Context: an optimization exercise on an open-source flow, tuned for small area and a short achievable clock period. The choices shown serve that exercise and are no tape-out recipe. Where RTL was checked, it was by simulation tests only, not by an equivalence proof against the original. Some runs may be left out. An edit can pass the tests and still lose a function that they never use. No functional check of the RTL was part of run 1.

==> design/flow/design.v <==
module fixed_point_alu (
    input clk,
    input rst,
    input [1:0] op,
    input signed [15:0] a,
    input signed [15:0] b,
    output signed [23:0] out,
    output overflow
);
    wire sub = op[0];
    wire [16:0] bx = {b[15], b} ^ {17{sub}};
    wire [17:0] acy;
    wire [16:0] addsub;
    assign acy[0] = sub;
    genvar ai;
    generate for (ai = 0; ai < 17; ai = ai + 1) begin : asum
        wire xa = (ai == 16) ? a[15] : a[ai];
        assign addsub[ai] = xa ^ bx[ai] ^ acy[ai];
        assign acy[ai+1] = (xa & bx[ai]) | (xa & acy[ai]) | (bx[ai] & acy[ai]);
    end endgenerate
    wire [16:0] bb = {b, 1'b0};
    wire [16:0] ax = {a[15], a};
    wire [17:0] ax2 = {a[15], a, 1'b0};
    wire bone0 = bb[1] ^ bb[0];
    wire btwo0 = (bb[2] & ~bb[1] & ~bb[0]) | (~bb[2] & bb[1] & bb[0]);
    wire bneg0 = bb[2];
    wire [16:0] bpp0 = ({17{bone0}} & ax | {17{btwo0}} & ax2[16:0]) ^ {17{bneg0}};
    wire bone1 = bb[3] ^ bb[2];
    wire btwo1 = (bb[4] & ~bb[3] & ~bb[2]) | (~bb[4] & bb[3] & bb[2]);
    wire bneg1 = bb[4];
    wire [16:0] bpp1 = ({17{bone1}} & ax | {17{btwo1}} & ax2[16:0]) ^ {17{bneg1}};
    wire bone2 = bb[5] ^ bb[4];
    wire btwo2 = (bb[6] & ~bb[5] & ~bb[4]) | (~bb[6] & bb[5] & bb[4]);
    wire bneg2 = bb[6];
    wire [16:0] bpp2 = ({17{bone2}} & ax | {17{btwo2}} & ax2[16:0]) ^ {17{bneg2}};
    wire bone3 = bb[7] ^ bb[6];
    wire btwo3 = (bb[8] & ~bb[7] & ~bb[6]) | (~bb[8] & bb[7] & bb[6]);
    wire bneg3 = bb[8];
    wire [16:0] bpp3 = ({17{bone3}} & ax | {17{btwo3}} & ax2[16:0]) ^ {17{bneg3}};
    wire bone4 = bb[9] ^ bb[8];
    wire btwo4 = (bb[10] & ~bb[9] & ~bb[8]) | (~bb[10] & bb[9] & bb[8]);
    wire bneg4 = bb[10];
    wire [16:0] bpp4 = ({17{bone4}} & ax | {17{btwo4}} & ax2[16:0]) ^ {17{bneg4}};
    wire bone5 = bb[11] ^ bb[10];
    wire btwo5 = (bb[12] & ~bb[11] & ~bb[10]) | (~bb[12] & bb[11] & bb[10]);
    wire bneg5 = bb[12];
    wire [16:0] bpp5 = ({17{bone5}} & ax | {17{btwo5}} & ax2[16:0]) ^ {17{bneg5}};
    wire bone6 = bb[13] ^ bb[12];
    wire btwo6 = (bb[14] & ~bb[13] & ~bb[12]) | (~bb[14] & bb[13] & bb[12]);
    wire bneg6 = bb[14];
    wire [16:0] bpp6 = ({17{bone6}} & ax | {17{btwo6}} & ax2[16:0]) ^ {17{bneg6}};
    wire bone7 = bb[15] ^ bb[14];
    wire btwo7 = (bb[16] & ~bb[15] & ~bb[14]) | (~bb[16] & bb[15] & bb[14]);
    wire bneg7 = bb[16];
    wire [16:0] bpp7 = ({17{bone7}} & ax | {17{btwo7}} & ax2[16:0]) ^ {17{bneg7}};
    wire ms1 = bpp0[10] ^ bpp1[8];
    wire mc2 = bpp0[10] & bpp1[8];
    wire ms3 = bpp0[11] ^ bpp1[9];
    wire mc4 = bpp0[11] & bpp1[9];
    wire ms5 = bpp0[12] ^ bpp1[10] ^ bpp2[8];
    wire mc6 = (bpp0[12] & bpp1[10]) | (bpp0[12] & bpp2[8]) | (bpp1[10] & bpp2[8]);
    wire ms7 = bpp3[6] ^ bpp4[4];
    wire mc8 = bpp3[6] & bpp4[4];
    wire ms9 = bpp0[13] ^ bpp1[11] ^ bpp2[9];
    wire mc10 = (bpp0[13] & bpp1[11]) | (bpp0[13] & bpp2[9]) | (bpp1[11] & bpp2[9]);
    wire ms11 = bpp3[7] ^ bpp4[5];
    wire mc12 = bpp3[7] & bpp4[5];
    wire ms13 = bpp0[14] ^ bpp1[12] ^ bpp2[10];
    wire mc14 = (bpp0[14] & bpp1[12]) | (bpp0[14] & bpp2[10]) | (bpp1[12] & bpp2[10]);
    wire ms15 = bpp3[8] ^ bpp4[6] ^ bpp5[4];
    wire mc16 = (bpp3[8] & bpp4[6]) | (bpp3[8] & bpp5[4]) | (bpp4[6] & bpp5[4]);
    wire ms17 = bpp6[2] ^ bpp7[0];
    wire mc18 = bpp6[2] & bpp7[0];
    wire ms19 = bpp0[15] ^ bpp1[13] ^ bpp2[11];
    wire mc20 = (bpp0[15] & bpp1[13]) | (bpp0[15] & bpp2[11]) | (bpp1[13] & bpp2[11]);
    wire ms21 = bpp3[9] ^ bpp4[7] ^ bpp5[5];
    wire mc22 = (bpp3[9] & bpp4[7]) | (bpp3[9] & bpp5[5]) | (bpp4[7] & bpp5[5]);
    wire ms23 = bpp6[3] ^ bpp7[1];
    wire mc24 = bpp6[3] & bpp7[1];
    wire ms25 = ~bpp0[16] ^ bpp1[14] ^ bpp2[12];
    wire mc26 = (~bpp0[16] & bpp1[14]) | (~bpp0[16] & bpp2[12]) | (bpp1[14] & bpp2[12]);
    wire ms27 = bpp3[10] ^ bpp4[8] ^ bpp5[6];
    wire mc28 = (bpp3[10] & bpp4[8]) | (bpp3[10] & bpp5[6]) | (bpp4[8] & bpp5[6]);
    wire ms29 = bpp6[4] ^ bpp7[2] ^ 1'b1;
    wire mc30 = (bpp6[4] & bpp7[2]) | (bpp6[4] & 1'b1) | (bpp7[2] & 1'b1);
    wire ms31 = bpp1[15] ^ bpp2[13] ^ bpp3[11];
    wire mc32 = (bpp1[15] & bpp2[13]) | (bpp1[15] & bpp3[11]) | (bpp2[13] & bpp3[11]);
    wire ms33 = bpp4[9] ^ bpp5[7] ^ bpp6[5];
    wire mc34 = (bpp4[9] & bpp5[7]) | (bpp4[9] & bpp6[5]) | (bpp5[7] & bpp6[5]);
    wire ms35 = bpp7[3] ^ 1'b1;
    wire mc36 = bpp7[3] & 1'b1;
    wire ms37 = ~bpp1[16] ^ bpp2[14] ^ bpp3[12];
    wire mc38 = (~bpp1[16] & bpp2[14]) | (~bpp1[16] & bpp3[12]) | (bpp2[14] & bpp3[12]);
    wire ms39 = bpp4[10] ^ bpp5[8] ^ bpp6[6];
    wire mc40 = (bpp4[10] & bpp5[8]) | (bpp4[10] & bpp6[6]) | (bpp5[8] & bpp6[6]);
    wire ms41 = bpp2[15] ^ bpp3[13] ^ bpp4[11];
    wire mc42 = (bpp2[15] & bpp3[13]) | (bpp2[15] & bpp4[11]) | (bpp3[13] & bpp4[11]);
    wire ms43 = bpp5[9] ^ bpp6[7];
    wire mc44 = bpp5[9] & bpp6[7];
    wire ms45 = ~bpp2[16] ^ bpp3[14] ^ bpp4[12];
    wire mc46 = (~bpp2[16] & bpp3[14]) | (~bpp2[16] & bpp4[12]) | (bpp3[14] & bpp4[12]);
    wire ms47 = bpp3[15] ^ bpp4[13];
    wire mc48 = bpp3[15] & bpp4[13];
    wire ms49 = bpp0[6] ^ bpp1[4];
    wire mc50 = bpp0[6] & bpp1[4];
    wire ms51 = bpp0[7] ^ bpp1[5];
    wire mc52 = bpp0[7] & bpp1[5];
    wire ms53 = bpp0[8] ^ bpp1[6] ^ bpp2[4];
    wire mc54 = (bpp0[8] & bpp1[6]) | (bpp0[8] & bpp2[4]) | (bpp1[6] & bpp2[4]);
    wire ms55 = bpp3[2] ^ bpp4[0];
    wire mc56 = bpp3[2] & bpp4[0];
    wire ms57 = bpp0[9] ^ bpp1[7] ^ bpp2[5];
    wire mc58 = (bpp0[9] & bpp1[7]) | (bpp0[9] & bpp2[5]) | (bpp1[7] & bpp2[5]);
    wire ms59 = bpp3[3] ^ bpp4[1];
    wire mc60 = bpp3[3] & bpp4[1];
    wire ms61 = bpp2[6] ^ bpp3[4] ^ bpp4[2];
    wire mc62 = (bpp2[6] & bpp3[4]) | (bpp2[6] & bpp4[2]) | (bpp3[4] & bpp4[2]);
    wire ms63 = bpp5[0] ^ bneg5 ^ ms1;
    wire mc64 = (bpp5[0] & bneg5) | (bpp5[0] & ms1) | (bneg5 & ms1);
    wire ms65 = bpp2[7] ^ bpp3[5] ^ bpp4[3];
    wire mc66 = (bpp2[7] & bpp3[5]) | (bpp2[7] & bpp4[3]) | (bpp3[5] & bpp4[3]);
    wire ms67 = bpp5[1] ^ ms3 ^ mc2;
    wire mc68 = (bpp5[1] & ms3) | (bpp5[1] & mc2) | (ms3 & mc2);
    wire ms69 = bpp5[2] ^ bpp6[0] ^ bneg6;
    wire mc70 = (bpp5[2] & bpp6[0]) | (bpp5[2] & bneg6) | (bpp6[0] & bneg6);
    wire ms71 = ms5 ^ ms7 ^ mc4;
    wire mc72 = (ms5 & ms7) | (ms5 & mc4) | (ms7 & mc4);
    wire ms73 = bpp5[3] ^ bpp6[1] ^ ms9;
    wire mc74 = (bpp5[3] & bpp6[1]) | (bpp5[3] & ms9) | (bpp6[1] & ms9);
    wire ms75 = ms11 ^ mc6 ^ mc8;
    wire mc76 = (ms11 & mc6) | (ms11 & mc8) | (mc6 & mc8);
    wire ms77 = bneg7 ^ ms13 ^ ms15;
    wire mc78 = (bneg7 & ms13) | (bneg7 & ms15) | (ms13 & ms15);
    wire ms79 = ms17 ^ mc10 ^ mc12;
    wire mc80 = (ms17 & mc10) | (ms17 & mc12) | (mc10 & mc12);
    wire ms81 = ms19 ^ ms21 ^ ms23;
    wire mc82 = (ms19 & ms21) | (ms19 & ms23) | (ms21 & ms23);
    wire ms83 = mc14 ^ mc16 ^ mc18;
    wire mc84 = (mc14 & mc16) | (mc14 & mc18) | (mc16 & mc18);
    wire ms85 = ms25 ^ ms27 ^ ms29;
    wire mc86 = (ms25 & ms27) | (ms25 & ms29) | (ms27 & ms29);
    wire ms87 = mc20 ^ mc22 ^ mc24;
    wire mc88 = (mc20 & mc22) | (mc20 & mc24) | (mc22 & mc24);
    wire ms89 = ms31 ^ ms33 ^ ms35;
    wire mc90 = (ms31 & ms33) | (ms31 & ms35) | (ms33 & ms35);
    wire ms91 = mc26 ^ mc28 ^ mc30;
    wire mc92 = (mc26 & mc28) | (mc26 & mc30) | (mc28 & mc30);
    wire ms93 = bpp7[4] ^ ms37 ^ ms39;
    wire mc94 = (bpp7[4] & ms37) | (bpp7[4] & ms39) | (ms37 & ms39);
    wire ms95 = mc32 ^ mc34 ^ mc36;
    wire mc96 = (mc32 & mc34) | (mc32 & mc36) | (mc34 & mc36);
    wire ms97 = bpp7[5] ^ 1'b1 ^ ms41;
    wire mc98 = (bpp7[5] & 1'b1) | (bpp7[5] & ms41) | (1'b1 & ms41);
    wire ms99 = ms43 ^ mc38 ^ mc40;
    wire mc100 = (ms43 & mc38) | (ms43 & mc40) | (mc38 & mc40);
    wire ms101 = bpp5[10] ^ bpp6[8] ^ bpp7[6];
    wire mc102 = (bpp5[10] & bpp6[8]) | (bpp5[10] & bpp7[6]) | (bpp6[8] & bpp7[6]);
    wire ms103 = ms45 ^ mc42 ^ mc44;
    wire mc104 = (ms45 & mc42) | (ms45 & mc44) | (mc42 & mc44);
    wire ms105 = bpp5[11] ^ bpp6[9] ^ bpp7[7];
    wire mc106 = (bpp5[11] & bpp6[9]) | (bpp5[11] & bpp7[7]) | (bpp6[9] & bpp7[7]);
    wire ms107 = 1'b1 ^ ms47 ^ mc46;
    wire mc108 = (1'b1 & ms47) | (1'b1 & mc46) | (ms47 & mc46);
    wire ms109 = ~bpp3[16] ^ bpp4[14] ^ bpp5[12];
    wire mc110 = (~bpp3[16] & bpp4[14]) | (~bpp3[16] & bpp5[12]) | (bpp4[14] & bpp5[12]);
    wire ms111 = bpp6[10] ^ bpp7[8] ^ mc48;
    wire mc112 = (bpp6[10] & bpp7[8]) | (bpp6[10] & mc48) | (bpp7[8] & mc48);
    wire ms113 = bpp4[15] ^ bpp5[13] ^ bpp6[11];
    wire mc114 = (bpp4[15] & bpp5[13]) | (bpp4[15] & bpp6[11]) | (bpp5[13] & bpp6[11]);
    wire ms115 = bpp7[9] ^ 1'b1;
    wire mc116 = bpp7[9] & 1'b1;
    wire ms117 = ~bpp4[16] ^ bpp5[14] ^ bpp6[12];
    wire mc118 = (~bpp4[16] & bpp5[14]) | (~bpp4[16] & bpp6[12]) | (bpp5[14] & bpp6[12]);
    wire ms119 = bpp5[15] ^ bpp6[13];
    wire mc120 = bpp5[15] & bpp6[13];
    wire ms121 = bpp0[4] ^ bpp1[2];
    wire mc122 = bpp0[4] & bpp1[2];
    wire ms123 = bpp0[5] ^ bpp1[3];
    wire mc124 = bpp0[5] & bpp1[3];
    wire ms125 = bpp2[2] ^ bpp3[0] ^ bneg3;
    wire mc126 = (bpp2[2] & bpp3[0]) | (bpp2[2] & bneg3) | (bpp3[0] & bneg3);
    wire ms127 = bpp2[3] ^ bpp3[1] ^ ms51;
    wire mc128 = (bpp2[3] & bpp3[1]) | (bpp2[3] & ms51) | (bpp3[1] & ms51);
    wire ms129 = bneg4 ^ ms53 ^ ms55;
    wire mc130 = (bneg4 & ms53) | (bneg4 & ms55) | (ms53 & ms55);
    wire ms131 = ms57 ^ ms59 ^ mc54;
    wire mc132 = (ms57 & ms59) | (ms57 & mc54) | (ms59 & mc54);
    wire ms133 = ms61 ^ ms63 ^ mc58;
    wire mc134 = (ms61 & ms63) | (ms61 & mc58) | (ms63 & mc58);
    wire ms135 = ms65 ^ ms67 ^ mc62;
    wire mc136 = (ms65 & ms67) | (ms65 & mc62) | (ms67 & mc62);
    wire ms137 = ms69 ^ ms71 ^ mc66;
    wire mc138 = (ms69 & ms71) | (ms69 & mc66) | (ms71 & mc66);
    wire ms139 = ms73 ^ ms75 ^ mc70;
    wire mc140 = (ms73 & ms75) | (ms73 & mc70) | (ms75 & mc70);
    wire ms141 = ms77 ^ ms79 ^ mc74;
    wire mc142 = (ms77 & ms79) | (ms77 & mc74) | (ms79 & mc74);
    wire ms143 = ms81 ^ ms83 ^ mc78;
    wire mc144 = (ms81 & ms83) | (ms81 & mc78) | (ms83 & mc78);
    wire ms145 = ms85 ^ ms87 ^ mc82;
    wire mc146 = (ms85 & ms87) | (ms85 & mc82) | (ms87 & mc82);
    wire ms147 = ms89 ^ ms91 ^ mc86;
    wire mc148 = (ms89 & ms91) | (ms89 & mc86) | (ms91 & mc86);
    wire ms149 = ms93 ^ ms95 ^ mc90;
    wire mc150 = (ms93 & ms95) | (ms93 & mc90) | (ms95 & mc90);
    wire ms151 = ms97 ^ ms99 ^ mc94;
    wire mc152 = (ms97 & ms99) | (ms97 & mc94) | (ms99 & mc94);
    wire ms153 = ms101 ^ ms103 ^ mc98;
    wire mc154 = (ms101 & ms103) | (ms101 & mc98) | (ms103 & mc98);
    wire ms155 = ms105 ^ ms107 ^ mc102;
    wire mc156 = (ms105 & ms107) | (ms105 & mc102) | (ms107 & mc102);
    wire ms157 = ms109 ^ ms111 ^ mc106;
    wire mc158 = (ms109 & ms111) | (ms109 & mc106) | (ms111 & mc106);
    wire ms159 = ms113 ^ ms115 ^ mc110;
    wire mc160 = (ms113 & ms115) | (ms113 & mc110) | (ms115 & mc110);
    wire ms161 = bpp7[10] ^ ms117 ^ mc114;
    wire mc162 = (bpp7[10] & ms117) | (bpp7[10] & mc114) | (ms117 & mc114);
    wire ms163 = bpp7[11] ^ 1'b1 ^ ms119;
    wire mc164 = (bpp7[11] & 1'b1) | (bpp7[11] & ms119) | (1'b1 & ms119);
    wire ms165 = ~bpp5[16] ^ bpp6[14] ^ bpp7[12];
    wire mc166 = (~bpp5[16] & bpp6[14]) | (~bpp5[16] & bpp7[12]) | (bpp6[14] & bpp7[12]);
    wire ms167 = bpp6[15] ^ bpp7[13];
    wire mc168 = bpp6[15] & bpp7[13];
    wire ms169 = bpp0[2] ^ bpp1[0];
    wire mc170 = bpp0[2] & bpp1[0];
    wire ms171 = bpp0[3] ^ bpp1[1];
    wire mc172 = bpp0[3] & bpp1[1];
    wire ms173 = bpp2[0] ^ bneg2 ^ ms121;
    wire mc174 = (bpp2[0] & bneg2) | (bpp2[0] & ms121) | (bneg2 & ms121);
    wire ms175 = bpp2[1] ^ ms123 ^ mc122;
    wire mc176 = (bpp2[1] & ms123) | (bpp2[1] & mc122) | (ms123 & mc122);
    wire ms177 = ms49 ^ ms125 ^ mc124;
    wire mc178 = (ms49 & ms125) | (ms49 & mc124) | (ms125 & mc124);
    wire ms179 = mc50 ^ ms127 ^ mc126;
    wire mc180 = (mc50 & ms127) | (mc50 & mc126) | (ms127 & mc126);
    wire ms181 = mc52 ^ ms129 ^ mc128;
    wire mc182 = (mc52 & ms129) | (mc52 & mc128) | (ms129 & mc128);
    wire ms183 = mc56 ^ ms131 ^ mc130;
    wire mc184 = (mc56 & ms131) | (mc56 & mc130) | (ms131 & mc130);
    wire ms185 = mc60 ^ ms133 ^ mc132;
    wire mc186 = (mc60 & ms133) | (mc60 & mc132) | (ms133 & mc132);
    wire ms187 = mc64 ^ ms135 ^ mc134;
    wire mc188 = (mc64 & ms135) | (mc64 & mc134) | (ms135 & mc134);
    wire ms189 = mc68 ^ ms137 ^ mc136;
    wire mc190 = (mc68 & ms137) | (mc68 & mc136) | (ms137 & mc136);
    wire ms191 = mc72 ^ ms139 ^ mc138;
    wire mc192 = (mc72 & ms139) | (mc72 & mc138) | (ms139 & mc138);
    wire ms193 = mc76 ^ ms141 ^ mc140;
    wire mc194 = (mc76 & ms141) | (mc76 & mc140) | (ms141 & mc140);
    wire ms195 = mc80 ^ ms143 ^ mc142;
    wire mc196 = (mc80 & ms143) | (mc80 & mc142) | (ms143 & mc142);
    wire ms197 = mc84 ^ ms145 ^ mc144;
    wire mc198 = (mc84 & ms145) | (mc84 & mc144) | (ms145 & mc144);
    wire ms199 = mc88 ^ ms147 ^ mc146;
    wire mc200 = (mc88 & ms147) | (mc88 & mc146) | (ms147 & mc146);
    wire ms201 = mc92 ^ ms149 ^ mc148;
    wire mc202 = (mc92 & ms149) | (mc92 & mc148) | (ms149 & mc148);
    wire ms203 = mc96 ^ ms151 ^ mc150;
    wire mc204 = (mc96 & ms151) | (mc96 & mc150) | (ms151 & mc150);
    wire ms205 = mc100 ^ ms153 ^ mc152;
    wire mc206 = (mc100 & ms153) | (mc100 & mc152) | (ms153 & mc152);
    wire ms207 = mc104 ^ ms155 ^ mc154;
    wire mc208 = (mc104 & ms155) | (mc104 & mc154) | (ms155 & mc154);
    wire ms209 = mc108 ^ ms157 ^ mc156;
    wire mc210 = (mc108 & ms157) | (mc108 & mc156) | (ms157 & mc156);
    wire ms211 = mc112 ^ ms159 ^ mc158;
    wire mc212 = (mc112 & ms159) | (mc112 & mc158) | (ms159 & mc158);
    wire ms213 = mc116 ^ ms161 ^ mc160;
    wire mc214 = (mc116 & ms161) | (mc116 & mc160) | (ms161 & mc160);
    wire ms215 = mc118 ^ ms163 ^ mc162;
    wire mc216 = (mc118 & ms163) | (mc118 & mc162) | (ms163 & mc162);
    wire ms217 = mc120 ^ ms165 ^ mc164;
    wire mc218 = (mc120 & ms165) | (mc120 & mc164) | (ms165 & mc164);
    wire ms219 = 1'b1 ^ ms167 ^ mc166;
    wire mc220 = (1'b1 & ms167) | (1'b1 & mc166) | (ms167 & mc166);
    wire ms221 = ~bpp6[16] ^ bpp7[14] ^ mc168;
    wire mc222 = (~bpp6[16] & bpp7[14]) | (~bpp6[16] & mc168) | (bpp7[14] & mc168);
    wire ms223 = bpp7[15] ^ 1'b1;
    wire mc224 = bpp7[15] & 1'b1;
    wire [31:0] mra = {1'b1, ~bpp7[16], ms223, ms221, ms219, ms217, ms215, ms213, ms211, ms209, ms207, ms205, ms203, ms201, ms199, ms197, ms195, ms193, ms191, ms189, ms187, ms185, ms183, ms181, ms179, ms177, ms175, ms173, ms171, bneg1, bpp0[1], bpp0[0]};
    wire [31:0] mrb = {1'b0, mc224, mc222, mc220, mc218, mc216, mc214, mc212, mc210, mc208, mc206, mc204, mc202, mc200, mc198, mc196, mc194, mc192, mc190, mc188, mc186, mc184, mc182, mc180, mc178, mc176, mc174, mc172, mc170, ms169, 1'b0, bneg0};
    wire [31:0] mg = mra & mrb;
    wire [31:0] mo = mra | mrb;
    wire mc_G1 = mg[0];
    wire mc_G2 = mg[2] | (mo[2] & mg[1]);
    wire mc_P2 = mo[2] & mo[1];
    wire mc_G3 = mg[4] | (mo[4] & mg[3]);
    wire mc_P3 = mo[4] & mo[3];
    wire mc_G4 = mg[6] | (mo[6] & mg[5]);
    wire mc_P4 = mo[6] & mo[5];
    wire mc_G5 = mg[8] | (mo[8] & mg[7]);
    wire mc_P5 = mo[8] & mo[7];
    wire mc_G6 = mg[10] | (mo[10] & mg[9]);
    wire mc_P6 = mo[10] & mo[9];
    wire mc_G7 = mg[12] | (mo[12] & mg[11]);
    wire mc_P7 = mo[12] & mo[11];
    wire mc_G8 = mg[14] | (mo[14] & mg[13]);
    wire mc_P8 = mo[14] & mo[13];
    wire mc_G9 = mg[16] | (mo[16] & mg[15]);
    wire mc_P9 = mo[16] & mo[15];
    wire mc_G10 = mg[18] | (mo[18] & mg[17]);
    wire mc_P10 = mo[18] & mo[17];
    wire mc_G11 = mg[20] | (mo[20] & mg[19]);
    wire mc_P11 = mo[20] & mo[19];
    wire mc_G12 = mg[22] | (mo[22] & mg[21]);
    wire mc_P12 = mo[22] & mo[21];
    wire mc_G13 = mg[24] | (mo[24] & mg[23]);
    wire mc_P13 = mo[24] & mo[23];
    wire mc_G14 = mg[26] | (mo[26] & mg[25]);
    wire mc_P14 = mo[26] & mo[25];
    wire mc_G15 = mg[28] | (mo[28] & mg[27]);
    wire mc_P15 = mo[28] & mo[27];
    wire mc_G16 = mg[30] | (mo[30] & mg[29]);
    wire mc_P16 = mo[30] & mo[29];
    wire mc_G17 = mc_G2 | (mc_P2 & mc_G1);
    wire mc_G18 = mc_G4 | (mc_P4 & mc_G3);
    wire mc_P18 = mc_P4 & mc_P3;
    wire mc_G19 = mc_G6 | (mc_P6 & mc_G5);
    wire mc_P19 = mc_P6 & mc_P5;
    wire mc_G20 = mc_G8 | (mc_P8 & mc_G7);
    wire mc_P20 = mc_P8 & mc_P7;
    wire mc_G21 = mc_G10 | (mc_P10 & mc_G9);
    wire mc_P21 = mc_P10 & mc_P9;
    wire mc_G22 = mc_G12 | (mc_P12 & mc_G11);
    wire mc_P22 = mc_P12 & mc_P11;
    wire mc_G23 = mc_G14 | (mc_P14 & mc_G13);
    wire mc_P23 = mc_P14 & mc_P13;
    wire mc_G24 = mc_G16 | (mc_P16 & mc_G15);
    wire mc_P24 = mc_P16 & mc_P15;
    wire mc_G25 = mc_G18 | (mc_P18 & mc_G17);
    wire mc_G26 = mc_G20 | (mc_P20 & mc_G19);
    wire mc_P26 = mc_P20 & mc_P19;
    wire mc_G27 = mc_G22 | (mc_P22 & mc_G21);
    wire mc_P27 = mc_P22 & mc_P21;
    wire mc_G28 = mc_G24 | (mc_P24 & mc_G23);
    wire mc_P28 = mc_P24 & mc_P23;
    wire mc_G29 = mc_G26 | (mc_P26 & mc_G25);
    wire mc_G30 = mc_G28 | (mc_P28 & mc_G27);
    wire mc_P30 = mc_P28 & mc_P27;
    wire mc_G31 = mc_G30 | (mc_P30 & mc_G29);
    wire mc_G32 = mc_G27 | (mc_P27 & mc_G29);
    wire mc_G33 = mc_G19 | (mc_P19 & mc_G25);
    wire mc_G34 = mc_G21 | (mc_P21 & mc_G29);
    wire mc_G35 = mc_G23 | (mc_P23 & mc_G32);
    wire mc_G36 = mc_G3 | (mc_P3 & mc_G17);
    wire mc_G37 = mc_G5 | (mc_P5 & mc_G25);
    wire mc_G38 = mc_G7 | (mc_P7 & mc_G33);
    wire mc_G39 = mc_G9 | (mc_P9 & mc_G29);
    wire mc_G40 = mc_G11 | (mc_P11 & mc_G34);
    wire mc_G41 = mc_G13 | (mc_P13 & mc_G32);
    wire mc_G42 = mc_G15 | (mc_P15 & mc_G35);
    wire mc_G43 = mg[1] | (mo[1] & mc_G1);
    wire mc_G44 = mg[3] | (mo[3] & mc_G17);
    wire mc_G45 = mg[5] | (mo[5] & mc_G36);
    wire mc_G46 = mg[7] | (mo[7] & mc_G25);
    wire mc_G47 = mg[9] | (mo[9] & mc_G37);
    wire mc_G48 = mg[11] | (mo[11] & mc_G33);
    wire mc_G49 = mg[13] | (mo[13] & mc_G38);
    wire mc_G50 = mg[15] | (mo[15] & mc_G29);
    wire mc_G51 = mg[17] | (mo[17] & mc_G39);
    wire mc_G52 = mg[19] | (mo[19] & mc_G34);
    wire mc_G53 = mg[21] | (mo[21] & mc_G40);
    wire mc_G54 = mg[23] | (mo[23] & mc_G32);
    wire mc_G55 = mg[25] | (mo[25] & mc_G41);
    wire mc_G56 = mg[27] | (mo[27] & mc_G35);
    wire mc_G57 = mg[29] | (mo[29] & mc_G42);
    wire mc_G58 = mg[31] | (mo[31] & mc_G31);
    wire [31:0] prod;
    assign prod[0] = mra[0] ^ mrb[0] ^ 1'b0;
    assign prod[1] = mra[1] ^ mrb[1] ^ mc_G1;
    assign prod[2] = mra[2] ^ mrb[2] ^ mc_G43;
    assign prod[3] = mra[3] ^ mrb[3] ^ mc_G17;
    assign prod[4] = mra[4] ^ mrb[4] ^ mc_G44;
    assign prod[5] = mra[5] ^ mrb[5] ^ mc_G36;
    assign prod[6] = mra[6] ^ mrb[6] ^ mc_G45;
    assign prod[7] = mra[7] ^ mrb[7] ^ mc_G25;
    assign prod[8] = mra[8] ^ mrb[8] ^ mc_G46;
    assign prod[9] = mra[9] ^ mrb[9] ^ mc_G37;
    assign prod[10] = mra[10] ^ mrb[10] ^ mc_G47;
    assign prod[11] = mra[11] ^ mrb[11] ^ mc_G33;
    assign prod[12] = mra[12] ^ mrb[12] ^ mc_G48;
    assign prod[13] = mra[13] ^ mrb[13] ^ mc_G38;
    assign prod[14] = mra[14] ^ mrb[14] ^ mc_G49;
    assign prod[15] = mra[15] ^ mrb[15] ^ mc_G29;
    assign prod[16] = mra[16] ^ mrb[16] ^ mc_G50;
    assign prod[17] = mra[17] ^ mrb[17] ^ mc_G39;
    assign prod[18] = mra[18] ^ mrb[18] ^ mc_G51;
    assign prod[19] = mra[19] ^ mrb[19] ^ mc_G34;
    assign prod[20] = mra[20] ^ mrb[20] ^ mc_G52;
    assign prod[21] = mra[21] ^ mrb[21] ^ mc_G40;
    assign prod[22] = mra[22] ^ mrb[22] ^ mc_G53;
    assign prod[23] = mra[23] ^ mrb[23] ^ mc_G32;
    assign prod[24] = mra[24] ^ mrb[24] ^ mc_G54;
    assign prod[25] = mra[25] ^ mrb[25] ^ mc_G41;
    assign prod[26] = mra[26] ^ mrb[26] ^ mc_G55;
    assign prod[27] = mra[27] ^ mrb[27] ^ mc_G35;
    assign prod[28] = mra[28] ^ mrb[28] ^ mc_G56;
    assign prod[29] = mra[29] ^ mrb[29] ^ mc_G42;
    assign prod[30] = mra[30] ^ mrb[30] ^ mc_G57;
    assign prod[31] = mra[31] ^ mrb[31] ^ mc_G31;
    wire [15:0] na = a[15] ? -a : a;
    wire [15:0] E = b[15] ? b : ~b;
    wire cin = ~b[15];
    wire [23:0] N = {na, 8'd0};
    wire [23:0] q1;
    wire [0:0] d1_p23 = N[23];
    wire [0:0] d1_r23_g = d1_p23 & E[0:0];
    wire [0:0] d1_r23_o = d1_p23 | E[0:0];
    wire d1_r23_G1 = d1_r23_g[0] | (d1_r23_o[0] & cin);
    assign q1[23] = (&E[15:1]) & d1_r23_G1;
    wire [0:0] d1_r23_r;
    assign d1_r23_r[0] = d1_p23[0] ^ (q1[23] & (E[0] ^ cin));
    wire [0:0] d1_rn23 = d1_r23_r;
    wire [14:0] d1_rem23 = {14'd0, d1_rn23[0:0]};
    wire [1:0] d1_p22 = {d1_rem23[0:0], N[22]};
    wire [1:0] d1_r22_g = d1_p22 & E[1:0];
    wire [1:0] d1_r22_o = d1_p22 | E[1:0];
    wire d1_r22_G1 = d1_r22_g[0] | (d1_r22_o[0] & cin);
    wire d1_r22_G2 = d1_r22_g[1] | (d1_r22_o[1] & d1_r22_G1);
    assign q1[22] = (&E[15:2]) & d1_r22_G2;
    wire [1:0] d1_r22_r;
    assign d1_r22_r[0] = d1_p22[0] ^ (q1[22] & (E[0] ^ cin));
    assign d1_r22_r[1] = d1_p22[1] ^ (q1[22] & (E[1] ^ d1_r22_G1));
    wire [1:0] d1_rn22 = d1_r22_r;
    wire [14:0] d1_rem22 = {13'd0, d1_rn22[1:0]};
    wire [2:0] d1_p21 = {d1_rem22[1:0], N[21]};
    wire [2:0] d1_r21_g = d1_p21 & E[2:0];
    wire [2:0] d1_r21_o = d1_p21 | E[2:0];
    wire d1_r21_G1 = d1_r21_g[0] | (d1_r21_o[0] & cin);
    wire d1_r21_G2 = d1_r21_g[2] | (d1_r21_o[2] & d1_r21_g[1]);
    wire d1_r21_P2 = d1_r21_o[2] & d1_r21_o[1];
    wire d1_r21_G3 = d1_r21_G2 | (d1_r21_P2 & d1_r21_G1);
    wire d1_r21_G4 = d1_r21_g[1] | (d1_r21_o[1] & d1_r21_G1);
    assign q1[21] = (&E[15:3]) & d1_r21_G3;
    wire [2:0] d1_r21_r;
    assign d1_r21_r[0] = d1_p21[0] ^ (q1[21] & (E[0] ^ cin));
    assign d1_r21_r[1] = d1_p21[1] ^ (q1[21] & (E[1] ^ d1_r21_G1));
    assign d1_r21_r[2] = d1_p21[2] ^ (q1[21] & (E[2] ^ d1_r21_G4));
    wire [2:0] d1_rn21 = d1_r21_r;
    wire [14:0] d1_rem21 = {12'd0, d1_rn21[2:0]};
    wire [3:0] d1_p20 = {d1_rem21[2:0], N[20]};
    wire [3:0] d1_r20_g = d1_p20 & E[3:0];
    wire [3:0] d1_r20_o = d1_p20 | E[3:0];
    wire d1_r20_G1 = d1_r20_g[0] | (d1_r20_o[0] & cin);
    wire d1_r20_G2 = d1_r20_g[2] | (d1_r20_o[2] & d1_r20_g[1]);
    wire d1_r20_P2 = d1_r20_o[2] & d1_r20_o[1];
    wire d1_r20_G3 = d1_r20_G2 | (d1_r20_P2 & d1_r20_G1);
    wire d1_r20_G4 = d1_r20_g[1] | (d1_r20_o[1] & d1_r20_G1);
    wire d1_r20_G5 = d1_r20_g[3] | (d1_r20_o[3] & d1_r20_G3);
    assign q1[20] = (&E[15:4]) & d1_r20_G5;
    wire [3:0] d1_r20_r;
    assign d1_r20_r[0] = d1_p20[0] ^ (q1[20] & (E[0] ^ cin));
    assign d1_r20_r[1] = d1_p20[1] ^ (q1[20] & (E[1] ^ d1_r20_G1));
    assign d1_r20_r[2] = d1_p20[2] ^ (q1[20] & (E[2] ^ d1_r20_G4));
    assign d1_r20_r[3] = d1_p20[3] ^ (q1[20] & (E[3] ^ d1_r20_G3));
    wire [3:0] d1_rn20 = d1_r20_r;
    wire [14:0] d1_rem20 = {11'd0, d1_rn20[3:0]};
    wire [4:0] d1_p19 = {d1_rem20[3:0], N[19]};
    wire [4:0] d1_r19_g = d1_p19 & E[4:0];
    wire [4:0] d1_r19_o = d1_p19 | E[4:0];
    wire d1_r19_G1 = d1_r19_g[0] | (d1_r19_o[0] & cin);
    wire d1_r19_G2 = d1_r19_g[2] | (d1_r19_o[2] & d1_r19_g[1]);
    wire d1_r19_P2 = d1_r19_o[2] & d1_r19_o[1];
    wire d1_r19_G3 = d1_r19_g[4] | (d1_r19_o[4] & d1_r19_g[3]);
    wire d1_r19_P3 = d1_r19_o[4] & d1_r19_o[3];
    wire d1_r19_G4 = d1_r19_G2 | (d1_r19_P2 & d1_r19_G1);
    wire d1_r19_G5 = d1_r19_G3 | (d1_r19_P3 & d1_r19_G4);
    wire d1_r19_G6 = d1_r19_g[1] | (d1_r19_o[1] & d1_r19_G1);
    wire d1_r19_G7 = d1_r19_g[3] | (d1_r19_o[3] & d1_r19_G4);
    assign q1[19] = (&E[15:5]) & d1_r19_G5;
    wire [4:0] d1_r19_r;
    assign d1_r19_r[0] = d1_p19[0] ^ (q1[19] & (E[0] ^ cin));
    assign d1_r19_r[1] = d1_p19[1] ^ (q1[19] & (E[1] ^ d1_r19_G1));
    assign d1_r19_r[2] = d1_p19[2] ^ (q1[19] & (E[2] ^ d1_r19_G6));
    assign d1_r19_r[3] = d1_p19[3] ^ (q1[19] & (E[3] ^ d1_r19_G4));
    assign d1_r19_r[4] = d1_p19[4] ^ (q1[19] & (E[4] ^ d1_r19_G7));
    wire [4:0] d1_rn19 = d1_r19_r;
    wire [14:0] d1_rem19 = {10'd0, d1_rn19[4:0]};
    wire [5:0] d1_p18 = {d1_rem19[4:0], N[18]};
    wire [5:0] d1_r18_g = d1_p18 & E[5:0];
    wire [5:0] d1_r18_o = d1_p18 | E[5:0];
    wire d1_r18_G1 = d1_r18_g[0] | (d1_r18_o[0] & cin);
    wire d1_r18_G2 = d1_r18_g[2] | (d1_r18_o[2] & d1_r18_g[1]);
    wire d1_r18_P2 = d1_r18_o[2] & d1_r18_o[1];
    wire d1_r18_G3 = d1_r18_g[4] | (d1_r18_o[4] & d1_r18_g[3]);
    wire d1_r18_P3 = d1_r18_o[4] & d1_r18_o[3];
    wire d1_r18_G4 = d1_r18_G2 | (d1_r18_P2 & d1_r18_G1);
    wire d1_r18_G5 = d1_r18_G3 | (d1_r18_P3 & d1_r18_G4);
    wire d1_r18_G6 = d1_r18_g[1] | (d1_r18_o[1] & d1_r18_G1);
    wire d1_r18_G7 = d1_r18_g[3] | (d1_r18_o[3] & d1_r18_G4);
    wire d1_r18_G8 = d1_r18_g[5] | (d1_r18_o[5] & d1_r18_G5);
    assign q1[18] = (&E[15:6]) & d1_r18_G8;
    wire [5:0] d1_r18_r;
    assign d1_r18_r[0] = d1_p18[0] ^ (q1[18] & (E[0] ^ cin));
    assign d1_r18_r[1] = d1_p18[1] ^ (q1[18] & (E[1] ^ d1_r18_G1));
    assign d1_r18_r[2] = d1_p18[2] ^ (q1[18] & (E[2] ^ d1_r18_G6));
    assign d1_r18_r[3] = d1_p18[3] ^ (q1[18] & (E[3] ^ d1_r18_G4));
    assign d1_r18_r[4] = d1_p18[4] ^ (q1[18] & (E[4] ^ d1_r18_G7));
    assign d1_r18_r[5] = d1_p18[5] ^ (q1[18] & (E[5] ^ d1_r18_G5));
    wire [5:0] d1_rn18 = d1_r18_r;
    wire [14:0] d1_rem18 = {9'd0, d1_rn18[5:0]};
    wire [6:0] d1_p17 = {d1_rem18[5:0], N[17]};
    wire [6:0] d1_r17_g = d1_p17 & E[6:0];
    wire [6:0] d1_r17_o = d1_p17 | E[6:0];
    wire d1_r17_G1 = d1_r17_g[0] | (d1_r17_o[0] & cin);
    wire d1_r17_G2 = d1_r17_g[2] | (d1_r17_o[2] & d1_r17_g[1]);
    wire d1_r17_P2 = d1_r17_o[2] & d1_r17_o[1];
    wire d1_r17_G3 = d1_r17_g[4] | (d1_r17_o[4] & d1_r17_g[3]);
    wire d1_r17_P3 = d1_r17_o[4] & d1_r17_o[3];
    wire d1_r17_G4 = d1_r17_g[6] | (d1_r17_o[6] & d1_r17_g[5]);
    wire d1_r17_P4 = d1_r17_o[6] & d1_r17_o[5];
    wire d1_r17_G5 = d1_r17_G2 | (d1_r17_P2 & d1_r17_G1);
    wire d1_r17_G6 = d1_r17_G4 | (d1_r17_P4 & d1_r17_G3);
    wire d1_r17_P6 = d1_r17_P4 & d1_r17_P3;
    wire d1_r17_G7 = d1_r17_G6 | (d1_r17_P6 & d1_r17_G5);
    wire d1_r17_G8 = d1_r17_G3 | (d1_r17_P3 & d1_r17_G5);
    wire d1_r17_G9 = d1_r17_g[1] | (d1_r17_o[1] & d1_r17_G1);
    wire d1_r17_G10 = d1_r17_g[3] | (d1_r17_o[3] & d1_r17_G5);
    wire d1_r17_G11 = d1_r17_g[5] | (d1_r17_o[5] & d1_r17_G8);
    assign q1[17] = (&E[15:7]) & d1_r17_G7;
    wire [6:0] d1_r17_r;
    assign d1_r17_r[0] = d1_p17[0] ^ (q1[17] & (E[0] ^ cin));
    assign d1_r17_r[1] = d1_p17[1] ^ (q1[17] & (E[1] ^ d1_r17_G1));
    assign d1_r17_r[2] = d1_p17[2] ^ (q1[17] & (E[2] ^ d1_r17_G9));
    assign d1_r17_r[3] = d1_p17[3] ^ (q1[17] & (E[3] ^ d1_r17_G5));
    assign d1_r17_r[4] = d1_p17[4] ^ (q1[17] & (E[4] ^ d1_r17_G10));
    assign d1_r17_r[5] = d1_p17[5] ^ (q1[17] & (E[5] ^ d1_r17_G8));
    assign d1_r17_r[6] = d1_p17[6] ^ (q1[17] & (E[6] ^ d1_r17_G11));
    wire [6:0] d1_rn17 = d1_r17_r;
    wire [14:0] d1_rem17 = {8'd0, d1_rn17[6:0]};
    wire [7:0] d1_p16 = {d1_rem17[6:0], N[16]};
    wire [7:0] d1_r16_g = d1_p16 & E[7:0];
    wire [7:0] d1_r16_o = d1_p16 | E[7:0];
    wire d1_r16_G1 = d1_r16_g[0] | (d1_r16_o[0] & cin);
    wire d1_r16_G2 = d1_r16_g[2] | (d1_r16_o[2] & d1_r16_g[1]);
    wire d1_r16_P2 = d1_r16_o[2] & d1_r16_o[1];
    wire d1_r16_G3 = d1_r16_g[4] | (d1_r16_o[4] & d1_r16_g[3]);
    wire d1_r16_P3 = d1_r16_o[4] & d1_r16_o[3];
    wire d1_r16_G4 = d1_r16_g[6] | (d1_r16_o[6] & d1_r16_g[5]);
    wire d1_r16_P4 = d1_r16_o[6] & d1_r16_o[5];
    wire d1_r16_G5 = d1_r16_G2 | (d1_r16_P2 & d1_r16_G1);
    wire d1_r16_G6 = d1_r16_G4 | (d1_r16_P4 & d1_r16_G3);
    wire d1_r16_P6 = d1_r16_P4 & d1_r16_P3;
    wire d1_r16_G7 = d1_r16_G6 | (d1_r16_P6 & d1_r16_G5);
    wire d1_r16_G8 = d1_r16_G3 | (d1_r16_P3 & d1_r16_G5);
    wire d1_r16_G9 = d1_r16_g[1] | (d1_r16_o[1] & d1_r16_G1);
    wire d1_r16_G10 = d1_r16_g[3] | (d1_r16_o[3] & d1_r16_G5);
    wire d1_r16_G11 = d1_r16_g[5] | (d1_r16_o[5] & d1_r16_G8);
    wire d1_r16_G12 = d1_r16_g[7] | (d1_r16_o[7] & d1_r16_G7);
    assign q1[16] = (&E[15:8]) & d1_r16_G12;
    wire [7:0] d1_r16_r;
    assign d1_r16_r[0] = d1_p16[0] ^ (q1[16] & (E[0] ^ cin));
    assign d1_r16_r[1] = d1_p16[1] ^ (q1[16] & (E[1] ^ d1_r16_G1));
    assign d1_r16_r[2] = d1_p16[2] ^ (q1[16] & (E[2] ^ d1_r16_G9));
    assign d1_r16_r[3] = d1_p16[3] ^ (q1[16] & (E[3] ^ d1_r16_G5));
    assign d1_r16_r[4] = d1_p16[4] ^ (q1[16] & (E[4] ^ d1_r16_G10));
    assign d1_r16_r[5] = d1_p16[5] ^ (q1[16] & (E[5] ^ d1_r16_G8));
    assign d1_r16_r[6] = d1_p16[6] ^ (q1[16] & (E[6] ^ d1_r16_G11));
    assign d1_r16_r[7] = d1_p16[7] ^ (q1[16] & (E[7] ^ d1_r16_G7));
    wire [7:0] d1_rn16 = d1_r16_r;
    wire [14:0] d1_rem16 = {7'd0, d1_rn16[7:0]};
    wire [8:0] d1_p15 = {d1_rem16[7:0], N[15]};
    wire [8:0] d1_r15_g = d1_p15 & E[8:0];
    wire [8:0] d1_r15_o = d1_p15 | E[8:0];
    wire d1_r15_G1 = d1_r15_g[0] | (d1_r15_o[0] & cin);
    wire d1_r15_G2 = d1_r15_g[2] | (d1_r15_o[2] & d1_r15_g[1]);
    wire d1_r15_P2 = d1_r15_o[2] & d1_r15_o[1];
    wire d1_r15_G3 = d1_r15_g[4] | (d1_r15_o[4] & d1_r15_g[3]);
    wire d1_r15_P3 = d1_r15_o[4] & d1_r15_o[3];
    wire d1_r15_G4 = d1_r15_g[6] | (d1_r15_o[6] & d1_r15_g[5]);
    wire d1_r15_P4 = d1_r15_o[6] & d1_r15_o[5];
    wire d1_r15_G5 = d1_r15_g[8] | (d1_r15_o[8] & d1_r15_g[7]);
    wire d1_r15_P5 = d1_r15_o[8] & d1_r15_o[7];
    wire d1_r15_G6 = d1_r15_G2 | (d1_r15_P2 & d1_r15_G1);
    wire d1_r15_G7 = d1_r15_G4 | (d1_r15_P4 & d1_r15_G3);
    wire d1_r15_P7 = d1_r15_P4 & d1_r15_P3;
    wire d1_r15_G8 = d1_r15_G7 | (d1_r15_P7 & d1_r15_G6);
    wire d1_r15_G9 = d1_r15_G3 | (d1_r15_P3 & d1_r15_G6);
    wire d1_r15_G10 = d1_r15_G5 | (d1_r15_P5 & d1_r15_G8);
    wire d1_r15_G11 = d1_r15_g[1] | (d1_r15_o[1] & d1_r15_G1);
    wire d1_r15_G12 = d1_r15_g[3] | (d1_r15_o[3] & d1_r15_G6);
    wire d1_r15_G13 = d1_r15_g[5] | (d1_r15_o[5] & d1_r15_G9);
    wire d1_r15_G14 = d1_r15_g[7] | (d1_r15_o[7] & d1_r15_G8);
    assign q1[15] = (&E[15:9]) & d1_r15_G10;
    wire [8:0] d1_r15_r;
    assign d1_r15_r[0] = d1_p15[0] ^ (q1[15] & (E[0] ^ cin));
    assign d1_r15_r[1] = d1_p15[1] ^ (q1[15] & (E[1] ^ d1_r15_G1));
    assign d1_r15_r[2] = d1_p15[2] ^ (q1[15] & (E[2] ^ d1_r15_G11));
    assign d1_r15_r[3] = d1_p15[3] ^ (q1[15] & (E[3] ^ d1_r15_G6));
    assign d1_r15_r[4] = d1_p15[4] ^ (q1[15] & (E[4] ^ d1_r15_G12));
    assign d1_r15_r[5] = d1_p15[5] ^ (q1[15] & (E[5] ^ d1_r15_G9));
    assign d1_r15_r[6] = d1_p15[6] ^ (q1[15] & (E[6] ^ d1_r15_G13));
    assign d1_r15_r[7] = d1_p15[7] ^ (q1[15] & (E[7] ^ d1_r15_G8));
    assign d1_r15_r[8] = d1_p15[8] ^ (q1[15] & (E[8] ^ d1_r15_G14));
    wire [8:0] d1_rn15 = d1_r15_r;
    wire [14:0] d1_rem15 = {6'd0, d1_rn15[8:0]};
    wire [9:0] d1_p14 = {d1_rem15[8:0], N[14]};
    wire [9:0] d1_r14_g = d1_p14 & E[9:0];
    wire [9:0] d1_r14_o = d1_p14 | E[9:0];
    wire d1_r14_G1 = d1_r14_g[0] | (d1_r14_o[0] & cin);
    wire d1_r14_G2 = d1_r14_g[2] | (d1_r14_o[2] & d1_r14_g[1]);
    wire d1_r14_P2 = d1_r14_o[2] & d1_r14_o[1];
    wire d1_r14_G3 = d1_r14_g[4] | (d1_r14_o[4] & d1_r14_g[3]);
    wire d1_r14_P3 = d1_r14_o[4] & d1_r14_o[3];
    wire d1_r14_G4 = d1_r14_g[6] | (d1_r14_o[6] & d1_r14_g[5]);
    wire d1_r14_P4 = d1_r14_o[6] & d1_r14_o[5];
    wire d1_r14_G5 = d1_r14_g[8] | (d1_r14_o[8] & d1_r14_g[7]);
    wire d1_r14_P5 = d1_r14_o[8] & d1_r14_o[7];
    wire d1_r14_G6 = d1_r14_G2 | (d1_r14_P2 & d1_r14_G1);
    wire d1_r14_G7 = d1_r14_G4 | (d1_r14_P4 & d1_r14_G3);
    wire d1_r14_P7 = d1_r14_P4 & d1_r14_P3;
    wire d1_r14_G8 = d1_r14_G7 | (d1_r14_P7 & d1_r14_G6);
    wire d1_r14_G9 = d1_r14_G3 | (d1_r14_P3 & d1_r14_G6);
    wire d1_r14_G10 = d1_r14_G5 | (d1_r14_P5 & d1_r14_G8);
    wire d1_r14_G11 = d1_r14_g[1] | (d1_r14_o[1] & d1_r14_G1);
    wire d1_r14_G12 = d1_r14_g[3] | (d1_r14_o[3] & d1_r14_G6);
    wire d1_r14_G13 = d1_r14_g[5] | (d1_r14_o[5] & d1_r14_G9);
    wire d1_r14_G14 = d1_r14_g[7] | (d1_r14_o[7] & d1_r14_G8);
    wire d1_r14_G15 = d1_r14_g[9] | (d1_r14_o[9] & d1_r14_G10);
    assign q1[14] = (&E[15:10]) & d1_r14_G15;
    wire [9:0] d1_r14_r;
    assign d1_r14_r[0] = d1_p14[0] ^ (q1[14] & (E[0] ^ cin));
    assign d1_r14_r[1] = d1_p14[1] ^ (q1[14] & (E[1] ^ d1_r14_G1));
    assign d1_r14_r[2] = d1_p14[2] ^ (q1[14] & (E[2] ^ d1_r14_G11));
    assign d1_r14_r[3] = d1_p14[3] ^ (q1[14] & (E[3] ^ d1_r14_G6));
    assign d1_r14_r[4] = d1_p14[4] ^ (q1[14] & (E[4] ^ d1_r14_G12));
    assign d1_r14_r[5] = d1_p14[5] ^ (q1[14] & (E[5] ^ d1_r14_G9));
    assign d1_r14_r[6] = d1_p14[6] ^ (q1[14] & (E[6] ^ d1_r14_G13));
    assign d1_r14_r[7] = d1_p14[7] ^ (q1[14] & (E[7] ^ d1_r14_G8));
    assign d1_r14_r[8] = d1_p14[8] ^ (q1[14] & (E[8] ^ d1_r14_G14));
    assign d1_r14_r[9] = d1_p14[9] ^ (q1[14] & (E[9] ^ d1_r14_G10));
    wire [9:0] d1_rn14 = d1_r14_r;
    wire [14:0] d1_rem14 = {5'd0, d1_rn14[9:0]};
    wire [10:0] d1_p13 = {d1_rem14[9:0], N[13]};
    wire [10:0] d1_r13_g = d1_p13 & E[10:0];
    wire [10:0] d1_r13_o = d1_p13 | E[10:0];
    wire d1_r13_G1 = d1_r13_g[0] | (d1_r13_o[0] & cin);
    wire d1_r13_G2 = d1_r13_g[2] | (d1_r13_o[2] & d1_r13_g[1]);
    wire d1_r13_P2 = d1_r13_o[2] & d1_r13_o[1];
    wire d1_r13_G3 = d1_r13_g[4] | (d1_r13_o[4] & d1_r13_g[3]);
    wire d1_r13_P3 = d1_r13_o[4] & d1_r13_o[3];
    wire d1_r13_G4 = d1_r13_g[6] | (d1_r13_o[6] & d1_r13_g[5]);
    wire d1_r13_P4 = d1_r13_o[6] & d1_r13_o[5];
    wire d1_r13_G5 = d1_r13_g[8] | (d1_r13_o[8] & d1_r13_g[7]);
    wire d1_r13_P5 = d1_r13_o[8] & d1_r13_o[7];
    wire d1_r13_G6 = d1_r13_g[10] | (d1_r13_o[10] & d1_r13_g[9]);
    wire d1_r13_P6 = d1_r13_o[10] & d1_r13_o[9];
    wire d1_r13_G7 = d1_r13_G2 | (d1_r13_P2 & d1_r13_G1);
    wire d1_r13_G8 = d1_r13_G4 | (d1_r13_P4 & d1_r13_G3);
    wire d1_r13_P8 = d1_r13_P4 & d1_r13_P3;
    wire d1_r13_G9 = d1_r13_G6 | (d1_r13_P6 & d1_r13_G5);
    wire d1_r13_P9 = d1_r13_P6 & d1_r13_P5;
    wire d1_r13_G10 = d1_r13_G8 | (d1_r13_P8 & d1_r13_G7);
    wire d1_r13_G11 = d1_r13_G9 | (d1_r13_P9 & d1_r13_G10);
    wire d1_r13_G12 = d1_r13_G3 | (d1_r13_P3 & d1_r13_G7);
    wire d1_r13_G13 = d1_r13_G5 | (d1_r13_P5 & d1_r13_G10);
    wire d1_r13_G14 = d1_r13_g[1] | (d1_r13_o[1] & d1_r13_G1);
    wire d1_r13_G15 = d1_r13_g[3] | (d1_r13_o[3] & d1_r13_G7);
    wire d1_r13_G16 = d1_r13_g[5] | (d1_r13_o[5] & d1_r13_G12);
    wire d1_r13_G17 = d1_r13_g[7] | (d1_r13_o[7] & d1_r13_G10);
    wire d1_r13_G18 = d1_r13_g[9] | (d1_r13_o[9] & d1_r13_G13);
    assign q1[13] = (&E[15:11]) & d1_r13_G11;
    wire [10:0] d1_r13_r;
    assign d1_r13_r[0] = d1_p13[0] ^ (q1[13] & (E[0] ^ cin));
    assign d1_r13_r[1] = d1_p13[1] ^ (q1[13] & (E[1] ^ d1_r13_G1));
    assign d1_r13_r[2] = d1_p13[2] ^ (q1[13] & (E[2] ^ d1_r13_G14));
    assign d1_r13_r[3] = d1_p13[3] ^ (q1[13] & (E[3] ^ d1_r13_G7));
    assign d1_r13_r[4] = d1_p13[4] ^ (q1[13] & (E[4] ^ d1_r13_G15));
    assign d1_r13_r[5] = d1_p13[5] ^ (q1[13] & (E[5] ^ d1_r13_G12));
    assign d1_r13_r[6] = d1_p13[6] ^ (q1[13] & (E[6] ^ d1_r13_G16));
    assign d1_r13_r[7] = d1_p13[7] ^ (q1[13] & (E[7] ^ d1_r13_G10));
    assign d1_r13_r[8] = d1_p13[8] ^ (q1[13] & (E[8] ^ d1_r13_G17));
    assign d1_r13_r[9] = d1_p13[9] ^ (q1[13] & (E[9] ^ d1_r13_G13));
    assign d1_r13_r[10] = d1_p13[10] ^ (q1[13] & (E[10] ^ d1_r13_G18));
    wire [10:0] d1_rn13 = d1_r13_r;
    wire [14:0] d1_rem13 = {4'd0, d1_rn13[10:0]};
    wire [11:0] d1_p12 = {d1_rem13[10:0], N[12]};
    wire [11:0] d1_r12_g = d1_p12 & E[11:0];
    wire [11:0] d1_r12_o = d1_p12 | E[11:0];
    wire d1_r12_G1 = d1_r12_g[0] | (d1_r12_o[0] & cin);
    wire d1_r12_G2 = d1_r12_g[2] | (d1_r12_o[2] & d1_r12_g[1]);
    wire d1_r12_P2 = d1_r12_o[2] & d1_r12_o[1];
    wire d1_r12_G3 = d1_r12_g[4] | (d1_r12_o[4] & d1_r12_g[3]);
    wire d1_r12_P3 = d1_r12_o[4] & d1_r12_o[3];
    wire d1_r12_G4 = d1_r12_g[6] | (d1_r12_o[6] & d1_r12_g[5]);
    wire d1_r12_P4 = d1_r12_o[6] & d1_r12_o[5];
    wire d1_r12_G5 = d1_r12_g[8] | (d1_r12_o[8] & d1_r12_g[7]);
    wire d1_r12_P5 = d1_r12_o[8] & d1_r12_o[7];
    wire d1_r12_G6 = d1_r12_g[10] | (d1_r12_o[10] & d1_r12_g[9]);
    wire d1_r12_P6 = d1_r12_o[10] & d1_r12_o[9];
    wire d1_r12_G7 = d1_r12_G2 | (d1_r12_P2 & d1_r12_G1);
    wire d1_r12_G8 = d1_r12_G4 | (d1_r12_P4 & d1_r12_G3);
    wire d1_r12_P8 = d1_r12_P4 & d1_r12_P3;
    wire d1_r12_G9 = d1_r12_G6 | (d1_r12_P6 & d1_r12_G5);
    wire d1_r12_P9 = d1_r12_P6 & d1_r12_P5;
    wire d1_r12_G10 = d1_r12_G8 | (d1_r12_P8 & d1_r12_G7);
    wire d1_r12_G11 = d1_r12_G9 | (d1_r12_P9 & d1_r12_G10);
    wire d1_r12_G12 = d1_r12_G3 | (d1_r12_P3 & d1_r12_G7);
    wire d1_r12_G13 = d1_r12_G5 | (d1_r12_P5 & d1_r12_G10);
    wire d1_r12_G14 = d1_r12_g[1] | (d1_r12_o[1] & d1_r12_G1);
    wire d1_r12_G15 = d1_r12_g[3] | (d1_r12_o[3] & d1_r12_G7);
    wire d1_r12_G16 = d1_r12_g[5] | (d1_r12_o[5] & d1_r12_G12);
    wire d1_r12_G17 = d1_r12_g[7] | (d1_r12_o[7] & d1_r12_G10);
    wire d1_r12_G18 = d1_r12_g[9] | (d1_r12_o[9] & d1_r12_G13);
    wire d1_r12_G19 = d1_r12_g[11] | (d1_r12_o[11] & d1_r12_G11);
    assign q1[12] = (&E[15:12]) & d1_r12_G19;
    wire [11:0] d1_r12_r;
    assign d1_r12_r[0] = d1_p12[0] ^ (q1[12] & (E[0] ^ cin));
    assign d1_r12_r[1] = d1_p12[1] ^ (q1[12] & (E[1] ^ d1_r12_G1));
    assign d1_r12_r[2] = d1_p12[2] ^ (q1[12] & (E[2] ^ d1_r12_G14));
    assign d1_r12_r[3] = d1_p12[3] ^ (q1[12] & (E[3] ^ d1_r12_G7));
    assign d1_r12_r[4] = d1_p12[4] ^ (q1[12] & (E[4] ^ d1_r12_G15));
    assign d1_r12_r[5] = d1_p12[5] ^ (q1[12] & (E[5] ^ d1_r12_G12));
    assign d1_r12_r[6] = d1_p12[6] ^ (q1[12] & (E[6] ^ d1_r12_G16));
    assign d1_r12_r[7] = d1_p12[7] ^ (q1[12] & (E[7] ^ d1_r12_G10));
    assign d1_r12_r[8] = d1_p12[8] ^ (q1[12] & (E[8] ^ d1_r12_G17));
    assign d1_r12_r[9] = d1_p12[9] ^ (q1[12] & (E[9] ^ d1_r12_G13));
    assign d1_r12_r[10] = d1_p12[10] ^ (q1[12] & (E[10] ^ d1_r12_G18));
    assign d1_r12_r[11] = d1_p12[11] ^ (q1[12] & (E[11] ^ d1_r12_G11));
    wire [11:0] d1_rn12 = d1_r12_r;
    wire [14:0] d1_rem12 = {3'd0, d1_rn12[11:0]};
    wire [12:0] d1_p11 = {d1_rem12[11:0], N[11]};
    wire [12:0] d1_r11_g = d1_p11 & E[12:0];
    wire [12:0] d1_r11_o = d1_p11 | E[12:0];
    wire d1_r11_G1 = d1_r11_g[0] | (d1_r11_o[0] & cin);
    wire d1_r11_G2 = d1_r11_g[2] | (d1_r11_o[2] & d1_r11_g[1]);
    wire d1_r11_P2 = d1_r11_o[2] & d1_r11_o[1];
    wire d1_r11_G3 = d1_r11_g[4] | (d1_r11_o[4] & d1_r11_g[3]);
    wire d1_r11_P3 = d1_r11_o[4] & d1_r11_o[3];
    wire d1_r11_G4 = d1_r11_g[6] | (d1_r11_o[6] & d1_r11_g[5]);
    wire d1_r11_P4 = d1_r11_o[6] & d1_r11_o[5];
    wire d1_r11_G5 = d1_r11_g[8] | (d1_r11_o[8] & d1_r11_g[7]);
    wire d1_r11_P5 = d1_r11_o[8] & d1_r11_o[7];
    wire d1_r11_G6 = d1_r11_g[10] | (d1_r11_o[10] & d1_r11_g[9]);
    wire d1_r11_P6 = d1_r11_o[10] & d1_r11_o[9];
    wire d1_r11_G7 = d1_r11_g[12] | (d1_r11_o[12] & d1_r11_g[11]);
    wire d1_r11_P7 = d1_r11_o[12] & d1_r11_o[11];
    wire d1_r11_G8 = d1_r11_G2 | (d1_r11_P2 & d1_r11_G1);
    wire d1_r11_G9 = d1_r11_G4 | (d1_r11_P4 & d1_r11_G3);
    wire d1_r11_P9 = d1_r11_P4 & d1_r11_P3;
    wire d1_r11_G10 = d1_r11_G6 | (d1_r11_P6 & d1_r11_G5);
    wire d1_r11_P10 = d1_r11_P6 & d1_r11_P5;
    wire d1_r11_G11 = d1_r11_G9 | (d1_r11_P9 & d1_r11_G8);
    wire d1_r11_G12 = d1_r11_G10 | (d1_r11_P10 & d1_r11_G11);
    wire d1_r11_G13 = d1_r11_G3 | (d1_r11_P3 & d1_r11_G8);
    wire d1_r11_G14 = d1_r11_G5 | (d1_r11_P5 & d1_r11_G11);
    wire d1_r11_G15 = d1_r11_G7 | (d1_r11_P7 & d1_r11_G12);
    wire d1_r11_G16 = d1_r11_g[1] | (d1_r11_o[1] & d1_r11_G1);
    wire d1_r11_G17 = d1_r11_g[3] | (d1_r11_o[3] & d1_r11_G8);
    wire d1_r11_G18 = d1_r11_g[5] | (d1_r11_o[5] & d1_r11_G13);
    wire d1_r11_G19 = d1_r11_g[7] | (d1_r11_o[7] & d1_r11_G11);
    wire d1_r11_G20 = d1_r11_g[9] | (d1_r11_o[9] & d1_r11_G14);
    wire d1_r11_G21 = d1_r11_g[11] | (d1_r11_o[11] & d1_r11_G12);
    assign q1[11] = (&E[15:13]) & d1_r11_G15;
    wire [12:0] d1_r11_r;
    assign d1_r11_r[0] = d1_p11[0] ^ (q1[11] & (E[0] ^ cin));
    assign d1_r11_r[1] = d1_p11[1] ^ (q1[11] & (E[1] ^ d1_r11_G1));
    assign d1_r11_r[2] = d1_p11[2] ^ (q1[11] & (E[2] ^ d1_r11_G16));
    assign d1_r11_r[3] = d1_p11[3] ^ (q1[11] & (E[3] ^ d1_r11_G8));
    assign d1_r11_r[4] = d1_p11[4] ^ (q1[11] & (E[4] ^ d1_r11_G17));
    assign d1_r11_r[5] = d1_p11[5] ^ (q1[11] & (E[5] ^ d1_r11_G13));
    assign d1_r11_r[6] = d1_p11[6] ^ (q1[11] & (E[6] ^ d1_r11_G18));
    assign d1_r11_r[7] = d1_p11[7] ^ (q1[11] & (E[7] ^ d1_r11_G11));
    assign d1_r11_r[8] = d1_p11[8] ^ (q1[11] & (E[8] ^ d1_r11_G19));
    assign d1_r11_r[9] = d1_p11[9] ^ (q1[11] & (E[9] ^ d1_r11_G14));
    assign d1_r11_r[10] = d1_p11[10] ^ (q1[11] & (E[10] ^ d1_r11_G20));
    assign d1_r11_r[11] = d1_p11[11] ^ (q1[11] & (E[11] ^ d1_r11_G12));
    assign d1_r11_r[12] = d1_p11[12] ^ (q1[11] & (E[12] ^ d1_r11_G21));
    wire [12:0] d1_rn11 = d1_r11_r;
    wire [14:0] d1_rem11 = {2'd0, d1_rn11[12:0]};
    reg [1:0] op_r;
    reg [23:0] res_r;   
    reg [14:0] e_r;     
    reg cin_r, a15_r;
    reg [3:0] remh_r;   
    reg [2:0] n_r;     
    always @(posedge clk or posedge rst) begin
        if (rst) begin
            op_r <= 2'd0;
            res_r <= 24'd0;
        end else begin
            op_r <= op;
            case (op)
                2'b00, 2'b01: res_r <= {{7{addsub[16]}}, addsub};
                2'b10: res_r <= prod[31:8];
                default: res_r <= {q1[23:11], d1_rem11[10:0]};
            endcase
        end
    end
    always @(posedge clk) begin
        e_r <= E[14:0];
        cin_r <= cin;
        a15_r <= a[15];
        n_r <= na[2:0];
        remh_r <= d1_rem11[14:11];
    end
    wire [15:0] E2 = {1'b1, e_r};
    wire [14:0] rem2 = {remh_r, res_r[10:0]};
    wire [23:0] N2 = {13'd0, n_r, 8'd0};
    wire [23:0] q;
    assign q[23:11] = res_r[23:11];
    wire [13:0] d2_p10 = {rem2[12:0], N2[10]};
    wire [13:0] d2_r10_g = d2_p10 & E2[13:0];
    wire [13:0] d2_r10_o = d2_p10 | E2[13:0];
    wire d2_r10_G1 = d2_r10_g[0] | (d2_r10_o[0] & cin_r);
    wire d2_r10_G2 = d2_r10_g[2] | (d2_r10_o[2] & d2_r10_g[1]);
    wire d2_r10_P2 = d2_r10_o[2] & d2_r10_o[1];
    wire d2_r10_G3 = d2_r10_g[4] | (d2_r10_o[4] & d2_r10_g[3]);
    wire d2_r10_P3 = d2_r10_o[4] & d2_r10_o[3];
    wire d2_r10_G4 = d2_r10_g[6] | (d2_r10_o[6] & d2_r10_g[5]);
    wire d2_r10_P4 = d2_r10_o[6] & d2_r10_o[5];
    wire d2_r10_G5 = d2_r10_g[8] | (d2_r10_o[8] & d2_r10_g[7]);
    wire d2_r10_P5 = d2_r10_o[8] & d2_r10_o[7];
    wire d2_r10_G6 = d2_r10_g[10] | (d2_r10_o[10] & d2_r10_g[9]);
    wire d2_r10_P6 = d2_r10_o[10] & d2_r10_o[9];
    wire d2_r10_G7 = d2_r10_g[12] | (d2_r10_o[12] & d2_r10_g[11]);
    wire d2_r10_P7 = d2_r10_o[12] & d2_r10_o[11];
    wire d2_r10_G8 = d2_r10_G2 | (d2_r10_P2 & d2_r10_G1);
    wire d2_r10_G9 = d2_r10_G4 | (d2_r10_P4 & d2_r10_G3);
    wire d2_r10_P9 = d2_r10_P4 & d2_r10_P3;
    wire d2_r10_G10 = d2_r10_G6 | (d2_r10_P6 & d2_r10_G5);
    wire d2_r10_P10 = d2_r10_P6 & d2_r10_P5;
    wire d2_r10_G11 = d2_r10_G9 | (d2_r10_P9 & d2_r10_G8);
    wire d2_r10_G12 = d2_r10_G10 | (d2_r10_P10 & d2_r10_G11);
    wire d2_r10_G13 = d2_r10_G3 | (d2_r10_P3 & d2_r10_G8);
    wire d2_r10_G14 = d2_r10_G5 | (d2_r10_P5 & d2_r10_G11);
    wire d2_r10_G15 = d2_r10_G7 | (d2_r10_P7 & d2_r10_G12);
    wire d2_r10_G16 = d2_r10_g[1] | (d2_r10_o[1] & d2_r10_G1);
    wire d2_r10_G17 = d2_r10_g[3] | (d2_r10_o[3] & d2_r10_G8);
    wire d2_r10_G18 = d2_r10_g[5] | (d2_r10_o[5] & d2_r10_G13);
    wire d2_r10_G19 = d2_r10_g[7] | (d2_r10_o[7] & d2_r10_G11);
    wire d2_r10_G20 = d2_r10_g[9] | (d2_r10_o[9] & d2_r10_G14);
    wire d2_r10_G21 = d2_r10_g[11] | (d2_r10_o[11] & d2_r10_G12);
    wire d2_r10_G22 = d2_r10_g[13] | (d2_r10_o[13] & d2_r10_G15);
    assign q[10] = (&E2[15:14]) & d2_r10_G22;
    wire [13:0] d2_r10_r;
    assign d2_r10_r[0] = d2_p10[0] ^ (q[10] & (E2[0] ^ cin_r));
    assign d2_r10_r[1] = d2_p10[1] ^ (q[10] & (E2[1] ^ d2_r10_G1));
    assign d2_r10_r[2] = d2_p10[2] ^ (q[10] & (E2[2] ^ d2_r10_G16));
    assign d2_r10_r[3] = d2_p10[3] ^ (q[10] & (E2[3] ^ d2_r10_G8));
    assign d2_r10_r[4] = d2_p10[4] ^ (q[10] & (E2[4] ^ d2_r10_G17));
    assign d2_r10_r[5] = d2_p10[5] ^ (q[10] & (E2[5] ^ d2_r10_G13));
    assign d2_r10_r[6] = d2_p10[6] ^ (q[10] & (E2[6] ^ d2_r10_G18));
    assign d2_r10_r[7] = d2_p10[7] ^ (q[10] & (E2[7] ^ d2_r10_G11));
    assign d2_r10_r[8] = d2_p10[8] ^ (q[10] & (E2[8] ^ d2_r10_G19));
    assign d2_r10_r[9] = d2_p10[9] ^ (q[10] & (E2[9] ^ d2_r10_G14));
    assign d2_r10_r[10] = d2_p10[10] ^ (q[10] & (E2[10] ^ d2_r10_G20));
    assign d2_r10_r[11] = d2_p10[11] ^ (q[10] & (E2[11] ^ d2_r10_G12));
    assign d2_r10_r[12] = d2_p10[12] ^ (q[10] & (E2[12] ^ d2_r10_G21));
    assign d2_r10_r[13] = d2_p10[13] ^ (q[10] & (E2[13] ^ d2_r10_G15));
    wire [13:0] d2_rn10 = d2_r10_r;
    wire [14:0] d2_rem10 = {1'd0, d2_rn10[13:0]};
    wire [14:0] d2_p9 = {d2_rem10[13:0], N2[9]};
    wire [14:0] d2_r9_g = d2_p9 & E2[14:0];
    wire [14:0] d2_r9_o = d2_p9 | E2[14:0];
    wire d2_r9_G1 = d2_r9_g[0] | (d2_r9_o[0] & cin_r);
    wire d2_r9_G2 = d2_r9_g[2] | (d2_r9_o[2] & d2_r9_g[1]);
    wire d2_r9_P2 = d2_r9_o[2] & d2_r9_o[1];
    wire d2_r9_G3 = d2_r9_g[4] | (d2_r9_o[4] & d2_r9_g[3]);
    wire d2_r9_P3 = d2_r9_o[4] & d2_r9_o[3];
    wire d2_r9_G4 = d2_r9_g[6] | (d2_r9_o[6] & d2_r9_g[5]);
    wire d2_r9_P4 = d2_r9_o[6] & d2_r9_o[5];
    wire d2_r9_G5 = d2_r9_g[8] | (d2_r9_o[8] & d2_r9_g[7]);
    wire d2_r9_P5 = d2_r9_o[8] & d2_r9_o[7];
    wire d2_r9_G6 = d2_r9_g[10] | (d2_r9_o[10] & d2_r9_g[9]);
    wire d2_r9_P6 = d2_r9_o[10] & d2_r9_o[9];
    wire d2_r9_G7 = d2_r9_g[12] | (d2_r9_o[12] & d2_r9_g[11]);
    wire d2_r9_P7 = d2_r9_o[12] & d2_r9_o[11];
    wire d2_r9_G8 = d2_r9_g[14] | (d2_r9_o[14] & d2_r9_g[13]);
    wire d2_r9_P8 = d2_r9_o[14] & d2_r9_o[13];
    wire d2_r9_G9 = d2_r9_G2 | (d2_r9_P2 & d2_r9_G1);
    wire d2_r9_G10 = d2_r9_G4 | (d2_r9_P4 & d2_r9_G3);
    wire d2_r9_P10 = d2_r9_P4 & d2_r9_P3;
    wire d2_r9_G11 = d2_r9_G6 | (d2_r9_P6 & d2_r9_G5);
    wire d2_r9_P11 = d2_r9_P6 & d2_r9_P5;
    wire d2_r9_G12 = d2_r9_G8 | (d2_r9_P8 & d2_r9_G7);
    wire d2_r9_P12 = d2_r9_P8 & d2_r9_P7;
    wire d2_r9_G13 = d2_r9_G10 | (d2_r9_P10 & d2_r9_G9);
    wire d2_r9_G14 = d2_r9_G12 | (d2_r9_P12 & d2_r9_G11);
    wire d2_r9_P14 = d2_r9_P12 & d2_r9_P11;
    wire d2_r9_G15 = d2_r9_G14 | (d2_r9_P14 & d2_r9_G13);
    wire d2_r9_G16 = d2_r9_G11 | (d2_r9_P11 & d2_r9_G13);
    wire d2_r9_G17 = d2_r9_G3 | (d2_r9_P3 & d2_r9_G9);
    wire d2_r9_G18 = d2_r9_G5 | (d2_r9_P5 & d2_r9_G13);
    wire d2_r9_G19 = d2_r9_G7 | (d2_r9_P7 & d2_r9_G16);
    wire d2_r9_G20 = d2_r9_g[1] | (d2_r9_o[1] & d2_r9_G1);
    wire d2_r9_G21 = d2_r9_g[3] | (d2_r9_o[3] & d2_r9_G9);
    wire d2_r9_G22 = d2_r9_g[5] | (d2_r9_o[5] & d2_r9_G17);
    wire d2_r9_G23 = d2_r9_g[7] | (d2_r9_o[7] & d2_r9_G13);
    wire d2_r9_G24 = d2_r9_g[9] | (d2_r9_o[9] & d2_r9_G18);
    wire d2_r9_G25 = d2_r9_g[11] | (d2_r9_o[11] & d2_r9_G16);
    wire d2_r9_G26 = d2_r9_g[13] | (d2_r9_o[13] & d2_r9_G19);
    assign q[9] = (&E2[15:15]) & d2_r9_G15;
    wire [14:0] d2_r9_r;
    assign d2_r9_r[0] = d2_p9[0] ^ (q[9] & (E2[0] ^ cin_r));
    assign d2_r9_r[1] = d2_p9[1] ^ (q[9] & (E2[1] ^ d2_r9_G1));
    assign d2_r9_r[2] = d2_p9[2] ^ (q[9] & (E2[2] ^ d2_r9_G20));
    assign d2_r9_r[3] = d2_p9[3] ^ (q[9] & (E2[3] ^ d2_r9_G9));
    assign d2_r9_r[4] = d2_p9[4] ^ (q[9] & (E2[4] ^ d2_r9_G21));
    assign d2_r9_r[5] = d2_p9[5] ^ (q[9] & (E2[5] ^ d2_r9_G17));
    assign d2_r9_r[6] = d2_p9[6] ^ (q[9] & (E2[6] ^ d2_r9_G22));
    assign d2_r9_r[7] = d2_p9[7] ^ (q[9] & (E2[7] ^ d2_r9_G13));
    assign d2_r9_r[8] = d2_p9[8] ^ (q[9] & (E2[8] ^ d2_r9_G23));
    assign d2_r9_r[9] = d2_p9[9] ^ (q[9] & (E2[9] ^ d2_r9_G18));
    assign d2_r9_r[10] = d2_p9[10] ^ (q[9] & (E2[10] ^ d2_r9_G24));
    assign d2_r9_r[11] = d2_p9[11] ^ (q[9] & (E2[11] ^ d2_r9_G16));
    assign d2_r9_r[12] = d2_p9[12] ^ (q[9] & (E2[12] ^ d2_r9_G25));
    assign d2_r9_r[13] = d2_p9[13] ^ (q[9] & (E2[13] ^ d2_r9_G19));
    assign d2_r9_r[14] = d2_p9[14] ^ (q[9] & (E2[14] ^ d2_r9_G26));
    wire [14:0] d2_rn9 = d2_r9_r;
    wire [14:0] d2_rem9 = d2_rn9[14:0];
    wire [15:0] d2_p8 = {d2_rem9[14:0], N2[8]};
    wire [15:0] d2_r8_g = d2_p8 & E2[15:0];
    wire [15:0] d2_r8_o = d2_p8 | E2[15:0];
    wire d2_r8_G1 = d2_r8_g[0] | (d2_r8_o[0] & cin_r);
    wire d2_r8_G2 = d2_r8_g[2] | (d2_r8_o[2] & d2_r8_g[1]);
    wire d2_r8_P2 = d2_r8_o[2] & d2_r8_o[1];
    wire d2_r8_G3 = d2_r8_g[4] | (d2_r8_o[4] & d2_r8_g[3]);
    wire d2_r8_P3 = d2_r8_o[4] & d2_r8_o[3];
    wire d2_r8_G4 = d2_r8_g[6] | (d2_r8_o[6] & d2_r8_g[5]);
    wire d2_r8_P4 = d2_r8_o[6] & d2_r8_o[5];
    wire d2_r8_G5 = d2_r8_g[8] | (d2_r8_o[8] & d2_r8_g[7]);
    wire d2_r8_P5 = d2_r8_o[8] & d2_r8_o[7];
    wire d2_r8_G6 = d2_r8_g[10] | (d2_r8_o[10] & d2_r8_g[9]);
    wire d2_r8_P6 = d2_r8_o[10] & d2_r8_o[9];
    wire d2_r8_G7 = d2_r8_g[12] | (d2_r8_o[12] & d2_r8_g[11]);
    wire d2_r8_P7 = d2_r8_o[12] & d2_r8_o[11];
    wire d2_r8_G8 = d2_r8_g[14] | (d2_r8_o[14] & d2_r8_g[13]);
    wire d2_r8_P8 = d2_r8_o[14] & d2_r8_o[13];
    wire d2_r8_G9 = d2_r8_G2 | (d2_r8_P2 & d2_r8_G1);
    wire d2_r8_G10 = d2_r8_G4 | (d2_r8_P4 & d2_r8_G3);
    wire d2_r8_P10 = d2_r8_P4 & d2_r8_P3;
    wire d2_r8_G11 = d2_r8_G6 | (d2_r8_P6 & d2_r8_G5);
    wire d2_r8_P11 = d2_r8_P6 & d2_r8_P5;
    wire d2_r8_G12 = d2_r8_G8 | (d2_r8_P8 & d2_r8_G7);
    wire d2_r8_P12 = d2_r8_P8 & d2_r8_P7;
    wire d2_r8_G13 = d2_r8_G10 | (d2_r8_P10 & d2_r8_G9);
    wire d2_r8_G14 = d2_r8_G12 | (d2_r8_P12 & d2_r8_G11);
    wire d2_r8_P14 = d2_r8_P12 & d2_r8_P11;
    wire d2_r8_G15 = d2_r8_G14 | (d2_r8_P14 & d2_r8_G13);
    wire d2_r8_G16 = d2_r8_G11 | (d2_r8_P11 & d2_r8_G13);
    wire d2_r8_G17 = d2_r8_G3 | (d2_r8_P3 & d2_r8_G9);
    wire d2_r8_G18 = d2_r8_G5 | (d2_r8_P5 & d2_r8_G13);
    wire d2_r8_G19 = d2_r8_G7 | (d2_r8_P7 & d2_r8_G16);
    wire d2_r8_G20 = d2_r8_g[1] | (d2_r8_o[1] & d2_r8_G1);
    wire d2_r8_G21 = d2_r8_g[3] | (d2_r8_o[3] & d2_r8_G9);
    wire d2_r8_G22 = d2_r8_g[5] | (d2_r8_o[5] & d2_r8_G17);
    wire d2_r8_G23 = d2_r8_g[7] | (d2_r8_o[7] & d2_r8_G13);
    wire d2_r8_G24 = d2_r8_g[9] | (d2_r8_o[9] & d2_r8_G18);
    wire d2_r8_G25 = d2_r8_g[11] | (d2_r8_o[11] & d2_r8_G16);
    wire d2_r8_G26 = d2_r8_g[13] | (d2_r8_o[13] & d2_r8_G19);
    wire d2_r8_G27 = d2_r8_g[15] | (d2_r8_o[15] & d2_r8_G15);
    assign q[8] = 1'b1 & d2_r8_G27;
    wire [15:0] d2_r8_r;
    assign d2_r8_r[0] = d2_p8[0] ^ (q[8] & (E2[0] ^ cin_r));
    assign d2_r8_r[1] = d2_p8[1] ^ (q[8] & (E2[1] ^ d2_r8_G1));
    assign d2_r8_r[2] = d2_p8[2] ^ (q[8] & (E2[2] ^ d2_r8_G20));
    assign d2_r8_r[3] = d2_p8[3] ^ (q[8] & (E2[3] ^ d2_r8_G9));
    assign d2_r8_r[4] = d2_p8[4] ^ (q[8] & (E2[4] ^ d2_r8_G21));
    assign d2_r8_r[5] = d2_p8[5] ^ (q[8] & (E2[5] ^ d2_r8_G17));
    assign d2_r8_r[6] = d2_p8[6] ^ (q[8] & (E2[6] ^ d2_r8_G22));
    assign d2_r8_r[7] = d2_p8[7] ^ (q[8] & (E2[7] ^ d2_r8_G13));
    assign d2_r8_r[8] = d2_p8[8] ^ (q[8] & (E2[8] ^ d2_r8_G23));
    assign d2_r8_r[9] = d2_p8[9] ^ (q[8] & (E2[9] ^ d2_r8_G18));
    assign d2_r8_r[10] = d2_p8[10] ^ (q[8] & (E2[10] ^ d2_r8_G24));
    assign d2_r8_r[11] = d2_p8[11] ^ (q[8] & (E2[11] ^ d2_r8_G16));
    assign d2_r8_r[12] = d2_p8[12] ^ (q[8] & (E2[12] ^ d2_r8_G25));
    assign d2_r8_r[13] = d2_p8[13] ^ (q[8] & (E2[13] ^ d2_r8_G19));
    assign d2_r8_r[14] = d2_p8[14] ^ (q[8] & (E2[14] ^ d2_r8_G26));
    assign d2_r8_r[15] = d2_p8[15] ^ (q[8] & (E2[15] ^ d2_r8_G15));
    wire [15:0] d2_rn8 = d2_r8_r;
    wire [14:0] d2_rem8 = d2_rn8[14:0];
    wire [15:0] d2_p7 = {d2_rem8[14:0], N2[7]};
    wire [15:0] d2_r7_g = d2_p7 & E2[15:0];
    wire [15:0] d2_r7_o = d2_p7 | E2[15:0];
    wire d2_r7_G1 = d2_r7_g[0] | (d2_r7_o[0] & cin_r);
    wire d2_r7_G2 = d2_r7_g[2] | (d2_r7_o[2] & d2_r7_g[1]);
    wire d2_r7_P2 = d2_r7_o[2] & d2_r7_o[1];
    wire d2_r7_G3 = d2_r7_g[4] | (d2_r7_o[4] & d2_r7_g[3]);
    wire d2_r7_P3 = d2_r7_o[4] & d2_r7_o[3];
    wire d2_r7_G4 = d2_r7_g[6] | (d2_r7_o[6] & d2_r7_g[5]);
    wire d2_r7_P4 = d2_r7_o[6] & d2_r7_o[5];
    wire d2_r7_G5 = d2_r7_g[8] | (d2_r7_o[8] & d2_r7_g[7]);
    wire d2_r7_P5 = d2_r7_o[8] & d2_r7_o[7];
    wire d2_r7_G6 = d2_r7_g[10] | (d2_r7_o[10] & d2_r7_g[9]);
    wire d2_r7_P6 = d2_r7_o[10] & d2_r7_o[9];
    wire d2_r7_G7 = d2_r7_g[12] | (d2_r7_o[12] & d2_r7_g[11]);
    wire d2_r7_P7 = d2_r7_o[12] & d2_r7_o[11];
    wire d2_r7_G8 = d2_r7_g[14] | (d2_r7_o[14] & d2_r7_g[13]);
    wire d2_r7_P8 = d2_r7_o[14] & d2_r7_o[13];
    wire d2_r7_G9 = d2_r7_G2 | (d2_r7_P2 & d2_r7_G1);
    wire d2_r7_G10 = d2_r7_G4 | (d2_r7_P4 & d2_r7_G3);
    wire d2_r7_P10 = d2_r7_P4 & d2_r7_P3;
    wire d2_r7_G11 = d2_r7_G6 | (d2_r7_P6 & d2_r7_G5);
    wire d2_r7_P11 = d2_r7_P6 & d2_r7_P5;
    wire d2_r7_G12 = d2_r7_G8 | (d2_r7_P8 & d2_r7_G7);
    wire d2_r7_P12 = d2_r7_P8 & d2_r7_P7;
    wire d2_r7_G13 = d2_r7_G10 | (d2_r7_P10 & d2_r7_G9);
    wire d2_r7_G14 = d2_r7_G12 | (d2_r7_P12 & d2_r7_G11);
    wire d2_r7_P14 = d2_r7_P12 & d2_r7_P11;
    wire d2_r7_G15 = d2_r7_G14 | (d2_r7_P14 & d2_r7_G13);
    wire d2_r7_G16 = d2_r7_G11 | (d2_r7_P11 & d2_r7_G13);
    wire d2_r7_G17 = d2_r7_G3 | (d2_r7_P3 & d2_r7_G9);
    wire d2_r7_G18 = d2_r7_G5 | (d2_r7_P5 & d2_r7_G13);
    wire d2_r7_G19 = d2_r7_G7 | (d2_r7_P7 & d2_r7_G16);
    wire d2_r7_G20 = d2_r7_g[1] | (d2_r7_o[1] & d2_r7_G1);
    wire d2_r7_G21 = d2_r7_g[3] | (d2_r7_o[3] & d2_r7_G9);
    wire d2_r7_G22 = d2_r7_g[5] | (d2_r7_o[5] & d2_r7_G17);
    wire d2_r7_G23 = d2_r7_g[7] | (d2_r7_o[7] & d2_r7_G13);
    wire d2_r7_G24 = d2_r7_g[9] | (d2_r7_o[9] & d2_r7_G18);
    wire d2_r7_G25 = d2_r7_g[11] | (d2_r7_o[11] & d2_r7_G16);
    wire d2_r7_G26 = d2_r7_g[13] | (d2_r7_o[13] & d2_r7_G19);
    wire d2_r7_G27 = d2_r7_g[15] | (d2_r7_o[15] & d2_r7_G15);
    assign q[7] = 1'b1 & d2_r7_G27;
    wire [15:0] d2_r7_r;
    assign d2_r7_r[0] = d2_p7[0] ^ (q[7] & (E2[0] ^ cin_r));
    assign d2_r7_r[1] = d2_p7[1] ^ (q[7] & (E2[1] ^ d2_r7_G1));
    assign d2_r7_r[2] = d2_p7[2] ^ (q[7] & (E2[2] ^ d2_r7_G20));
    assign d2_r7_r[3] = d2_p7[3] ^ (q[7] & (E2[3] ^ d2_r7_G9));
    assign d2_r7_r[4] = d2_p7[4] ^ (q[7] & (E2[4] ^ d2_r7_G21));
    assign d2_r7_r[5] = d2_p7[5] ^ (q[7] & (E2[5] ^ d2_r7_G17));
    assign d2_r7_r[6] = d2_p7[6] ^ (q[7] & (E2[6] ^ d2_r7_G22));
    assign d2_r7_r[7] = d2_p7[7] ^ (q[7] & (E2[7] ^ d2_r7_G13));
    assign d2_r7_r[8] = d2_p7[8] ^ (q[7] & (E2[8] ^ d2_r7_G23));
    assign d2_r7_r[9] = d2_p7[9] ^ (q[7] & (E2[9] ^ d2_r7_G18));
    assign d2_r7_r[10] = d2_p7[10] ^ (q[7] & (E2[10] ^ d2_r7_G24));
    assign d2_r7_r[11] = d2_p7[11] ^ (q[7] & (E2[11] ^ d2_r7_G16));
    assign d2_r7_r[12] = d2_p7[12] ^ (q[7] & (E2[12] ^ d2_r7_G25));
    assign d2_r7_r[13] = d2_p7[13] ^ (q[7] & (E2[13] ^ d2_r7_G19));
    assign d2_r7_r[14] = d2_p7[14] ^ (q[7] & (E2[14] ^ d2_r7_G26));
    assign d2_r7_r[15] = d2_p7[15] ^ (q[7] & (E2[15] ^ d2_r7_G15));
    wire [15:0] d2_rn7 = d2_r7_r;
    wire [14:0] d2_rem7 = d2_rn7[14:0];
    wire [15:0] d2_p6 = {d2_rem7[14:0], N2[6]};
    wire [15:0] d2_r6_g = d2_p6 & E2[15:0];
    wire [15:0] d2_r6_o = d2_p6 | E2[15:0];
    wire d2_r6_G1 = d2_r6_g[0] | (d2_r6_o[0] & cin_r);
    wire d2_r6_G2 = d2_r6_g[2] | (d2_r6_o[2] & d2_r6_g[1]);
    wire d2_r6_P2 = d2_r6_o[2] & d2_r6_o[1];
    wire d2_r6_G3 = d2_r6_g[4] | (d2_r6_o[4] & d2_r6_g[3]);
    wire d2_r6_P3 = d2_r6_o[4] & d2_r6_o[3];
    wire d2_r6_G4 = d2_r6_g[6] | (d2_r6_o[6] & d2_r6_g[5]);
    wire d2_r6_P4 = d2_r6_o[6] & d2_r6_o[5];
    wire d2_r6_G5 = d2_r6_g[8] | (d2_r6_o[8] & d2_r6_g[7]);
    wire d2_r6_P5 = d2_r6_o[8] & d2_r6_o[7];
    wire d2_r6_G6 = d2_r6_g[10] | (d2_r6_o[10] & d2_r6_g[9]);
    wire d2_r6_P6 = d2_r6_o[10] & d2_r6_o[9];
    wire d2_r6_G7 = d2_r6_g[12] | (d2_r6_o[12] & d2_r6_g[11]);
    wire d2_r6_P7 = d2_r6_o[12] & d2_r6_o[11];
    wire d2_r6_G8 = d2_r6_g[14] | (d2_r6_o[14] & d2_r6_g[13]);
    wire d2_r6_P8 = d2_r6_o[14] & d2_r6_o[13];
    wire d2_r6_G9 = d2_r6_G2 | (d2_r6_P2 & d2_r6_G1);
    wire d2_r6_G10 = d2_r6_G4 | (d2_r6_P4 & d2_r6_G3);
    wire d2_r6_P10 = d2_r6_P4 & d2_r6_P3;
    wire d2_r6_G11 = d2_r6_G6 | (d2_r6_P6 & d2_r6_G5);
    wire d2_r6_P11 = d2_r6_P6 & d2_r6_P5;
    wire d2_r6_G12 = d2_r6_G8 | (d2_r6_P8 & d2_r6_G7);
    wire d2_r6_P12 = d2_r6_P8 & d2_r6_P7;
    wire d2_r6_G13 = d2_r6_G10 | (d2_r6_P10 & d2_r6_G9);
    wire d2_r6_G14 = d2_r6_G12 | (d2_r6_P12 & d2_r6_G11);
    wire d2_r6_P14 = d2_r6_P12 & d2_r6_P11;
    wire d2_r6_G15 = d2_r6_G14 | (d2_r6_P14 & d2_r6_G13);
    wire d2_r6_G16 = d2_r6_G11 | (d2_r6_P11 & d2_r6_G13);
    wire d2_r6_G17 = d2_r6_G3 | (d2_r6_P3 & d2_r6_G9);
    wire d2_r6_G18 = d2_r6_G5 | (d2_r6_P5 & d2_r6_G13);
    wire d2_r6_G19 = d2_r6_G7 | (d2_r6_P7 & d2_r6_G16);
    wire d2_r6_G20 = d2_r6_g[1] | (d2_r6_o[1] & d2_r6_G1);
    wire d2_r6_G21 = d2_r6_g[3] | (d2_r6_o[3] & d2_r6_G9);
    wire d2_r6_G22 = d2_r6_g[5] | (d2_r6_o[5] & d2_r6_G17);
    wire d2_r6_G23 = d2_r6_g[7] | (d2_r6_o[7] & d2_r6_G13);
    wire d2_r6_G24 = d2_r6_g[9] | (d2_r6_o[9] & d2_r6_G18);
    wire d2_r6_G25 = d2_r6_g[11] | (d2_r6_o[11] & d2_r6_G16);
    wire d2_r6_G26 = d2_r6_g[13] | (d2_r6_o[13] & d2_r6_G19);
    wire d2_r6_G27 = d2_r6_g[15] | (d2_r6_o[15] & d2_r6_G15);
    assign q[6] = 1'b1 & d2_r6_G27;
    wire [15:0] d2_r6_r;
    assign d2_r6_r[0] = d2_p6[0] ^ (q[6] & (E2[0] ^ cin_r));
    assign d2_r6_r[1] = d2_p6[1] ^ (q[6] & (E2[1] ^ d2_r6_G1));
    assign d2_r6_r[2] = d2_p6[2] ^ (q[6] & (E2[2] ^ d2_r6_G20));
    assign d2_r6_r[3] = d2_p6[3] ^ (q[6] & (E2[3] ^ d2_r6_G9));
    assign d2_r6_r[4] = d2_p6[4] ^ (q[6] & (E2[4] ^ d2_r6_G21));
    assign d2_r6_r[5] = d2_p6[5] ^ (q[6] & (E2[5] ^ d2_r6_G17));
    assign d2_r6_r[6] = d2_p6[6] ^ (q[6] & (E2[6] ^ d2_r6_G22));
    assign d2_r6_r[7] = d2_p6[7] ^ (q[6] & (E2[7] ^ d2_r6_G13));
    assign d2_r6_r[8] = d2_p6[8] ^ (q[6] & (E2[8] ^ d2_r6_G23));
    assign d2_r6_r[9] = d2_p6[9] ^ (q[6] & (E2[9] ^ d2_r6_G18));
    assign d2_r6_r[10] = d2_p6[10] ^ (q[6] & (E2[10] ^ d2_r6_G24));
    assign d2_r6_r[11] = d2_p6[11] ^ (q[6] & (E2[11] ^ d2_r6_G16));
    assign d2_r6_r[12] = d2_p6[12] ^ (q[6] & (E2[12] ^ d2_r6_G25));
    assign d2_r6_r[13] = d2_p6[13] ^ (q[6] & (E2[13] ^ d2_r6_G19));
    assign d2_r6_r[14] = d2_p6[14] ^ (q[6] & (E2[14] ^ d2_r6_G26));
    assign d2_r6_r[15] = d2_p6[15] ^ (q[6] & (E2[15] ^ d2_r6_G15));
    wire [15:0] d2_rn6 = d2_r6_r;
    wire [14:0] d2_rem6 = d2_rn6[14:0];
    wire [15:0] d2_p5 = {d2_rem6[14:0], N2[5]};
    wire [15:0] d2_r5_g = d2_p5 & E2[15:0];
    wire [15:0] d2_r5_o = d2_p5 | E2[15:0];
    wire d2_r5_G1 = d2_r5_g[0] | (d2_r5_o[0] & cin_r);
    wire d2_r5_G2 = d2_r5_g[2] | (d2_r5_o[2] & d2_r5_g[1]);
    wire d2_r5_P2 = d2_r5_o[2] & d2_r5_o[1];
    wire d2_r5_G3 = d2_r5_g[4] | (d2_r5_o[4] & d2_r5_g[3]);
    wire d2_r5_P3 = d2_r5_o[4] & d2_r5_o[3];
    wire d2_r5_G4 = d2_r5_g[6] | (d2_r5_o[6] & d2_r5_g[5]);
    wire d2_r5_P4 = d2_r5_o[6] & d2_r5_o[5];
    wire d2_r5_G5 = d2_r5_g[8] | (d2_r5_o[8] & d2_r5_g[7]);
    wire d2_r5_P5 = d2_r5_o[8] & d2_r5_o[7];
    wire d2_r5_G6 = d2_r5_g[10] | (d2_r5_o[10] & d2_r5_g[9]);
    wire d2_r5_P6 = d2_r5_o[10] & d2_r5_o[9];
    wire d2_r5_G7 = d2_r5_g[12] | (d2_r5_o[12] & d2_r5_g[11]);
    wire d2_r5_P7 = d2_r5_o[12] & d2_r5_o[11];
    wire d2_r5_G8 = d2_r5_g[14] | (d2_r5_o[14] & d2_r5_g[13]);
    wire d2_r5_P8 = d2_r5_o[14] & d2_r5_o[13];
    wire d2_r5_G9 = d2_r5_G2 | (d2_r5_P2 & d2_r5_G1);
    wire d2_r5_G10 = d2_r5_G4 | (d2_r5_P4 & d2_r5_G3);
    wire d2_r5_P10 = d2_r5_P4 & d2_r5_P3;
    wire d2_r5_G11 = d2_r5_G6 | (d2_r5_P6 & d2_r5_G5);
    wire d2_r5_P11 = d2_r5_P6 & d2_r5_P5;
    wire d2_r5_G12 = d2_r5_G8 | (d2_r5_P8 & d2_r5_G7);
    wire d2_r5_P12 = d2_r5_P8 & d2_r5_P7;
    wire d2_r5_G13 = d2_r5_G10 | (d2_r5_P10 & d2_r5_G9);
    wire d2_r5_G14 = d2_r5_G12 | (d2_r5_P12 & d2_r5_G11);
    wire d2_r5_P14 = d2_r5_P12 & d2_r5_P11;
    wire d2_r5_G15 = d2_r5_G14 | (d2_r5_P14 & d2_r5_G13);
    wire d2_r5_G16 = d2_r5_G11 | (d2_r5_P11 & d2_r5_G13);
    wire d2_r5_G17 = d2_r5_G3 | (d2_r5_P3 & d2_r5_G9);
    wire d2_r5_G18 = d2_r5_G5 | (d2_r5_P5 & d2_r5_G13);
    wire d2_r5_G19 = d2_r5_G7 | (d2_r5_P7 & d2_r5_G16);
    wire d2_r5_G20 = d2_r5_g[1] | (d2_r5_o[1] & d2_r5_G1);
    wire d2_r5_G21 = d2_r5_g[3] | (d2_r5_o[3] & d2_r5_G9);
    wire d2_r5_G22 = d2_r5_g[5] | (d2_r5_o[5] & d2_r5_G17);
    wire d2_r5_G23 = d2_r5_g[7] | (d2_r5_o[7] & d2_r5_G13);
    wire d2_r5_G24 = d2_r5_g[9] | (d2_r5_o[9] & d2_r5_G18);
    wire d2_r5_G25 = d2_r5_g[11] | (d2_r5_o[11] & d2_r5_G16);
    wire d2_r5_G26 = d2_r5_g[13] | (d2_r5_o[13] & d2_r5_G19);
    wire d2_r5_G27 = d2_r5_g[15] | (d2_r5_o[15] & d2_r5_G15);
    assign q[5] = 1'b1 & d2_r5_G27;
    wire [15:0] d2_r5_r;
    assign d2_r5_r[0] = d2_p5[0] ^ (q[5] & (E2[0] ^ cin_r));
    assign d2_r5_r[1] = d2_p5[1] ^ (q[5] & (E2[1] ^ d2_r5_G1));
    assign d2_r5_r[2] = d2_p5[2] ^ (q[5] & (E2[2] ^ d2_r5_G20));
    assign d2_r5_r[3] = d2_p5[3] ^ (q[5] & (E2[3] ^ d2_r5_G9));
    assign d2_r5_r[4] = d2_p5[4] ^ (q[5] & (E2[4] ^ d2_r5_G21));
    assign d2_r5_r[5] = d2_p5[5] ^ (q[5] & (E2[5] ^ d2_r5_G17));
    assign d2_r5_r[6] = d2_p5[6] ^ (q[5] & (E2[6] ^ d2_r5_G22));
    assign d2_r5_r[7] = d2_p5[7] ^ (q[5] & (E2[7] ^ d2_r5_G13));
    assign d2_r5_r[8] = d2_p5[8] ^ (q[5] & (E2[8] ^ d2_r5_G23));
    assign d2_r5_r[9] = d2_p5[9] ^ (q[5] & (E2[9] ^ d2_r5_G18));
    assign d2_r5_r[10] = d2_p5[10] ^ (q[5] & (E2[10] ^ d2_r5_G24));
    assign d2_r5_r[11] = d2_p5[11] ^ (q[5] & (E2[11] ^ d2_r5_G16));
    assign d2_r5_r[12] = d2_p5[12] ^ (q[5] & (E2[12] ^ d2_r5_G25));
    assign d2_r5_r[13] = d2_p5[13] ^ (q[5] & (E2[13] ^ d2_r5_G19));
    assign d2_r5_r[14] = d2_p5[14] ^ (q[5] & (E2[14] ^ d2_r5_G26));
    assign d2_r5_r[15] = d2_p5[15] ^ (q[5] & (E2[15] ^ d2_r5_G15));
    wire [15:0] d2_rn5 = d2_r5_r;
    wire [14:0] d2_rem5 = d2_rn5[14:0];
    wire [15:0] d2_p4 = {d2_rem5[14:0], N2[4]};
    wire [15:0] d2_r4_g = d2_p4 & E2[15:0];
    wire [15:0] d2_r4_o = d2_p4 | E2[15:0];
    wire d2_r4_G1 = d2_r4_g[0] | (d2_r4_o[0] & cin_r);
    wire d2_r4_G2 = d2_r4_g[2] | (d2_r4_o[2] & d2_r4_g[1]);
    wire d2_r4_P2 = d2_r4_o[2] & d2_r4_o[1];
    wire d2_r4_G3 = d2_r4_g[4] | (d2_r4_o[4] & d2_r4_g[3]);
    wire d2_r4_P3 = d2_r4_o[4] & d2_r4_o[3];
    wire d2_r4_G4 = d2_r4_g[6] | (d2_r4_o[6] & d2_r4_g[5]);
    wire d2_r4_P4 = d2_r4_o[6] & d2_r4_o[5];
    wire d2_r4_G5 = d2_r4_g[8] | (d2_r4_o[8] & d2_r4_g[7]);
    wire d2_r4_P5 = d2_r4_o[8] & d2_r4_o[7];
    wire d2_r4_G6 = d2_r4_g[10] | (d2_r4_o[10] & d2_r4_g[9]);
    wire d2_r4_P6 = d2_r4_o[10] & d2_r4_o[9];
    wire d2_r4_G7 = d2_r4_g[12] | (d2_r4_o[12] & d2_r4_g[11]);
    wire d2_r4_P7 = d2_r4_o[12] & d2_r4_o[11];
    wire d2_r4_G8 = d2_r4_g[14] | (d2_r4_o[14] & d2_r4_g[13]);
    wire d2_r4_P8 = d2_r4_o[14] & d2_r4_o[13];
    wire d2_r4_G9 = d2_r4_G2 | (d2_r4_P2 & d2_r4_G1);
    wire d2_r4_G10 = d2_r4_G4 | (d2_r4_P4 & d2_r4_G3);
    wire d2_r4_P10 = d2_r4_P4 & d2_r4_P3;
    wire d2_r4_G11 = d2_r4_G6 | (d2_r4_P6 & d2_r4_G5);
    wire d2_r4_P11 = d2_r4_P6 & d2_r4_P5;
    wire d2_r4_G12 = d2_r4_G8 | (d2_r4_P8 & d2_r4_G7);
    wire d2_r4_P12 = d2_r4_P8 & d2_r4_P7;
    wire d2_r4_G13 = d2_r4_G10 | (d2_r4_P10 & d2_r4_G9);
    wire d2_r4_G14 = d2_r4_G12 | (d2_r4_P12 & d2_r4_G11);
    wire d2_r4_P14 = d2_r4_P12 & d2_r4_P11;
    wire d2_r4_G15 = d2_r4_G14 | (d2_r4_P14 & d2_r4_G13);
    wire d2_r4_G16 = d2_r4_G11 | (d2_r4_P11 & d2_r4_G13);
    wire d2_r4_G17 = d2_r4_G3 | (d2_r4_P3 & d2_r4_G9);
    wire d2_r4_G18 = d2_r4_G5 | (d2_r4_P5 & d2_r4_G13);
    wire d2_r4_G19 = d2_r4_G7 | (d2_r4_P7 & d2_r4_G16);
    wire d2_r4_G20 = d2_r4_g[1] | (d2_r4_o[1] & d2_r4_G1);
    wire d2_r4_G21 = d2_r4_g[3] | (d2_r4_o[3] & d2_r4_G9);
    wire d2_r4_G22 = d2_r4_g[5] | (d2_r4_o[5] & d2_r4_G17);
    wire d2_r4_G23 = d2_r4_g[7] | (d2_r4_o[7] & d2_r4_G13);
    wire d2_r4_G24 = d2_r4_g[9] | (d2_r4_o[9] & d2_r4_G18);
    wire d2_r4_G25 = d2_r4_g[11] | (d2_r4_o[11] & d2_r4_G16);
    wire d2_r4_G26 = d2_r4_g[13] | (d2_r4_o[13] & d2_r4_G19);
    wire d2_r4_G27 = d2_r4_g[15] | (d2_r4_o[15] & d2_r4_G15);
    assign q[4] = 1'b1 & d2_r4_G27;
    wire [15:0] d2_r4_r;
    assign d2_r4_r[0] = d2_p4[0] ^ (q[4] & (E2[0] ^ cin_r));
    assign d2_r4_r[1] = d2_p4[1] ^ (q[4] & (E2[1] ^ d2_r4_G1));
    assign d2_r4_r[2] = d2_p4[2] ^ (q[4] & (E2[2] ^ d2_r4_G20));
    assign d2_r4_r[3] = d2_p4[3] ^ (q[4] & (E2[3] ^ d2_r4_G9));
    assign d2_r4_r[4] = d2_p4[4] ^ (q[4] & (E2[4] ^ d2_r4_G21));
    assign d2_r4_r[5] = d2_p4[5] ^ (q[4] & (E2[5] ^ d2_r4_G17));
    assign d2_r4_r[6] = d2_p4[6] ^ (q[4] & (E2[6] ^ d2_r4_G22));
    assign d2_r4_r[7] = d2_p4[7] ^ (q[4] & (E2[7] ^ d2_r4_G13));
    assign d2_r4_r[8] = d2_p4[8] ^ (q[4] & (E2[8] ^ d2_r4_G23));
    assign d2_r4_r[9] = d2_p4[9] ^ (q[4] & (E2[9] ^ d2_r4_G18));
    assign d2_r4_r[10] = d2_p4[10] ^ (q[4] & (E2[10] ^ d2_r4_G24));
    assign d2_r4_r[11] = d2_p4[11] ^ (q[4] & (E2[11] ^ d2_r4_G16));
    assign d2_r4_r[12] = d2_p4[12] ^ (q[4] & (E2[12] ^ d2_r4_G25));
    assign d2_r4_r[13] = d2_p4[13] ^ (q[4] & (E2[13] ^ d2_r4_G19));
    assign d2_r4_r[14] = d2_p4[14] ^ (q[4] & (E2[14] ^ d2_r4_G26));
    assign d2_r4_r[15] = d2_p4[15] ^ (q[4] & (E2[15] ^ d2_r4_G15));
    wire [15:0] d2_rn4 = d2_r4_r;
    wire [14:0] d2_rem4 = d2_rn4[14:0];
    wire [15:0] d2_p3 = {d2_rem4[14:0], N2[3]};
    wire [15:0] d2_r3_g = d2_p3 & E2[15:0];
    wire [15:0] d2_r3_o = d2_p3 | E2[15:0];
    wire d2_r3_G1 = d2_r3_g[0] | (d2_r3_o[0] & cin_r);
    wire d2_r3_G2 = d2_r3_g[2] | (d2_r3_o[2] & d2_r3_g[1]);
    wire d2_r3_P2 = d2_r3_o[2] & d2_r3_o[1];
    wire d2_r3_G3 = d2_r3_g[4] | (d2_r3_o[4] & d2_r3_g[3]);
    wire d2_r3_P3 = d2_r3_o[4] & d2_r3_o[3];
    wire d2_r3_G4 = d2_r3_g[6] | (d2_r3_o[6] & d2_r3_g[5]);
    wire d2_r3_P4 = d2_r3_o[6] & d2_r3_o[5];
    wire d2_r3_G5 = d2_r3_g[8] | (d2_r3_o[8] & d2_r3_g[7]);
    wire d2_r3_P5 = d2_r3_o[8] & d2_r3_o[7];
    wire d2_r3_G6 = d2_r3_g[10] | (d2_r3_o[10] & d2_r3_g[9]);
    wire d2_r3_P6 = d2_r3_o[10] & d2_r3_o[9];
    wire d2_r3_G7 = d2_r3_g[12] | (d2_r3_o[12] & d2_r3_g[11]);
    wire d2_r3_P7 = d2_r3_o[12] & d2_r3_o[11];
    wire d2_r3_G8 = d2_r3_g[14] | (d2_r3_o[14] & d2_r3_g[13]);
    wire d2_r3_P8 = d2_r3_o[14] & d2_r3_o[13];
    wire d2_r3_G9 = d2_r3_G2 | (d2_r3_P2 & d2_r3_G1);
    wire d2_r3_G10 = d2_r3_G4 | (d2_r3_P4 & d2_r3_G3);
    wire d2_r3_P10 = d2_r3_P4 & d2_r3_P3;
    wire d2_r3_G11 = d2_r3_G6 | (d2_r3_P6 & d2_r3_G5);
    wire d2_r3_P11 = d2_r3_P6 & d2_r3_P5;
    wire d2_r3_G12 = d2_r3_G8 | (d2_r3_P8 & d2_r3_G7);
    wire d2_r3_P12 = d2_r3_P8 & d2_r3_P7;
    wire d2_r3_G13 = d2_r3_G10 | (d2_r3_P10 & d2_r3_G9);
    wire d2_r3_G14 = d2_r3_G12 | (d2_r3_P12 & d2_r3_G11);
    wire d2_r3_P14 = d2_r3_P12 & d2_r3_P11;
    wire d2_r3_G15 = d2_r3_G14 | (d2_r3_P14 & d2_r3_G13);
    wire d2_r3_G16 = d2_r3_G11 | (d2_r3_P11 & d2_r3_G13);
    wire d2_r3_G17 = d2_r3_G3 | (d2_r3_P3 & d2_r3_G9);
    wire d2_r3_G18 = d2_r3_G5 | (d2_r3_P5 & d2_r3_G13);
    wire d2_r3_G19 = d2_r3_G7 | (d2_r3_P7 & d2_r3_G16);
    wire d2_r3_G20 = d2_r3_g[1] | (d2_r3_o[1] & d2_r3_G1);
    wire d2_r3_G21 = d2_r3_g[3] | (d2_r3_o[3] & d2_r3_G9);
    wire d2_r3_G22 = d2_r3_g[5] | (d2_r3_o[5] & d2_r3_G17);
    wire d2_r3_G23 = d2_r3_g[7] | (d2_r3_o[7] & d2_r3_G13);
    wire d2_r3_G24 = d2_r3_g[9] | (d2_r3_o[9] & d2_r3_G18);
    wire d2_r3_G25 = d2_r3_g[11] | (d2_r3_o[11] & d2_r3_G16);
    wire d2_r3_G26 = d2_r3_g[13] | (d2_r3_o[13] & d2_r3_G19);
    wire d2_r3_G27 = d2_r3_g[15] | (d2_r3_o[15] & d2_r3_G15);
    assign q[3] = 1'b1 & d2_r3_G27;
    wire [15:0] d2_r3_r;
    assign d2_r3_r[0] = d2_p3[0] ^ (q[3] & (E2[0] ^ cin_r));
    assign d2_r3_r[1] = d2_p3[1] ^ (q[3] & (E2[1] ^ d2_r3_G1));
    assign d2_r3_r[2] = d2_p3[2] ^ (q[3] & (E2[2] ^ d2_r3_G20));
    assign d2_r3_r[3] = d2_p3[3] ^ (q[3] & (E2[3] ^ d2_r3_G9));
    assign d2_r3_r[4] = d2_p3[4] ^ (q[3] & (E2[4] ^ d2_r3_G21));
    assign d2_r3_r[5] = d2_p3[5] ^ (q[3] & (E2[5] ^ d2_r3_G17));
    assign d2_r3_r[6] = d2_p3[6] ^ (q[3] & (E2[6] ^ d2_r3_G22));
    assign d2_r3_r[7] = d2_p3[7] ^ (q[3] & (E2[7] ^ d2_r3_G13));
    assign d2_r3_r[8] = d2_p3[8] ^ (q[3] & (E2[8] ^ d2_r3_G23));
    assign d2_r3_r[9] = d2_p3[9] ^ (q[3] & (E2[9] ^ d2_r3_G18));
    assign d2_r3_r[10] = d2_p3[10] ^ (q[3] & (E2[10] ^ d2_r3_G24));
    assign d2_r3_r[11] = d2_p3[11] ^ (q[3] & (E2[11] ^ d2_r3_G16));
    assign d2_r3_r[12] = d2_p3[12] ^ (q[3] & (E2[12] ^ d2_r3_G25));
    assign d2_r3_r[13] = d2_p3[13] ^ (q[3] & (E2[13] ^ d2_r3_G19));
    assign d2_r3_r[14] = d2_p3[14] ^ (q[3] & (E2[14] ^ d2_r3_G26));
    assign d2_r3_r[15] = d2_p3[15] ^ (q[3] & (E2[15] ^ d2_r3_G15));
    wire [15:0] d2_rn3 = d2_r3_r;
    wire [14:0] d2_rem3 = d2_rn3[14:0];
    wire [15:0] d2_p2 = {d2_rem3[14:0], N2[2]};
    wire [15:0] d2_r2_g = d2_p2 & E2[15:0];
    wire [15:0] d2_r2_o = d2_p2 | E2[15:0];
    wire d2_r2_G1 = d2_r2_g[0] | (d2_r2_o[0] & cin_r);
    wire d2_r2_G2 = d2_r2_g[2] | (d2_r2_o[2] & d2_r2_g[1]);
    wire d2_r2_P2 = d2_r2_o[2] & d2_r2_o[1];
    wire d2_r2_G3 = d2_r2_g[4] | (d2_r2_o[4] & d2_r2_g[3]);
    wire d2_r2_P3 = d2_r2_o[4] & d2_r2_o[3];
    wire d2_r2_G4 = d2_r2_g[6] | (d2_r2_o[6] & d2_r2_g[5]);
    wire d2_r2_P4 = d2_r2_o[6] & d2_r2_o[5];
    wire d2_r2_G5 = d2_r2_g[8] | (d2_r2_o[8] & d2_r2_g[7]);
    wire d2_r2_P5 = d2_r2_o[8] & d2_r2_o[7];
    wire d2_r2_G6 = d2_r2_g[10] | (d2_r2_o[10] & d2_r2_g[9]);
    wire d2_r2_P6 = d2_r2_o[10] & d2_r2_o[9];
    wire d2_r2_G7 = d2_r2_g[12] | (d2_r2_o[12] & d2_r2_g[11]);
    wire d2_r2_P7 = d2_r2_o[12] & d2_r2_o[11];
    wire d2_r2_G8 = d2_r2_g[14] | (d2_r2_o[14] & d2_r2_g[13]);
    wire d2_r2_P8 = d2_r2_o[14] & d2_r2_o[13];
    wire d2_r2_G9 = d2_r2_G2 | (d2_r2_P2 & d2_r2_G1);
    wire d2_r2_G10 = d2_r2_G4 | (d2_r2_P4 & d2_r2_G3);
    wire d2_r2_P10 = d2_r2_P4 & d2_r2_P3;
    wire d2_r2_G11 = d2_r2_G6 | (d2_r2_P6 & d2_r2_G5);
    wire d2_r2_P11 = d2_r2_P6 & d2_r2_P5;
    wire d2_r2_G12 = d2_r2_G8 | (d2_r2_P8 & d2_r2_G7);
    wire d2_r2_P12 = d2_r2_P8 & d2_r2_P7;
    wire d2_r2_G13 = d2_r2_G10 | (d2_r2_P10 & d2_r2_G9);
    wire d2_r2_G14 = d2_r2_G12 | (d2_r2_P12 & d2_r2_G11);
    wire d2_r2_P14 = d2_r2_P12 & d2_r2_P11;
    wire d2_r2_G15 = d2_r2_G14 | (d2_r2_P14 & d2_r2_G13);
    wire d2_r2_G16 = d2_r2_G11 | (d2_r2_P11 & d2_r2_G13);
    wire d2_r2_G17 = d2_r2_G3 | (d2_r2_P3 & d2_r2_G9);
    wire d2_r2_G18 = d2_r2_G5 | (d2_r2_P5 & d2_r2_G13);
    wire d2_r2_G19 = d2_r2_G7 | (d2_r2_P7 & d2_r2_G16);
    wire d2_r2_G20 = d2_r2_g[1] | (d2_r2_o[1] & d2_r2_G1);
    wire d2_r2_G21 = d2_r2_g[3] | (d2_r2_o[3] & d2_r2_G9);
    wire d2_r2_G22 = d2_r2_g[5] | (d2_r2_o[5] & d2_r2_G17);
    wire d2_r2_G23 = d2_r2_g[7] | (d2_r2_o[7] & d2_r2_G13);
    wire d2_r2_G24 = d2_r2_g[9] | (d2_r2_o[9] & d2_r2_G18);
    wire d2_r2_G25 = d2_r2_g[11] | (d2_r2_o[11] & d2_r2_G16);
    wire d2_r2_G26 = d2_r2_g[13] | (d2_r2_o[13] & d2_r2_G19);
    wire d2_r2_G27 = d2_r2_g[15] | (d2_r2_o[15] & d2_r2_G15);
    assign q[2] = 1'b1 & d2_r2_G27;
    wire [15:0] d2_r2_r;
    assign d2_r2_r[0] = d2_p2[0] ^ (q[2] & (E2[0] ^ cin_r));
    assign d2_r2_r[1] = d2_p2[1] ^ (q[2] & (E2[1] ^ d2_r2_G1));
    assign d2_r2_r[2] = d2_p2[2] ^ (q[2] & (E2[2] ^ d2_r2_G20));
    assign d2_r2_r[3] = d2_p2[3] ^ (q[2] & (E2[3] ^ d2_r2_G9));
    assign d2_r2_r[4] = d2_p2[4] ^ (q[2] & (E2[4] ^ d2_r2_G21));
    assign d2_r2_r[5] = d2_p2[5] ^ (q[2] & (E2[5] ^ d2_r2_G17));
    assign d2_r2_r[6] = d2_p2[6] ^ (q[2] & (E2[6] ^ d2_r2_G22));
    assign d2_r2_r[7] = d2_p2[7] ^ (q[2] & (E2[7] ^ d2_r2_G13));
    assign d2_r2_r[8] = d2_p2[8] ^ (q[2] & (E2[8] ^ d2_r2_G23));
    assign d2_r2_r[9] = d2_p2[9] ^ (q[2] & (E2[9] ^ d2_r2_G18));
    assign d2_r2_r[10] = d2_p2[10] ^ (q[2] & (E2[10] ^ d2_r2_G24));
    assign d2_r2_r[11] = d2_p2[11] ^ (q[2] & (E2[11] ^ d2_r2_G16));
    assign d2_r2_r[12] = d2_p2[12] ^ (q[2] & (E2[12] ^ d2_r2_G25));
    assign d2_r2_r[13] = d2_p2[13] ^ (q[2] & (E2[13] ^ d2_r2_G19));
    assign d2_r2_r[14] = d2_p2[14] ^ (q[2] & (E2[14] ^ d2_r2_G26));
    assign d2_r2_r[15] = d2_p2[15] ^ (q[2] & (E2[15] ^ d2_r2_G15));
    wire [15:0] d2_rn2 = d2_r2_r;
    wire [14:0] d2_rem2 = d2_rn2[14:0];
    wire [15:0] d2_p1 = {d2_rem2[14:0], N2[1]};
    wire [15:0] d2_r1_g = d2_p1 & E2[15:0];
    wire [15:0] d2_r1_o = d2_p1 | E2[15:0];
    wire d2_r1_G1 = d2_r1_g[0] | (d2_r1_o[0] & cin_r);
    wire d2_r1_G2 = d2_r1_g[2] | (d2_r1_o[2] & d2_r1_g[1]);
    wire d2_r1_P2 = d2_r1_o[2] & d2_r1_o[1];
    wire d2_r1_G3 = d2_r1_g[4] | (d2_r1_o[4] & d2_r1_g[3]);
    wire d2_r1_P3 = d2_r1_o[4] & d2_r1_o[3];
    wire d2_r1_G4 = d2_r1_g[6] | (d2_r1_o[6] & d2_r1_g[5]);
    wire d2_r1_P4 = d2_r1_o[6] & d2_r1_o[5];
    wire d2_r1_G5 = d2_r1_g[8] | (d2_r1_o[8] & d2_r1_g[7]);
    wire d2_r1_P5 = d2_r1_o[8] & d2_r1_o[7];
    wire d2_r1_G6 = d2_r1_g[10] | (d2_r1_o[10] & d2_r1_g[9]);
    wire d2_r1_P6 = d2_r1_o[10] & d2_r1_o[9];
    wire d2_r1_G7 = d2_r1_g[12] | (d2_r1_o[12] & d2_r1_g[11]);
    wire d2_r1_P7 = d2_r1_o[12] & d2_r1_o[11];
    wire d2_r1_G8 = d2_r1_g[14] | (d2_r1_o[14] & d2_r1_g[13]);
    wire d2_r1_P8 = d2_r1_o[14] & d2_r1_o[13];
    wire d2_r1_G9 = d2_r1_G2 | (d2_r1_P2 & d2_r1_G1);
    wire d2_r1_G10 = d2_r1_G4 | (d2_r1_P4 & d2_r1_G3);
    wire d2_r1_P10 = d2_r1_P4 & d2_r1_P3;
    wire d2_r1_G11 = d2_r1_G6 | (d2_r1_P6 & d2_r1_G5);
    wire d2_r1_P11 = d2_r1_P6 & d2_r1_P5;
    wire d2_r1_G12 = d2_r1_G8 | (d2_r1_P8 & d2_r1_G7);
    wire d2_r1_P12 = d2_r1_P8 & d2_r1_P7;
    wire d2_r1_G13 = d2_r1_G10 | (d2_r1_P10 & d2_r1_G9);
    wire d2_r1_G14 = d2_r1_G12 | (d2_r1_P12 & d2_r1_G11);
    wire d2_r1_P14 = d2_r1_P12 & d2_r1_P11;
    wire d2_r1_G15 = d2_r1_G14 | (d2_r1_P14 & d2_r1_G13);
    wire d2_r1_G16 = d2_r1_G11 | (d2_r1_P11 & d2_r1_G13);
    wire d2_r1_G17 = d2_r1_G3 | (d2_r1_P3 & d2_r1_G9);
    wire d2_r1_G18 = d2_r1_G5 | (d2_r1_P5 & d2_r1_G13);
    wire d2_r1_G19 = d2_r1_G7 | (d2_r1_P7 & d2_r1_G16);
    wire d2_r1_G20 = d2_r1_g[1] | (d2_r1_o[1] & d2_r1_G1);
    wire d2_r1_G21 = d2_r1_g[3] | (d2_r1_o[3] & d2_r1_G9);
    wire d2_r1_G22 = d2_r1_g[5] | (d2_r1_o[5] & d2_r1_G17);
    wire d2_r1_G23 = d2_r1_g[7] | (d2_r1_o[7] & d2_r1_G13);
    wire d2_r1_G24 = d2_r1_g[9] | (d2_r1_o[9] & d2_r1_G18);
    wire d2_r1_G25 = d2_r1_g[11] | (d2_r1_o[11] & d2_r1_G16);
    wire d2_r1_G26 = d2_r1_g[13] | (d2_r1_o[13] & d2_r1_G19);
    wire d2_r1_G27 = d2_r1_g[15] | (d2_r1_o[15] & d2_r1_G15);
    assign q[1] = 1'b1 & d2_r1_G27;
    wire [15:0] d2_r1_r;
    assign d2_r1_r[0] = d2_p1[0] ^ (q[1] & (E2[0] ^ cin_r));
    assign d2_r1_r[1] = d2_p1[1] ^ (q[1] & (E2[1] ^ d2_r1_G1));
    assign d2_r1_r[2] = d2_p1[2] ^ (q[1] & (E2[2] ^ d2_r1_G20));
    assign d2_r1_r[3] = d2_p1[3] ^ (q[1] & (E2[3] ^ d2_r1_G9));
    assign d2_r1_r[4] = d2_p1[4] ^ (q[1] & (E2[4] ^ d2_r1_G21));
    assign d2_r1_r[5] = d2_p1[5] ^ (q[1] & (E2[5] ^ d2_r1_G17));
    assign d2_r1_r[6] = d2_p1[6] ^ (q[1] & (E2[6] ^ d2_r1_G22));
    assign d2_r1_r[7] = d2_p1[7] ^ (q[1] & (E2[7] ^ d2_r1_G13));
    assign d2_r1_r[8] = d2_p1[8] ^ (q[1] & (E2[8] ^ d2_r1_G23));
    assign d2_r1_r[9] = d2_p1[9] ^ (q[1] & (E2[9] ^ d2_r1_G18));
    assign d2_r1_r[10] = d2_p1[10] ^ (q[1] & (E2[10] ^ d2_r1_G24));
    assign d2_r1_r[11] = d2_p1[11] ^ (q[1] & (E2[11] ^ d2_r1_G16));
    assign d2_r1_r[12] = d2_p1[12] ^ (q[1] & (E2[12] ^ d2_r1_G25));
    assign d2_r1_r[13] = d2_p1[13] ^ (q[1] & (E2[13] ^ d2_r1_G19));
    assign d2_r1_r[14] = d2_p1[14] ^ (q[1] & (E2[14] ^ d2_r1_G26));
    assign d2_r1_r[15] = d2_p1[15] ^ (q[1] & (E2[15] ^ d2_r1_G15));
    wire [15:0] d2_rn1 = d2_r1_r;
    wire [14:0] d2_rem1 = d2_rn1[14:0];
    wire [15:0] d2_p0 = {d2_rem1[14:0], N2[0]};
    wire [15:0] d2_r0_g = d2_p0 & E2[15:0];
    wire [15:0] d2_r0_o = d2_p0 | E2[15:0];
    wire d2_r0_G1 = d2_r0_g[0] | (d2_r0_o[0] & cin_r);
    wire d2_r0_G2 = d2_r0_g[2] | (d2_r0_o[2] & d2_r0_g[1]);
    wire d2_r0_P2 = d2_r0_o[2] & d2_r0_o[1];
    wire d2_r0_G3 = d2_r0_g[4] | (d2_r0_o[4] & d2_r0_g[3]);
    wire d2_r0_P3 = d2_r0_o[4] & d2_r0_o[3];
    wire d2_r0_G4 = d2_r0_g[6] | (d2_r0_o[6] & d2_r0_g[5]);
    wire d2_r0_P4 = d2_r0_o[6] & d2_r0_o[5];
    wire d2_r0_G5 = d2_r0_g[8] | (d2_r0_o[8] & d2_r0_g[7]);
    wire d2_r0_P5 = d2_r0_o[8] & d2_r0_o[7];
    wire d2_r0_G6 = d2_r0_g[10] | (d2_r0_o[10] & d2_r0_g[9]);
    wire d2_r0_P6 = d2_r0_o[10] & d2_r0_o[9];
    wire d2_r0_G7 = d2_r0_g[12] | (d2_r0_o[12] & d2_r0_g[11]);
    wire d2_r0_P7 = d2_r0_o[12] & d2_r0_o[11];
    wire d2_r0_G8 = d2_r0_g[14] | (d2_r0_o[14] & d2_r0_g[13]);
    wire d2_r0_P8 = d2_r0_o[14] & d2_r0_o[13];
    wire d2_r0_G9 = d2_r0_G2 | (d2_r0_P2 & d2_r0_G1);
    wire d2_r0_G10 = d2_r0_G4 | (d2_r0_P4 & d2_r0_G3);
    wire d2_r0_P10 = d2_r0_P4 & d2_r0_P3;
    wire d2_r0_G11 = d2_r0_G6 | (d2_r0_P6 & d2_r0_G5);
    wire d2_r0_P11 = d2_r0_P6 & d2_r0_P5;
    wire d2_r0_G12 = d2_r0_G8 | (d2_r0_P8 & d2_r0_G7);
    wire d2_r0_P12 = d2_r0_P8 & d2_r0_P7;
    wire d2_r0_G13 = d2_r0_G10 | (d2_r0_P10 & d2_r0_G9);
    wire d2_r0_G14 = d2_r0_G12 | (d2_r0_P12 & d2_r0_G11);
    wire d2_r0_P14 = d2_r0_P12 & d2_r0_P11;
    wire d2_r0_G15 = d2_r0_G14 | (d2_r0_P14 & d2_r0_G13);
    wire d2_r0_G16 = d2_r0_G11 | (d2_r0_P11 & d2_r0_G13);
    wire d2_r0_G17 = d2_r0_G3 | (d2_r0_P3 & d2_r0_G9);
    wire d2_r0_G18 = d2_r0_G5 | (d2_r0_P5 & d2_r0_G13);
    wire d2_r0_G19 = d2_r0_G7 | (d2_r0_P7 & d2_r0_G16);
    wire d2_r0_G20 = d2_r0_g[1] | (d2_r0_o[1] & d2_r0_G1);
    wire d2_r0_G21 = d2_r0_g[3] | (d2_r0_o[3] & d2_r0_G9);
    wire d2_r0_G22 = d2_r0_g[5] | (d2_r0_o[5] & d2_r0_G17);
    wire d2_r0_G23 = d2_r0_g[7] | (d2_r0_o[7] & d2_r0_G13);
    wire d2_r0_G24 = d2_r0_g[9] | (d2_r0_o[9] & d2_r0_G18);
    wire d2_r0_G25 = d2_r0_g[11] | (d2_r0_o[11] & d2_r0_G16);
    wire d2_r0_G26 = d2_r0_g[13] | (d2_r0_o[13] & d2_r0_G19);
    wire d2_r0_G27 = d2_r0_g[15] | (d2_r0_o[15] & d2_r0_G15);
    assign q[0] = 1'b1 & d2_r0_G27;
    wire [15:0] d2_r0_r;
    assign d2_r0_r[0] = d2_p0[0] ^ (q[0] & (E2[0] ^ cin_r));
    assign d2_r0_r[1] = d2_p0[1] ^ (q[0] & (E2[1] ^ d2_r0_G1));
    assign d2_r0_r[2] = d2_p0[2] ^ (q[0] & (E2[2] ^ d2_r0_G20));
    assign d2_r0_r[3] = d2_p0[3] ^ (q[0] & (E2[3] ^ d2_r0_G9));
    assign d2_r0_r[4] = d2_p0[4] ^ (q[0] & (E2[4] ^ d2_r0_G21));
    assign d2_r0_r[5] = d2_p0[5] ^ (q[0] & (E2[5] ^ d2_r0_G17));
    assign d2_r0_r[6] = d2_p0[6] ^ (q[0] & (E2[6] ^ d2_r0_G22));
    assign d2_r0_r[7] = d2_p0[7] ^ (q[0] & (E2[7] ^ d2_r0_G13));
    assign d2_r0_r[8] = d2_p0[8] ^ (q[0] & (E2[8] ^ d2_r0_G23));
    assign d2_r0_r[9] = d2_p0[9] ^ (q[0] & (E2[9] ^ d2_r0_G18));
    assign d2_r0_r[10] = d2_p0[10] ^ (q[0] & (E2[10] ^ d2_r0_G24));
    assign d2_r0_r[11] = d2_p0[11] ^ (q[0] & (E2[11] ^ d2_r0_G16));
    assign d2_r0_r[12] = d2_p0[12] ^ (q[0] & (E2[12] ^ d2_r0_G25));
    assign d2_r0_r[13] = d2_p0[13] ^ (q[0] & (E2[13] ^ d2_r0_G19));
    assign d2_r0_r[14] = d2_p0[14] ^ (q[0] & (E2[14] ^ d2_r0_G26));
    assign d2_r0_r[15] = d2_p0[15] ^ (q[0] & (E2[15] ^ d2_r0_G15));
    wire [15:0] d2_rn0 = d2_r0_r;
    wire [14:0] d2_rem0 = d2_rn0[14:0];
    wire sgn = a15_r ^ ~cin_r;
    wire bz = cin_r & (&e_r);
    wire [23:0] qs;
    assign qs[0] = q[0];
    genvar qi;
    generate for (qi = 1; qi < 24; qi = qi + 1) begin : qneg
        assign qs[qi] = q[qi] ^ (sgn & (|q[qi-1:0]));
    end endgenerate
    wire div = op_r[1] & op_r[0];
    assign out = !div ? res_r : bz ? {a15_r, {23{~a15_r}}} : qs;
    assign overflow = div & bz;
endmodule
==> design/flow/flow/run.sh <==
#!/bin/bash
# The standard layout (standard.sh), with timing repair asked for more setup
# slack than the clock needs, so that it sizes up the critical paths.
export SETUP_SLACK_MARGIN=30
export BUFFER_PORTS_ARGS="-buffer_cell sky130_fd_sc_hd__buf_2"
bash standard.sh > standard.log 2>&1
==> design/flow/standard.sh <==
#!/bin/bash
# synth_recipe.tcl (not shown) runs the flow's synth.tcl, then flattens the netlist and writes it again
# the make line also repeats each setting of config.mk as NAME=value (left out here)
make -C /OpenROAD-flow-scripts/flow DESIGN_CONFIG=/design/flow/config.mk WORK_HOME=/design/flow/orfs CLKGATE_MAP_FILE= SYNTH_SCRIPT=/design/flow/synth_recipe.tcl "${@:-finish}"
==> design/flow/config.mk <==
export PLATFORM = sky130hd
export DESIGN_NAME = fixed_point_alu
export DESIGN_NICKNAME = fixed_point_alu
export VERILOG_FILES = /design/flow/design.v
export SDC_FILE = /design/flow/constraint.sdc
export NUM_CORES = 4
export LEC_CHECK = 0
export ABC_AREA = 1
export CAP_MARGIN = 20
export CORE_MARGIN = 2
export CORE_UTILIZATION = 40
export SLEW_MARGIN = 20
==> design/flow/constraint.sdc <==
create_clock -name core_clock -period 60.0 [get_ports {clk}]
set_input_delay 12.0000 -clock core_clock [delete_from_list [all_inputs] [get_ports {clk}]]
set_output_delay 12.0000 -clock core_clock [all_outputs]
set_load 0.01 [all_outputs]
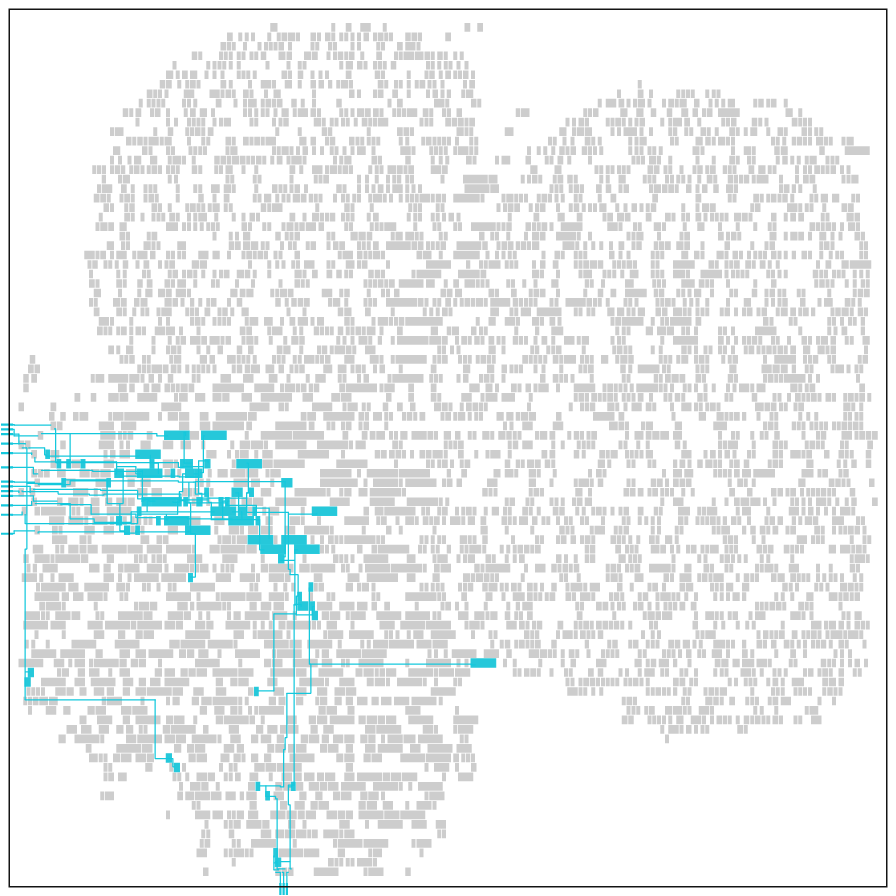
**Above:** run 1 (I/O nets highlighted).
[a] cyan | bits: 16 | direction: input | edge: 13 left, 3 bottom | end cells: 66 | buffers: 16 | wire: 1,530 um

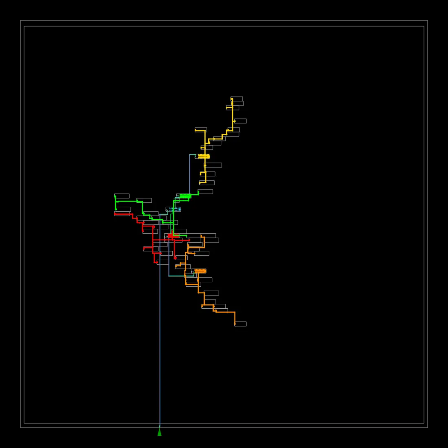
**Above:** run 1 (clock tree after CTS).
CTS buffer count: 5
CTS root buf: clkbuf_16
H-tree levels: 2

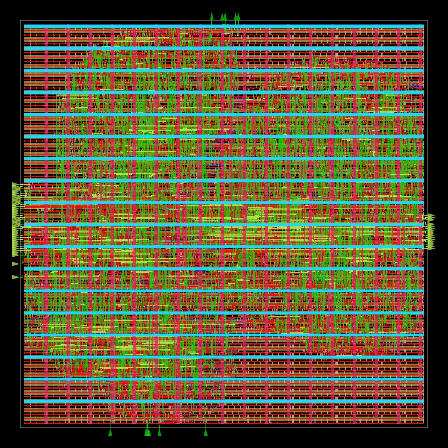
**Above:** run 1 (full-chip view from the flow's report step).
Total Wirelength: 85,000 um
num rows: 90

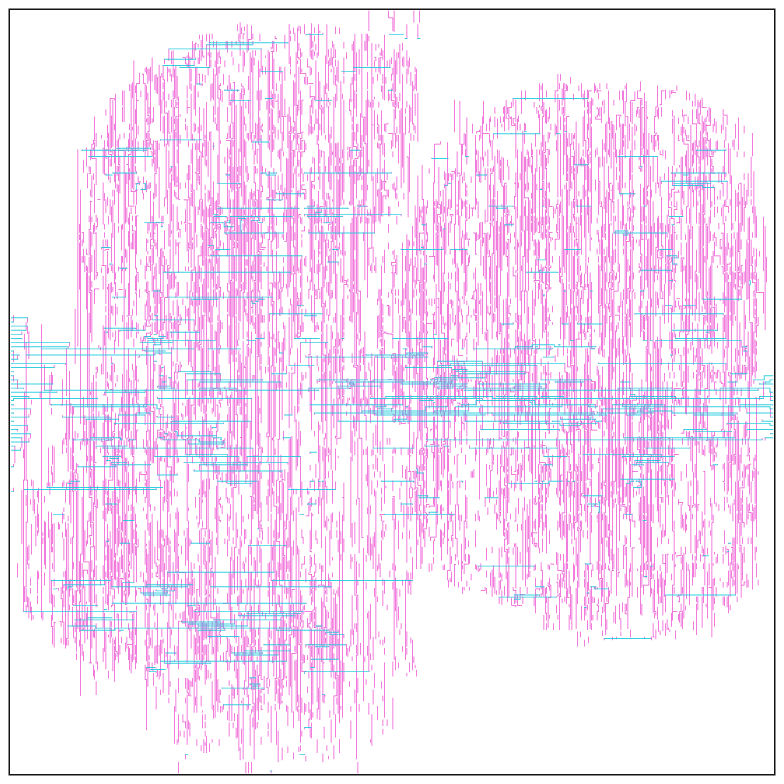
**Above:** run 1 (routed metal, one color a layer).
Only two layers are drawn.
[metal 3] cyan | wire length: 5,380 um
[metal 2] magenta | wire length: 40.2 mm

==> flow_summary.ini, run 1 <==
[logic_synthesis]
synth_edf_count = 0
syn_area_um2 = 24400
yosysSeqAreaShare_pct = 4.47
synth_top_flop_cell = dfrtp_1
async_flop_share_pct = 54.2
yosys.area.top_type_share_pct = 23.6
yosysWarnings = 1
post-synth-top-count-cell = nand2_1
ys_ff_latch = 48
syn-instance-count = 4447
synthDistinctLibCells = 66
syn-mean-instance-area_um2 = 5.49
synth.area.top_cells = nand2_1 (24%), nand3_1 (13%), inv_1 (9.2%), xor2_1 (9.1%), fa_1 (8.9%)
synth_area_leader_cell = nand2_1
synthTopCellsByCount = nand2_1 (1,538), nand3_1 (626), inv_1 (600), nor2_1 (285), xor2_1 (254)

[place]
dp_slack_ps = 29980
portBuffers = 60
gp_congestion = 0.971
hpwl_um = 65200

[floorplan]
fp.dieW_um = 251
ios = 61
core_um2 = 60400
dieArea_um2 = 63100
initial_core_util_pct = 40.5
fp.dieH_um = 251

[timing]
grt_setup_unrepaired = no
worst_slew_pin_slew_ps = 1250
fin_tns_setup_ps = 0
hold_viol = 0
setup_viol = 0
relSlewSlack_pct = 16.3
setup_slack_ps = 31420
drv_slew = 0
period_share_pct = 47.6
whs_ps = 11620
fmax_mhz = 35.0
fin_crit_ps = 28580

[global_route]
grt_use_total_pct = 25.8
grt_pass1_wl_um = 133000
grt_pass1_vias = 25300
antenna_found_initial = 0
overflow = 0
grt_max_degree = 40

[setup_path]
cp_data_required_time_ps = 48000
crit_path_top_delay_cell = dfxtp_1
path_max_fanout = 34
critPathLaunchType = flip-flop
setup.worst_path.class = reg -> out
cp_common_cell = nand2_1
arrival_ps = 16580
end_kind = primary output
max_stage_delay_ps = 710

[route]
drcViolationCount = 0
routedWlPerCell_um = 16.5
firstDrtPassIters = 6
viasPerCell = 5.39
drt_iter0_drc = 2519
vias = 27900
antenna_left = 0

[outcome]
outcome = complete, no violations

[cts]
tritoncts = done
cts_max_path_buffers = 2
clkSlewWorstSetupHoldPaths_ps = 70
cts_sinks = 48

[final_layout]
layout-drive-gt1-share_pct = 6.78
regArea_um2 = 1090
multi_input_area_um2 = 20000
n_antenna_cell = 0
fillers = 6784
nets = 4598
syn2layout_area_growth_pct = 4.07

[job]
maxCapViolations = 0

[hold_path]
min_path_type = in -> async
## run 1: final timing paths
kind                        start         to  slack [ps]
min                           rst   res_r[5]       11620
min in group core_clock     op[1]    op_r[1]       11920
max                        e_r[5]    out[18]       31420
max in group asynchronous     rst  res_r[20]       47990
## run 1: layout by cell type, fill, tap and decap left out, drive strengths merged, types with 15 or more instances in the layout
master	instances
a21oi	82
buf	111
clkinv	22
dfrtp	26
dfxtp	22
fa	108
ha	73
inv	627
nand2	1576
nand3	663
nand3b	23
nand4	142
nor2	303
nor3	15
o21ai	97
o22ai	118
xor2	257
## run 1: metal layers
layer  vias up  track usage (%)  share of wire, %
met5         -                0                 0
met4         0             9.15               3.9
met3       158             2.03               6.3
met2       875             44.9                47
met1     12700             33.3                42
li1      14100                -                 -
## run 1: final cells by class
cell class,instances,share of cell area [%]
multi-input combinational,3564,78.6
inverter,649,9.62
sequential,48,4.30
tap,782,3.85
timing repair buffer,112,2.83
clock buffer,5,0.492
clock inverter,3,0.271
timing repair inverter,1,0.0197
## run 1: through the flow
step / util (%) / instances / area, um2
global placement: 41.2 / 5141 / 24800
CTS: 41.5 / 5149 / 25100
finish: 42.1 / 5164 / 25400
global route: 42.1 / 5164 / 25400
floorplan: - / 4447 / 24400
detailed placement: 41.2 / 5141 / 24800
## run 1: kinds of logic (layout without fill, tap and decap cells)
kind of cell	after synthesis	count (layout)	share of synthesized area, %
AOI/OAI and AO/OA	360	360	8.93
xor gates and xnor gates	269	269	9.74
adders and majority gates	181	181	12.6
buffers and inverters	845	770	15.2
DFF	48	48	4.47
muxes	2	2	0.0820
and+or+nand+nor	2742	2752	49.0
## run 1: what timing repair did
action | in CTS | in global routing
setup buffers | 0 | 3
gates cloned | 0 | 11
hold buffers | 0 | 0
pin swaps | 0 | 5
gates resized for setup | 3 | 39
endpoints found under the setup margin | 20 | 24
## run 1: critical path: cells and delay by family, from the launching register on
kind | cells | cell delay [ps]
buffers and inverters | 10 | 1210
flip-flops | 1 | 710
AO/OA/AOI/OAI | 8 | 1570
AND/OR/NAND/NOR | 89 | 12650
## run 1: registers in the layout, summed over array words and instances, names as in the netlist
register and flops:
n_r 3, op_r 2, res_r 24, cin_r 1
a15_r 1, remh_r 2, e_r 15
==> run 1 -> run 2 <==
--- a/design/flow/design.v
+++ b/design/flow/design.v
@@ -770,2 +770,53 @@
     wire [14:0] d1_rem11 = {2'd0, d1_rn11[12:0]};
+    wire [13:0] d1_p10 = {d1_rem11[12:0], N[10]};
+    wire [13:0] d1_r10_g = d1_p10 & E[13:0];
+    wire [13:0] d1_r10_o = d1_p10 | E[13:0];
+    wire d1_r10_G1 = d1_r10_g[0] | (d1_r10_o[0] & cin);
+    wire d1_r10_G2 = d1_r10_g[2] | (d1_r10_o[2] & d1_r10_g[1]);
+    wire d1_r10_P2 = d1_r10_o[2] & d1_r10_o[1];
+    wire d1_r10_G3 = d1_r10_g[4] | (d1_r10_o[4] & d1_r10_g[3]);
+    wire d1_r10_P3 = d1_r10_o[4] & d1_r10_o[3];
+    wire d1_r10_G4 = d1_r10_g[6] | (d1_r10_o[6] & d1_r10_g[5]);
+    wire d1_r10_P4 = d1_r10_o[6] & d1_r10_o[5];
+    wire d1_r10_G5 = d1_r10_g[8] | (d1_r10_o[8] & d1_r10_g[7]);
+    wire d1_r10_P5 = d1_r10_o[8] & d1_r10_o[7];
+    wire d1_r10_G6 = d1_r10_g[10] | (d1_r10_o[10] & d1_r10_g[9]);
+    wire d1_r10_P6 = d1_r10_o[10] & d1_r10_o[9];
+    wire d1_r10_G7 = d1_r10_g[12] | (d1_r10_o[12] & d1_r10_g[11]);
+    wire d1_r10_P7 = d1_r10_o[12] & d1_r10_o[11];
+    wire d1_r10_G8 = d1_r10_G2 | (d1_r10_P2 & d1_r10_G1);
+    wire d1_r10_G9 = d1_r10_G4 | (d1_r10_P4 & d1_r10_G3);
+    wire d1_r10_P9 = d1_r10_P4 & d1_r10_P3;
+    wire d1_r10_G10 = d1_r10_G6 | (d1_r10_P6 & d1_r10_G5);
+    wire d1_r10_P10 = d1_r10_P6 & d1_r10_P5;
+    wire d1_r10_G11 = d1_r10_G9 | (d1_r10_P9 & d1_r10_G8);
+    wire d1_r10_G12 = d1_r10_G10 | (d1_r10_P10 & d1_r10_G11);
+    wire d1_r10_G13 = d1_r10_G3 | (d1_r10_P3 & d1_r10_G8);
+    wire d1_r10_G14 = d1_r10_G5 | (d1_r10_P5 & d1_r10_G11);
+    wire d1_r10_G15 = d1_r10_G7 | (d1_r10_P7 & d1_r10_G12);
+    wire d1_r10_G16 = d1_r10_g[1] | (d1_r10_o[1] & d1_r10_G1);
+    wire d1_r10_G17 = d1_r10_g[3] | (d1_r10_o[3] & d1_r10_G8);
+    wire d1_r10_G18 = d1_r10_g[5] | (d1_r10_o[5] & d1_r10_G13);
+    wire d1_r10_G19 = d1_r10_g[7] | (d1_r10_o[7] & d1_r10_G11);
+    wire d1_r10_G20 = d1_r10_g[9] | (d1_r10_o[9] & d1_r10_G14);
+    wire d1_r10_G21 = d1_r10_g[11] | (d1_r10_o[11] & d1_r10_G12);
+    wire d1_r10_G22 = d1_r10_g[13] | (d1_r10_o[13] & d1_r10_G15);
+    assign q1[10] = (&E[15:14]) & d1_r10_G22;
+    wire [13:0] d1_r10_r;
+    assign d1_r10_r[0] = d1_p10[0] ^ (q1[10] & (E[0] ^ cin));
+    assign d1_r10_r[1] = d1_p10[1] ^ (q1[10] & (E[1] ^ d1_r10_G1));
+    assign d1_r10_r[2] = d1_p10[2] ^ (q1[10] & (E[2] ^ d1_r10_G16));
+    assign d1_r10_r[3] = d1_p10[3] ^ (q1[10] & (E[3] ^ d1_r10_G8));
+    assign d1_r10_r[4] = d1_p10[4] ^ (q1[10] & (E[4] ^ d1_r10_G17));
+    assign d1_r10_r[5] = d1_p10[5] ^ (q1[10] & (E[5] ^ d1_r10_G13));
+    assign d1_r10_r[6] = d1_p10[6] ^ (q1[10] & (E[6] ^ d1_r10_G18));
+    assign d1_r10_r[7] = d1_p10[7] ^ (q1[10] & (E[7] ^ d1_r10_G11));
+    assign d1_r10_r[8] = d1_p10[8] ^ (q1[10] & (E[8] ^ d1_r10_G19));
+    assign d1_r10_r[9] = d1_p10[9] ^ (q1[10] & (E[9] ^ d1_r10_G14));
+    assign d1_r10_r[10] = d1_p10[10] ^ (q1[10] & (E[10] ^ d1_r10_G20));
+    assign d1_r10_r[11] = d1_p10[11] ^ (q1[10] & (E[11] ^ d1_r10_G12));
+    assign d1_r10_r[12] = d1_p10[12] ^ (q1[10] & (E[12] ^ d1_r10_G21));
+    assign d1_r10_r[13] = d1_p10[13] ^ (q1[10] & (E[13] ^ d1_r10_G15));
+    wire [13:0] d1_rn10 = d1_r10_r;
+    wire [14:0] d1_rem10 = {1'd0, d1_rn10[13:0]};
     reg [1:0] op_r;
@@ -774,4 +825,4 @@
     reg cin_r, a15_r;
-    reg [3:0] remh_r;   
-    reg [2:0] n_r;     
+    reg [4:0] remh_r;   
+    reg [1:0] n_r;     
     always @(posedge clk or posedge rst) begin
@@ -785,3 +836,3 @@
                 2'b10: res_r <= prod[31:8];
-                default: res_r <= {q1[23:11], d1_rem11[10:0]};
+                default: res_r <= {q1[23:10], d1_rem10[9:0]};
             endcase
@@ -793,62 +844,11 @@
         a15_r <= a[15];
-        n_r <= na[2:0];
-        remh_r <= d1_rem11[14:11];
+        n_r <= na[1:0];
+        remh_r <= d1_rem10[14:10];
     end
     wire [15:0] E2 = {1'b1, e_r};
-    wire [14:0] rem2 = {remh_r, res_r[10:0]};
-    wire [23:0] N2 = {13'd0, n_r, 8'd0};
+    wire [14:0] rem2 = {remh_r, res_r[9:0]};
+    wire [23:0] N2 = {14'd0, n_r, 8'd0};
     wire [23:0] q;
-    assign q[23:11] = res_r[23:11];
-    wire [13:0] d2_p10 = {rem2[12:0], N2[10]};
-    wire [13:0] d2_r10_g = d2_p10 & E2[13:0];
-    wire [13:0] d2_r10_o = d2_p10 | E2[13:0];
-    wire d2_r10_G1 = d2_r10_g[0] | (d2_r10_o[0] & cin_r);
-    wire d2_r10_G2 = d2_r10_g[2] | (d2_r10_o[2] & d2_r10_g[1]);
-    wire d2_r10_P2 = d2_r10_o[2] & d2_r10_o[1];
-    wire d2_r10_G3 = d2_r10_g[4] | (d2_r10_o[4] & d2_r10_g[3]);
-    wire d2_r10_P3 = d2_r10_o[4] & d2_r10_o[3];
-    wire d2_r10_G4 = d2_r10_g[6] | (d2_r10_o[6] & d2_r10_g[5]);
-    wire d2_r10_P4 = d2_r10_o[6] & d2_r10_o[5];
-    wire d2_r10_G5 = d2_r10_g[8] | (d2_r10_o[8] & d2_r10_g[7]);
-    wire d2_r10_P5 = d2_r10_o[8] & d2_r10_o[7];
-    wire d2_r10_G6 = d2_r10_g[10] | (d2_r10_o[10] & d2_r10_g[9]);
-    wire d2_r10_P6 = d2_r10_o[10] & d2_r10_o[9];
-    wire d2_r10_G7 = d2_r10_g[12] | (d2_r10_o[12] & d2_r10_g[11]);
-    wire d2_r10_P7 = d2_r10_o[12] & d2_r10_o[11];
-    wire d2_r10_G8 = d2_r10_G2 | (d2_r10_P2 & d2_r10_G1);
-    wire d2_r10_G9 = d2_r10_G4 | (d2_r10_P4 & d2_r10_G3);
-    wire d2_r10_P9 = d2_r10_P4 & d2_r10_P3;
-    wire d2_r10_G10 = d2_r10_G6 | (d2_r10_P6 & d2_r10_G5);
-    wire d2_r10_P10 = d2_r10_P6 & d2_r10_P5;
-    wire d2_r10_G11 = d2_r10_G9 | (d2_r10_P9 & d2_r10_G8);
-    wire d2_r10_G12 = d2_r10_G10 | (d2_r10_P10 & d2_r10_G11);
-    wire d2_r10_G13 = d2_r10_G3 | (d2_r10_P3 & d2_r10_G8);
-    wire d2_r10_G14 = d2_r10_G5 | (d2_r10_P5 & d2_r10_G11);
-    wire d2_r10_G15 = d2_r10_G7 | (d2_r10_P7 & d2_r10_G12);
-    wire d2_r10_G16 = d2_r10_g[1] | (d2_r10_o[1] & d2_r10_G1);
-    wire d2_r10_G17 = d2_r10_g[3] | (d2_r10_o[3] & d2_r10_G8);
-    wire d2_r10_G18 = d2_r10_g[5] | (d2_r10_o[5] & d2_r10_G13);
-    wire d2_r10_G19 = d2_r10_g[7] | (d2_r10_o[7] & d2_r10_G11);
-    wire d2_r10_G20 = d2_r10_g[9] | (d2_r10_o[9] & d2_r10_G14);
-    wire d2_r10_G21 = d2_r10_g[11] | (d2_r10_o[11] & d2_r10_G12);
-    wire d2_r10_G22 = d2_r10_g[13] | (d2_r10_o[13] & d2_r10_G15);
-    assign q[10] = (&E2[15:14]) & d2_r10_G22;
-    wire [13:0] d2_r10_r;
-    assign d2_r10_r[0] = d2_p10[0] ^ (q[10] & (E2[0] ^ cin_r));
-    assign d2_r10_r[1] = d2_p10[1] ^ (q[10] & (E2[1] ^ d2_r10_G1));
-    assign d2_r10_r[2] = d2_p10[2] ^ (q[10] & (E2[2] ^ d2_r10_G16));
-    assign d2_r10_r[3] = d2_p10[3] ^ (q[10] & (E2[3] ^ d2_r10_G8));
-    assign d2_r10_r[4] = d2_p10[4] ^ (q[10] & (E2[4] ^ d2_r10_G17));
-    assign d2_r10_r[5] = d2_p10[5] ^ (q[10] & (E2[5] ^ d2_r10_G13));
-    assign d2_r10_r[6] = d2_p10[6] ^ (q[10] & (E2[6] ^ d2_r10_G18));
-    assign d2_r10_r[7] = d2_p10[7] ^ (q[10] & (E2[7] ^ d2_r10_G11));
-    assign d2_r10_r[8] = d2_p10[8] ^ (q[10] & (E2[8] ^ d2_r10_G19));
-    assign d2_r10_r[9] = d2_p10[9] ^ (q[10] & (E2[9] ^ d2_r10_G14));
-    assign d2_r10_r[10] = d2_p10[10] ^ (q[10] & (E2[10] ^ d2_r10_G20));
-    assign d2_r10_r[11] = d2_p10[11] ^ (q[10] & (E2[11] ^ d2_r10_G12));
-    assign d2_r10_r[12] = d2_p10[12] ^ (q[10] & (E2[12] ^ d2_r10_G21));
-    assign d2_r10_r[13] = d2_p10[13] ^ (q[10] & (E2[13] ^ d2_r10_G15));
-    wire [13:0] d2_rn10 = d2_r10_r;
-    wire [14:0] d2_rem10 = {1'd0, d2_rn10[13:0]};
-    wire [14:0] d2_p9 = {d2_rem10[13:0], N2[9]};
+    assign q[23:10] = res_r[23:10];
+    wire [14:0] d2_p9 = {rem2[13:0], N2[9]};
     wire [14:0] d2_r9_g = d2_p9 & E2[14:0];
--- a/design/flow/flow/run.sh
+++ b/design/flow/flow/run.sh
@@ -3,3 +3,3 @@
 # slack than the clock needs, so that it sizes up the critical paths.
-export SETUP_SLACK_MARGIN=30
+export SETUP_SLACK_MARGIN=32
 export BUFFER_PORTS_ARGS="-buffer_cell sky130_fd_sc_hd__buf_2"
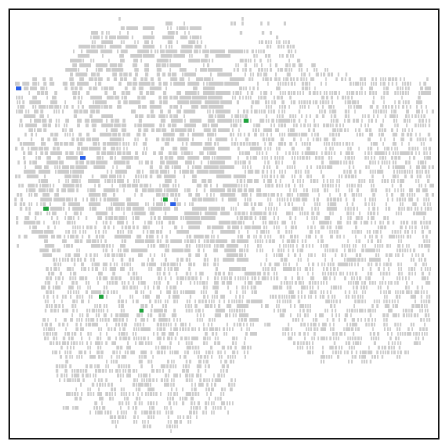
**Above:** run 2 (logic cells by family).
[multiplexers] blue | cells: 3 | most used: mux2i_1
[AND-OR and OR-AND gates] green | cells: 5

==> flow_summary.ini, run 2 <==
[setup_path]
end_kind = primary output
setup.worst_path.class = reg -> out
crit_path_top_delay_cell = xnor2_1
path_max_fanout = 21
critPathLaunchType = flip-flop
cp_common_cell = nand2_1
cp_data_required_time_ps = 48000
max_stage_delay_ps = 670
arrival_ps = 14630

[cts]
numCtsBuffers = 5
cts_max_path_buffers = 2
cts_sinks = 49
cts_max_level = 2
tritoncts = done
clkSlewWorstSetupHoldPaths_ps = 70
clockRootBuffer = clkbuf_16

[timing]
fin_crit_ps = 26630
relSlewSlack_pct = 33.9
drv_slew = 0
fmax_mhz = 37.6
grt_setup_unrepaired = no
setup_viol = 0
period_share_pct = 44.4
fin_tns_setup_ps = 0
hold_viol = 0
worst_slew_pin_slew_ps = 989

[final_layout]
design_area_um2 = 25500
fin_util_pct = 42.2
largest_register = res_r
top_regs = res_r: 24 flops, e_r: 15 flops, remh_r: 4 flops
largest_reg_flops = 24
mostFrequentLayoutCells = nand2_1 (1,440), nand3_1 (577), inv_1 (549)
final_common_cell = nand2_1
nets = 4500
layout-drive-gt1-share_pct = 9.36
syn2layout_area_growth_pct = 4.21

[floorplan]
core_um2 = 60500
initial_core_util_pct = 40.5
dieArea_um2 = 63200
ios = 61
fp.dieW_um = 251
rows = 90
fp.dieH_um = 251

[global_route]
overflow = 0
antenna_found_initial = 1
grt.met3_usage_pct = 2.23
grt_max_degree = 39
grt.busiest_layer = met2
grt_util_met1_pct = 33.7
use_met2_pct = 45.8
grt_pass1_vias = 24900
grt_pass1_wl_um = 134000

[logic_synthesis]
synthTopCellsByCount = nand2_1 (1,445), nand3_1 (579), inv_1 (549), nor2_1 (272), xor2_1 (255)
synth_edf_count = 0
syn_area_um2 = 24500
yosysSeqAreaShare_pct = 4.54
yosys.area.top_type_share_pct = 22.2
async_flop_share_pct = 53.1
yosysWarnings = 1
syn-instance-count = 4339
synth_top_flop_cell = dfrtp_1
synth.area.top_cells = nand2_1 (22%), nand3_1 (12%), xor2_1 (9.1%), fa_1 (8.8%), inv_1 (8.4%)
synthDistinctLibCells = 71
ys_ff_latch = 49
synth_area_leader_cell = nand2_1
post-synth-top-count-cell = nand2_1
syn-mean-instance-area_um2 = 5.64

[route]
firstDrtPassIters = 6
drt_iter0_drc = 2051
antenna_left = 0
drcViolationCount = 0
viasPerCell = 5.44

[place]
portBuffers = 60
hpwl_um = 66000
gp_congestion = 0.962
placed_area_um2 = 24900

[job]
maxCapViolations = 0

[hold_path]
min_path_type = in -> async

[outcome]
outcome = complete, no violations
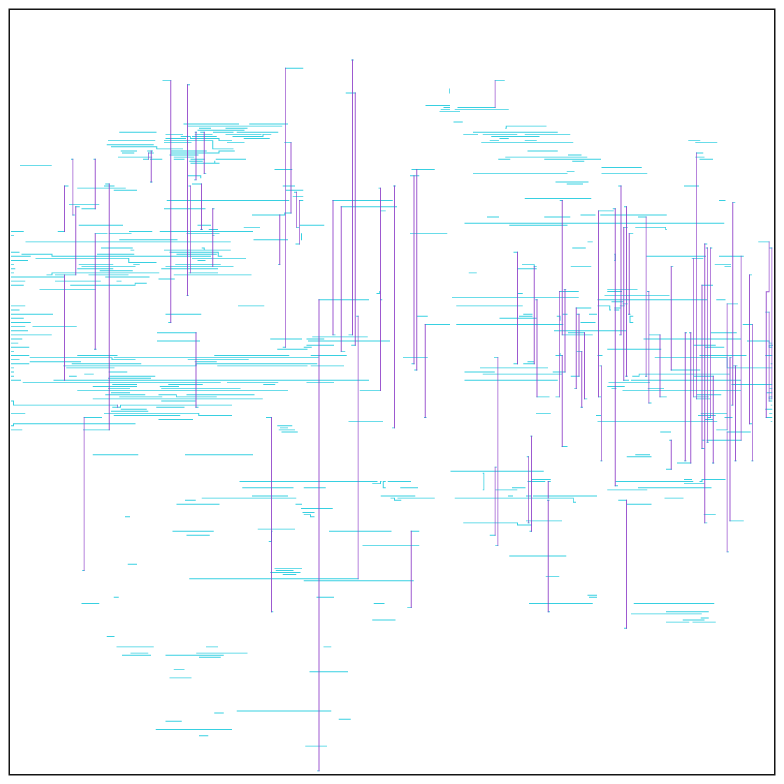
**Above:** run 2 (routed metal, one color a layer).
Only two layers are drawn.
[metal 4] purple | wire length: 3,710 um
[metal 3] cyan | wire length: 5,280 um
vias post-DR: 27,600
Total Wirelength: 86,300 um
global-route usage over all layers: 26.4%
routed length per instance: 17.0 um

## run 2: cell count changes in the layout (fill, tap and decap cells not counted), moves of 12 or more
cell     delta
inv_1      -49
inv_2      +28
nand3_1    -48
nand2_4    +12
nand3_2    +14
o21ai_1    +27
nor2_1     -12
o21ai_0    -23
nand2_1    -97
nand2_2    +22
## run 2: repair_timing
action / 4_1_cts / 5_1_grt
endpoints found under the setup margin: 21 / 39
resized for setup: 2 / 43
cloned: 0 / 9
setup buffers: 0 / 12
pin swaps: 0 / 8
hold buffers: 0 / 0
## run 2: cell families after synthesis
logic type	after synthesis	synth area share, %
xor gates and xnor gates	283	10.6
buffers and inverters	817	14.5
adders and majority gates	184	12.7
and+or+nand+nor	2645	48.5
muxes	3	0.123
DFF	49	4.54
AOI/OAI and AO/OA	358	9.04
## run 2: layout make-up
type | count | area [um2]
fill | 6684 | 35000
multi-input combinational | 3482 | 20200
inverter | 628 | 2370
sequential | 49 | 1110
tap | 782 | 978
timing repair buffer | 117 | 743
clock buffer | 6 | 139
clock inverter | 2 | 13.8
antenna | 1 | 2.50
## run 2: routing by layer
layer  wire, um  share of wire [%]
met3       5280                6.1
met5         12              0.014
met4       3710                4.3
met1      36500                 42
met2      40800                 47
## run 2: worst paths after layout
kind                        start        end  slack, ps  depth (start not counted)
max                        n_r[1]     out[1]      33370                         97
min                           rst   res_r[3]      11710                          2
max in group asynchronous     rst  res_r[22]      47850                          3
min in group core_clock     op[1]    op_r[1]      11940                          1
## run 2: worst max-delay path: cells and delay by family, from the launching register on
family / cells / cell delay [ps]
and+or+nand+nor: 75 / 9780
buffers and inverters: 6 / 660
AOI/OAI and AO/OA: 10 / 1670
xor gates and xnor gates: 4 / 1300
adders and majority gates: 2 / 430
DFF: 1 / 400
## run 2: per-stage QoR
step	setup WS (ps)	instances	hold WS, ps
2_1_floorplan	37090	4339	12030
3_3_place_gp	32320	5035	12230
6_report	33370	5067	11710
5_1_grt	31890	5066	11710
4_1_cts	32180	5043	11920
3_5_place_dp	32020	5035	12230
==> run 2 -> run 3 <==
--- a/design/flow/flow/run.sh
+++ b/design/flow/flow/run.sh
@@ -3,3 +3,3 @@
 # slack than the clock needs, so that it sizes up the critical paths.
-export SETUP_SLACK_MARGIN=32
+export SETUP_SLACK_MARGIN=0
 export BUFFER_PORTS_ARGS="-buffer_cell sky130_fd_sc_hd__buf_2"
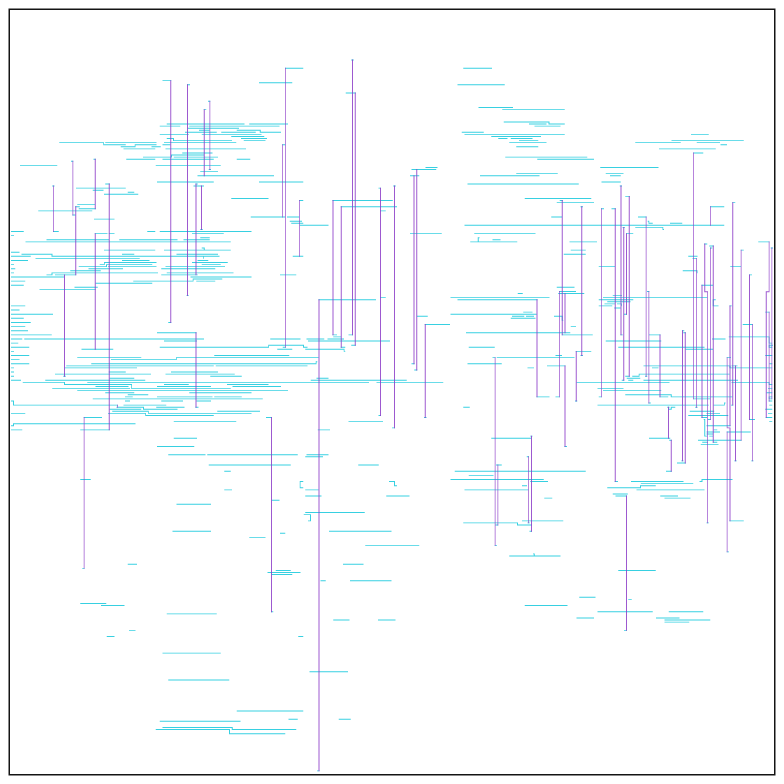
**Above:** run 3 (routed metal, one color a layer).
Only two layers are drawn.
[metal 3] cyan | wire length: 5,280 um
[metal 4] purple | wire length: 3,330 um

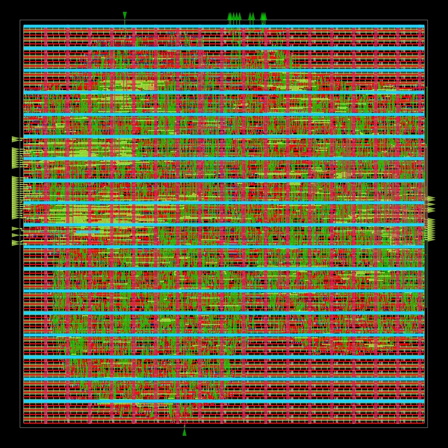
**Above:** run 3 (full-chip view from the flow's report step).
final core occ: 41.5%
IO Pins: 61
fin area: 25,100 um2

==> flow_summary.ini, run 3 <==
[outcome]
outcome = complete, no violations

[global_route]
overflow = 0
grt_pass1_wl_um = 134000
grt_max_degree = 39
antenna_found_initial = 1

[floorplan]
dieArea_um2 = 63200
initial_core_util_pct = 40.5
core_um2 = 60500
fp.dieH_um = 251

[route]
firstDrtPassIters = 8
drcViolationCount = 0
wl_met2_um = 39800
antenna_left = 0
viasPerCell = 5.39
drt_iter0_drc = 2078
routed-wl-met3_um = 5280
routed_wirelength_um = 84500
m1WireLength_um = 36100
dr.max_layer_used = met5
vias = 27200

[place]
gp_congestion = 0.962
hpwl_um = 66000

[timing]
fin_tns_setup_ps = 0
period_share_pct = 47.4
drv_slew = 0
fin_crit_ps = 28420
hold_viol = 0

[logic_synthesis]
yosys.area.top_type_share_pct = 22.2
synth.area.top_cells = nand2_1 (22%), nand3_1 (12%), xor2_1 (9.1%), fa_1 (8.8%), inv_1 (8.4%)
syn_area_um2 = 24500
synth_top_flop_cell = dfrtp_1
yosysSeqAreaShare_pct = 4.54
synth_edf_count = 0
ys_ff_latch = 49
syn-instance-count = 4339
synth_area_leader_cell = nand2_1
async_flop_share_pct = 53.1

[setup_path]
cp_common_cell = nand2_1
end_kind = primary output
crit_path_top_delay_cell = nand2_1
critPathLaunchType = flip-flop
critical-path-top-delay-family = simple AND/OR/NAND/NOR gates
cp_data_required_time_ps = 48000

[cts]
cts_max_level = 2
cts-hold-fix-buffers = 0
clockRootBuffer = clkbuf_16
cts_sinks = 49
postCtsSetupRepairBufs = 0
clkSlewWorstSetupHoldPaths_ps = 70
cts_resized = 0
tritoncts = done

[job]
maxCapViolations = 0

[final_layout]
top_regs = res_r: 24 flops, e_r: 15 flops, remh_r: 4 flops
multi_input_area_um2 = 19800
nets = 4479
largest_register = res_r
syn2layout_area_growth_pct = 2.55
layout-drive-gt1-share_pct = 8.42
## run 3: cell counts after synthesis
Identical to the previous run, type by type.
## run 3: cell families (layout without fill, tap and decap cells)
family | count (synthesis) | in the layout | synth area share (%)
compound gates | 358 | 358 | 9.04
xor+xnor | 283 | 283 | 10.6
fa+ha+maj | 184 | 184 | 12.7
buf+inv | 817 | 741 | 14.5
flops | 49 | 49 | 4.54
mux | 3 | 3 | 0.123
other cells | 0 | 1 | 0
simple gates | 2645 | 2645 | 48.5
## run 3: per-layer routing
metal	up-vias	track usage (%)
met5	-	0
met4	2	10.4
met3	154	2.23
met2	901	45.8
met1	12500	33.7
li1	13700	-
## run 3: worst paths after layout
check	from	end	slack, ps	depth (start not counted)
max	cin_r	out[9]	31580	100
min	rst	res_r[3]	11710	2
max in group asynchronous	rst	res_r[19]	47840	3
min in group core_clock	op[1]	op_r[1]	11940	1
## run 3: metrics by stage
stage / setup slack [ps] / std cells / hold slack (ps) / utilization, %
CTS: 31660 / 5043 / 11920 / 41.4
detailed placement: 32020 / 5035 / 12230 / 41.2
floorplan: 37090 / 4339 / 12030 / -
global placement: 32320 / 5035 / 12230 / 41.2
global route: 29570 / 5045 / 11710 / 41.5
finish: 31580 / 5046 / 11710 / 41.5
## run 3: cell type report
class                           instances  share of cell area [%]
Inverter                              628                    9.39
Clock inverter                          2                  0.0548
Antenna cell                            1                 0.00997
Sequential cell                        49                    4.43
Multi-Input combinational cell       3473                    79.1
Tap cell                              782                    3.90
Timing Repair Buffer                  105                    2.60
Clock buffer                            6                   0.553
==> run 3 -> run 4 <==
--- a/design/flow/design.v
+++ b/design/flow/design.v
@@ -821,2 +821,61 @@
     wire [14:0] d1_rem10 = {1'd0, d1_rn10[13:0]};
+    wire [14:0] d1_p9 = {d1_rem10[13:0], N[9]};
+    wire [14:0] d1_r9_g = d1_p9 & E[14:0];
+    wire [14:0] d1_r9_o = d1_p9 | E[14:0];
+    wire d1_r9_G1 = d1_r9_g[0] | (d1_r9_o[0] & cin);
+    wire d1_r9_G2 = d1_r9_g[2] | (d1_r9_o[2] & d1_r9_g[1]);
+    wire d1_r9_P2 = d1_r9_o[2] & d1_r9_o[1];
+    wire d1_r9_G3 = d1_r9_g[4] | (d1_r9_o[4] & d1_r9_g[3]);
+    wire d1_r9_P3 = d1_r9_o[4] & d1_r9_o[3];
+    wire d1_r9_G4 = d1_r9_g[6] | (d1_r9_o[6] & d1_r9_g[5]);
+    wire d1_r9_P4 = d1_r9_o[6] & d1_r9_o[5];
+    wire d1_r9_G5 = d1_r9_g[8] | (d1_r9_o[8] & d1_r9_g[7]);
+    wire d1_r9_P5 = d1_r9_o[8] & d1_r9_o[7];
+    wire d1_r9_G6 = d1_r9_g[10] | (d1_r9_o[10] & d1_r9_g[9]);
+    wire d1_r9_P6 = d1_r9_o[10] & d1_r9_o[9];
+    wire d1_r9_G7 = d1_r9_g[12] | (d1_r9_o[12] & d1_r9_g[11]);
+    wire d1_r9_P7 = d1_r9_o[12] & d1_r9_o[11];
+    wire d1_r9_G8 = d1_r9_g[14] | (d1_r9_o[14] & d1_r9_g[13]);
+    wire d1_r9_P8 = d1_r9_o[14] & d1_r9_o[13];
+    wire d1_r9_G9 = d1_r9_G2 | (d1_r9_P2 & d1_r9_G1);
+    wire d1_r9_G10 = d1_r9_G4 | (d1_r9_P4 & d1_r9_G3);
+    wire d1_r9_P10 = d1_r9_P4 & d1_r9_P3;
+    wire d1_r9_G11 = d1_r9_G6 | (d1_r9_P6 & d1_r9_G5);
+    wire d1_r9_P11 = d1_r9_P6 & d1_r9_P5;
+    wire d1_r9_G12 = d1_r9_G8 | (d1_r9_P8 & d1_r9_G7);
+    wire d1_r9_P12 = d1_r9_P8 & d1_r9_P7;
+    wire d1_r9_G13 = d1_r9_G10 | (d1_r9_P10 & d1_r9_G9);
+    wire d1_r9_G14 = d1_r9_G12 | (d1_r9_P12 & d1_r9_G11);
+    wire d1_r9_P14 = d1_r9_P12 & d1_r9_P11;
+    wire d1_r9_G15 = d1_r9_G14 | (d1_r9_P14 & d1_r9_G13);
+    wire d1_r9_G16 = d1_r9_G11 | (d1_r9_P11 & d1_r9_G13);
+    wire d1_r9_G17 = d1_r9_G3 | (d1_r9_P3 & d1_r9_G9);
+    wire d1_r9_G18 = d1_r9_G5 | (d1_r9_P5 & d1_r9_G13);
+    wire d1_r9_G19 = d1_r9_G7 | (d1_r9_P7 & d1_r9_G16);
+    wire d1_r9_G20 = d1_r9_g[1] | (d1_r9_o[1] & d1_r9_G1);
+    wire d1_r9_G21 = d1_r9_g[3] | (d1_r9_o[3] & d1_r9_G9);
+    wire d1_r9_G22 = d1_r9_g[5] | (d1_r9_o[5] & d1_r9_G17);
+    wire d1_r9_G23 = d1_r9_g[7] | (d1_r9_o[7] & d1_r9_G13);
+    wire d1_r9_G24 = d1_r9_g[9] | (d1_r9_o[9] & d1_r9_G18);
+    wire d1_r9_G25 = d1_r9_g[11] | (d1_r9_o[11] & d1_r9_G16);
+    wire d1_r9_G26 = d1_r9_g[13] | (d1_r9_o[13] & d1_r9_G19);
+    assign q1[9] = (&E[15:15]) & d1_r9_G15;
+    wire [14:0] d1_r9_r;
+    assign d1_r9_r[0] = d1_p9[0] ^ (q1[9] & (E[0] ^ cin));
+    assign d1_r9_r[1] = d1_p9[1] ^ (q1[9] & (E[1] ^ d1_r9_G1));
+    assign d1_r9_r[2] = d1_p9[2] ^ (q1[9] & (E[2] ^ d1_r9_G20));
+    assign d1_r9_r[3] = d1_p9[3] ^ (q1[9] & (E[3] ^ d1_r9_G9));
+    assign d1_r9_r[4] = d1_p9[4] ^ (q1[9] & (E[4] ^ d1_r9_G21));
+    assign d1_r9_r[5] = d1_p9[5] ^ (q1[9] & (E[5] ^ d1_r9_G17));
+    assign d1_r9_r[6] = d1_p9[6] ^ (q1[9] & (E[6] ^ d1_r9_G22));
+    assign d1_r9_r[7] = d1_p9[7] ^ (q1[9] & (E[7] ^ d1_r9_G13));
+    assign d1_r9_r[8] = d1_p9[8] ^ (q1[9] & (E[8] ^ d1_r9_G23));
+    assign d1_r9_r[9] = d1_p9[9] ^ (q1[9] & (E[9] ^ d1_r9_G18));
+    assign d1_r9_r[10] = d1_p9[10] ^ (q1[9] & (E[10] ^ d1_r9_G24));
+    assign d1_r9_r[11] = d1_p9[11] ^ (q1[9] & (E[11] ^ d1_r9_G16));
+    assign d1_r9_r[12] = d1_p9[12] ^ (q1[9] & (E[12] ^ d1_r9_G25));
+    assign d1_r9_r[13] = d1_p9[13] ^ (q1[9] & (E[13] ^ d1_r9_G19));
+    assign d1_r9_r[14] = d1_p9[14] ^ (q1[9] & (E[14] ^ d1_r9_G26));
+    wire [14:0] d1_rn9 = d1_r9_r;
+    wire [14:0] d1_rem9 = d1_rn9[14:0];
     reg [1:0] op_r;
@@ -825,4 +884,4 @@
     reg cin_r, a15_r;
-    reg [4:0] remh_r;   
-    reg [1:0] n_r;     
+    reg [5:0] remh_r;   
+    reg [0:0] n_r;     
     always @(posedge clk or posedge rst) begin
@@ -836,3 +895,3 @@
                 2'b10: res_r <= prod[31:8];
-                default: res_r <= {q1[23:10], d1_rem10[9:0]};
+                default: res_r <= {q1[23:9], d1_rem9[8:0]};
             endcase
@@ -844,70 +903,11 @@
         a15_r <= a[15];
-        n_r <= na[1:0];
-        remh_r <= d1_rem10[14:10];
+        n_r <= na[0:0];
+        remh_r <= d1_rem9[14:9];
     end
     wire [15:0] E2 = {1'b1, e_r};
-    wire [14:0] rem2 = {remh_r, res_r[9:0]};
-    wire [23:0] N2 = {14'd0, n_r, 8'd0};
+    wire [14:0] rem2 = {remh_r, res_r[8:0]};
+    wire [23:0] N2 = {15'd0, n_r, 8'd0};
     wire [23:0] q;
-    assign q[23:10] = res_r[23:10];
-    wire [14:0] d2_p9 = {rem2[13:0], N2[9]};
-    wire [14:0] d2_r9_g = d2_p9 & E2[14:0];
-    wire [14:0] d2_r9_o = d2_p9 | E2[14:0];
-    wire d2_r9_G1 = d2_r9_g[0] | (d2_r9_o[0] & cin_r);
-    wire d2_r9_G2 = d2_r9_g[2] | (d2_r9_o[2] & d2_r9_g[1]);
-    wire d2_r9_P2 = d2_r9_o[2] & d2_r9_o[1];
-    wire d2_r9_G3 = d2_r9_g[4] | (d2_r9_o[4] & d2_r9_g[3]);
-    wire d2_r9_P3 = d2_r9_o[4] & d2_r9_o[3];
-    wire d2_r9_G4 = d2_r9_g[6] | (d2_r9_o[6] & d2_r9_g[5]);
-    wire d2_r9_P4 = d2_r9_o[6] & d2_r9_o[5];
-    wire d2_r9_G5 = d2_r9_g[8] | (d2_r9_o[8] & d2_r9_g[7]);
-    wire d2_r9_P5 = d2_r9_o[8] & d2_r9_o[7];
-    wire d2_r9_G6 = d2_r9_g[10] | (d2_r9_o[10] & d2_r9_g[9]);
-    wire d2_r9_P6 = d2_r9_o[10] & d2_r9_o[9];
-    wire d2_r9_G7 = d2_r9_g[12] | (d2_r9_o[12] & d2_r9_g[11]);
-    wire d2_r9_P7 = d2_r9_o[12] & d2_r9_o[11];
-    wire d2_r9_G8 = d2_r9_g[14] | (d2_r9_o[14] & d2_r9_g[13]);
-    wire d2_r9_P8 = d2_r9_o[14] & d2_r9_o[13];
-    wire d2_r9_G9 = d2_r9_G2 | (d2_r9_P2 & d2_r9_G1);
-    wire d2_r9_G10 = d2_r9_G4 | (d2_r9_P4 & d2_r9_G3);
-    wire d2_r9_P10 = d2_r9_P4 & d2_r9_P3;
-    wire d2_r9_G11 = d2_r9_G6 | (d2_r9_P6 & d2_r9_G5);
-    wire d2_r9_P11 = d2_r9_P6 & d2_r9_P5;
-    wire d2_r9_G12 = d2_r9_G8 | (d2_r9_P8 & d2_r9_G7);
-    wire d2_r9_P12 = d2_r9_P8 & d2_r9_P7;
-    wire d2_r9_G13 = d2_r9_G10 | (d2_r9_P10 & d2_r9_G9);
-    wire d2_r9_G14 = d2_r9_G12 | (d2_r9_P12 & d2_r9_G11);
-    wire d2_r9_P14 = d2_r9_P12 & d2_r9_P11;
-    wire d2_r9_G15 = d2_r9_G14 | (d2_r9_P14 & d2_r9_G13);
-    wire d2_r9_G16 = d2_r9_G11 | (d2_r9_P11 & d2_r9_G13);
-    wire d2_r9_G17 = d2_r9_G3 | (d2_r9_P3 & d2_r9_G9);
-    wire d2_r9_G18 = d2_r9_G5 | (d2_r9_P5 & d2_r9_G13);
-    wire d2_r9_G19 = d2_r9_G7 | (d2_r9_P7 & d2_r9_G16);
-    wire d2_r9_G20 = d2_r9_g[1] | (d2_r9_o[1] & d2_r9_G1);
-    wire d2_r9_G21 = d2_r9_g[3] | (d2_r9_o[3] & d2_r9_G9);
-    wire d2_r9_G22 = d2_r9_g[5] | (d2_r9_o[5] & d2_r9_G17);
-    wire d2_r9_G23 = d2_r9_g[7] | (d2_r9_o[7] & d2_r9_G13);
-    wire d2_r9_G24 = d2_r9_g[9] | (d2_r9_o[9] & d2_r9_G18);
-    wire d2_r9_G25 = d2_r9_g[11] | (d2_r9_o[11] & d2_r9_G16);
-    wire d2_r9_G26 = d2_r9_g[13] | (d2_r9_o[13] & d2_r9_G19);
-    assign q[9] = (&E2[15:15]) & d2_r9_G15;
-    wire [14:0] d2_r9_r;
-    assign d2_r9_r[0] = d2_p9[0] ^ (q[9] & (E2[0] ^ cin_r));
-    assign d2_r9_r[1] = d2_p9[1] ^ (q[9] & (E2[1] ^ d2_r9_G1));
-    assign d2_r9_r[2] = d2_p9[2] ^ (q[9] & (E2[2] ^ d2_r9_G20));
-    assign d2_r9_r[3] = d2_p9[3] ^ (q[9] & (E2[3] ^ d2_r9_G9));
-    assign d2_r9_r[4] = d2_p9[4] ^ (q[9] & (E2[4] ^ d2_r9_G21));
-    assign d2_r9_r[5] = d2_p9[5] ^ (q[9] & (E2[5] ^ d2_r9_G17));
-    assign d2_r9_r[6] = d2_p9[6] ^ (q[9] & (E2[6] ^ d2_r9_G22));
-    assign d2_r9_r[7] = d2_p9[7] ^ (q[9] & (E2[7] ^ d2_r9_G13));
-    assign d2_r9_r[8] = d2_p9[8] ^ (q[9] & (E2[8] ^ d2_r9_G23));
-    assign d2_r9_r[9] = d2_p9[9] ^ (q[9] & (E2[9] ^ d2_r9_G18));
-    assign d2_r9_r[10] = d2_p9[10] ^ (q[9] & (E2[10] ^ d2_r9_G24));
-    assign d2_r9_r[11] = d2_p9[11] ^ (q[9] & (E2[11] ^ d2_r9_G16));
-    assign d2_r9_r[12] = d2_p9[12] ^ (q[9] & (E2[12] ^ d2_r9_G25));
-    assign d2_r9_r[13] = d2_p9[13] ^ (q[9] & (E2[13] ^ d2_r9_G19));
-    assign d2_r9_r[14] = d2_p9[14] ^ (q[9] & (E2[14] ^ d2_r9_G26));
-    wire [14:0] d2_rn9 = d2_r9_r;
-    wire [14:0] d2_rem9 = d2_rn9[14:0];
-    wire [15:0] d2_p8 = {d2_rem9[14:0], N2[8]};
+    assign q[23:9] = res_r[23:9];
+    wire [15:0] d2_p8 = {rem2[14:0], N2[8]};
     wire [15:0] d2_r8_g = d2_p8 & E2[15:0];
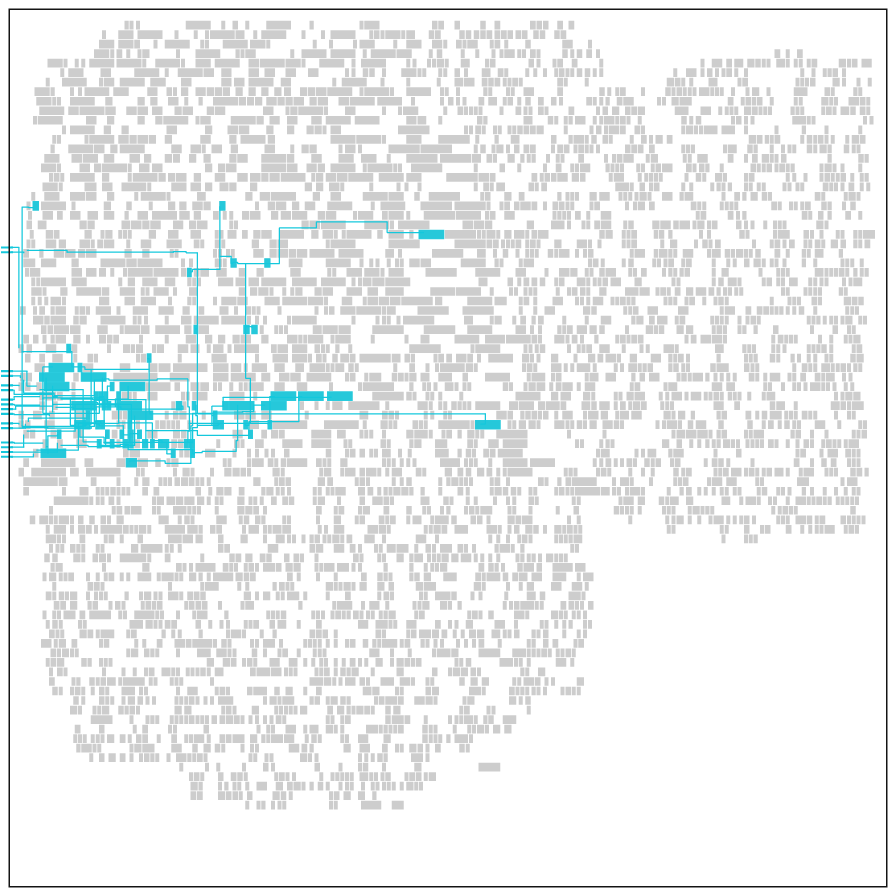
**Above:** run 4 (I/O nets highlighted).
[a] cyan | bits: 16 | direction: input | edge: left | end cells: 66 | buffers: 16 | wire: 1,520 um
Port Buffers: 60

==> flow_summary.ini, run 4 <==
[final_layout]
top_regs = res_r: 24 flops, e_r: 15 flops, remh_r: 6 flops
largest_reg_flops = 24
n_antenna_cell = 0
mostFrequentLayoutCells = nand2_1 (1,227), inv_1 (501), nand3_1 (466)
final_common_cell = nand2_1
syn2layout_area_growth_pct = 0.515
largest_register = res_r
nets = 4192
layout-drive-gt1-share_pct = 9.41
fillers = 6694

[logic_synthesis]
synth_area_leader_cell = nand2_1
synthDistinctLibCells = 87
yosys.area.top_type_share_pct = 19.0
yosysWarnings = 1
yosysSeqAreaShare_pct = 4.65
syn-instance-count = 4054
synth_top_flop_cell = dfrtp_1
syn-mean-instance-area_um2 = 5.99
ys_ff_latch = 50
syn_area_um2 = 24300
synth_edf_count = 0
post-synth-top-count-cell = nand2_1
synthTopCellsByCount = nand2_1 (1,227), inv_1 (501), nand3_1 (466), nor2_1 (281), xor2_1 (262)
synth.area.top_cells = nand2_1 (19%), nand3_1 (9.6%), xor2_1 (9.4%), fa_1 (8.9%), inv_1 (7.7%)
async_flop_share_pct = 52.0

[place]
dp_slack_ps = 31300
gp_congestion = 0.906
hpwl_um = 59000

[route]
drt_iter0_drc = 1998
viasPerCell = 5.32
antenna_left = 0
firstDrtPassIters = 8
vias = 25300
routedWlPerCell_um = 15.8
drcViolationCount = 0

[setup_path]
max_stage_delay_ps = 710
setup.worst_path.class = reg -> out
path_max_fanout = 36
end_kind = primary output
cp_data_required_time_ps = 48000
cp_common_cell = nand2_1
crit_path_top_delay_cell = dfxtp_1
arrival_ps = 16670
critPathLaunchType = flip-flop

[global_route]
grt_pass1_wl_um = 122000
antenna_found_initial = 0
overflow = 0
grt_max_degree = 42
grt_use_total_pct = 23.6
grt_pass1_vias = 23100

[cts]
tritoncts = done
cts_resized = 0
cts-hold-fix-buffers = 0
clockRootBuffer = clkbuf_16
cts_sinks = 50
cts_max_path_buffers = 2
numCtsBuffers = 5
postCtsSetupRepairBufs = 0
clkSlewWorstSetupHoldPaths_ps = 70
cts_max_level = 2

[timing]
fin_tns_setup_ps = 0
hold_viol = 0
drv_slew = 0
fin_crit_ps = 28670
period_share_pct = 47.8
setup_viol = 0
fmax_mhz = 34.9
setup_slack_ps = 31330
worst_slew_pin_slew_ps = 1080
relSlewSlack_pct = 27.9
grt_setup_unrepaired = no

[floorplan]
initial_core_util_pct = 40.3
rows = 90
ios = 61
core_um2 = 60200

[outcome]
outcome = complete, no violations

[job]
maxCapViolations = 0

[hold_path]
min_path_type = in -> async
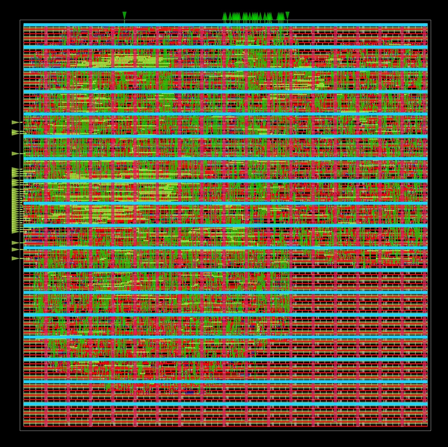
**Above:** run 4 (full-chip view from the flow's report step).
Die ar.: 62,700 um2
final core occ: 40.5%
fin area: 24,400 um2
Die Width: 250 um
Total Wirelength: 75,100 um

[run 4: final timing paths]
kind	startpoint	end	slack, ps	depth (start not counted)
max	e_r[2]	out[15]	31330	107
min	rst	res_r[1]	11680	2
max in group asynchronous	rst	res_r[23]	47880	3
min in group core_clock	op[1]	op_r[1]	11930	1
[run 4: per-stage QoR]
step / hold WS, ps / instances / instance area [um2]
finish: 11680 / 4758 / 24400
global route: 11680 / 4758 / 24400
CTS: 11920 / 4757 / 24400
detailed placement: 12240 / 4749 / 24300
global placement: 12240 / 4749 / 24300
floorplan: 12030 / 4054 / 24300
[run 4: cells by family (layout without fill, tap and decap cells)]
group / after synthesis / in the layout / share of synthesized area [%]
AOI/OAI and AO/OA: 436 / 436 / 11.1
xor gates and xnor gates: 316 / 316 / 12.2
adders and majority gates: 182 / 182 / 12.7
buffers and inverters: 730 / 652 / 15.3
DFF: 50 / 50 / 4.65
muxes: 3 / 3 / 0.124
and+or+nand+nor: 2337 / 2337 / 43.9
[run 4: cell type report]
cell class | instances | area (um2) | share of cell area [%]
repair buffers | 89 | 526 | 2.15
inverters | 555 | 2160 | 8.84
flip-flops and latches | 50 | 1130 | 4.63
clock buffers | 5 | 125 | 0.512
multi-input cells | 3274 | 19500 | 79.7
well taps | 782 | 978 | 4.01
clock inverters | 3 | 28.8 | 0.118
[run 4: critical path, delay by kind of cell (launching register included)]
family / cells / cell delay (ps)
buffers and inverters: 7 / 670
xor gates and xnor gates: 1 / 180
and+or+nand+nor: 73 / 9970
DFF: 1 / 710
AOI/OAI and AO/OA: 26 / 4740
[run 4: metal layers]
metal	routed length, um	up-vias	GRT usage [%]
met5	0	-	0
met4	1480	0	5.30
met3	4370	76	1.92
met2	34900	718	40.3
met1	34300	11700	32.2
li1	-	12800	-
**Run 4: routed metal, one color a layer**

Only two layers are drawn.
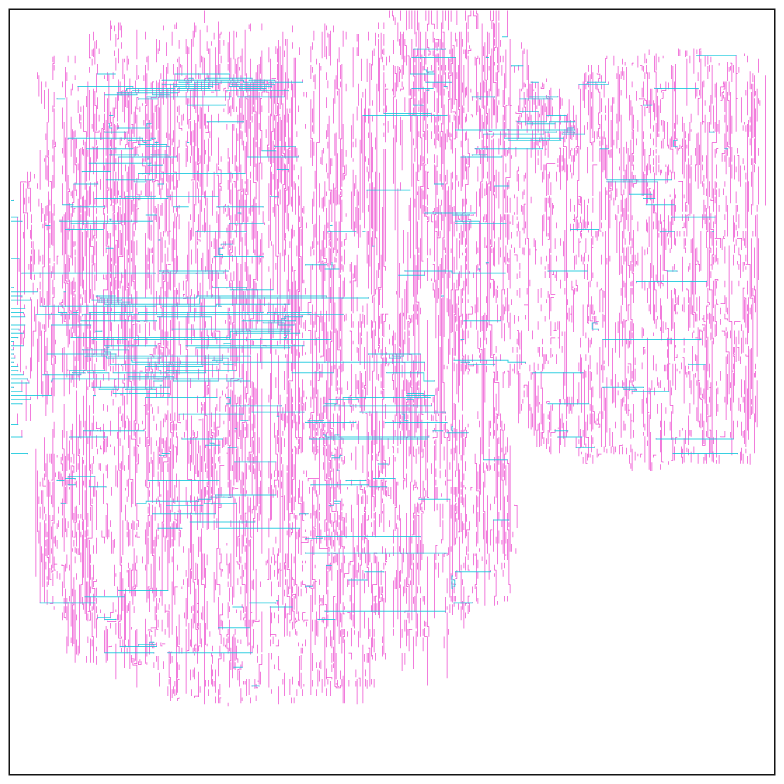

==> run 4 -> run 5 <==
--- a/design/flow/flow/run.sh
+++ b/design/flow/flow/run.sh
@@ -5,2 +5,3 @@
 export BUFFER_PORTS_ARGS="-buffer_cell sky130_fd_sc_hd__buf_2"
+export REMOVE_ABC_BUFFERS=1
 bash standard.sh > standard.log 2>&1
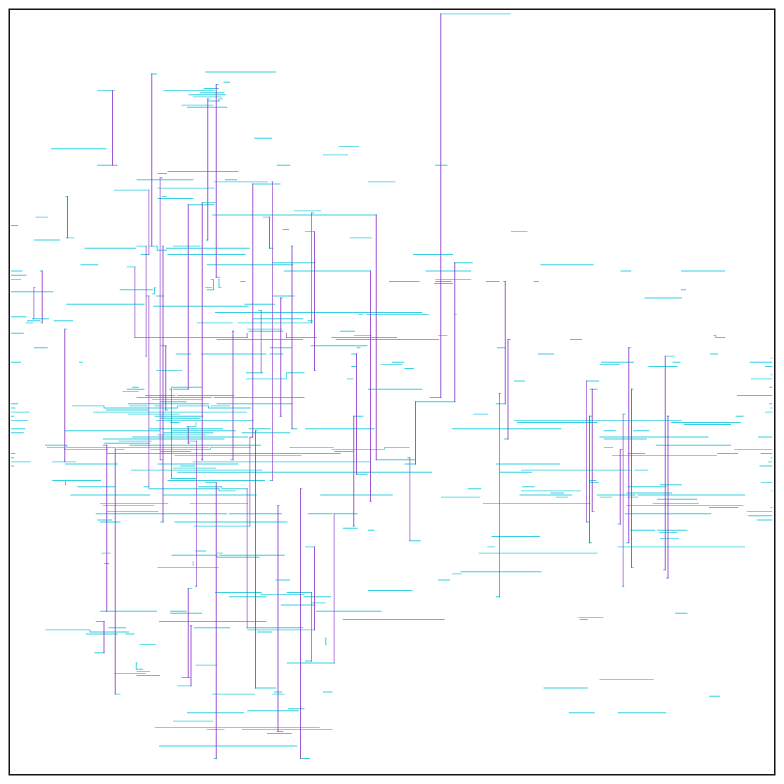
**Above:** run 5 (routed metal, one color a layer).
Only two layers are drawn.
[metal 4] purple | wire length: 3,030 um
[metal 3] cyan | wire length: 4,810 um
global-route usage over all layers: 25.2%
vias post-DR: 25,500
routed length per instance: 16.7 um
Total Wirelength: 79,800 um

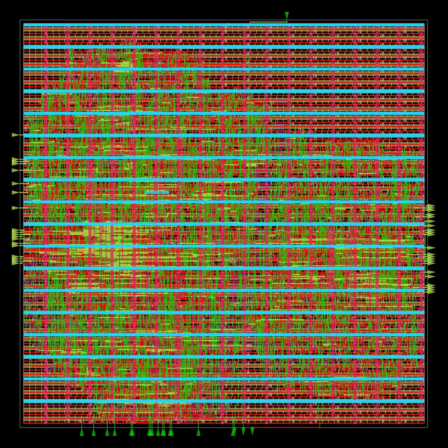
**Above:** run 5 (full-chip view from the flow's report step).
fin cells: 4,767
fin area: 24,500 um2
Die Height: 250 um
final core occ: 40.7%

==> flow_summary.ini, run 5 <==
[global_route]
grt_max_degree = 37
overflow = 0
antenna_found_initial = 2
grt_pass1_vias = 23800
grt_pass1_wl_um = 128000

[logic_synthesis]
yosys.area.top_type_share_pct = 19.0
yosysSeqAreaShare_pct = 4.65
post-synth-top-count-cell = nand2_1
synth.area.top_cells = nand2_1 (19%), nand3_1 (9.6%), xor2_1 (9.4%), fa_1 (8.9%), inv_1 (7.7%)
yosysWarnings = 1
syn-instance-count = 4054
syn-mean-instance-area_um2 = 5.99
syn_area_um2 = 24300
async_flop_share_pct = 52.0
synth_edf_count = 0
ys_ff_latch = 50
synth_area_leader_cell = nand2_1
synthDistinctLibCells = 87
synthTopCellsByCount = nand2_1 (1,227), inv_1 (501), nand3_1 (466), nor2_1 (281), xor2_1 (262)
synth_top_flop_cell = dfrtp_1

[setup_path]
arrival_ps = 17570
critPathLaunchType = flip-flop
path_max_fanout = 36
setup.worst_path.class = reg -> out
cp_data_required_time_ps = 48000
end_kind = primary output
cp-startpoint = e_r[2]
max_stage_delay_ps = 730
cp_common_cell = nand2_1
crit_path_top_delay_cell = dfxtp_1

[place]
dp.cells = 4758
hpwl_um = 62800
portBuffers = 60
gp_congestion = 0.980

[route]
drcViolationCount = 0
drt_iter0_drc = 2316
firstDrtPassIters = 6
antenna_left = 0
viasPerCell = 5.36

[timing]
setup_viol = 0
grt_setup_unrepaired = no
worst_slew_pin_slew_ps = 947
fmax_mhz = 33.8
whs_ps = 11640
fin_tns_setup_ps = 0
fin_crit_ps = 29570
period_share_pct = 49.3
drv_slew = 0
relSlewSlack_pct = 36.6
hold_viol = 0

[outcome]
outcome = complete, no violations

[cts]
postCtsSetupRepairBufs = 0
clkSlewWorstSetupHoldPaths_ps = 70
clockRootBuffer = clkbuf_16
tritoncts = done
cts-hold-fix-buffers = 0
cts_resized = 0
cts_max_path_buffers = 2
numCtsBuffers = 5
cts_sinks = 50
cts_max_level = 2

[floorplan]
rows = 90
core_um2 = 60200
fp.dieW_um = 250
ios = 61
initial_core_util_pct = 40.3
dieArea_um2 = 62700

[final_layout]
largest_reg_flops = 24
nets = 4201
syn2layout_area_growth_pct = 0.777
layout-drive-gt1-share_pct = 9.59
final_common_cell = nand2_1
top_regs = res_r: 24 flops, e_r: 15 flops, remh_r: 6 flops
largest_register = res_r
mostFrequentLayoutCells = nand2_1 (1,227), inv_1 (501), nand3_1 (466)
n_antenna_cell = 0

[job]
maxCapViolations = 0

[hold_path]
min_path_type = in -> async
[run 5: cell count changes in the layout (fill, tap and decap cells not counted), sizes merged]
cell,before,now
buf,89,98
[run 5: layout make-up]
type	count	area, um2
Tap cell	782	978
Multi-Input combinational cell	3274	19500
Timing Repair Buffer	98	596
Clock inverter	3	26.3
Sequential cell	50	1130
Inverter	555	2160
Fill cell	6645	35800
Clock buffer	5	125
[run 5: path summary, 6_finish.rpt]
kind	end	slack [ps]	cells past startpoint
max	out[9]	30430	108
min	res_r[14]	11640	2
max in group asynchronous	res_r[16]	47940	3
min in group core_clock	n_r	11940	1
[run 5: routing by layer]
metal	GRT usage [%]	vias up	wire length, um
li1	-	12800	-
met1	33.6	11800	35600
met2	42.0	805	36400
met3	2.23	131	4810
met4	9.75	2	3030
met5	0	-	12
[run 5: cells by family after synthesis]
| family | Yosys count | share of synthesized area [%] |
|---|---|---|
| flip-flops | 50 | 4.65 |
| buffers and inverters | 730 | 15.3 |
| AO/OA/AOI/OAI | 436 | 11.1 |
| AND/OR/NAND/NOR | 2337 | 43.9 |
| multiplexers | 3 | 0.124 |
| XOR/XNOR | 316 | 12.2 |
| adder cells (fa/ha/maj) | 182 | 12.7 |
[run 5: per-stage QoR]
step | setup WS, ps | area [um2]
4_1_cts | 30380 | 24500
2_1_floorplan | 34980 | 22700
5_1_grt | 28190 | 24500
3_3_place_gp | 30890 | 24300
6_report | 30430 | 24500
3_5_place_dp | 30750 | 24300
[run 5: critical path: cells and delay by family, from the launching register on]
kind,cells,cell delay (ps)
compound gates,24,4540
buf+inv,7,830
xor+xnor,2,350
simple gates,75,10620
flops,1,730
**Run 5: clock tree after CTS**

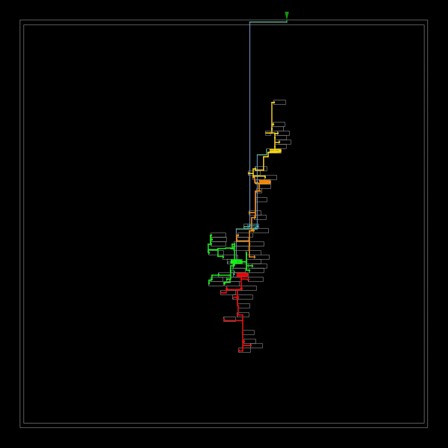

==> run 5 -> run 6 <==
--- a/design/flow/flow/run.sh
+++ b/design/flow/flow/run.sh
@@ -5,3 +5,2 @@
 export BUFFER_PORTS_ARGS="-buffer_cell sky130_fd_sc_hd__buf_2"
-export REMOVE_ABC_BUFFERS=1
 bash standard.sh > standard.log 2>&1
--- a/design/flow/config.mk
+++ b/design/flow/config.mk
@@ -10,3 +10,3 @@
 export CORE_MARGIN = 2
-export CORE_UTILIZATION = 40
+export CORE_UTILIZATION = 55
 export SLEW_MARGIN = 20
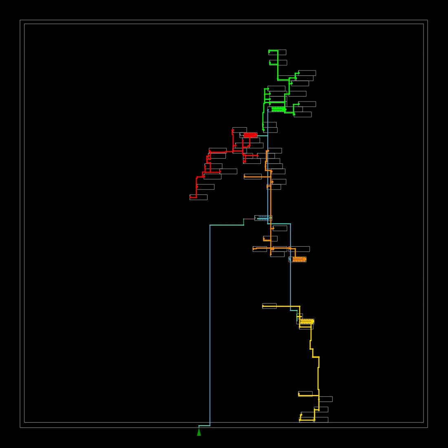
**Above:** run 6 (clock tree after CTS).
CTS Sinks: 50
num sequential: 50

==> flow_summary.ini, run 6 <==
[outcome]
outcome = complete, no violations

[logic_synthesis]
yosys.area.top_type_share_pct = 19.0
synthXorXnorAreaFrac_pct = 12.2
synth_area_leader_cell = nand2_1
synth_compound_area_share_pct = 11.1
syn-mean-instance-area_um2 = 5.99
synth_top_flop_cell = dfrtp_1
synth_edf_count = 0
syn-instance-count = 4054
synthDistinctLibCells = 87
syn_area_um2 = 24300
yosysSeqAreaShare_pct = 4.65
muxShareOfSynthArea_pct = 0.124
synthSimpleGateAreaFrac_pct = 43.9
synth.area.top_cells = nand2_1 (19%), nand3_1 (9.6%), xor2_1 (9.4%), fa_1 (8.9%), inv_1 (7.7%)
ys_ff_latch = 50
async_flop_share_pct = 52.0
synth_top_family_by_area = simple AND/OR/NAND/NOR gates
post-synth-top-count-cell = nand2_1
synthTopCellsByCount = nand2_1 (1,227), inv_1 (501), nand3_1 (466), nor2_1 (281), xor2_1 (262)
yosysWarnings = 1
synth_fa_ha_area_share_pct = 12.7

[timing]
worst_slew_pin_slew_ps = 1140
hold_viol = 0
period_share_pct = 49.6
setup_viol = 0
fmax_mhz = 33.6
relSlewSlack_pct = 23.6
grt_setup_unrepaired = no
fin_tns_setup_ps = 0
whs_ps = 11830
fin_crit_ps = 29790
drv_slew = 0

[floorplan]
initial_core_util_pct = 55.3
fp.dieW_um = 214
dieArea_um2 = 45900
ios = 61
core_um2 = 43900
rows = 77
fp.dieH_um = 214

[setup_path]
path_max_fanout = 36
crit_path_top_delay_cell = dfxtp_1
arrival_ps = 17790
end_kind = primary output
cp_common_cell = nand2_1
critPathLaunchType = flip-flop
setup.worst_path.class = reg -> out
max_stage_delay_ps = 720
cp_data_required_time_ps = 48000

[global_route]
overflow = 0
grt_pass1_vias = 24900
grt_use_total_pct = 34.8
grt_pass1_wl_um = 130000
antenna_found_initial = 4
grt_max_degree = 42

[place]
dp.cells = 4557
gp_congestion = 0.973
hpwl_um = 63800
portBuffers = 60

[cts]
tritoncts = done
numCtsBuffers = 5
cts-hold-fix-buffers = 0
cts_resized = 0
clockRootBuffer = clkbuf_16
cts_max_path_buffers = 2
postCtsSetupRepairBufs = 0
cts_max_level = 2
clkSlewWorstSetupHoldPaths_ps = 70

[route]
drcViolationCount = 0
routedWlPerCell_um = 17.9
vias = 26500
drt_iter0_drc = 2457
routed_wirelength_um = 81900
firstDrtPassIters = 8
viasPerCell = 5.82
antenna_left = 0

[final_layout]
layout-drive-gt1-share_pct = 9.31
nets = 4189
fin_cells = 4565
multi_input_area_um2 = 19500
fillers = 4543
final_common_cell = nand2_1
mostFrequentLayoutCells = nand2_1 (1,227), inv_1 (500), nand3_1 (466)
regArea_um2 = 1130
n_antenna_cell = 0
syn2layout_area_growth_pct = -0.551
top_regs = res_r: 24 flops, e_r: 15 flops, remh_r: 6 flops
largest_register = res_r
largest_reg_flops = 24

[job]
maxCapViolations = 0

[hold_path]
min_path_type = in -> async
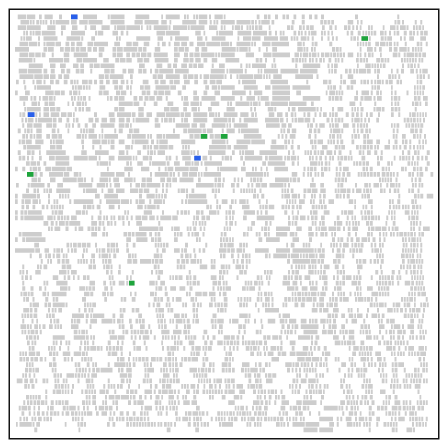
**Above:** run 6 (logic cells by family).
[multiplexers] blue | cells: 3 | most used: mux2i_1
[AND-OR and OR-AND gates] green | cells: 5 | most used: a221o_1

## run 6: cell counts after synthesis
Identical to the previous run, type by type.
## run 6: critical path: cells and delay by family (launching register included)
family	cells	cell delay, ps
DFF	1	720
xor gates and xnor gates	2	370
and+or+nand+nor	71	10610
buffers and inverters	9	1110
AOI/OAI and AO/OA	24	4520
## run 6: cell families (layout without fill, tap and decap cells)
logic type | count (synthesis) | after routing
AND/OR/NAND/NOR | 2337 | 2337
buffers and inverters | 730 | 649
AO/OA/AOI/OAI | 436 | 436
XOR/XNOR | 316 | 316
adder cells (fa/ha/maj) | 182 | 182
flip-flops | 50 | 50
multiplexers | 3 | 3
## run 6: metal layers
| layer | vias up | global-route usage (%) | wire, um |
|---|---|---|---|
| li1 | 12800 | - | - |
| met1 | 12400 | 44.4 | 34000 |
| met2 | 1107 | 60.9 | 38900 |
| met3 | 161 | 3.62 | 6110 |
| met4 | 4 | 12.6 | 2780 |
| met5 | - | 0 | 27 |
## run 6: final timing paths
| path | endpoint | depth (start not counted) | slack, ps | from |
|---|---|---|---|---|
| setup / recovery | out[8] | 106 | 30210 | e_r[2] |
| hold / removal | res_r[4] | 2 | 11830 | rst |
| max in group asynchronous | res_r[22] | 2 | 47730 | rst |
| min in group core_clock | op_r[1] | 1 | 11930 | op[1] |
## run 6: cell type report
type                    count  area share (%)
clock buffers               6           0.575
inverters                 555            8.93
clock inverters             2           0.160
well taps                 592            3.06
repair buffers             86            2.05
flip-flops and latches     50            4.68
multi-input cells        3274            80.5
## run 6: stage by stage
| stage | worst slack, ps | util, % | area (um2) |
|---|---|---|---|
| after floorplan | 36050 | - | 24300 |
| after global placement | 30760 | 54.6 | 24000 |
| after detailed placement | 30510 | 54.6 | 24000 |
| after CTS | 30510 | 55.0 | 24200 |
| after global routing | 28280 | 55.0 | 24200 |
| final | 30210 | 55.0 | 24200 |
==> run 6 -> run 7 <==
--- a/design/flow/flow/run.sh
+++ b/design/flow/flow/run.sh
@@ -3,3 +3,3 @@
 # slack than the clock needs, so that it sizes up the critical paths.
-export SETUP_SLACK_MARGIN=0
+export SETUP_SLACK_MARGIN=30
 export BUFFER_PORTS_ARGS="-buffer_cell sky130_fd_sc_hd__buf_2"
--- a/design/flow/config.mk
+++ b/design/flow/config.mk
@@ -10,3 +10,3 @@
 export CORE_MARGIN = 2
-export CORE_UTILIZATION = 55
+export CORE_UTILIZATION = 40
 export SLEW_MARGIN = 20
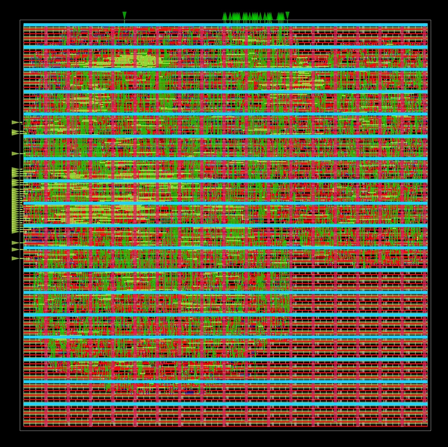
**Above:** run 7 (full-chip view from the flow's report step).
final core occ: 40.7%
fin area: 24,500 um2
fin cells: 4,760

==> flow_summary.ini, run 7 <==
[outcome]
outcome = complete, no violations

[global_route]
grt_use_total_pct = 23.6
grt_max_degree = 42
grt_pass1_vias = 23100
grt_pass1_wl_um = 122000

[timing]
hold_viol = 0
worst_slew_pin_slew_ps = 1030
setup_viol = 0
grt_setup_unrepaired = yes
fmax_mhz = 35.4
drv_slew = 0
whs_ps = 11680

[cts]
cts_max_path_buffers = 2
cts_sinks = 50
cts_max_level = 2
cts_resized = 0
postCtsSetupRepairBufs = 0
cts-hold-fix-buffers = 0
clkSlewWorstSetupHoldPaths_ps = 70
tritoncts = done
numCtsBuffers = 5

[final_layout]
largest_reg_flops = 24
largest_register = res_r
nets = 4194
layout-drive-gt1-share_pct = 9.58

[floorplan]
dieArea_um2 = 62700
rows = 90
ios = 61
fp.dieH_um = 250
fp.dieW_um = 250
core_um2 = 60200
initial_core_util_pct = 40.3

[route]
drt_iter0_drc = 1950
drcViolationCount = 0
routedWlPerCell_um = 15.9
antenna_left = 0

[logic_synthesis]
syn_area_um2 = 24300
yosysSeqAreaShare_pct = 4.65
synth_area_leader_cell = nand2_1
ys_ff_latch = 50
synth_edf_count = 0
post-synth-top-count-cell = nand2_1
synth_top_flop_cell = dfrtp_1
yosys.area.top_type_share_pct = 19.0
yosysWarnings = 1
synth.area.top_cells = nand2_1 (19%), nand3_1 (9.6%), xor2_1 (9.4%), fa_1 (8.9%), inv_1 (7.7%)
syn-instance-count = 4054

[hold_path]
min_path_type = in -> async

[setup_path]
max_stage_delay_ps = 970
setup.worst_path.class = in -> reg
arrival_ps = 28450
cp_common_cell = nand2_1
path_max_fanout = 41

[job]
maxCapViolations = 0

[place]
hpwl_um = 59000
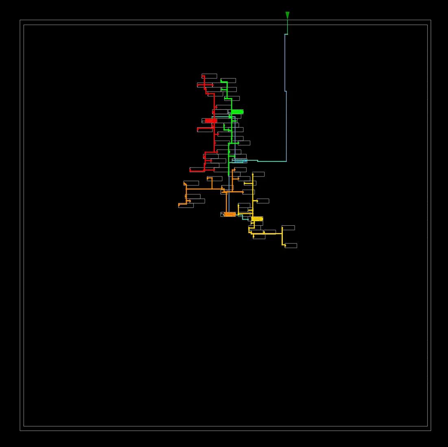
**Above:** run 7 (clock tree after CTS).

## run 7: final cells by class
class / instances / area, um2 / area share, %
repair buffers: 89 / 526 / 2.15
clock inverters: 3 / 28.8 / 0.118
multi-input cells: 3276 / 19500 / 79.8
well taps: 782 / 978 / 4.00
clock buffers: 5 / 125 / 0.511
inverters: 555 / 2160 / 8.81
flip-flops and latches: 50 / 1130 / 4.62
## run 7: cells by family (layout without fill, tap and decap cells)
logic type               count (synthesis)  after routing  share of synthesized area [%]
AND/OR/NAND/NOR                       2337           2339                           43.9
buffers and inverters                  730            652                           15.3
AO/OA/AOI/OAI                          436            436                           11.1
XOR/XNOR                               316            316                           12.2
adder cells (fa/ha/maj)                182            182                           12.7
flip-flops                              50             50                           4.65
multiplexers                             3              3                          0.124
## run 7: routing by layer
layer	global-route usage, %	vias up	share of wire [%]
met5	0	-	0
met4	5.30	0	1.9
met3	1.92	72	6.3
met2	40.3	731	47
met1	32.2	11800	45
li1	-	12800	-
## run 7: worst paths after layout
check                            end  slack [ps]  depth (start not counted)
setup / recovery            res_r[9]       31720                        129
hold / removal              res_r[1]       11680                          2
max in group asynchronous  res_r[23]       47880                          3
min in group core_clock      op_r[1]       11930                          1
## run 7: worst max-delay path: cells and delay by family
| kind | cells | cell delay (ps) |
|---|---|---|
| AND/OR/NAND/NOR | 111 | 12470 |
| XOR/XNOR | 1 | 260 |
| AO/OA/AOI/OAI | 5 | 1190 |
| buffers and inverters | 12 | 2410 |
## run 7: through the flow
step / worst slack [ps] / util [%] / cell area, um2
2_1_floorplan: 36050 / - / 24300
3_5_place_dp: 31300 / 40.3 / 24300
6_report: 31720 / 40.7 / 24500
4_1_cts: 31410 / 40.5 / 24400
5_1_grt: 30000 / 40.7 / 24500
3_3_place_gp: 31450 / 40.3 / 24300
==> run 7 -> run 8 <==
--- a/design/flow/flow/run.sh
+++ b/design/flow/flow/run.sh
@@ -3,3 +3,3 @@
 # slack than the clock needs, so that it sizes up the critical paths.
-export SETUP_SLACK_MARGIN=30
+export SETUP_SLACK_MARGIN=34
 export BUFFER_PORTS_ARGS="-buffer_cell sky130_fd_sc_hd__buf_2"
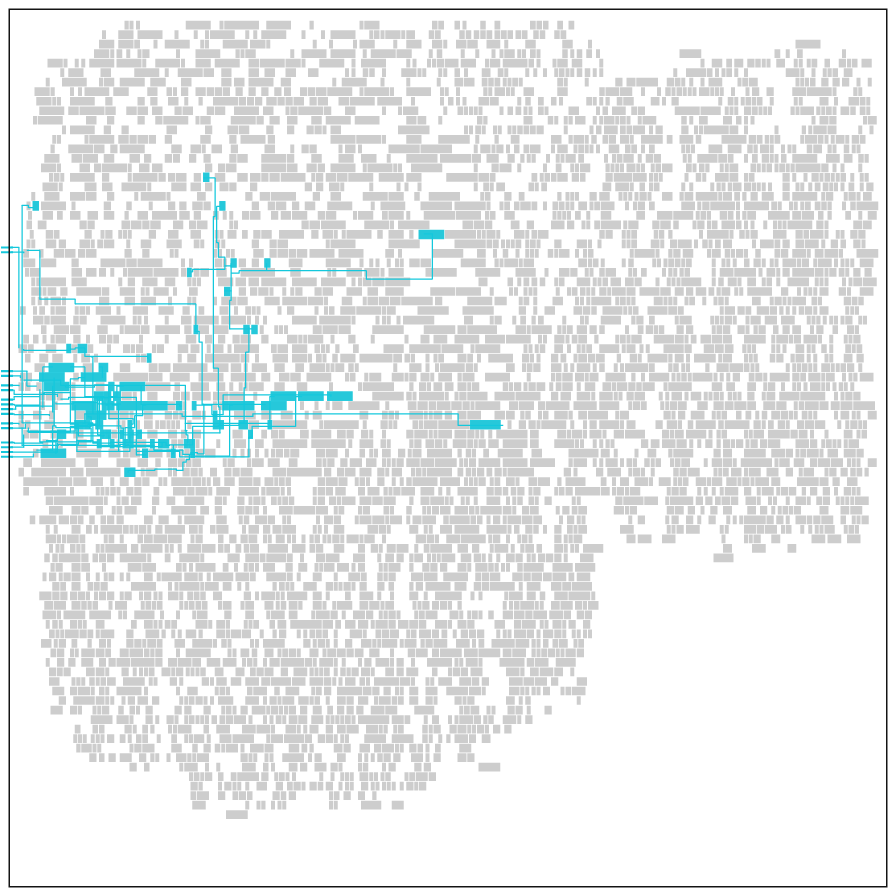
**Above:** run 8 (I/O nets highlighted).
[a] cyan | bits: 16 | direction: input | edge: left | end cells: 68 | buffers: 16 | wire: 1,700 um

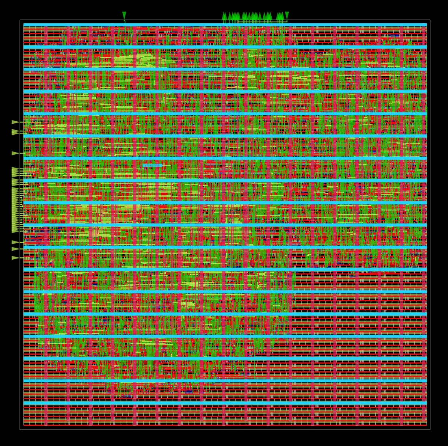
**Above:** run 8 (full-chip view from the flow's report step).
final core occ: 50.7%
fin cells: 5,038

==> flow_summary.ini, run 8 <==
[final_layout]
mostFrequentLayoutCells = nand2_1 (926), inv_1 (479), nand3_1 (346)
final_common_cell = nand2_1
top_regs = res_r: 24 flops, e_r: 15 flops, remh_r: 6 flops
multi_input_area_um2 = 23200
largest_reg_flops = 24
regArea_um2 = 1140
design_area_um2 = 30600
fillers = 6071
syn2layout_area_growth_pct = 25.8
nets = 4471
largest_register = res_r
layout-drive-gt1-share_pct = 30.2

[place]
placed_area_um2 = 24300
portBuffers = 60
hpwl_um = 59000
gp_congestion = 0.906

[floorplan]
rows = 90
ios = 61
dieArea_um2 = 62700
initial_core_util_pct = 40.3
core_um2 = 60200
fp.dieW_um = 250
fp.dieH_um = 250

[global_route]
overflow = 0
grt_pass1_wl_um = 127000
grt_pass1_vias = 23700
grt_max_degree = 42
grt_use_total_pct = 24.7
antenna_found_initial = 2

[cts]
numCtsBuffers = 5
cts-hold-fix-buffers = 0
cts_sinks = 50
cts_max_level = 2
clkSlewWorstSetupHoldPaths_ps = 70
clockRootBuffer = clkbuf_16
cts_max_path_buffers = 2
tritoncts = done

[logic_synthesis]
syn_area_um2 = 24300
ys_ff_latch = 50
yosysWarnings = 1
syn-mean-instance-area_um2 = 5.99
synthTopCellsByCount = nand2_1 (1,227), inv_1 (501), nand3_1 (466), nor2_1 (281), xor2_1 (262)
synth_top_flop_cell = dfrtp_1
yosysSeqAreaShare_pct = 4.65
async_flop_share_pct = 52.0
synth_area_leader_cell = nand2_1
yosys.area.top_type_share_pct = 19.0
synth_edf_count = 0
synth.area.top_cells = nand2_1 (19%), nand3_1 (9.6%), xor2_1 (9.4%), fa_1 (8.9%), inv_1 (7.7%)
post-synth-top-count-cell = nand2_1
syn-instance-count = 4054
synthDistinctLibCells = 87

[route]
routed_wirelength_um = 87800
viasPerCell = 5.53
drt_iter0_drc = 2430
antenna_left = 0
drcViolationCount = 0
routedWlPerCell_um = 17.4
vias = 27900
firstDrtPassIters = 8

[setup_path]
crit_path_top_delay_cell = dfxtp_2
path_max_fanout = 8
cp_data_required_time_ps = 48000
cp-endpoint = out[11]
arrival_ps = 13840
end_kind = primary output
max_stage_delay_ps = 360
cp-startpoint = e_r[0]
critPathLaunchType = flip-flop
setup.worst_path.class = reg -> out

[timing]
drv_slew = 0
period_share_pct = 43.1
fin_tns_setup_ps = 0
relSlewSlack_pct = 24.5
fin_crit_ps = 25840
grt_setup_unrepaired = yes
fmax_mhz = 38.7
hold_viol = 0
worst_slew_pin_slew_ps = 1130
setup_viol = 0

[outcome]
outcome = complete, no violations

[job]
maxCapViolations = 0

[hold_path]
min_path_type = in -> async
run 8: worst min-delay path by stage:
| stage | cells past startpoint | slack [ps] | to |
|---|---|---|---|
| final | 2 | 11690 | res_r[1] |
| after floorplan | 0 | 12030 | a15_r |
| after global placement | 1 | 12240 | op_r[1] |
| after detailed placement | 1 | 12240 | op_r[1] |
| after CTS | 1 | 11920 | op_r[1] |
| after global routing | 2 | 11680 | res_r[5] |
run 8: cell type report:
type	count	share of cell area, %
Multi-Input combinational cell	3300	76.0
Timing Repair Buffer	339	9.04
Inverter	555	7.40
Sequential cell	50	3.75
Tap cell	782	3.20
Clock buffer	5	0.409
Clock inverter	3	0.0942
Timing Repair inverter	3	0.0532
Antenna cell	1	0.00819
run 8: per-stage QoR:
stage	setup slack (ps)	hold WS, ps	cells
after global placement	31450	12240	4749
after floorplan	36050	12030	4054
final	34160	11690	5038
after global routing	33380	11680	5037
after CTS	34010	11920	4812
after detailed placement	31300	12240	4749
run 8: repair_timing:
action                                  CTS  global route
endpoints found under the hold margin     0             0
endpoints found under the setup margin   41            41
setup buffers                            40           205
gates cloned                             15            19
resized for setup                       118           836
pin swaps                                33           414
run 8: worst max-delay path: cells and delay by family, from the launching register on:
kind | cells | cell delay, ps
AND/OR/NAND/NOR | 71 | 7410
AO/OA/AOI/OAI | 29 | 4570
buffers and inverters | 6 | 750
flip-flops | 1 | 360
XOR/XNOR | 2 | 350
run 8: kinds of logic after synthesis:
family	share of synthesized area [%]
muxes	0.124
adders and majority gates	12.7
AOI/OAI and AO/OA	11.1
and+or+nand+nor	43.9
xor gates and xnor gates	12.2
DFF	4.65
buffers and inverters	15.3
run 8: layer usage:
layer	GRT usage (%)	wire [um]
met5	0	10
met4	6.43	3330
met3	1.97	5770
met2	42.2	42000
met1	33.5	36700
**Run 8: clock tree after CTS**

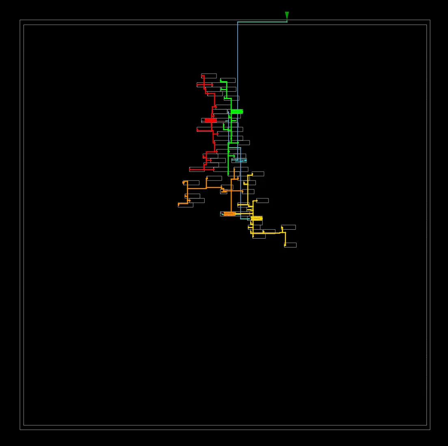

==> run 8 -> run 9 <==
--- a/design/flow/flow/run.sh
+++ b/design/flow/flow/run.sh
@@ -3,3 +3,3 @@
 # slack than the clock needs, so that it sizes up the critical paths.
-export SETUP_SLACK_MARGIN=34
+export SETUP_SLACK_MARGIN=32
 export BUFFER_PORTS_ARGS="-buffer_cell sky130_fd_sc_hd__buf_2"
--- a/design/flow/config.mk
+++ b/design/flow/config.mk
@@ -11,2 +11,3 @@
 export CORE_UTILIZATION = 40
+export PLACE_DENSITY = 0.75
 export SLEW_MARGIN = 20
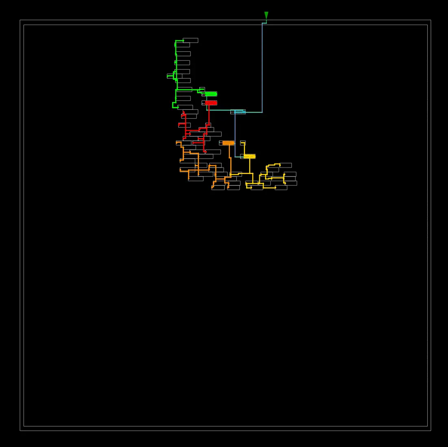
**Above:** run 9 (clock tree after CTS).

==> flow_summary.ini, run 9 <==
[outcome]
outcome = complete, no violations

[timing]
setup_slack_ps = 33380
fin_tns_setup_ps = 0
fmax_mhz = 37.6
period_share_pct = 44.4
fin_crit_ps = 26620
grt_setup_unrepaired = yes
hold_viol = 0
drv_slew = 0
relSlewSlack_pct = 23.8
setup_viol = 0
worst_slew_pin_slew_ps = 1140

[setup_path]
crit_path_top_delay_cell = ha_4
path_max_fanout = 14
end_kind = flip-flop
cp_data_required_time_ps = 60170
critPathLaunchType = input pin
max_stage_delay_ps = 340
arrival_ps = 26790
setup.worst_path.class = in -> reg
cp_common_cell = nand2_1

[logic_synthesis]
syn-mean-instance-area_um2 = 5.99
yosys.area.top_type_share_pct = 19.0
yosysWarnings = 1
synthDistinctLibCells = 87
yosysSeqAreaShare_pct = 4.65
syn-instance-count = 4054
async_flop_share_pct = 52.0
post-synth-top-count-cell = nand2_1
synthTopCellsByCount = nand2_1 (1,227), inv_1 (501), nand3_1 (466), nor2_1 (281), xor2_1 (262)
syn_area_um2 = 24300
synth.area.top_cells = nand2_1 (19%), nand3_1 (9.6%), xor2_1 (9.4%), fa_1 (8.9%), inv_1 (7.7%)
synth_edf_count = 0
synth_top_flop_cell = dfrtp_1
synth_area_leader_cell = nand2_1
ys_ff_latch = 50

[cts]
cts-hold-fix-buffers = 0
clkSlewWorstSetupHoldPaths_ps = 70
numCtsBuffers = 5
cts_max_level = 2
cts_sinks = 50
cts_max_path_buffers = 2
tritoncts = done
clockRootBuffer = clkbuf_16

[place]
portBuffers = 60
hpwl_um = 55500
dp_slack_ps = 31570
gp_congestion = 0.955

[route]
vias = 26300
drcViolationCount = 0
viasPerCell = 5.46
routed_wirelength_um = 74200
firstDrtPassIters = 6
drt_iter0_drc = 2392
antenna_left = 0
routedWlPerCell_um = 15.4

[global_route]
grt_pass1_vias = 23300
grt_pass1_wl_um = 116000
overflow = 0
grt_use_total_pct = 22.0
antenna_found_initial = 1
grt_max_degree = 42

[final_layout]
largest_reg_flops = 24
top_regs = res_r: 24 flops, e_r: 15 flops, remh_r: 6 flops
n_antenna_cell = 0
largest_register = res_r
multi_input_area_um2 = 20100
final_common_cell = nand2_1
nets = 4262
fillers = 6285
regArea_um2 = 1130
mostFrequentLayoutCells = nand2_1 (1,209), inv_1 (498), nand3_1 (458)
layout-drive-gt1-share_pct = 12.5
syn2layout_area_growth_pct = 5.32

[floorplan]
fp.dieW_um = 250
dieArea_um2 = 62700
rows = 90
ios = 61
initial_core_util_pct = 40.3
fp.dieH_um = 250
core_um2 = 60200

[hold_path]
min_path_type = in -> reg

[job]
maxCapViolations = 0
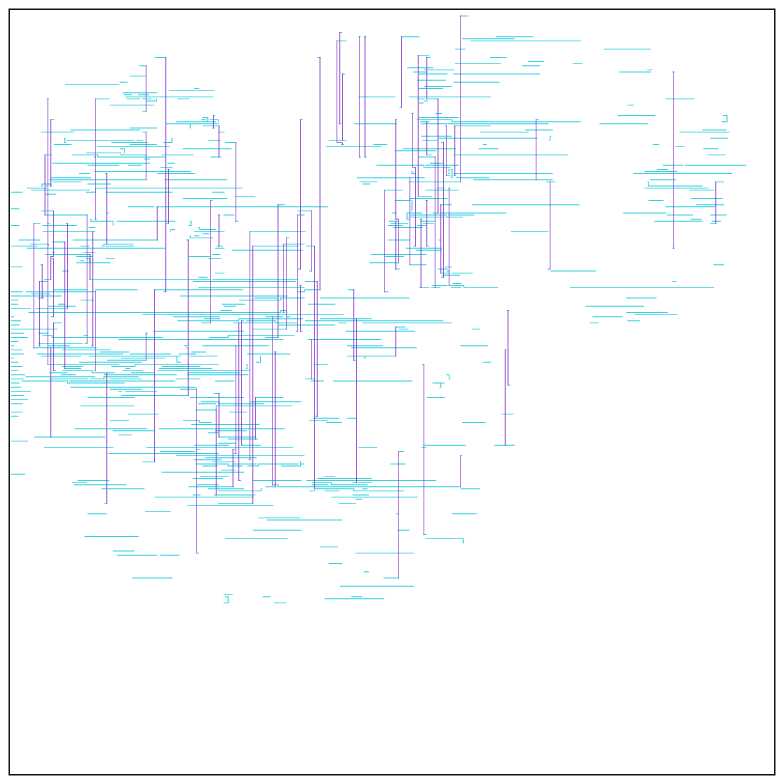
**Above:** run 9 (routed metal, one color a layer).
Only two layers are drawn.
[metal 3] cyan | wire length: 6,070 um
[metal 4] purple | wire length: 2,960 um

run 9: worst paths after layout:
check | from | to | depth (start not counted)
min in group asynchronous | rst | res_r[2] | 2
max in group asynchronous | rst | res_r[21] | 2
worst max-delay path | b[15] | res_r[9] | 132
worst min-delay path | op[1] | op_r[1] | 1
run 9: cells by family after synthesis:
group / count (synthesis) / share of synthesized area (%)
simple gates: 2337 / 43.9
buf+inv: 730 / 15.3
compound gates: 436 / 11.1
xor+xnor: 316 / 12.2
fa+ha+maj: 182 / 12.7
flops: 50 / 4.65
mux: 3 / 0.124
run 9: stage by stage:
| stage | hold slack, ps | instances | util, % | cell area [um2] |
|---|---|---|---|---|
| after global routing | 11920 | 4828 | 42.5 | 25600 |
| after global placement | 12230 | 4750 | 40.3 | 24300 |
| after detailed placement | 12230 | 4750 | 40.3 | 24300 |
| after floorplan | 12030 | 4054 | - | 24300 |
| final | 11920 | 4828 | 42.5 | 25600 |
| after CTS | 11910 | 4758 | 40.5 | 24400 |
run 9: area by class of cell:
cell class / instances / share of cell area (%)
multi-input combinational: 3287 / 78.4
inverter: 555 / 8.59
sequential: 50 / 4.43
timing repair buffer: 146 / 4.14
tap: 782 / 3.82
clock buffer: 5 / 0.489
clock inverter: 3 / 0.103
run 9: repair_timing:
| item | 4_1_cts | 5_1_grt |
|---|---|---|
| buffers inserted | 0 | 56 |
| cloned | 0 | 14 |
| pin swaps | 0 | 32 |
| setup endpoints to repair | 33 | 41 |
| hold endpoints to repair | 0 | 0 |
| resized for setup | 4 | 113 |
run 9: worst max-delay path, delay by kind of cell:
kind	cells	cell delay (ps)
adder cells (fa/ha/maj)	1	340
AND/OR/NAND/NOR	112	11480
AO/OA/AOI/OAI	7	1360
buffers and inverters	12	1540
run 9: routing by layer:
metal	track usage, %	wire (um)	vias up
met2	37.0	33400	1128
li1	-	-	13000
met3	2.03	6070	208
met4	7.85	2960	2
met5	0	11	-
met1	29.2	31800	12000
**Run 9: the metal 1 layer**

Supply wires on this layer in gray.
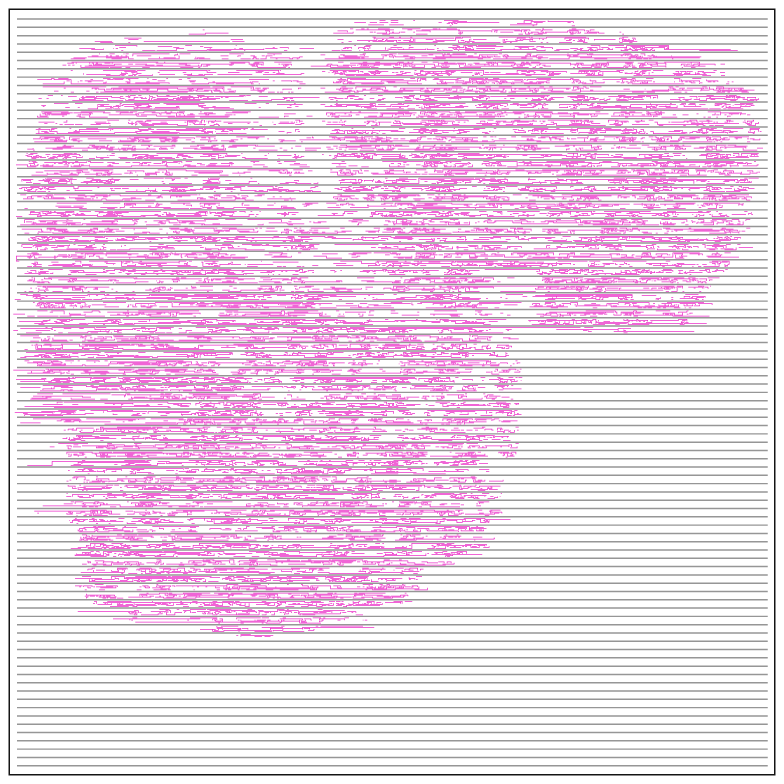

==> run 9 -> run 10 <==
--- a/design/flow/flow/run.sh
+++ b/design/flow/flow/run.sh
@@ -5,2 +5,3 @@
 export BUFFER_PORTS_ARGS="-buffer_cell sky130_fd_sc_hd__buf_2"
+export SETUP_MOVE_SEQUENCE=unbuffer,sizeup,swap
 bash standard.sh > standard.log 2>&1
--- a/design/flow/config.mk
+++ b/design/flow/config.mk
@@ -11,3 +11,2 @@
 export CORE_UTILIZATION = 40
-export PLACE_DENSITY = 0.75
 export SLEW_MARGIN = 20
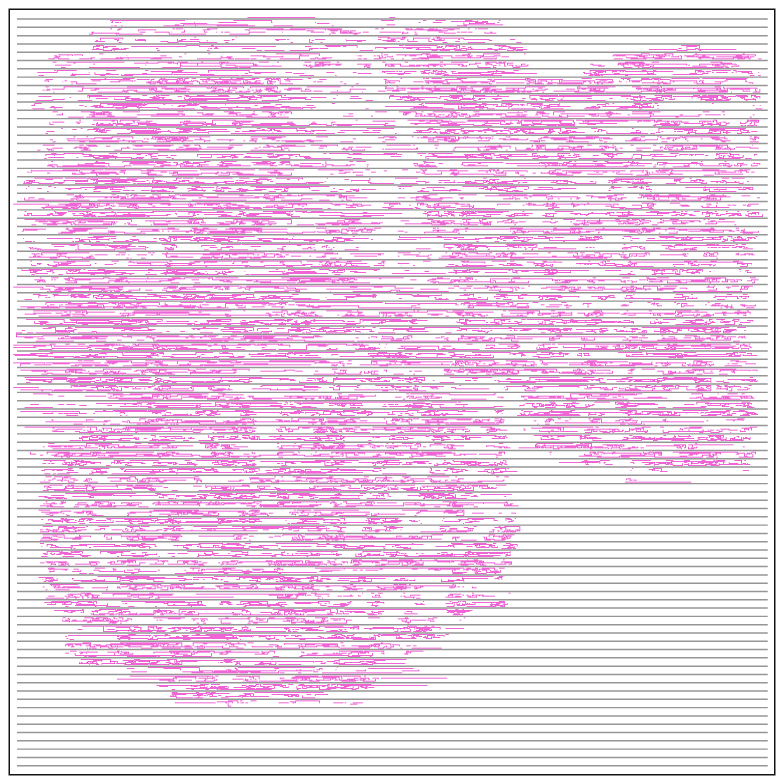
**Above:** run 10 (the metal 1 layer).
Supply wires on this layer in gray.
longest straight run: 85.6 um
share of all routed wire: 46%
wire length on this layer: 34.6 mm
nets with wire on the layer: 3,897
main direction: horizontal

==> flow_summary.ini, run 10 <==
[timing]
period_share_pct = 44.4
worst_slew_pin_slew_ps = 1020
relSlewSlack_pct = 31.9
setup_viol = 0
hold_viol = 0
fmax_mhz = 37.5
fin_crit_ps = 26640
fin_tns_setup_ps = 0
grt_setup_unrepaired = no
drv_slew = 0

[floorplan]
ios = 61
rows = 90
fp.dieW_um = 250
core_um2 = 60200
dieArea_um2 = 62700
initial_core_util_pct = 40.3
fp.dieH_um = 250

[final_layout]
n_antenna_cell = 0
syn2layout_area_growth_pct = 5.13
nets = 4192
largest_register = res_r
layout-drive-gt1-share_pct = 14.3
final_common_cell = nand2_1
design_area_um2 = 25500
largest_reg_flops = 24
mostFrequentLayoutCells = nand2_1 (1,129), inv_1 (493), nand3_1 (438)
top_regs = res_r: 24 flops, e_r: 15 flops, remh_r: 6 flops

[logic_synthesis]
yosys.area.top_type_share_pct = 19.0
synth_edf_count = 0
synth_top_flop_cell = dfrtp_1
synthDistinctLibCells = 87
async_flop_share_pct = 52.0
ys_ff_latch = 50
synth_area_leader_cell = nand2_1
syn_area_um2 = 24300
synth.area.top_cells = nand2_1 (19%), nand3_1 (9.6%), xor2_1 (9.4%), fa_1 (8.9%), inv_1 (7.7%)
post-synth-top-count-cell = nand2_1
synthTopCellsByCount = nand2_1 (1,227), inv_1 (501), nand3_1 (466), nor2_1 (281), xor2_1 (262)
syn-instance-count = 4054
yosysWarnings = 1
yosysSeqAreaShare_pct = 4.65
syn-mean-instance-area_um2 = 5.99

[place]
portBuffers = 60
placed_area_um2 = 24300
hpwl_um = 59000
gp_congestion = 0.906

[route]
vias = 25400
antenna_left = 0
routed_wirelength_um = 75700
drt_iter0_drc = 1998
viasPerCell = 5.33
routedWlPerCell_um = 15.9
drcViolationCount = 0
firstDrtPassIters = 6

[setup_path]
setup.worst_path.class = reg -> out
cp-startpoint = e_r[2]
path_max_fanout = 36
end_kind = primary output
max_stage_delay_ps = 540
cp_common_cell = nand2_1
crit_path_top_delay_cell = dfxtp_2
cp_data_required_time_ps = 48000
critPathLaunchType = flip-flop
cp-endpoint = out[1]
arrival_ps = 14640

[job]
maxCapViolations = 0

[cts]
tritoncts = done
numCtsBuffers = 5
cts-hold-fix-buffers = 0
cts_sinks = 50
cts_max_level = 2
clkSlewWorstSetupHoldPaths_ps = 70
clockRootBuffer = clkbuf_16
cts_max_path_buffers = 2

[global_route]
grt_pass1_wl_um = 122000
grt_use_total_pct = 23.6
grt_pass1_vias = 23100
grt_max_degree = 42
antenna_found_initial = 1
overflow = 0

[outcome]
outcome = complete, no violations

[hold_path]
min_path_type = in -> async
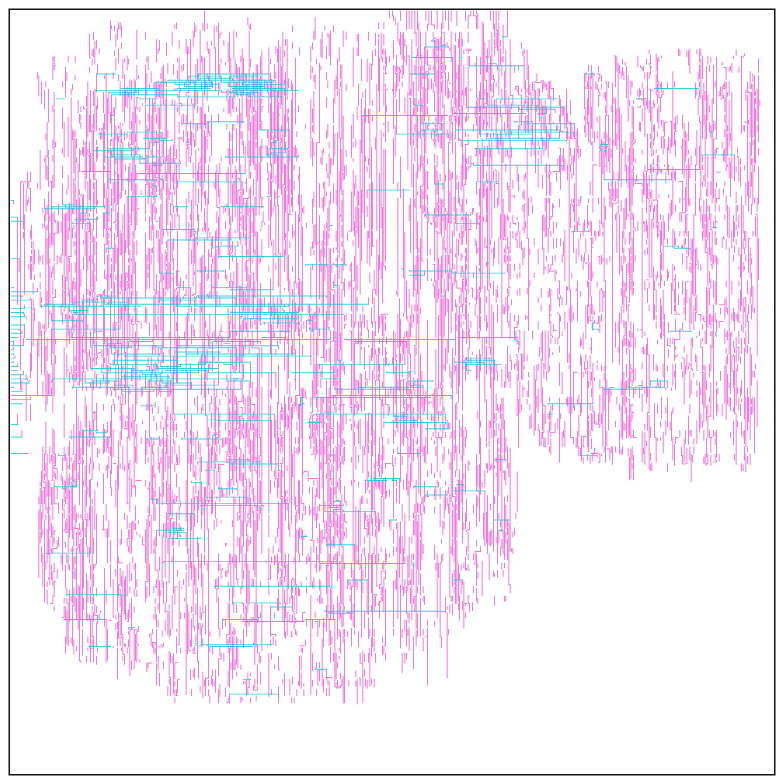
**Above:** run 10 (routed metal, one color a layer).
Only two layers are drawn.
[metal 2] magenta | wire length: 35.4 mm
[metal 3] cyan | wire length: 4,130 um

## run 10: area by class of cell
cell class                      instances  area (um2)
Clock buffer                            5         125
Clock inverter                          3        28.8
Fill cell                            6590       34700
Inverter                              555        2200
Multi-Input combinational cell       3274       20500
Sequential cell                        50        1140
Tap cell                              782         978
Timing Repair Buffer                   89         549
## run 10: how the worst min path moves through the flow
stage	startpoint	endpoint	slack, ps	depth (start not counted)
6_report	rst	res_r[1]	11680	2
5_1_grt	rst	res_r[5]	11680	2
3_3_place_gp	op[1]	op_r[1]	12240	1
4_1_cts	op[1]	op_r[1]	11920	1
3_5_place_dp	op[1]	op_r[1]	12240	1
2_1_floorplan	a[15]	a15_r	12030	0
## run 10: repair_timing
action | in CTS | in global routing
pin swaps | 0 | 127
setup buffers | 0 | 0
setup endpoints to repair | 40 | 41
resized for setup | 7 | 274
## run 10: logic make-up (layout without fill, tap and decap cells)
| family | count (synthesis) | after routing | synth area share (%) |
|---|---|---|---|
| AOI/OAI and AO/OA | 436 | 436 | 11.1 |
| and+or+nand+nor | 2337 | 2337 | 43.9 |
| buffers and inverters | 730 | 652 | 15.3 |
| adders and majority gates | 182 | 182 | 12.7 |
| muxes | 3 | 3 | 0.124 |
| xor gates and xnor gates | 316 | 316 | 12.2 |
| DFF | 50 | 50 | 4.65 |
## run 10: worst max-delay path: cells and delay by family, from the launching register on
family	cells	cell delay [ps]
flops	1	540
buf+inv	6	650
simple gates	72	8480
xor+xnor	2	360
compound gates	25	4190
## run 10: metal layers
metal	GRT usage, %	wire, um
met1	32.2	34600
met5	0	0
met4	5.30	1610
met3	1.92	4130
met2	40.3	35400
## run 10: through the flow
stage	setup slack, ps	cells	hold WS, ps	utilization (%)
after floorplan	36050	4054	12030	-
after global placement	31450	4749	12240	40.3
after detailed placement	31300	4749	12240	40.3
after CTS	32010	4757	11920	40.6
after global routing	31880	4758	11680	42.4
final	33360	4758	11680	42.4
**Run 10: full-chip view from the flow's report step**

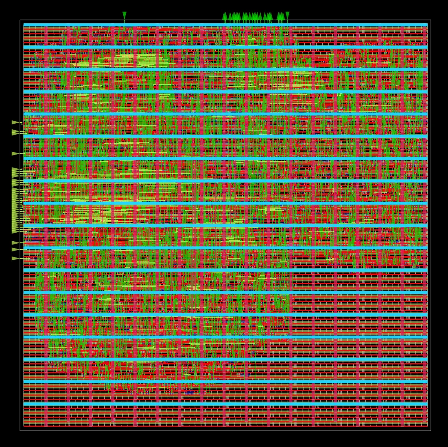

==> run 10 -> run 11 <==
--- a/design/flow/flow/run.sh
+++ b/design/flow/flow/run.sh
@@ -3,3 +3,3 @@
 # slack than the clock needs, so that it sizes up the critical paths.
-export SETUP_SLACK_MARGIN=32
+export SETUP_SLACK_MARGIN=33
 export BUFFER_PORTS_ARGS="-buffer_cell sky130_fd_sc_hd__buf_2"
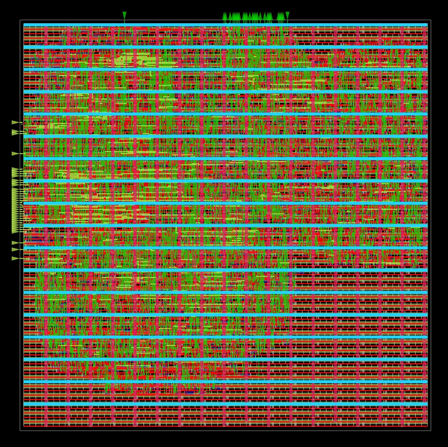
**Above:** run 11 (full-chip view from the flow's report step).
fin area: 27,600 um2
final core occ: 45.9%
Total Wirelength: 78,500 um
fin cells: 4,758

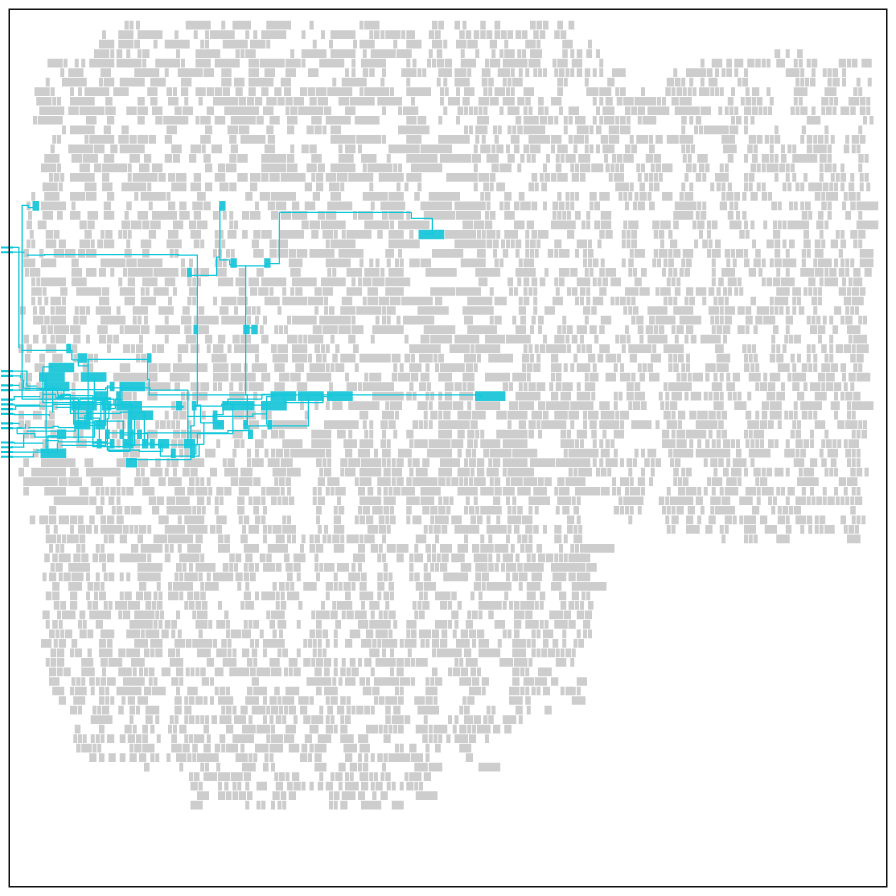
**Above:** run 11 (I/O nets highlighted).
[a] cyan | bits: 16 | direction: input | edge: left | end cells: 66 | buffers: 16 | wire: 1,540 um

==> flow_summary.ini, run 11 <==
[logic_synthesis]
synth_area_leader_cell = nand2_1
synthDistinctLibCells = 87
ys_ff_latch = 50
syn_area_um2 = 24300
yosysSeqAreaShare_pct = 4.65
synth.area.top_cells = nand2_1 (19%), nand3_1 (9.6%), xor2_1 (9.4%), fa_1 (8.9%), inv_1 (7.7%)
async_flop_share_pct = 52.0
synthTopCellsByCount = nand2_1 (1,227), inv_1 (501), nand3_1 (466), nor2_1 (281), xor2_1 (262)
syn-instance-count = 4054
yosysWarnings = 1
syn-mean-instance-area_um2 = 5.99
post-synth-top-count-cell = nand2_1
synth_top_flop_cell = dfrtp_1

[global_route]
antenna_found_initial = 0
grt_max_degree = 42
overflow = 0
grt_use_total_pct = 23.7
grt_pass1_vias = 23200

[final_layout]
largest_register = res_r
nets = 4192
layout-drive-gt1-share_pct = 23.2
mostFrequentLayoutCells = nand2_1 (971), inv_1 (483), nand3_1 (341)
largest_reg_flops = 24
n_antenna_cell = 0
final_common_cell = nand2_1

[route]
viasPerCell = 5.44
routedWlPerCell_um = 16.5
drt_iter0_drc = 1913
antenna_left = 0
firstDrtPassIters = 7
drcViolationCount = 0
vias = 25900

[timing]
drv_slew = 0
hold_viol = 0
setup_slack_ps = 33160
relSlewSlack_pct = 31.1
setup_viol = 0
fin_crit_ps = 26840
fmax_mhz = 37.3
whs_ps = 11680
fin_tns_setup_ps = 0
worst_slew_pin_slew_ps = 1030
period_share_pct = 44.7
grt_setup_unrepaired = yes

[floorplan]
core_um2 = 60200
dieArea_um2 = 62700
fp.dieH_um = 250
initial_core_util_pct = 40.3
fp.dieW_um = 250

[cts]
numCtsBuffers = 5
tritoncts = done
cts_max_level = 2
cts_max_path_buffers = 2
clockRootBuffer = clkbuf_16
clkSlewWorstSetupHoldPaths_ps = 70
cts_sinks = 50

[setup_path]
cp_data_required_time_ps = 48000
cp_common_cell = nand2_4
max_stage_delay_ps = 440
cp-startpoint = n_r
critPathLaunchType = flip-flop
arrival_ps = 14840
setup.worst_path.class = reg -> out

[place]
portBuffers = 60
placed_area_um2 = 24300
gp_congestion = 0.906
dp_slack_ps = 31300
hpwl_um = 59000

[hold_path]
min_path_type = in -> async

[outcome]
outcome = complete, no violations

[job]
maxCapViolations = 0
[run 11: cell counts after synthesis]
No cell type changed its count.
[run 11: critical path, delay by kind of cell (launching register included)]
family | cells | cell delay (ps)
simple gates | 72 | 9200
compound gates | 25 | 3860
xor+xnor | 3 | 680
flops | 1 | 400
buf+inv | 4 | 330
[run 11: final cells by class]
class | instances | area (um2)
clock buffer | 5 | 125
clock inverter | 3 | 28.8
fill | 6393 | 32600
inverter | 555 | 2240
multi-input combinational | 3274 | 22600
sequential | 50 | 1140
tap | 782 | 978
timing repair buffer | 89 | 556
[run 11: cells by family (layout without fill, tap and decap cells)]
| group | after synthesis | count (layout) | share of synthesized area (%) |
|---|---|---|---|
| fa+ha+maj | 182 | 182 | 12.7 |
| flops | 50 | 50 | 4.65 |
| buf+inv | 730 | 652 | 15.3 |
| mux | 3 | 3 | 0.124 |
| compound gates | 436 | 436 | 11.1 |
| xor+xnor | 316 | 316 | 12.2 |
| simple gates | 2337 | 2337 | 43.9 |
[run 11: worst paths after layout]
path,to,slack [ps],cells after the start
hold / removal,res_r[1],11680,2
setup / recovery,out[16],33160,104
max in group asynchronous,res_r[23],47880,3
min in group core_clock,op_r[1],11930,1
[run 11: per-layer routing]
layer	up-vias	global-route usage, %	wire length (um)
met4	0	5.10	1760
li1	12900	-	-
met3	100	1.85	4300
met1	12200	32.3	35100
met5	-	0	0
met2	729	40.6	37300
[run 11: timing repair]
item,CTS,global route
gates cloned,0,0
pin swaps,12,321
gates resized for setup,60,728
setup endpoints to repair,41,41
[run 11: through the flow]
step	cells	utilization, %
final	4758	45.9
after global routing	4758	45.9
after CTS	4757	41.0
after detailed placement	4749	40.3
after global placement	4749	40.3
after floorplan	4054	-
**Run 11: logic cells by family**

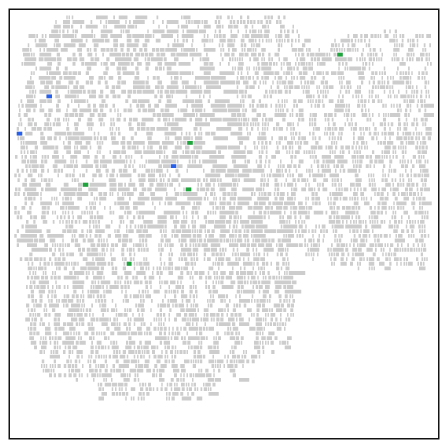

==> run 11 -> run 12 <==
--- a/design/flow/flow/run.sh
+++ b/design/flow/flow/run.sh
@@ -5,3 +5,2 @@
 export BUFFER_PORTS_ARGS="-buffer_cell sky130_fd_sc_hd__buf_2"
-export SETUP_MOVE_SEQUENCE=unbuffer,sizeup,swap
 bash standard.sh > standard.log 2>&1
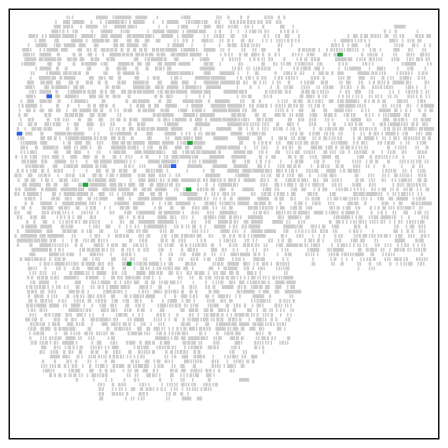
**Above:** run 12 (logic cells by family).
[AND-OR and OR-AND gates] green | cells: 5 | most used: a221o_1
[multiplexers] blue | cells: 3 | most used: mux2i_1

==> flow_summary.ini, run 12 <==
[global_route]
overflow = 0
grt_pass1_wl_um = 125000
grt_max_degree = 42
grt_use_total_pct = 24.1
grt_pass1_vias = 23400
antenna_found_initial = 1

[route]
firstDrtPassIters = 6
drt_iter0_drc = 2210
routedWlPerCell_um = 16.7
routed_wirelength_um = 81900
viasPerCell = 5.41
vias = 26500
antenna_left = 0
drcViolationCount = 0

[floorplan]
rows = 90
fp.dieH_um = 250
dieArea_um2 = 62700
core_um2 = 60200
ios = 61
initial_core_util_pct = 40.3
fp.dieW_um = 250

[timing]
worst_slew_pin_slew_ps = 1020
fin_tns_setup_ps = 0
drv_slew = 0
relSlewSlack_pct = 32.1
grt_setup_unrepaired = no
fmax_mhz = 38.5
fin_crit_ps = 25940
period_share_pct = 43.2
setup_viol = 0
hold_viol = 0
whs_ps = 11690

[logic_synthesis]
synth.area.top_cells = nand2_1 (19%), nand3_1 (9.6%), xor2_1 (9.4%), fa_1 (8.9%), inv_1 (7.7%)
yosys.area.top_type_share_pct = 19.0
syn_area_um2 = 24300
yosysSeqAreaShare_pct = 4.65
syn-mean-instance-area_um2 = 5.99
post-synth-top-count-cell = nand2_1
synth_edf_count = 0
async_flop_share_pct = 52.0
ys_ff_latch = 50
synthDistinctLibCells = 87
yosysWarnings = 1
synth_area_leader_cell = nand2_1
synth_top_flop_cell = dfrtp_1
syn-instance-count = 4054
synthTopCellsByCount = nand2_1 (1,227), inv_1 (501), nand3_1 (466), nor2_1 (281), xor2_1 (262)

[final_layout]
final_common_cell = nand2_1
nets = 4338
n_antenna_cell = 0
syn2layout_area_growth_pct = 11.2
design_area_um2 = 27000
largest_register = res_r
multi_input_area_um2 = 20900
fillers = 6465
largest_reg_flops = 24
top_regs = res_r: 24 flops, e_r: 15 flops, remh_r: 6 flops
fin_cells = 4904
regArea_um2 = 1140
layout-drive-gt1-share_pct = 17.4
mostFrequentLayoutCells = nand2_1 (1,140), inv_1 (493), nand3_1 (446)
fin_util_pct = 44.9

[cts]
clockRootBuffer = clkbuf_16
tritoncts = done
cts-hold-fix-buffers = 0
clkSlewWorstSetupHoldPaths_ps = 70
numCtsBuffers = 5
cts_sinks = 50
cts_max_level = 2

[setup_path]
crit_path_top_delay_cell = a21oi_4
setup.worst_path.class = in -> reg
end_kind = flip-flop
max_stage_delay_ps = 390
cp_data_required_time_ps = 60180
critPathLaunchType = input pin
arrival_ps = 26120
path_max_fanout = 23
cp_common_cell = nand2_1

[place]
placed_area_um2 = 24300
dp.cells = 4749
portBuffers = 60
gp_congestion = 0.906
hpwl_um = 59000

[outcome]
outcome = complete, no violations

[hold_path]
min_path_type = in -> async

[job]
maxCapViolations = 0
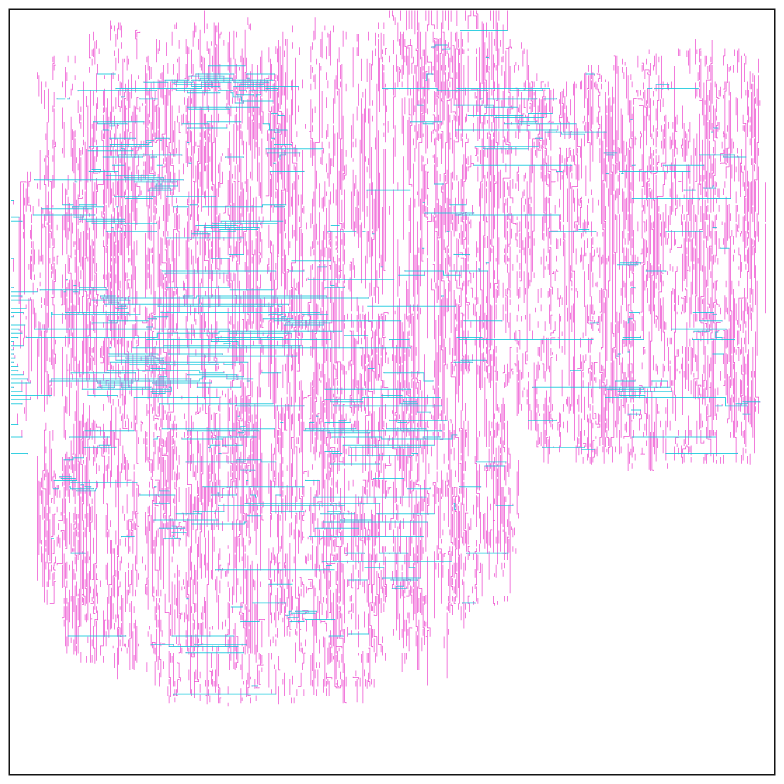
**Above:** run 12 (routed metal, one color a layer).
Only two layers are drawn.
[metal 2] magenta | wire length: 38.5 mm
[metal 3] cyan | wire length: 5,520 um

[run 12: layout make-up]
| type | count | area share [%] |
|---|---|---|
| clock buffer | 5 | 0.463 |
| timing repair inverter | 2 | 0.0509 |
| inverter | 555 | 8.23 |
| timing repair buffer | 205 | 5.80 |
| tap | 782 | 3.62 |
| sequential | 50 | 4.21 |
| multi-input combinational | 3302 | 77.5 |
| clock inverter | 3 | 0.106 |
[run 12: worst paths after layout]
check	from	to	depth (start not counted)
hold / removal	rst	res_r[1]	2
max in group asynchronous	rst	res_r[23]	3
setup / recovery	b[15]	res_r[9]	124
min in group core_clock	op[1]	op_r[1]	1
[run 12: metal layers]
layer | track usage [%] | routed length, um
met1 | 33.0 | 35600
met2 | 41.2 | 38500
met3 | 1.75 | 5520
met4 | 5.58 | 2240
met5 | 0 | 0
[run 12: critical path: cells and delay by family]
family                 cells  cell delay, ps
AND/OR/NAND/NOR          104           10830
buffers and inverters     11            1490
XOR/XNOR                   2             350
AO/OA/AOI/OAI              7            1340
[run 12: logic make-up after synthesis]
| kind of cell | after synthesis | share of synthesized area, % |
|---|---|---|
| buf+inv | 730 | 15.3 |
| fa+ha+maj | 182 | 12.7 |
| mux | 3 | 0.124 |
| xor+xnor | 316 | 12.2 |
| simple gates | 2337 | 43.9 |
| compound gates | 436 | 11.1 |
| flops | 50 | 4.65 |
[run 12: repair_timing]
| item | in CTS | in global routing |
|---|---|---|
| endpoints found under the setup margin | 41 | 41 |
| buffers inserted | 15 | 99 |
| pin swaps | 7 | 119 |
| gates cloned | 6 | 26 |
| resized for setup | 50 | 271 |
[run 12: metrics by stage]
| stage | setup slack [ps] |
|---|---|
| 3_5_place_dp | 31300 |
| 4_1_cts | 33030 |
| 6_report | 34060 |
| 2_1_floorplan | 36050 |
| 5_1_grt | 32870 |
| 3_3_place_gp | 31450 |
**Run 12: clock tree after CTS**

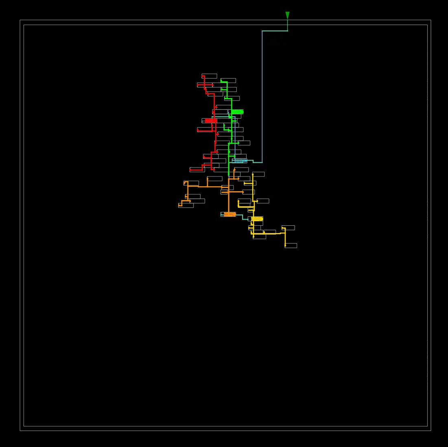

==> run 12 -> run 13 <==
--- a/design/flow/flow/run.sh
+++ b/design/flow/flow/run.sh
@@ -3,3 +3,3 @@
 # slack than the clock needs, so that it sizes up the critical paths.
-export SETUP_SLACK_MARGIN=33
+export SETUP_SLACK_MARGIN=32
 export BUFFER_PORTS_ARGS="-buffer_cell sky130_fd_sc_hd__buf_2"
--- a/design/flow/config.mk
+++ b/design/flow/config.mk
@@ -8,5 +8,5 @@
 export ABC_AREA = 1
-export CAP_MARGIN = 20
+export CAP_MARGIN = 0
 export CORE_MARGIN = 2
 export CORE_UTILIZATION = 40
-export SLEW_MARGIN = 20
+export SLEW_MARGIN = 0
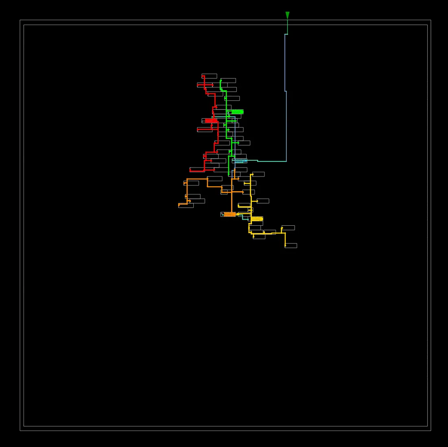
**Above:** run 13 (clock tree after CTS).

==> flow_summary.ini, run 13 <==
[place]
gp_congestion = 0.906
hpwl_um = 59000
dp_slack_ps = 31300
portBuffers = 60

[logic_synthesis]
yosysSeqAreaShare_pct = 4.65
syn-mean-instance-area_um2 = 5.99
synthTopCellsByCount = nand2_1 (1,227), inv_1 (501), nand3_1 (466), nor2_1 (281), xor2_1 (262)
async_flop_share_pct = 52.0
yosysWarnings = 1
syn_area_um2 = 24300
synth_top_flop_cell = dfrtp_1
yosys.area.top_type_share_pct = 19.0
post-synth-top-count-cell = nand2_1
synth_area_leader_cell = nand2_1
synth_edf_count = 0
ys_ff_latch = 50
syn-instance-count = 4054
synthDistinctLibCells = 87
synth.area.top_cells = nand2_1 (19%), nand3_1 (9.6%), xor2_1 (9.4%), fa_1 (8.9%), inv_1 (7.7%)

[timing]
relSlewSlack_pct = 17.8
worst_slew_pin_slew_ps = 1230
hold_viol = 0
drv_slew = 0
setup_slack_ps = 33370
period_share_pct = 44.4
fin_tns_setup_ps = 0
fin_crit_ps = 26630
setup_viol = 0
fmax_mhz = 37.6
grt_setup_unrepaired = no
whs_ps = 11930

[final_layout]
top_regs = res_r: 24 flops, e_r: 15 flops, remh_r: 6 flops
layout-drive-gt1-share_pct = 12.3
nets = 4254
mostFrequentLayoutCells = nand2_1 (1,208), inv_1 (496), nand3_1 (462)
largest_reg_flops = 24
n_antenna_cell = 0
final_common_cell = nand2_1
fillers = 6592
syn2layout_area_growth_pct = 4.96
largest_register = res_r

[setup_path]
path_max_fanout = 14
cp-startpoint = b[15]
critPathLaunchType = input pin
cp_data_required_time_ps = 60220
max_stage_delay_ps = 360
crit_path_top_delay_cell = nor3_2
end_kind = flip-flop
arrival_ps = 26850
cp-endpoint = res_r[0]
setup.worst_path.class = in -> reg
cp_common_cell = nand2_1

[route]
antenna_left = 0
routedWlPerCell_um = 16.1
viasPerCell = 5.35
drt_iter0_drc = 1994
vias = 25800
routed_wirelength_um = 77800
drcViolationCount = 0
firstDrtPassIters = 7

[floorplan]
dieArea_um2 = 62700
rows = 90
fp.dieW_um = 250
initial_core_util_pct = 40.3
ios = 61
fp.dieH_um = 250
core_um2 = 60200

[cts]
tritoncts = done
clkSlewWorstSetupHoldPaths_ps = 70
clockRootBuffer = clkbuf_16
cts_max_path_buffers = 2
cts-hold-fix-buffers = 0
cts_sinks = 50
cts_max_level = 2
numCtsBuffers = 5

[global_route]
grt_use_total_pct = 23.6
antenna_found_initial = 0
grt_pass1_wl_um = 122000
overflow = 0
grt_max_degree = 42
grt_pass1_vias = 23100

[hold_path]
min_path_type = in -> reg

[job]
maxCapViolations = 0

[outcome]
outcome = complete, no violations
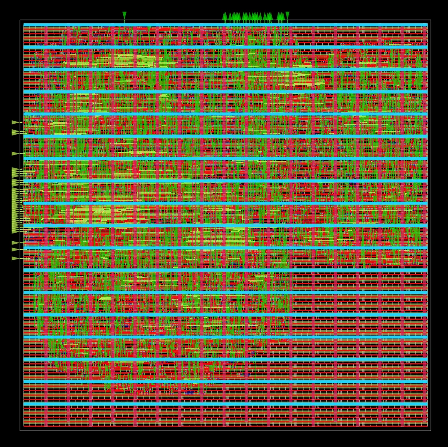
**Above:** run 13 (full-chip view from the flow's report step).
fin area: 25,500 um2
fin cells: 4,820
final core occ: 42.3%

[run 13: cell counts after synthesis]
No cell type changed its count.
[run 13: per-layer routing]
layer  GRT usage [%]  wire [um]  vias up
li1                -          -    13000
met1            32.2      34900    11900
met2            40.3      36400      775
met3            1.92       4850       88
met4            5.30       1660        0
met5               0          0        -
[run 13: timing repair]
action / in CTS / in global routing
cloned: 0 / 13
pin swaps: 0 / 25
setup endpoints to repair: 40 / 41
resized for setup: 7 / 114
buffers inserted: 0 / 50
endpoints found under the hold margin: 0 / 0
[run 13: worst min path at each step]
| stage | from | slack, ps | endpoint | cells after the start |
|---|---|---|---|---|
| after global routing | op[1] | 11920 | op_r[1] | 1 |
| after detailed placement | op[1] | 12240 | op_r[1] | 1 |
| after CTS | op[1] | 11920 | op_r[1] | 1 |
| after floorplan | a[15] | 12030 | a15_r | 0 |
| after global placement | op[1] | 12240 | op_r[1] | 1 |
| final | op[1] | 11930 | op_r[1] | 1 |
[run 13: cells by family (layout without fill, tap and decap cells)]
| group | after synthesis | after routing | share of synthesized area (%) |
|---|---|---|---|
| buffers and inverters | 730 | 702 | 15.3 |
| adders and majority gates | 182 | 182 | 12.7 |
| muxes | 3 | 3 | 0.124 |
| xor gates and xnor gates | 316 | 316 | 12.2 |
| AOI/OAI and AO/OA | 436 | 436 | 11.1 |
| DFF | 50 | 50 | 4.65 |
| and+or+nand+nor | 2337 | 2349 | 43.9 |
[run 13: layout make-up]
type / count / area [um2] / share of cell area [%]
multi-input cells: 3286 / 20100 / 78.7
inverters: 555 / 2210 / 8.65
flip-flops and latches: 50 / 1130 / 4.44
well taps: 782 / 978 / 3.84
repair buffers: 139 / 957 / 3.75
clock buffers: 5 / 125 / 0.491
clock inverters: 3 / 28.8 / 0.113
[run 13: metrics by stage]
step / util, % / instance area (um2) / cells
global route: 42.3 / 25500 / 4820
CTS: 40.6 / 24400 / 4757
finish: 42.3 / 25500 / 4820
global placement: 40.3 / 24300 / 4749
floorplan: - / 24300 / 4054
detailed placement: 40.3 / 24300 / 4749
[run 13: critical path: cells and delay by family]
| kind | cells | cell delay (ps) |
|---|---|---|
| compound gates | 5 | 1010 |
| xor+xnor | 1 | 200 |
| fa+ha+maj | 1 | 350 |
| buf+inv | 15 | 1990 |
| simple gates | 111 | 11190 |
==> run 13 -> run 14 <==
--- a/design/flow/config.mk
+++ b/design/flow/config.mk
@@ -8,5 +8,5 @@
 export ABC_AREA = 1
-export CAP_MARGIN = 0
+export CAP_MARGIN = 20
 export CORE_MARGIN = 2
-export CORE_UTILIZATION = 40
-export SLEW_MARGIN = 0
+export CORE_UTILIZATION = 50
+export SLEW_MARGIN = 20
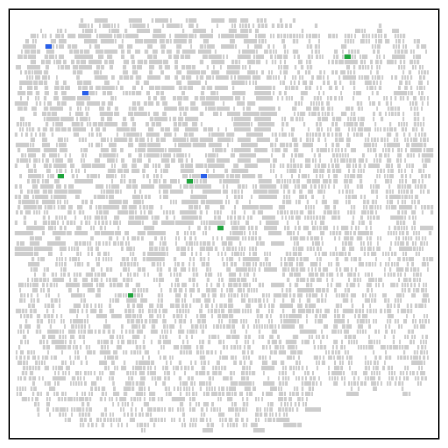
**Above:** run 14 (logic cells by family).
[AND-OR and OR-AND gates] green | cells: 5 | most used: a221o_1
[multiplexers] blue | cells: 3 | most used: mux2i_1

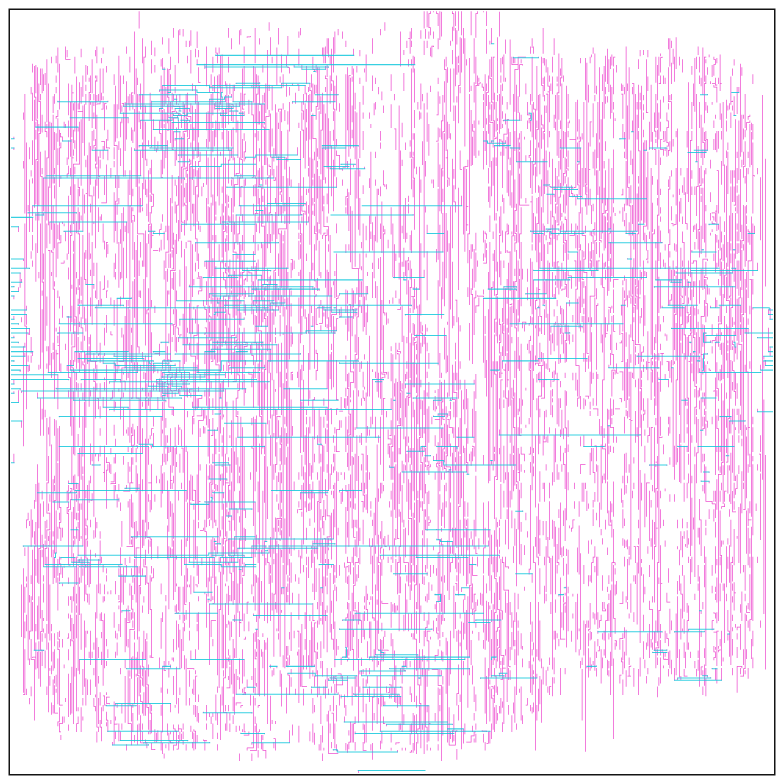
**Above:** run 14 (routed metal, one color a layer).
Only two layers are drawn.
[metal 2] magenta | wire length: 38.1 mm
[metal 3] cyan | wire length: 5,350 um
routed length per instance: 17.4 um
global-route usage over all layers: 31.0%
vias post-DR: 26,000

==> flow_summary.ini, run 14 <==
[outcome]
outcome = complete, no violations

[timing]
grt_setup_unrepaired = no
fin_tns_setup_ps = 0
setup_slack_ps = 33210
hold_viol = 0
fin_crit_ps = 26790
drv_slew = 0
period_share_pct = 44.7
worst_slew_pin_slew_ps = 1270
fmax_mhz = 37.3
whs_ps = 11760
relSlewSlack_pct = 15.0
setup_viol = 0

[logic_synthesis]
async_flop_share_pct = 52.0
syn-mean-instance-area_um2 = 5.99
yosysWarnings = 1
synth_area_leader_cell = nand2_1
synth_edf_count = 0
syn_area_um2 = 24300
yosysSeqAreaShare_pct = 4.65
synth_top_flop_cell = dfrtp_1
synthTopCellsByCount = nand2_1 (1,227), inv_1 (501), nand3_1 (466), nor2_1 (281), xor2_1 (262)
syn-instance-count = 4054
ys_ff_latch = 50
yosys.area.top_type_share_pct = 19.0
synth.area.top_cells = nand2_1 (19%), nand3_1 (9.6%), xor2_1 (9.4%), fa_1 (8.9%), inv_1 (7.7%)
synthDistinctLibCells = 87
post-synth-top-count-cell = nand2_1

[route]
dr.max_layer_used = met4
routed-wl-met3_um = 5350
drcViolationCount = 0
drt_iter0_drc = 2173
viasPerCell = 5.56
wl_met2_um = 38100
firstDrtPassIters = 6
m1WireLength_um = 35100
antenna_left = 0
routed_wirelength_um = 81400

[final_layout]
final_common_cell = nand2_1
largest_register = res_r
largest_reg_flops = 24
regArea_um2 = 1140
mostFrequentLayoutCells = nand2_1 (1,205), inv_1 (496), nand3_1 (458)
nets = 4283
layout-drive-gt1-share_pct = 13.4
fin_util_pct = 53.6
multi_input_area_um2 = 20100
top_regs = res_r: 24 flops, e_r: 15 flops, remh_r: 6 flops
syn2layout_area_growth_pct = 5.60
fillers = 5141

[cts]
clkSlewWorstSetupHoldPaths_ps = 70
cts_sinks = 50
clockRootBuffer = clkbuf_16
cts_max_level = 2
tritoncts = done
cts_max_path_buffers = 2
numCtsBuffers = 5

[hold_path]
min_path_type = in -> async

[floorplan]
rows = 80
initial_core_util_pct = 50.8
fp.dieW_um = 224
fp.dieH_um = 224
core_um2 = 47800
dieArea_um2 = 50400
ios = 61

[setup_path]
critical_path_buf_inv_count = 9
cp_data_required_time_ps = 48000
crit_path_top_delay_cell = dfxtp_2
max_stage_delay_ps = 400
end_kind = primary output
critical-path-top-delay-family = simple AND/OR/NAND/NOR gates
setup.worst_path.class = reg -> out
path_max_fanout = 19
arrival_ps = 14790
cp_common_cell = nand2_1
critPathLaunchType = flip-flop

[place]
gp_congestion = 0.913
dp_slack_ps = 30770
portBuffers = 60
hpwl_um = 60300

[global_route]
grt_max_degree = 42
grt_pass1_wl_um = 126000
antenna_found_initial = 1
overflow = 0
grt_pass1_vias = 23300

[job]
maxCapViolations = 0
## run 14: cells by family after synthesis
group	synth area share, %
AO/OA/AOI/OAI	11.1
XOR/XNOR	12.2
AND/OR/NAND/NOR	43.9
flip-flops	4.65
buffers and inverters	15.3
multiplexers	0.124
adder cells (fa/ha/maj)	12.7
## run 14: final timing paths
kind | from | to | slack (ps) | depth (start not counted)
setup / recovery | cin_r | out[5] | 33210 | 112
min in group core_clock | op[1] | op_r[1] | 11910 | 1
hold / removal | rst | res_r[6] | 11760 | 2
max in group asynchronous | rst | res_r[21] | 47750 | 3
## run 14: layer usage
layer  up-vias  GRT usage [%]
met5         -              0
met4         0           8.99
met3       149           3.14
met2       869           53.2
met1     12000           41.1
li1      13000              -
## run 14: cell type report
class / instances / share of cell area, %
clock buffers: 5 / 0.488
diodes: 1 / 0.00975
multi-input cells: 3286 / 78.5
flip-flops and latches: 50 / 4.43
clock inverters: 3 / 0.112
well taps: 615 / 3.00
repair inverters: 1 / 0.0195
inverters: 555 / 8.59
repair buffers: 167 / 4.86
## run 14: timing repair
action | in CTS | in global routing
cloned | 2 | 13
hold buffers | 0 | 0
pin swaps | 4 | 32
buffers inserted | 10 | 62
gates resized for setup | 16 | 133
endpoints found under the setup margin | 39 | 41
## run 14: stage by stage
step	std cells	area, um2
floorplan	4054	24300
global placement	4586	24100
detailed placement	4587	24100
CTS	4607	24500
global route	4682	25700
finish	4683	25700
==> run 14 -> run 15 <==
--- a/design/flow/config.mk
+++ b/design/flow/config.mk
@@ -10,3 +10,4 @@
 export CORE_MARGIN = 2
-export CORE_UTILIZATION = 50
+export CORE_UTILIZATION = 40
+export GPL_ROUTABILITY_DRIVEN = 0
 export SLEW_MARGIN = 20
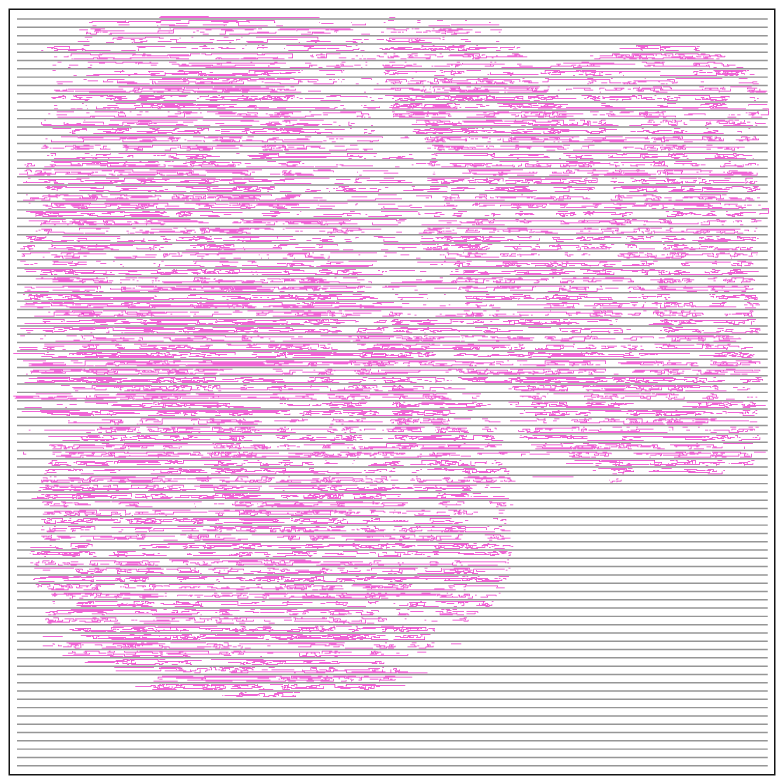
**Above:** run 15 (the metal 1 layer).
Supply wires on this layer in gray.
main direction: horizontal
wire length on this layer: 35.4 mm
share of all routed wire: 45%
nets with wire on the layer: 3,963
longest straight run: 53.4 um

==> flow_summary.ini, run 15 <==
[outcome]
outcome = complete, no violations

[setup_path]
cp_common_cell = nand2_1
critPathLaunchType = input pin
cp_data_required_time_ps = 60170
setup.worst_path.class = in -> reg
arrival_ps = 26770
path_max_fanout = 25
end_kind = flip-flop
max_stage_delay_ps = 320
critical-path-top-delay-family = simple AND/OR/NAND/NOR gates
crit_path_top_delay_cell = nor3_1
critical_path_buf_inv_count = 13

[cts]
cts-hold-fix-buffers = 0
tritoncts = done
clockRootBuffer = clkbuf_16
cts_max_path_buffers = 2
clkSlewWorstSetupHoldPaths_ps = 70
cts_max_level = 2
cts_sinks = 50
numCtsBuffers = 5

[route]
firstDrtPassIters = 6
drcViolationCount = 0
vias = 25800
drt_iter0_drc = 2209
routedWlPerCell_um = 16.2
antenna_left = 0
viasPerCell = 5.34

[logic_synthesis]
yosysWarnings = 1
synth_area_leader_cell = nand2_1
syn_area_um2 = 24300
post-synth-top-count-cell = nand2_1
ys_ff_latch = 50
synthDistinctLibCells = 87
synthTopCellsByCount = nand2_1 (1,227), inv_1 (501), nand3_1 (466), nor2_1 (281), xor2_1 (262)
yosysSeqAreaShare_pct = 4.65
syn-instance-count = 4054
synth_edf_count = 0
yosys.area.top_type_share_pct = 19.0
synth_top_flop_cell = dfrtp_1
async_flop_share_pct = 52.0
syn-mean-instance-area_um2 = 5.99
synth.area.top_cells = nand2_1 (19%), nand3_1 (9.6%), xor2_1 (9.4%), fa_1 (8.9%), inv_1 (7.7%)

[timing]
fmax_mhz = 37.6
relSlewSlack_pct = 31.9
fin_tns_setup_ps = 0
hold_viol = 0
fin_crit_ps = 26610
setup_viol = 0
grt_setup_unrepaired = no
drv_slew = 0
worst_slew_pin_slew_ps = 1020
period_share_pct = 44.3

[global_route]
grt_max_degree = 42
grt_pass1_vias = 23300
grt_pass1_wl_um = 124000
antenna_found_initial = 0
overflow = 0
grt_use_total_pct = 23.9

[place]
dp.cells = 4752
hpwl_um = 59100
portBuffers = 60
placed_area_um2 = 24300

[hold_path]
min_path_type = in -> async

[final_layout]
n_antenna_cell = 0
fin_cells = 4827
top_regs = res_r: 24 flops, e_r: 15 flops, remh_r: 6 flops
syn2layout_area_growth_pct = 5.34
largest_reg_flops = 24
final_common_cell = nand2_1
nets = 4261
layout-drive-gt1-share_pct = 12.6
mostFrequentLayoutCells = nand2_1 (1,211), inv_1 (496), nand3_1 (461)
largest_register = res_r

[floorplan]
fp.dieH_um = 250
ios = 61
fp.dieW_um = 250
rows = 90
core_um2 = 60200
dieArea_um2 = 62700
initial_core_util_pct = 40.3

[job]
maxCapViolations = 0
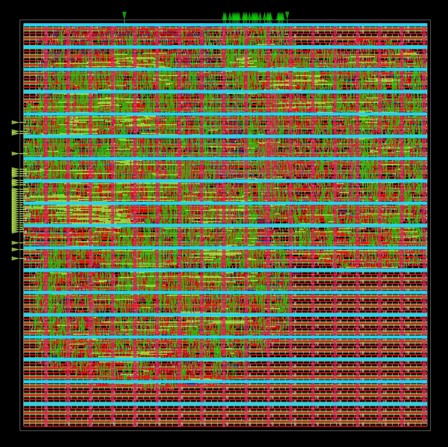
**Above:** run 15 (full-chip view from the flow's report step).
fin area: 25,600 um2
Total Wirelength: 78,300 um
final core occ: 42.5%

run 15: cell counts after synthesis:
No cell type changed its count.
run 15: cell type report:
type,instances,area (um2)
fill,6626,34600
clock buffer,6,139
multi-input combinational,3287,20100
tap,782,978
inverter,555,2210
clock inverter,2,38.8
sequential,50,1130
timing repair buffer,145,1040
run 15: final timing paths:
check / startpoint / end / slack (ps) / cells past startpoint
min in group core_clock: op[1] / op_r[1] / 11940 / 1
setup / recovery: b[15] / res_r[9] / 33390 / 130
hold / removal: rst / res_r[1] / 11830 / 2
max in group asynchronous: rst / res_r[16] / 47740 / 2
run 15: metrics by stage:
step / setup slack [ps] / hold slack (ps)
after CTS: 32030 / 11920
after floorplan: 36050 / 12030
final: 33390 / 11830
after detailed placement: 31230 / 12230
after global placement: 31320 / 12230
after global routing: 31940 / 11890
run 15: cell families (layout without fill, tap and decap cells):
kind of cell,count (synthesis),count (layout),share of synthesized area [%]
simple gates,2337,2350,43.9
buf+inv,730,708,15.3
compound gates,436,436,11.1
xor+xnor,316,316,12.2
fa+ha+maj,182,182,12.7
flops,50,50,4.65
mux,3,3,0.124
run 15: timing repair:
item / 4_1_cts / 5_1_grt
endpoints found under the setup margin: 40 / 41
gates resized for setup: 12 / 109
pin swaps: 1 / 28
setup buffers: 0 / 52
cloned: 2 / 13
run 15: layer usage:
layer  wire length, um  global-route usage [%]
met1             35400                    32.5
met2             36000                    40.9
met3              4910                    2.02
met4              1990                    5.65
met5                 0                       0

## port drivers added, routing unchanged
In the flow no input, the clock included, has a driving cell. The finished layouts below were timed again as built, in two steps.
Step 1 (the two cells are an assumption about what drives the block):
set clk [get_ports {clk}]
set_driving_cell -lib_cell sky130_fd_sc_hd__clkbuf_16 $clk
set_driving_cell -lib_cell sky130_fd_sc_hd__buf_2 [delete_from_list [all_inputs] $clk]
Step 2 moves the port delays by t, midway between the first and last clock arrival at a register: inputs arrive t later, outputs are due t later. That takes back most of the time a late clock gives input paths.
Three values: ideal ports, drivers, drivers and shift; two values: the first two.
| run | t, ns | setup WS [ns] | hold WS [ns] | worst setup path after step 2 | clock arrival spread, ns |
|---|---|---|---|---|---|
| run 1 | 0.344 | 31.415 / 31.364 / 31.536 | 11.616 / 11.583 / 11.927 | input to register | 0.006 / 0.006 |
| run 2 | 0.348 | 33.370 / 33.313 / 33.292 | 11.705 / 11.667 / 12.015 | input to register | 0.007 / 0.007 |
| run 3 | 0.349 | 31.582 / 31.524 / 31.873 | 11.708 / 11.669 / 12.018 | register to output | 0.006 / 0.006 |
| run 4 | 0.341 | 31.326 / 31.281 / 31.169 | 11.682 / 11.661 / 12.002 | input to register | 0.005 / 0.005 |
| run 5 | 0.341 | 30.433 / 30.382 / 30.723 | 11.640 / 11.607 / 11.948 | register to output | 0.007 / 0.008 |
| run 6 | 0.349 | 30.212 / 30.164 / 30.200 | 11.827 / 11.799 / 12.148 | input to register | 0.004 / 0.004 |
| run 7 | 0.341 | 31.721 / 31.745 / 31.405 | 11.678 / 11.657 / 11.998 | input to register | 0.005 / 0.005 |
| run 8 | 0.336 | 34.162 / 34.120 / 33.881 | 11.687 / 11.667 / 12.003 | input to register | 0.005 / 0.006 |
| run 9 | 0.330 | 33.377 / 33.354 / 33.064 | 11.920 / 11.903 / 12.233 | input to register | 0.008 / 0.008 |
| run 10 | 0.338 | 33.358 / 33.314 / 33.098 | 11.681 / 11.663 / 12.001 | input to register | 0.007 / 0.006 |
| run 11 | 0.341 | 33.164 / 33.120 / 33.009 | 11.681 / 11.660 / 12.001 | input to register | 0.005 / 0.006 |
| run 12 | 0.341 | 34.058 / 34.069 / 33.740 | 11.689 / 11.667 / 12.008 | input to register | 0.006 / 0.006 |
| run 13 | 0.340 | 33.369 / 33.394 / 33.054 | 11.931 / 11.906 / 12.246 | input to register | 0.004 / 0.005 |
| run 14 | 0.349 | 33.206 / 33.164 / 33.102 | 11.760 / 11.738 / 12.087 | input to register | 0.008 / 0.008 |
| run 15 | 0.335 | 33.392 / 33.415 / 33.080 | 11.833 / 11.806 / 12.141 | input to register | 0.003 / 0.003 |
After both steps every run listed still meets setup and hold. For run 12, which loses most, drivers alone change the setup slack by +0.011 ns; drivers and shift together by -0.318 ns.
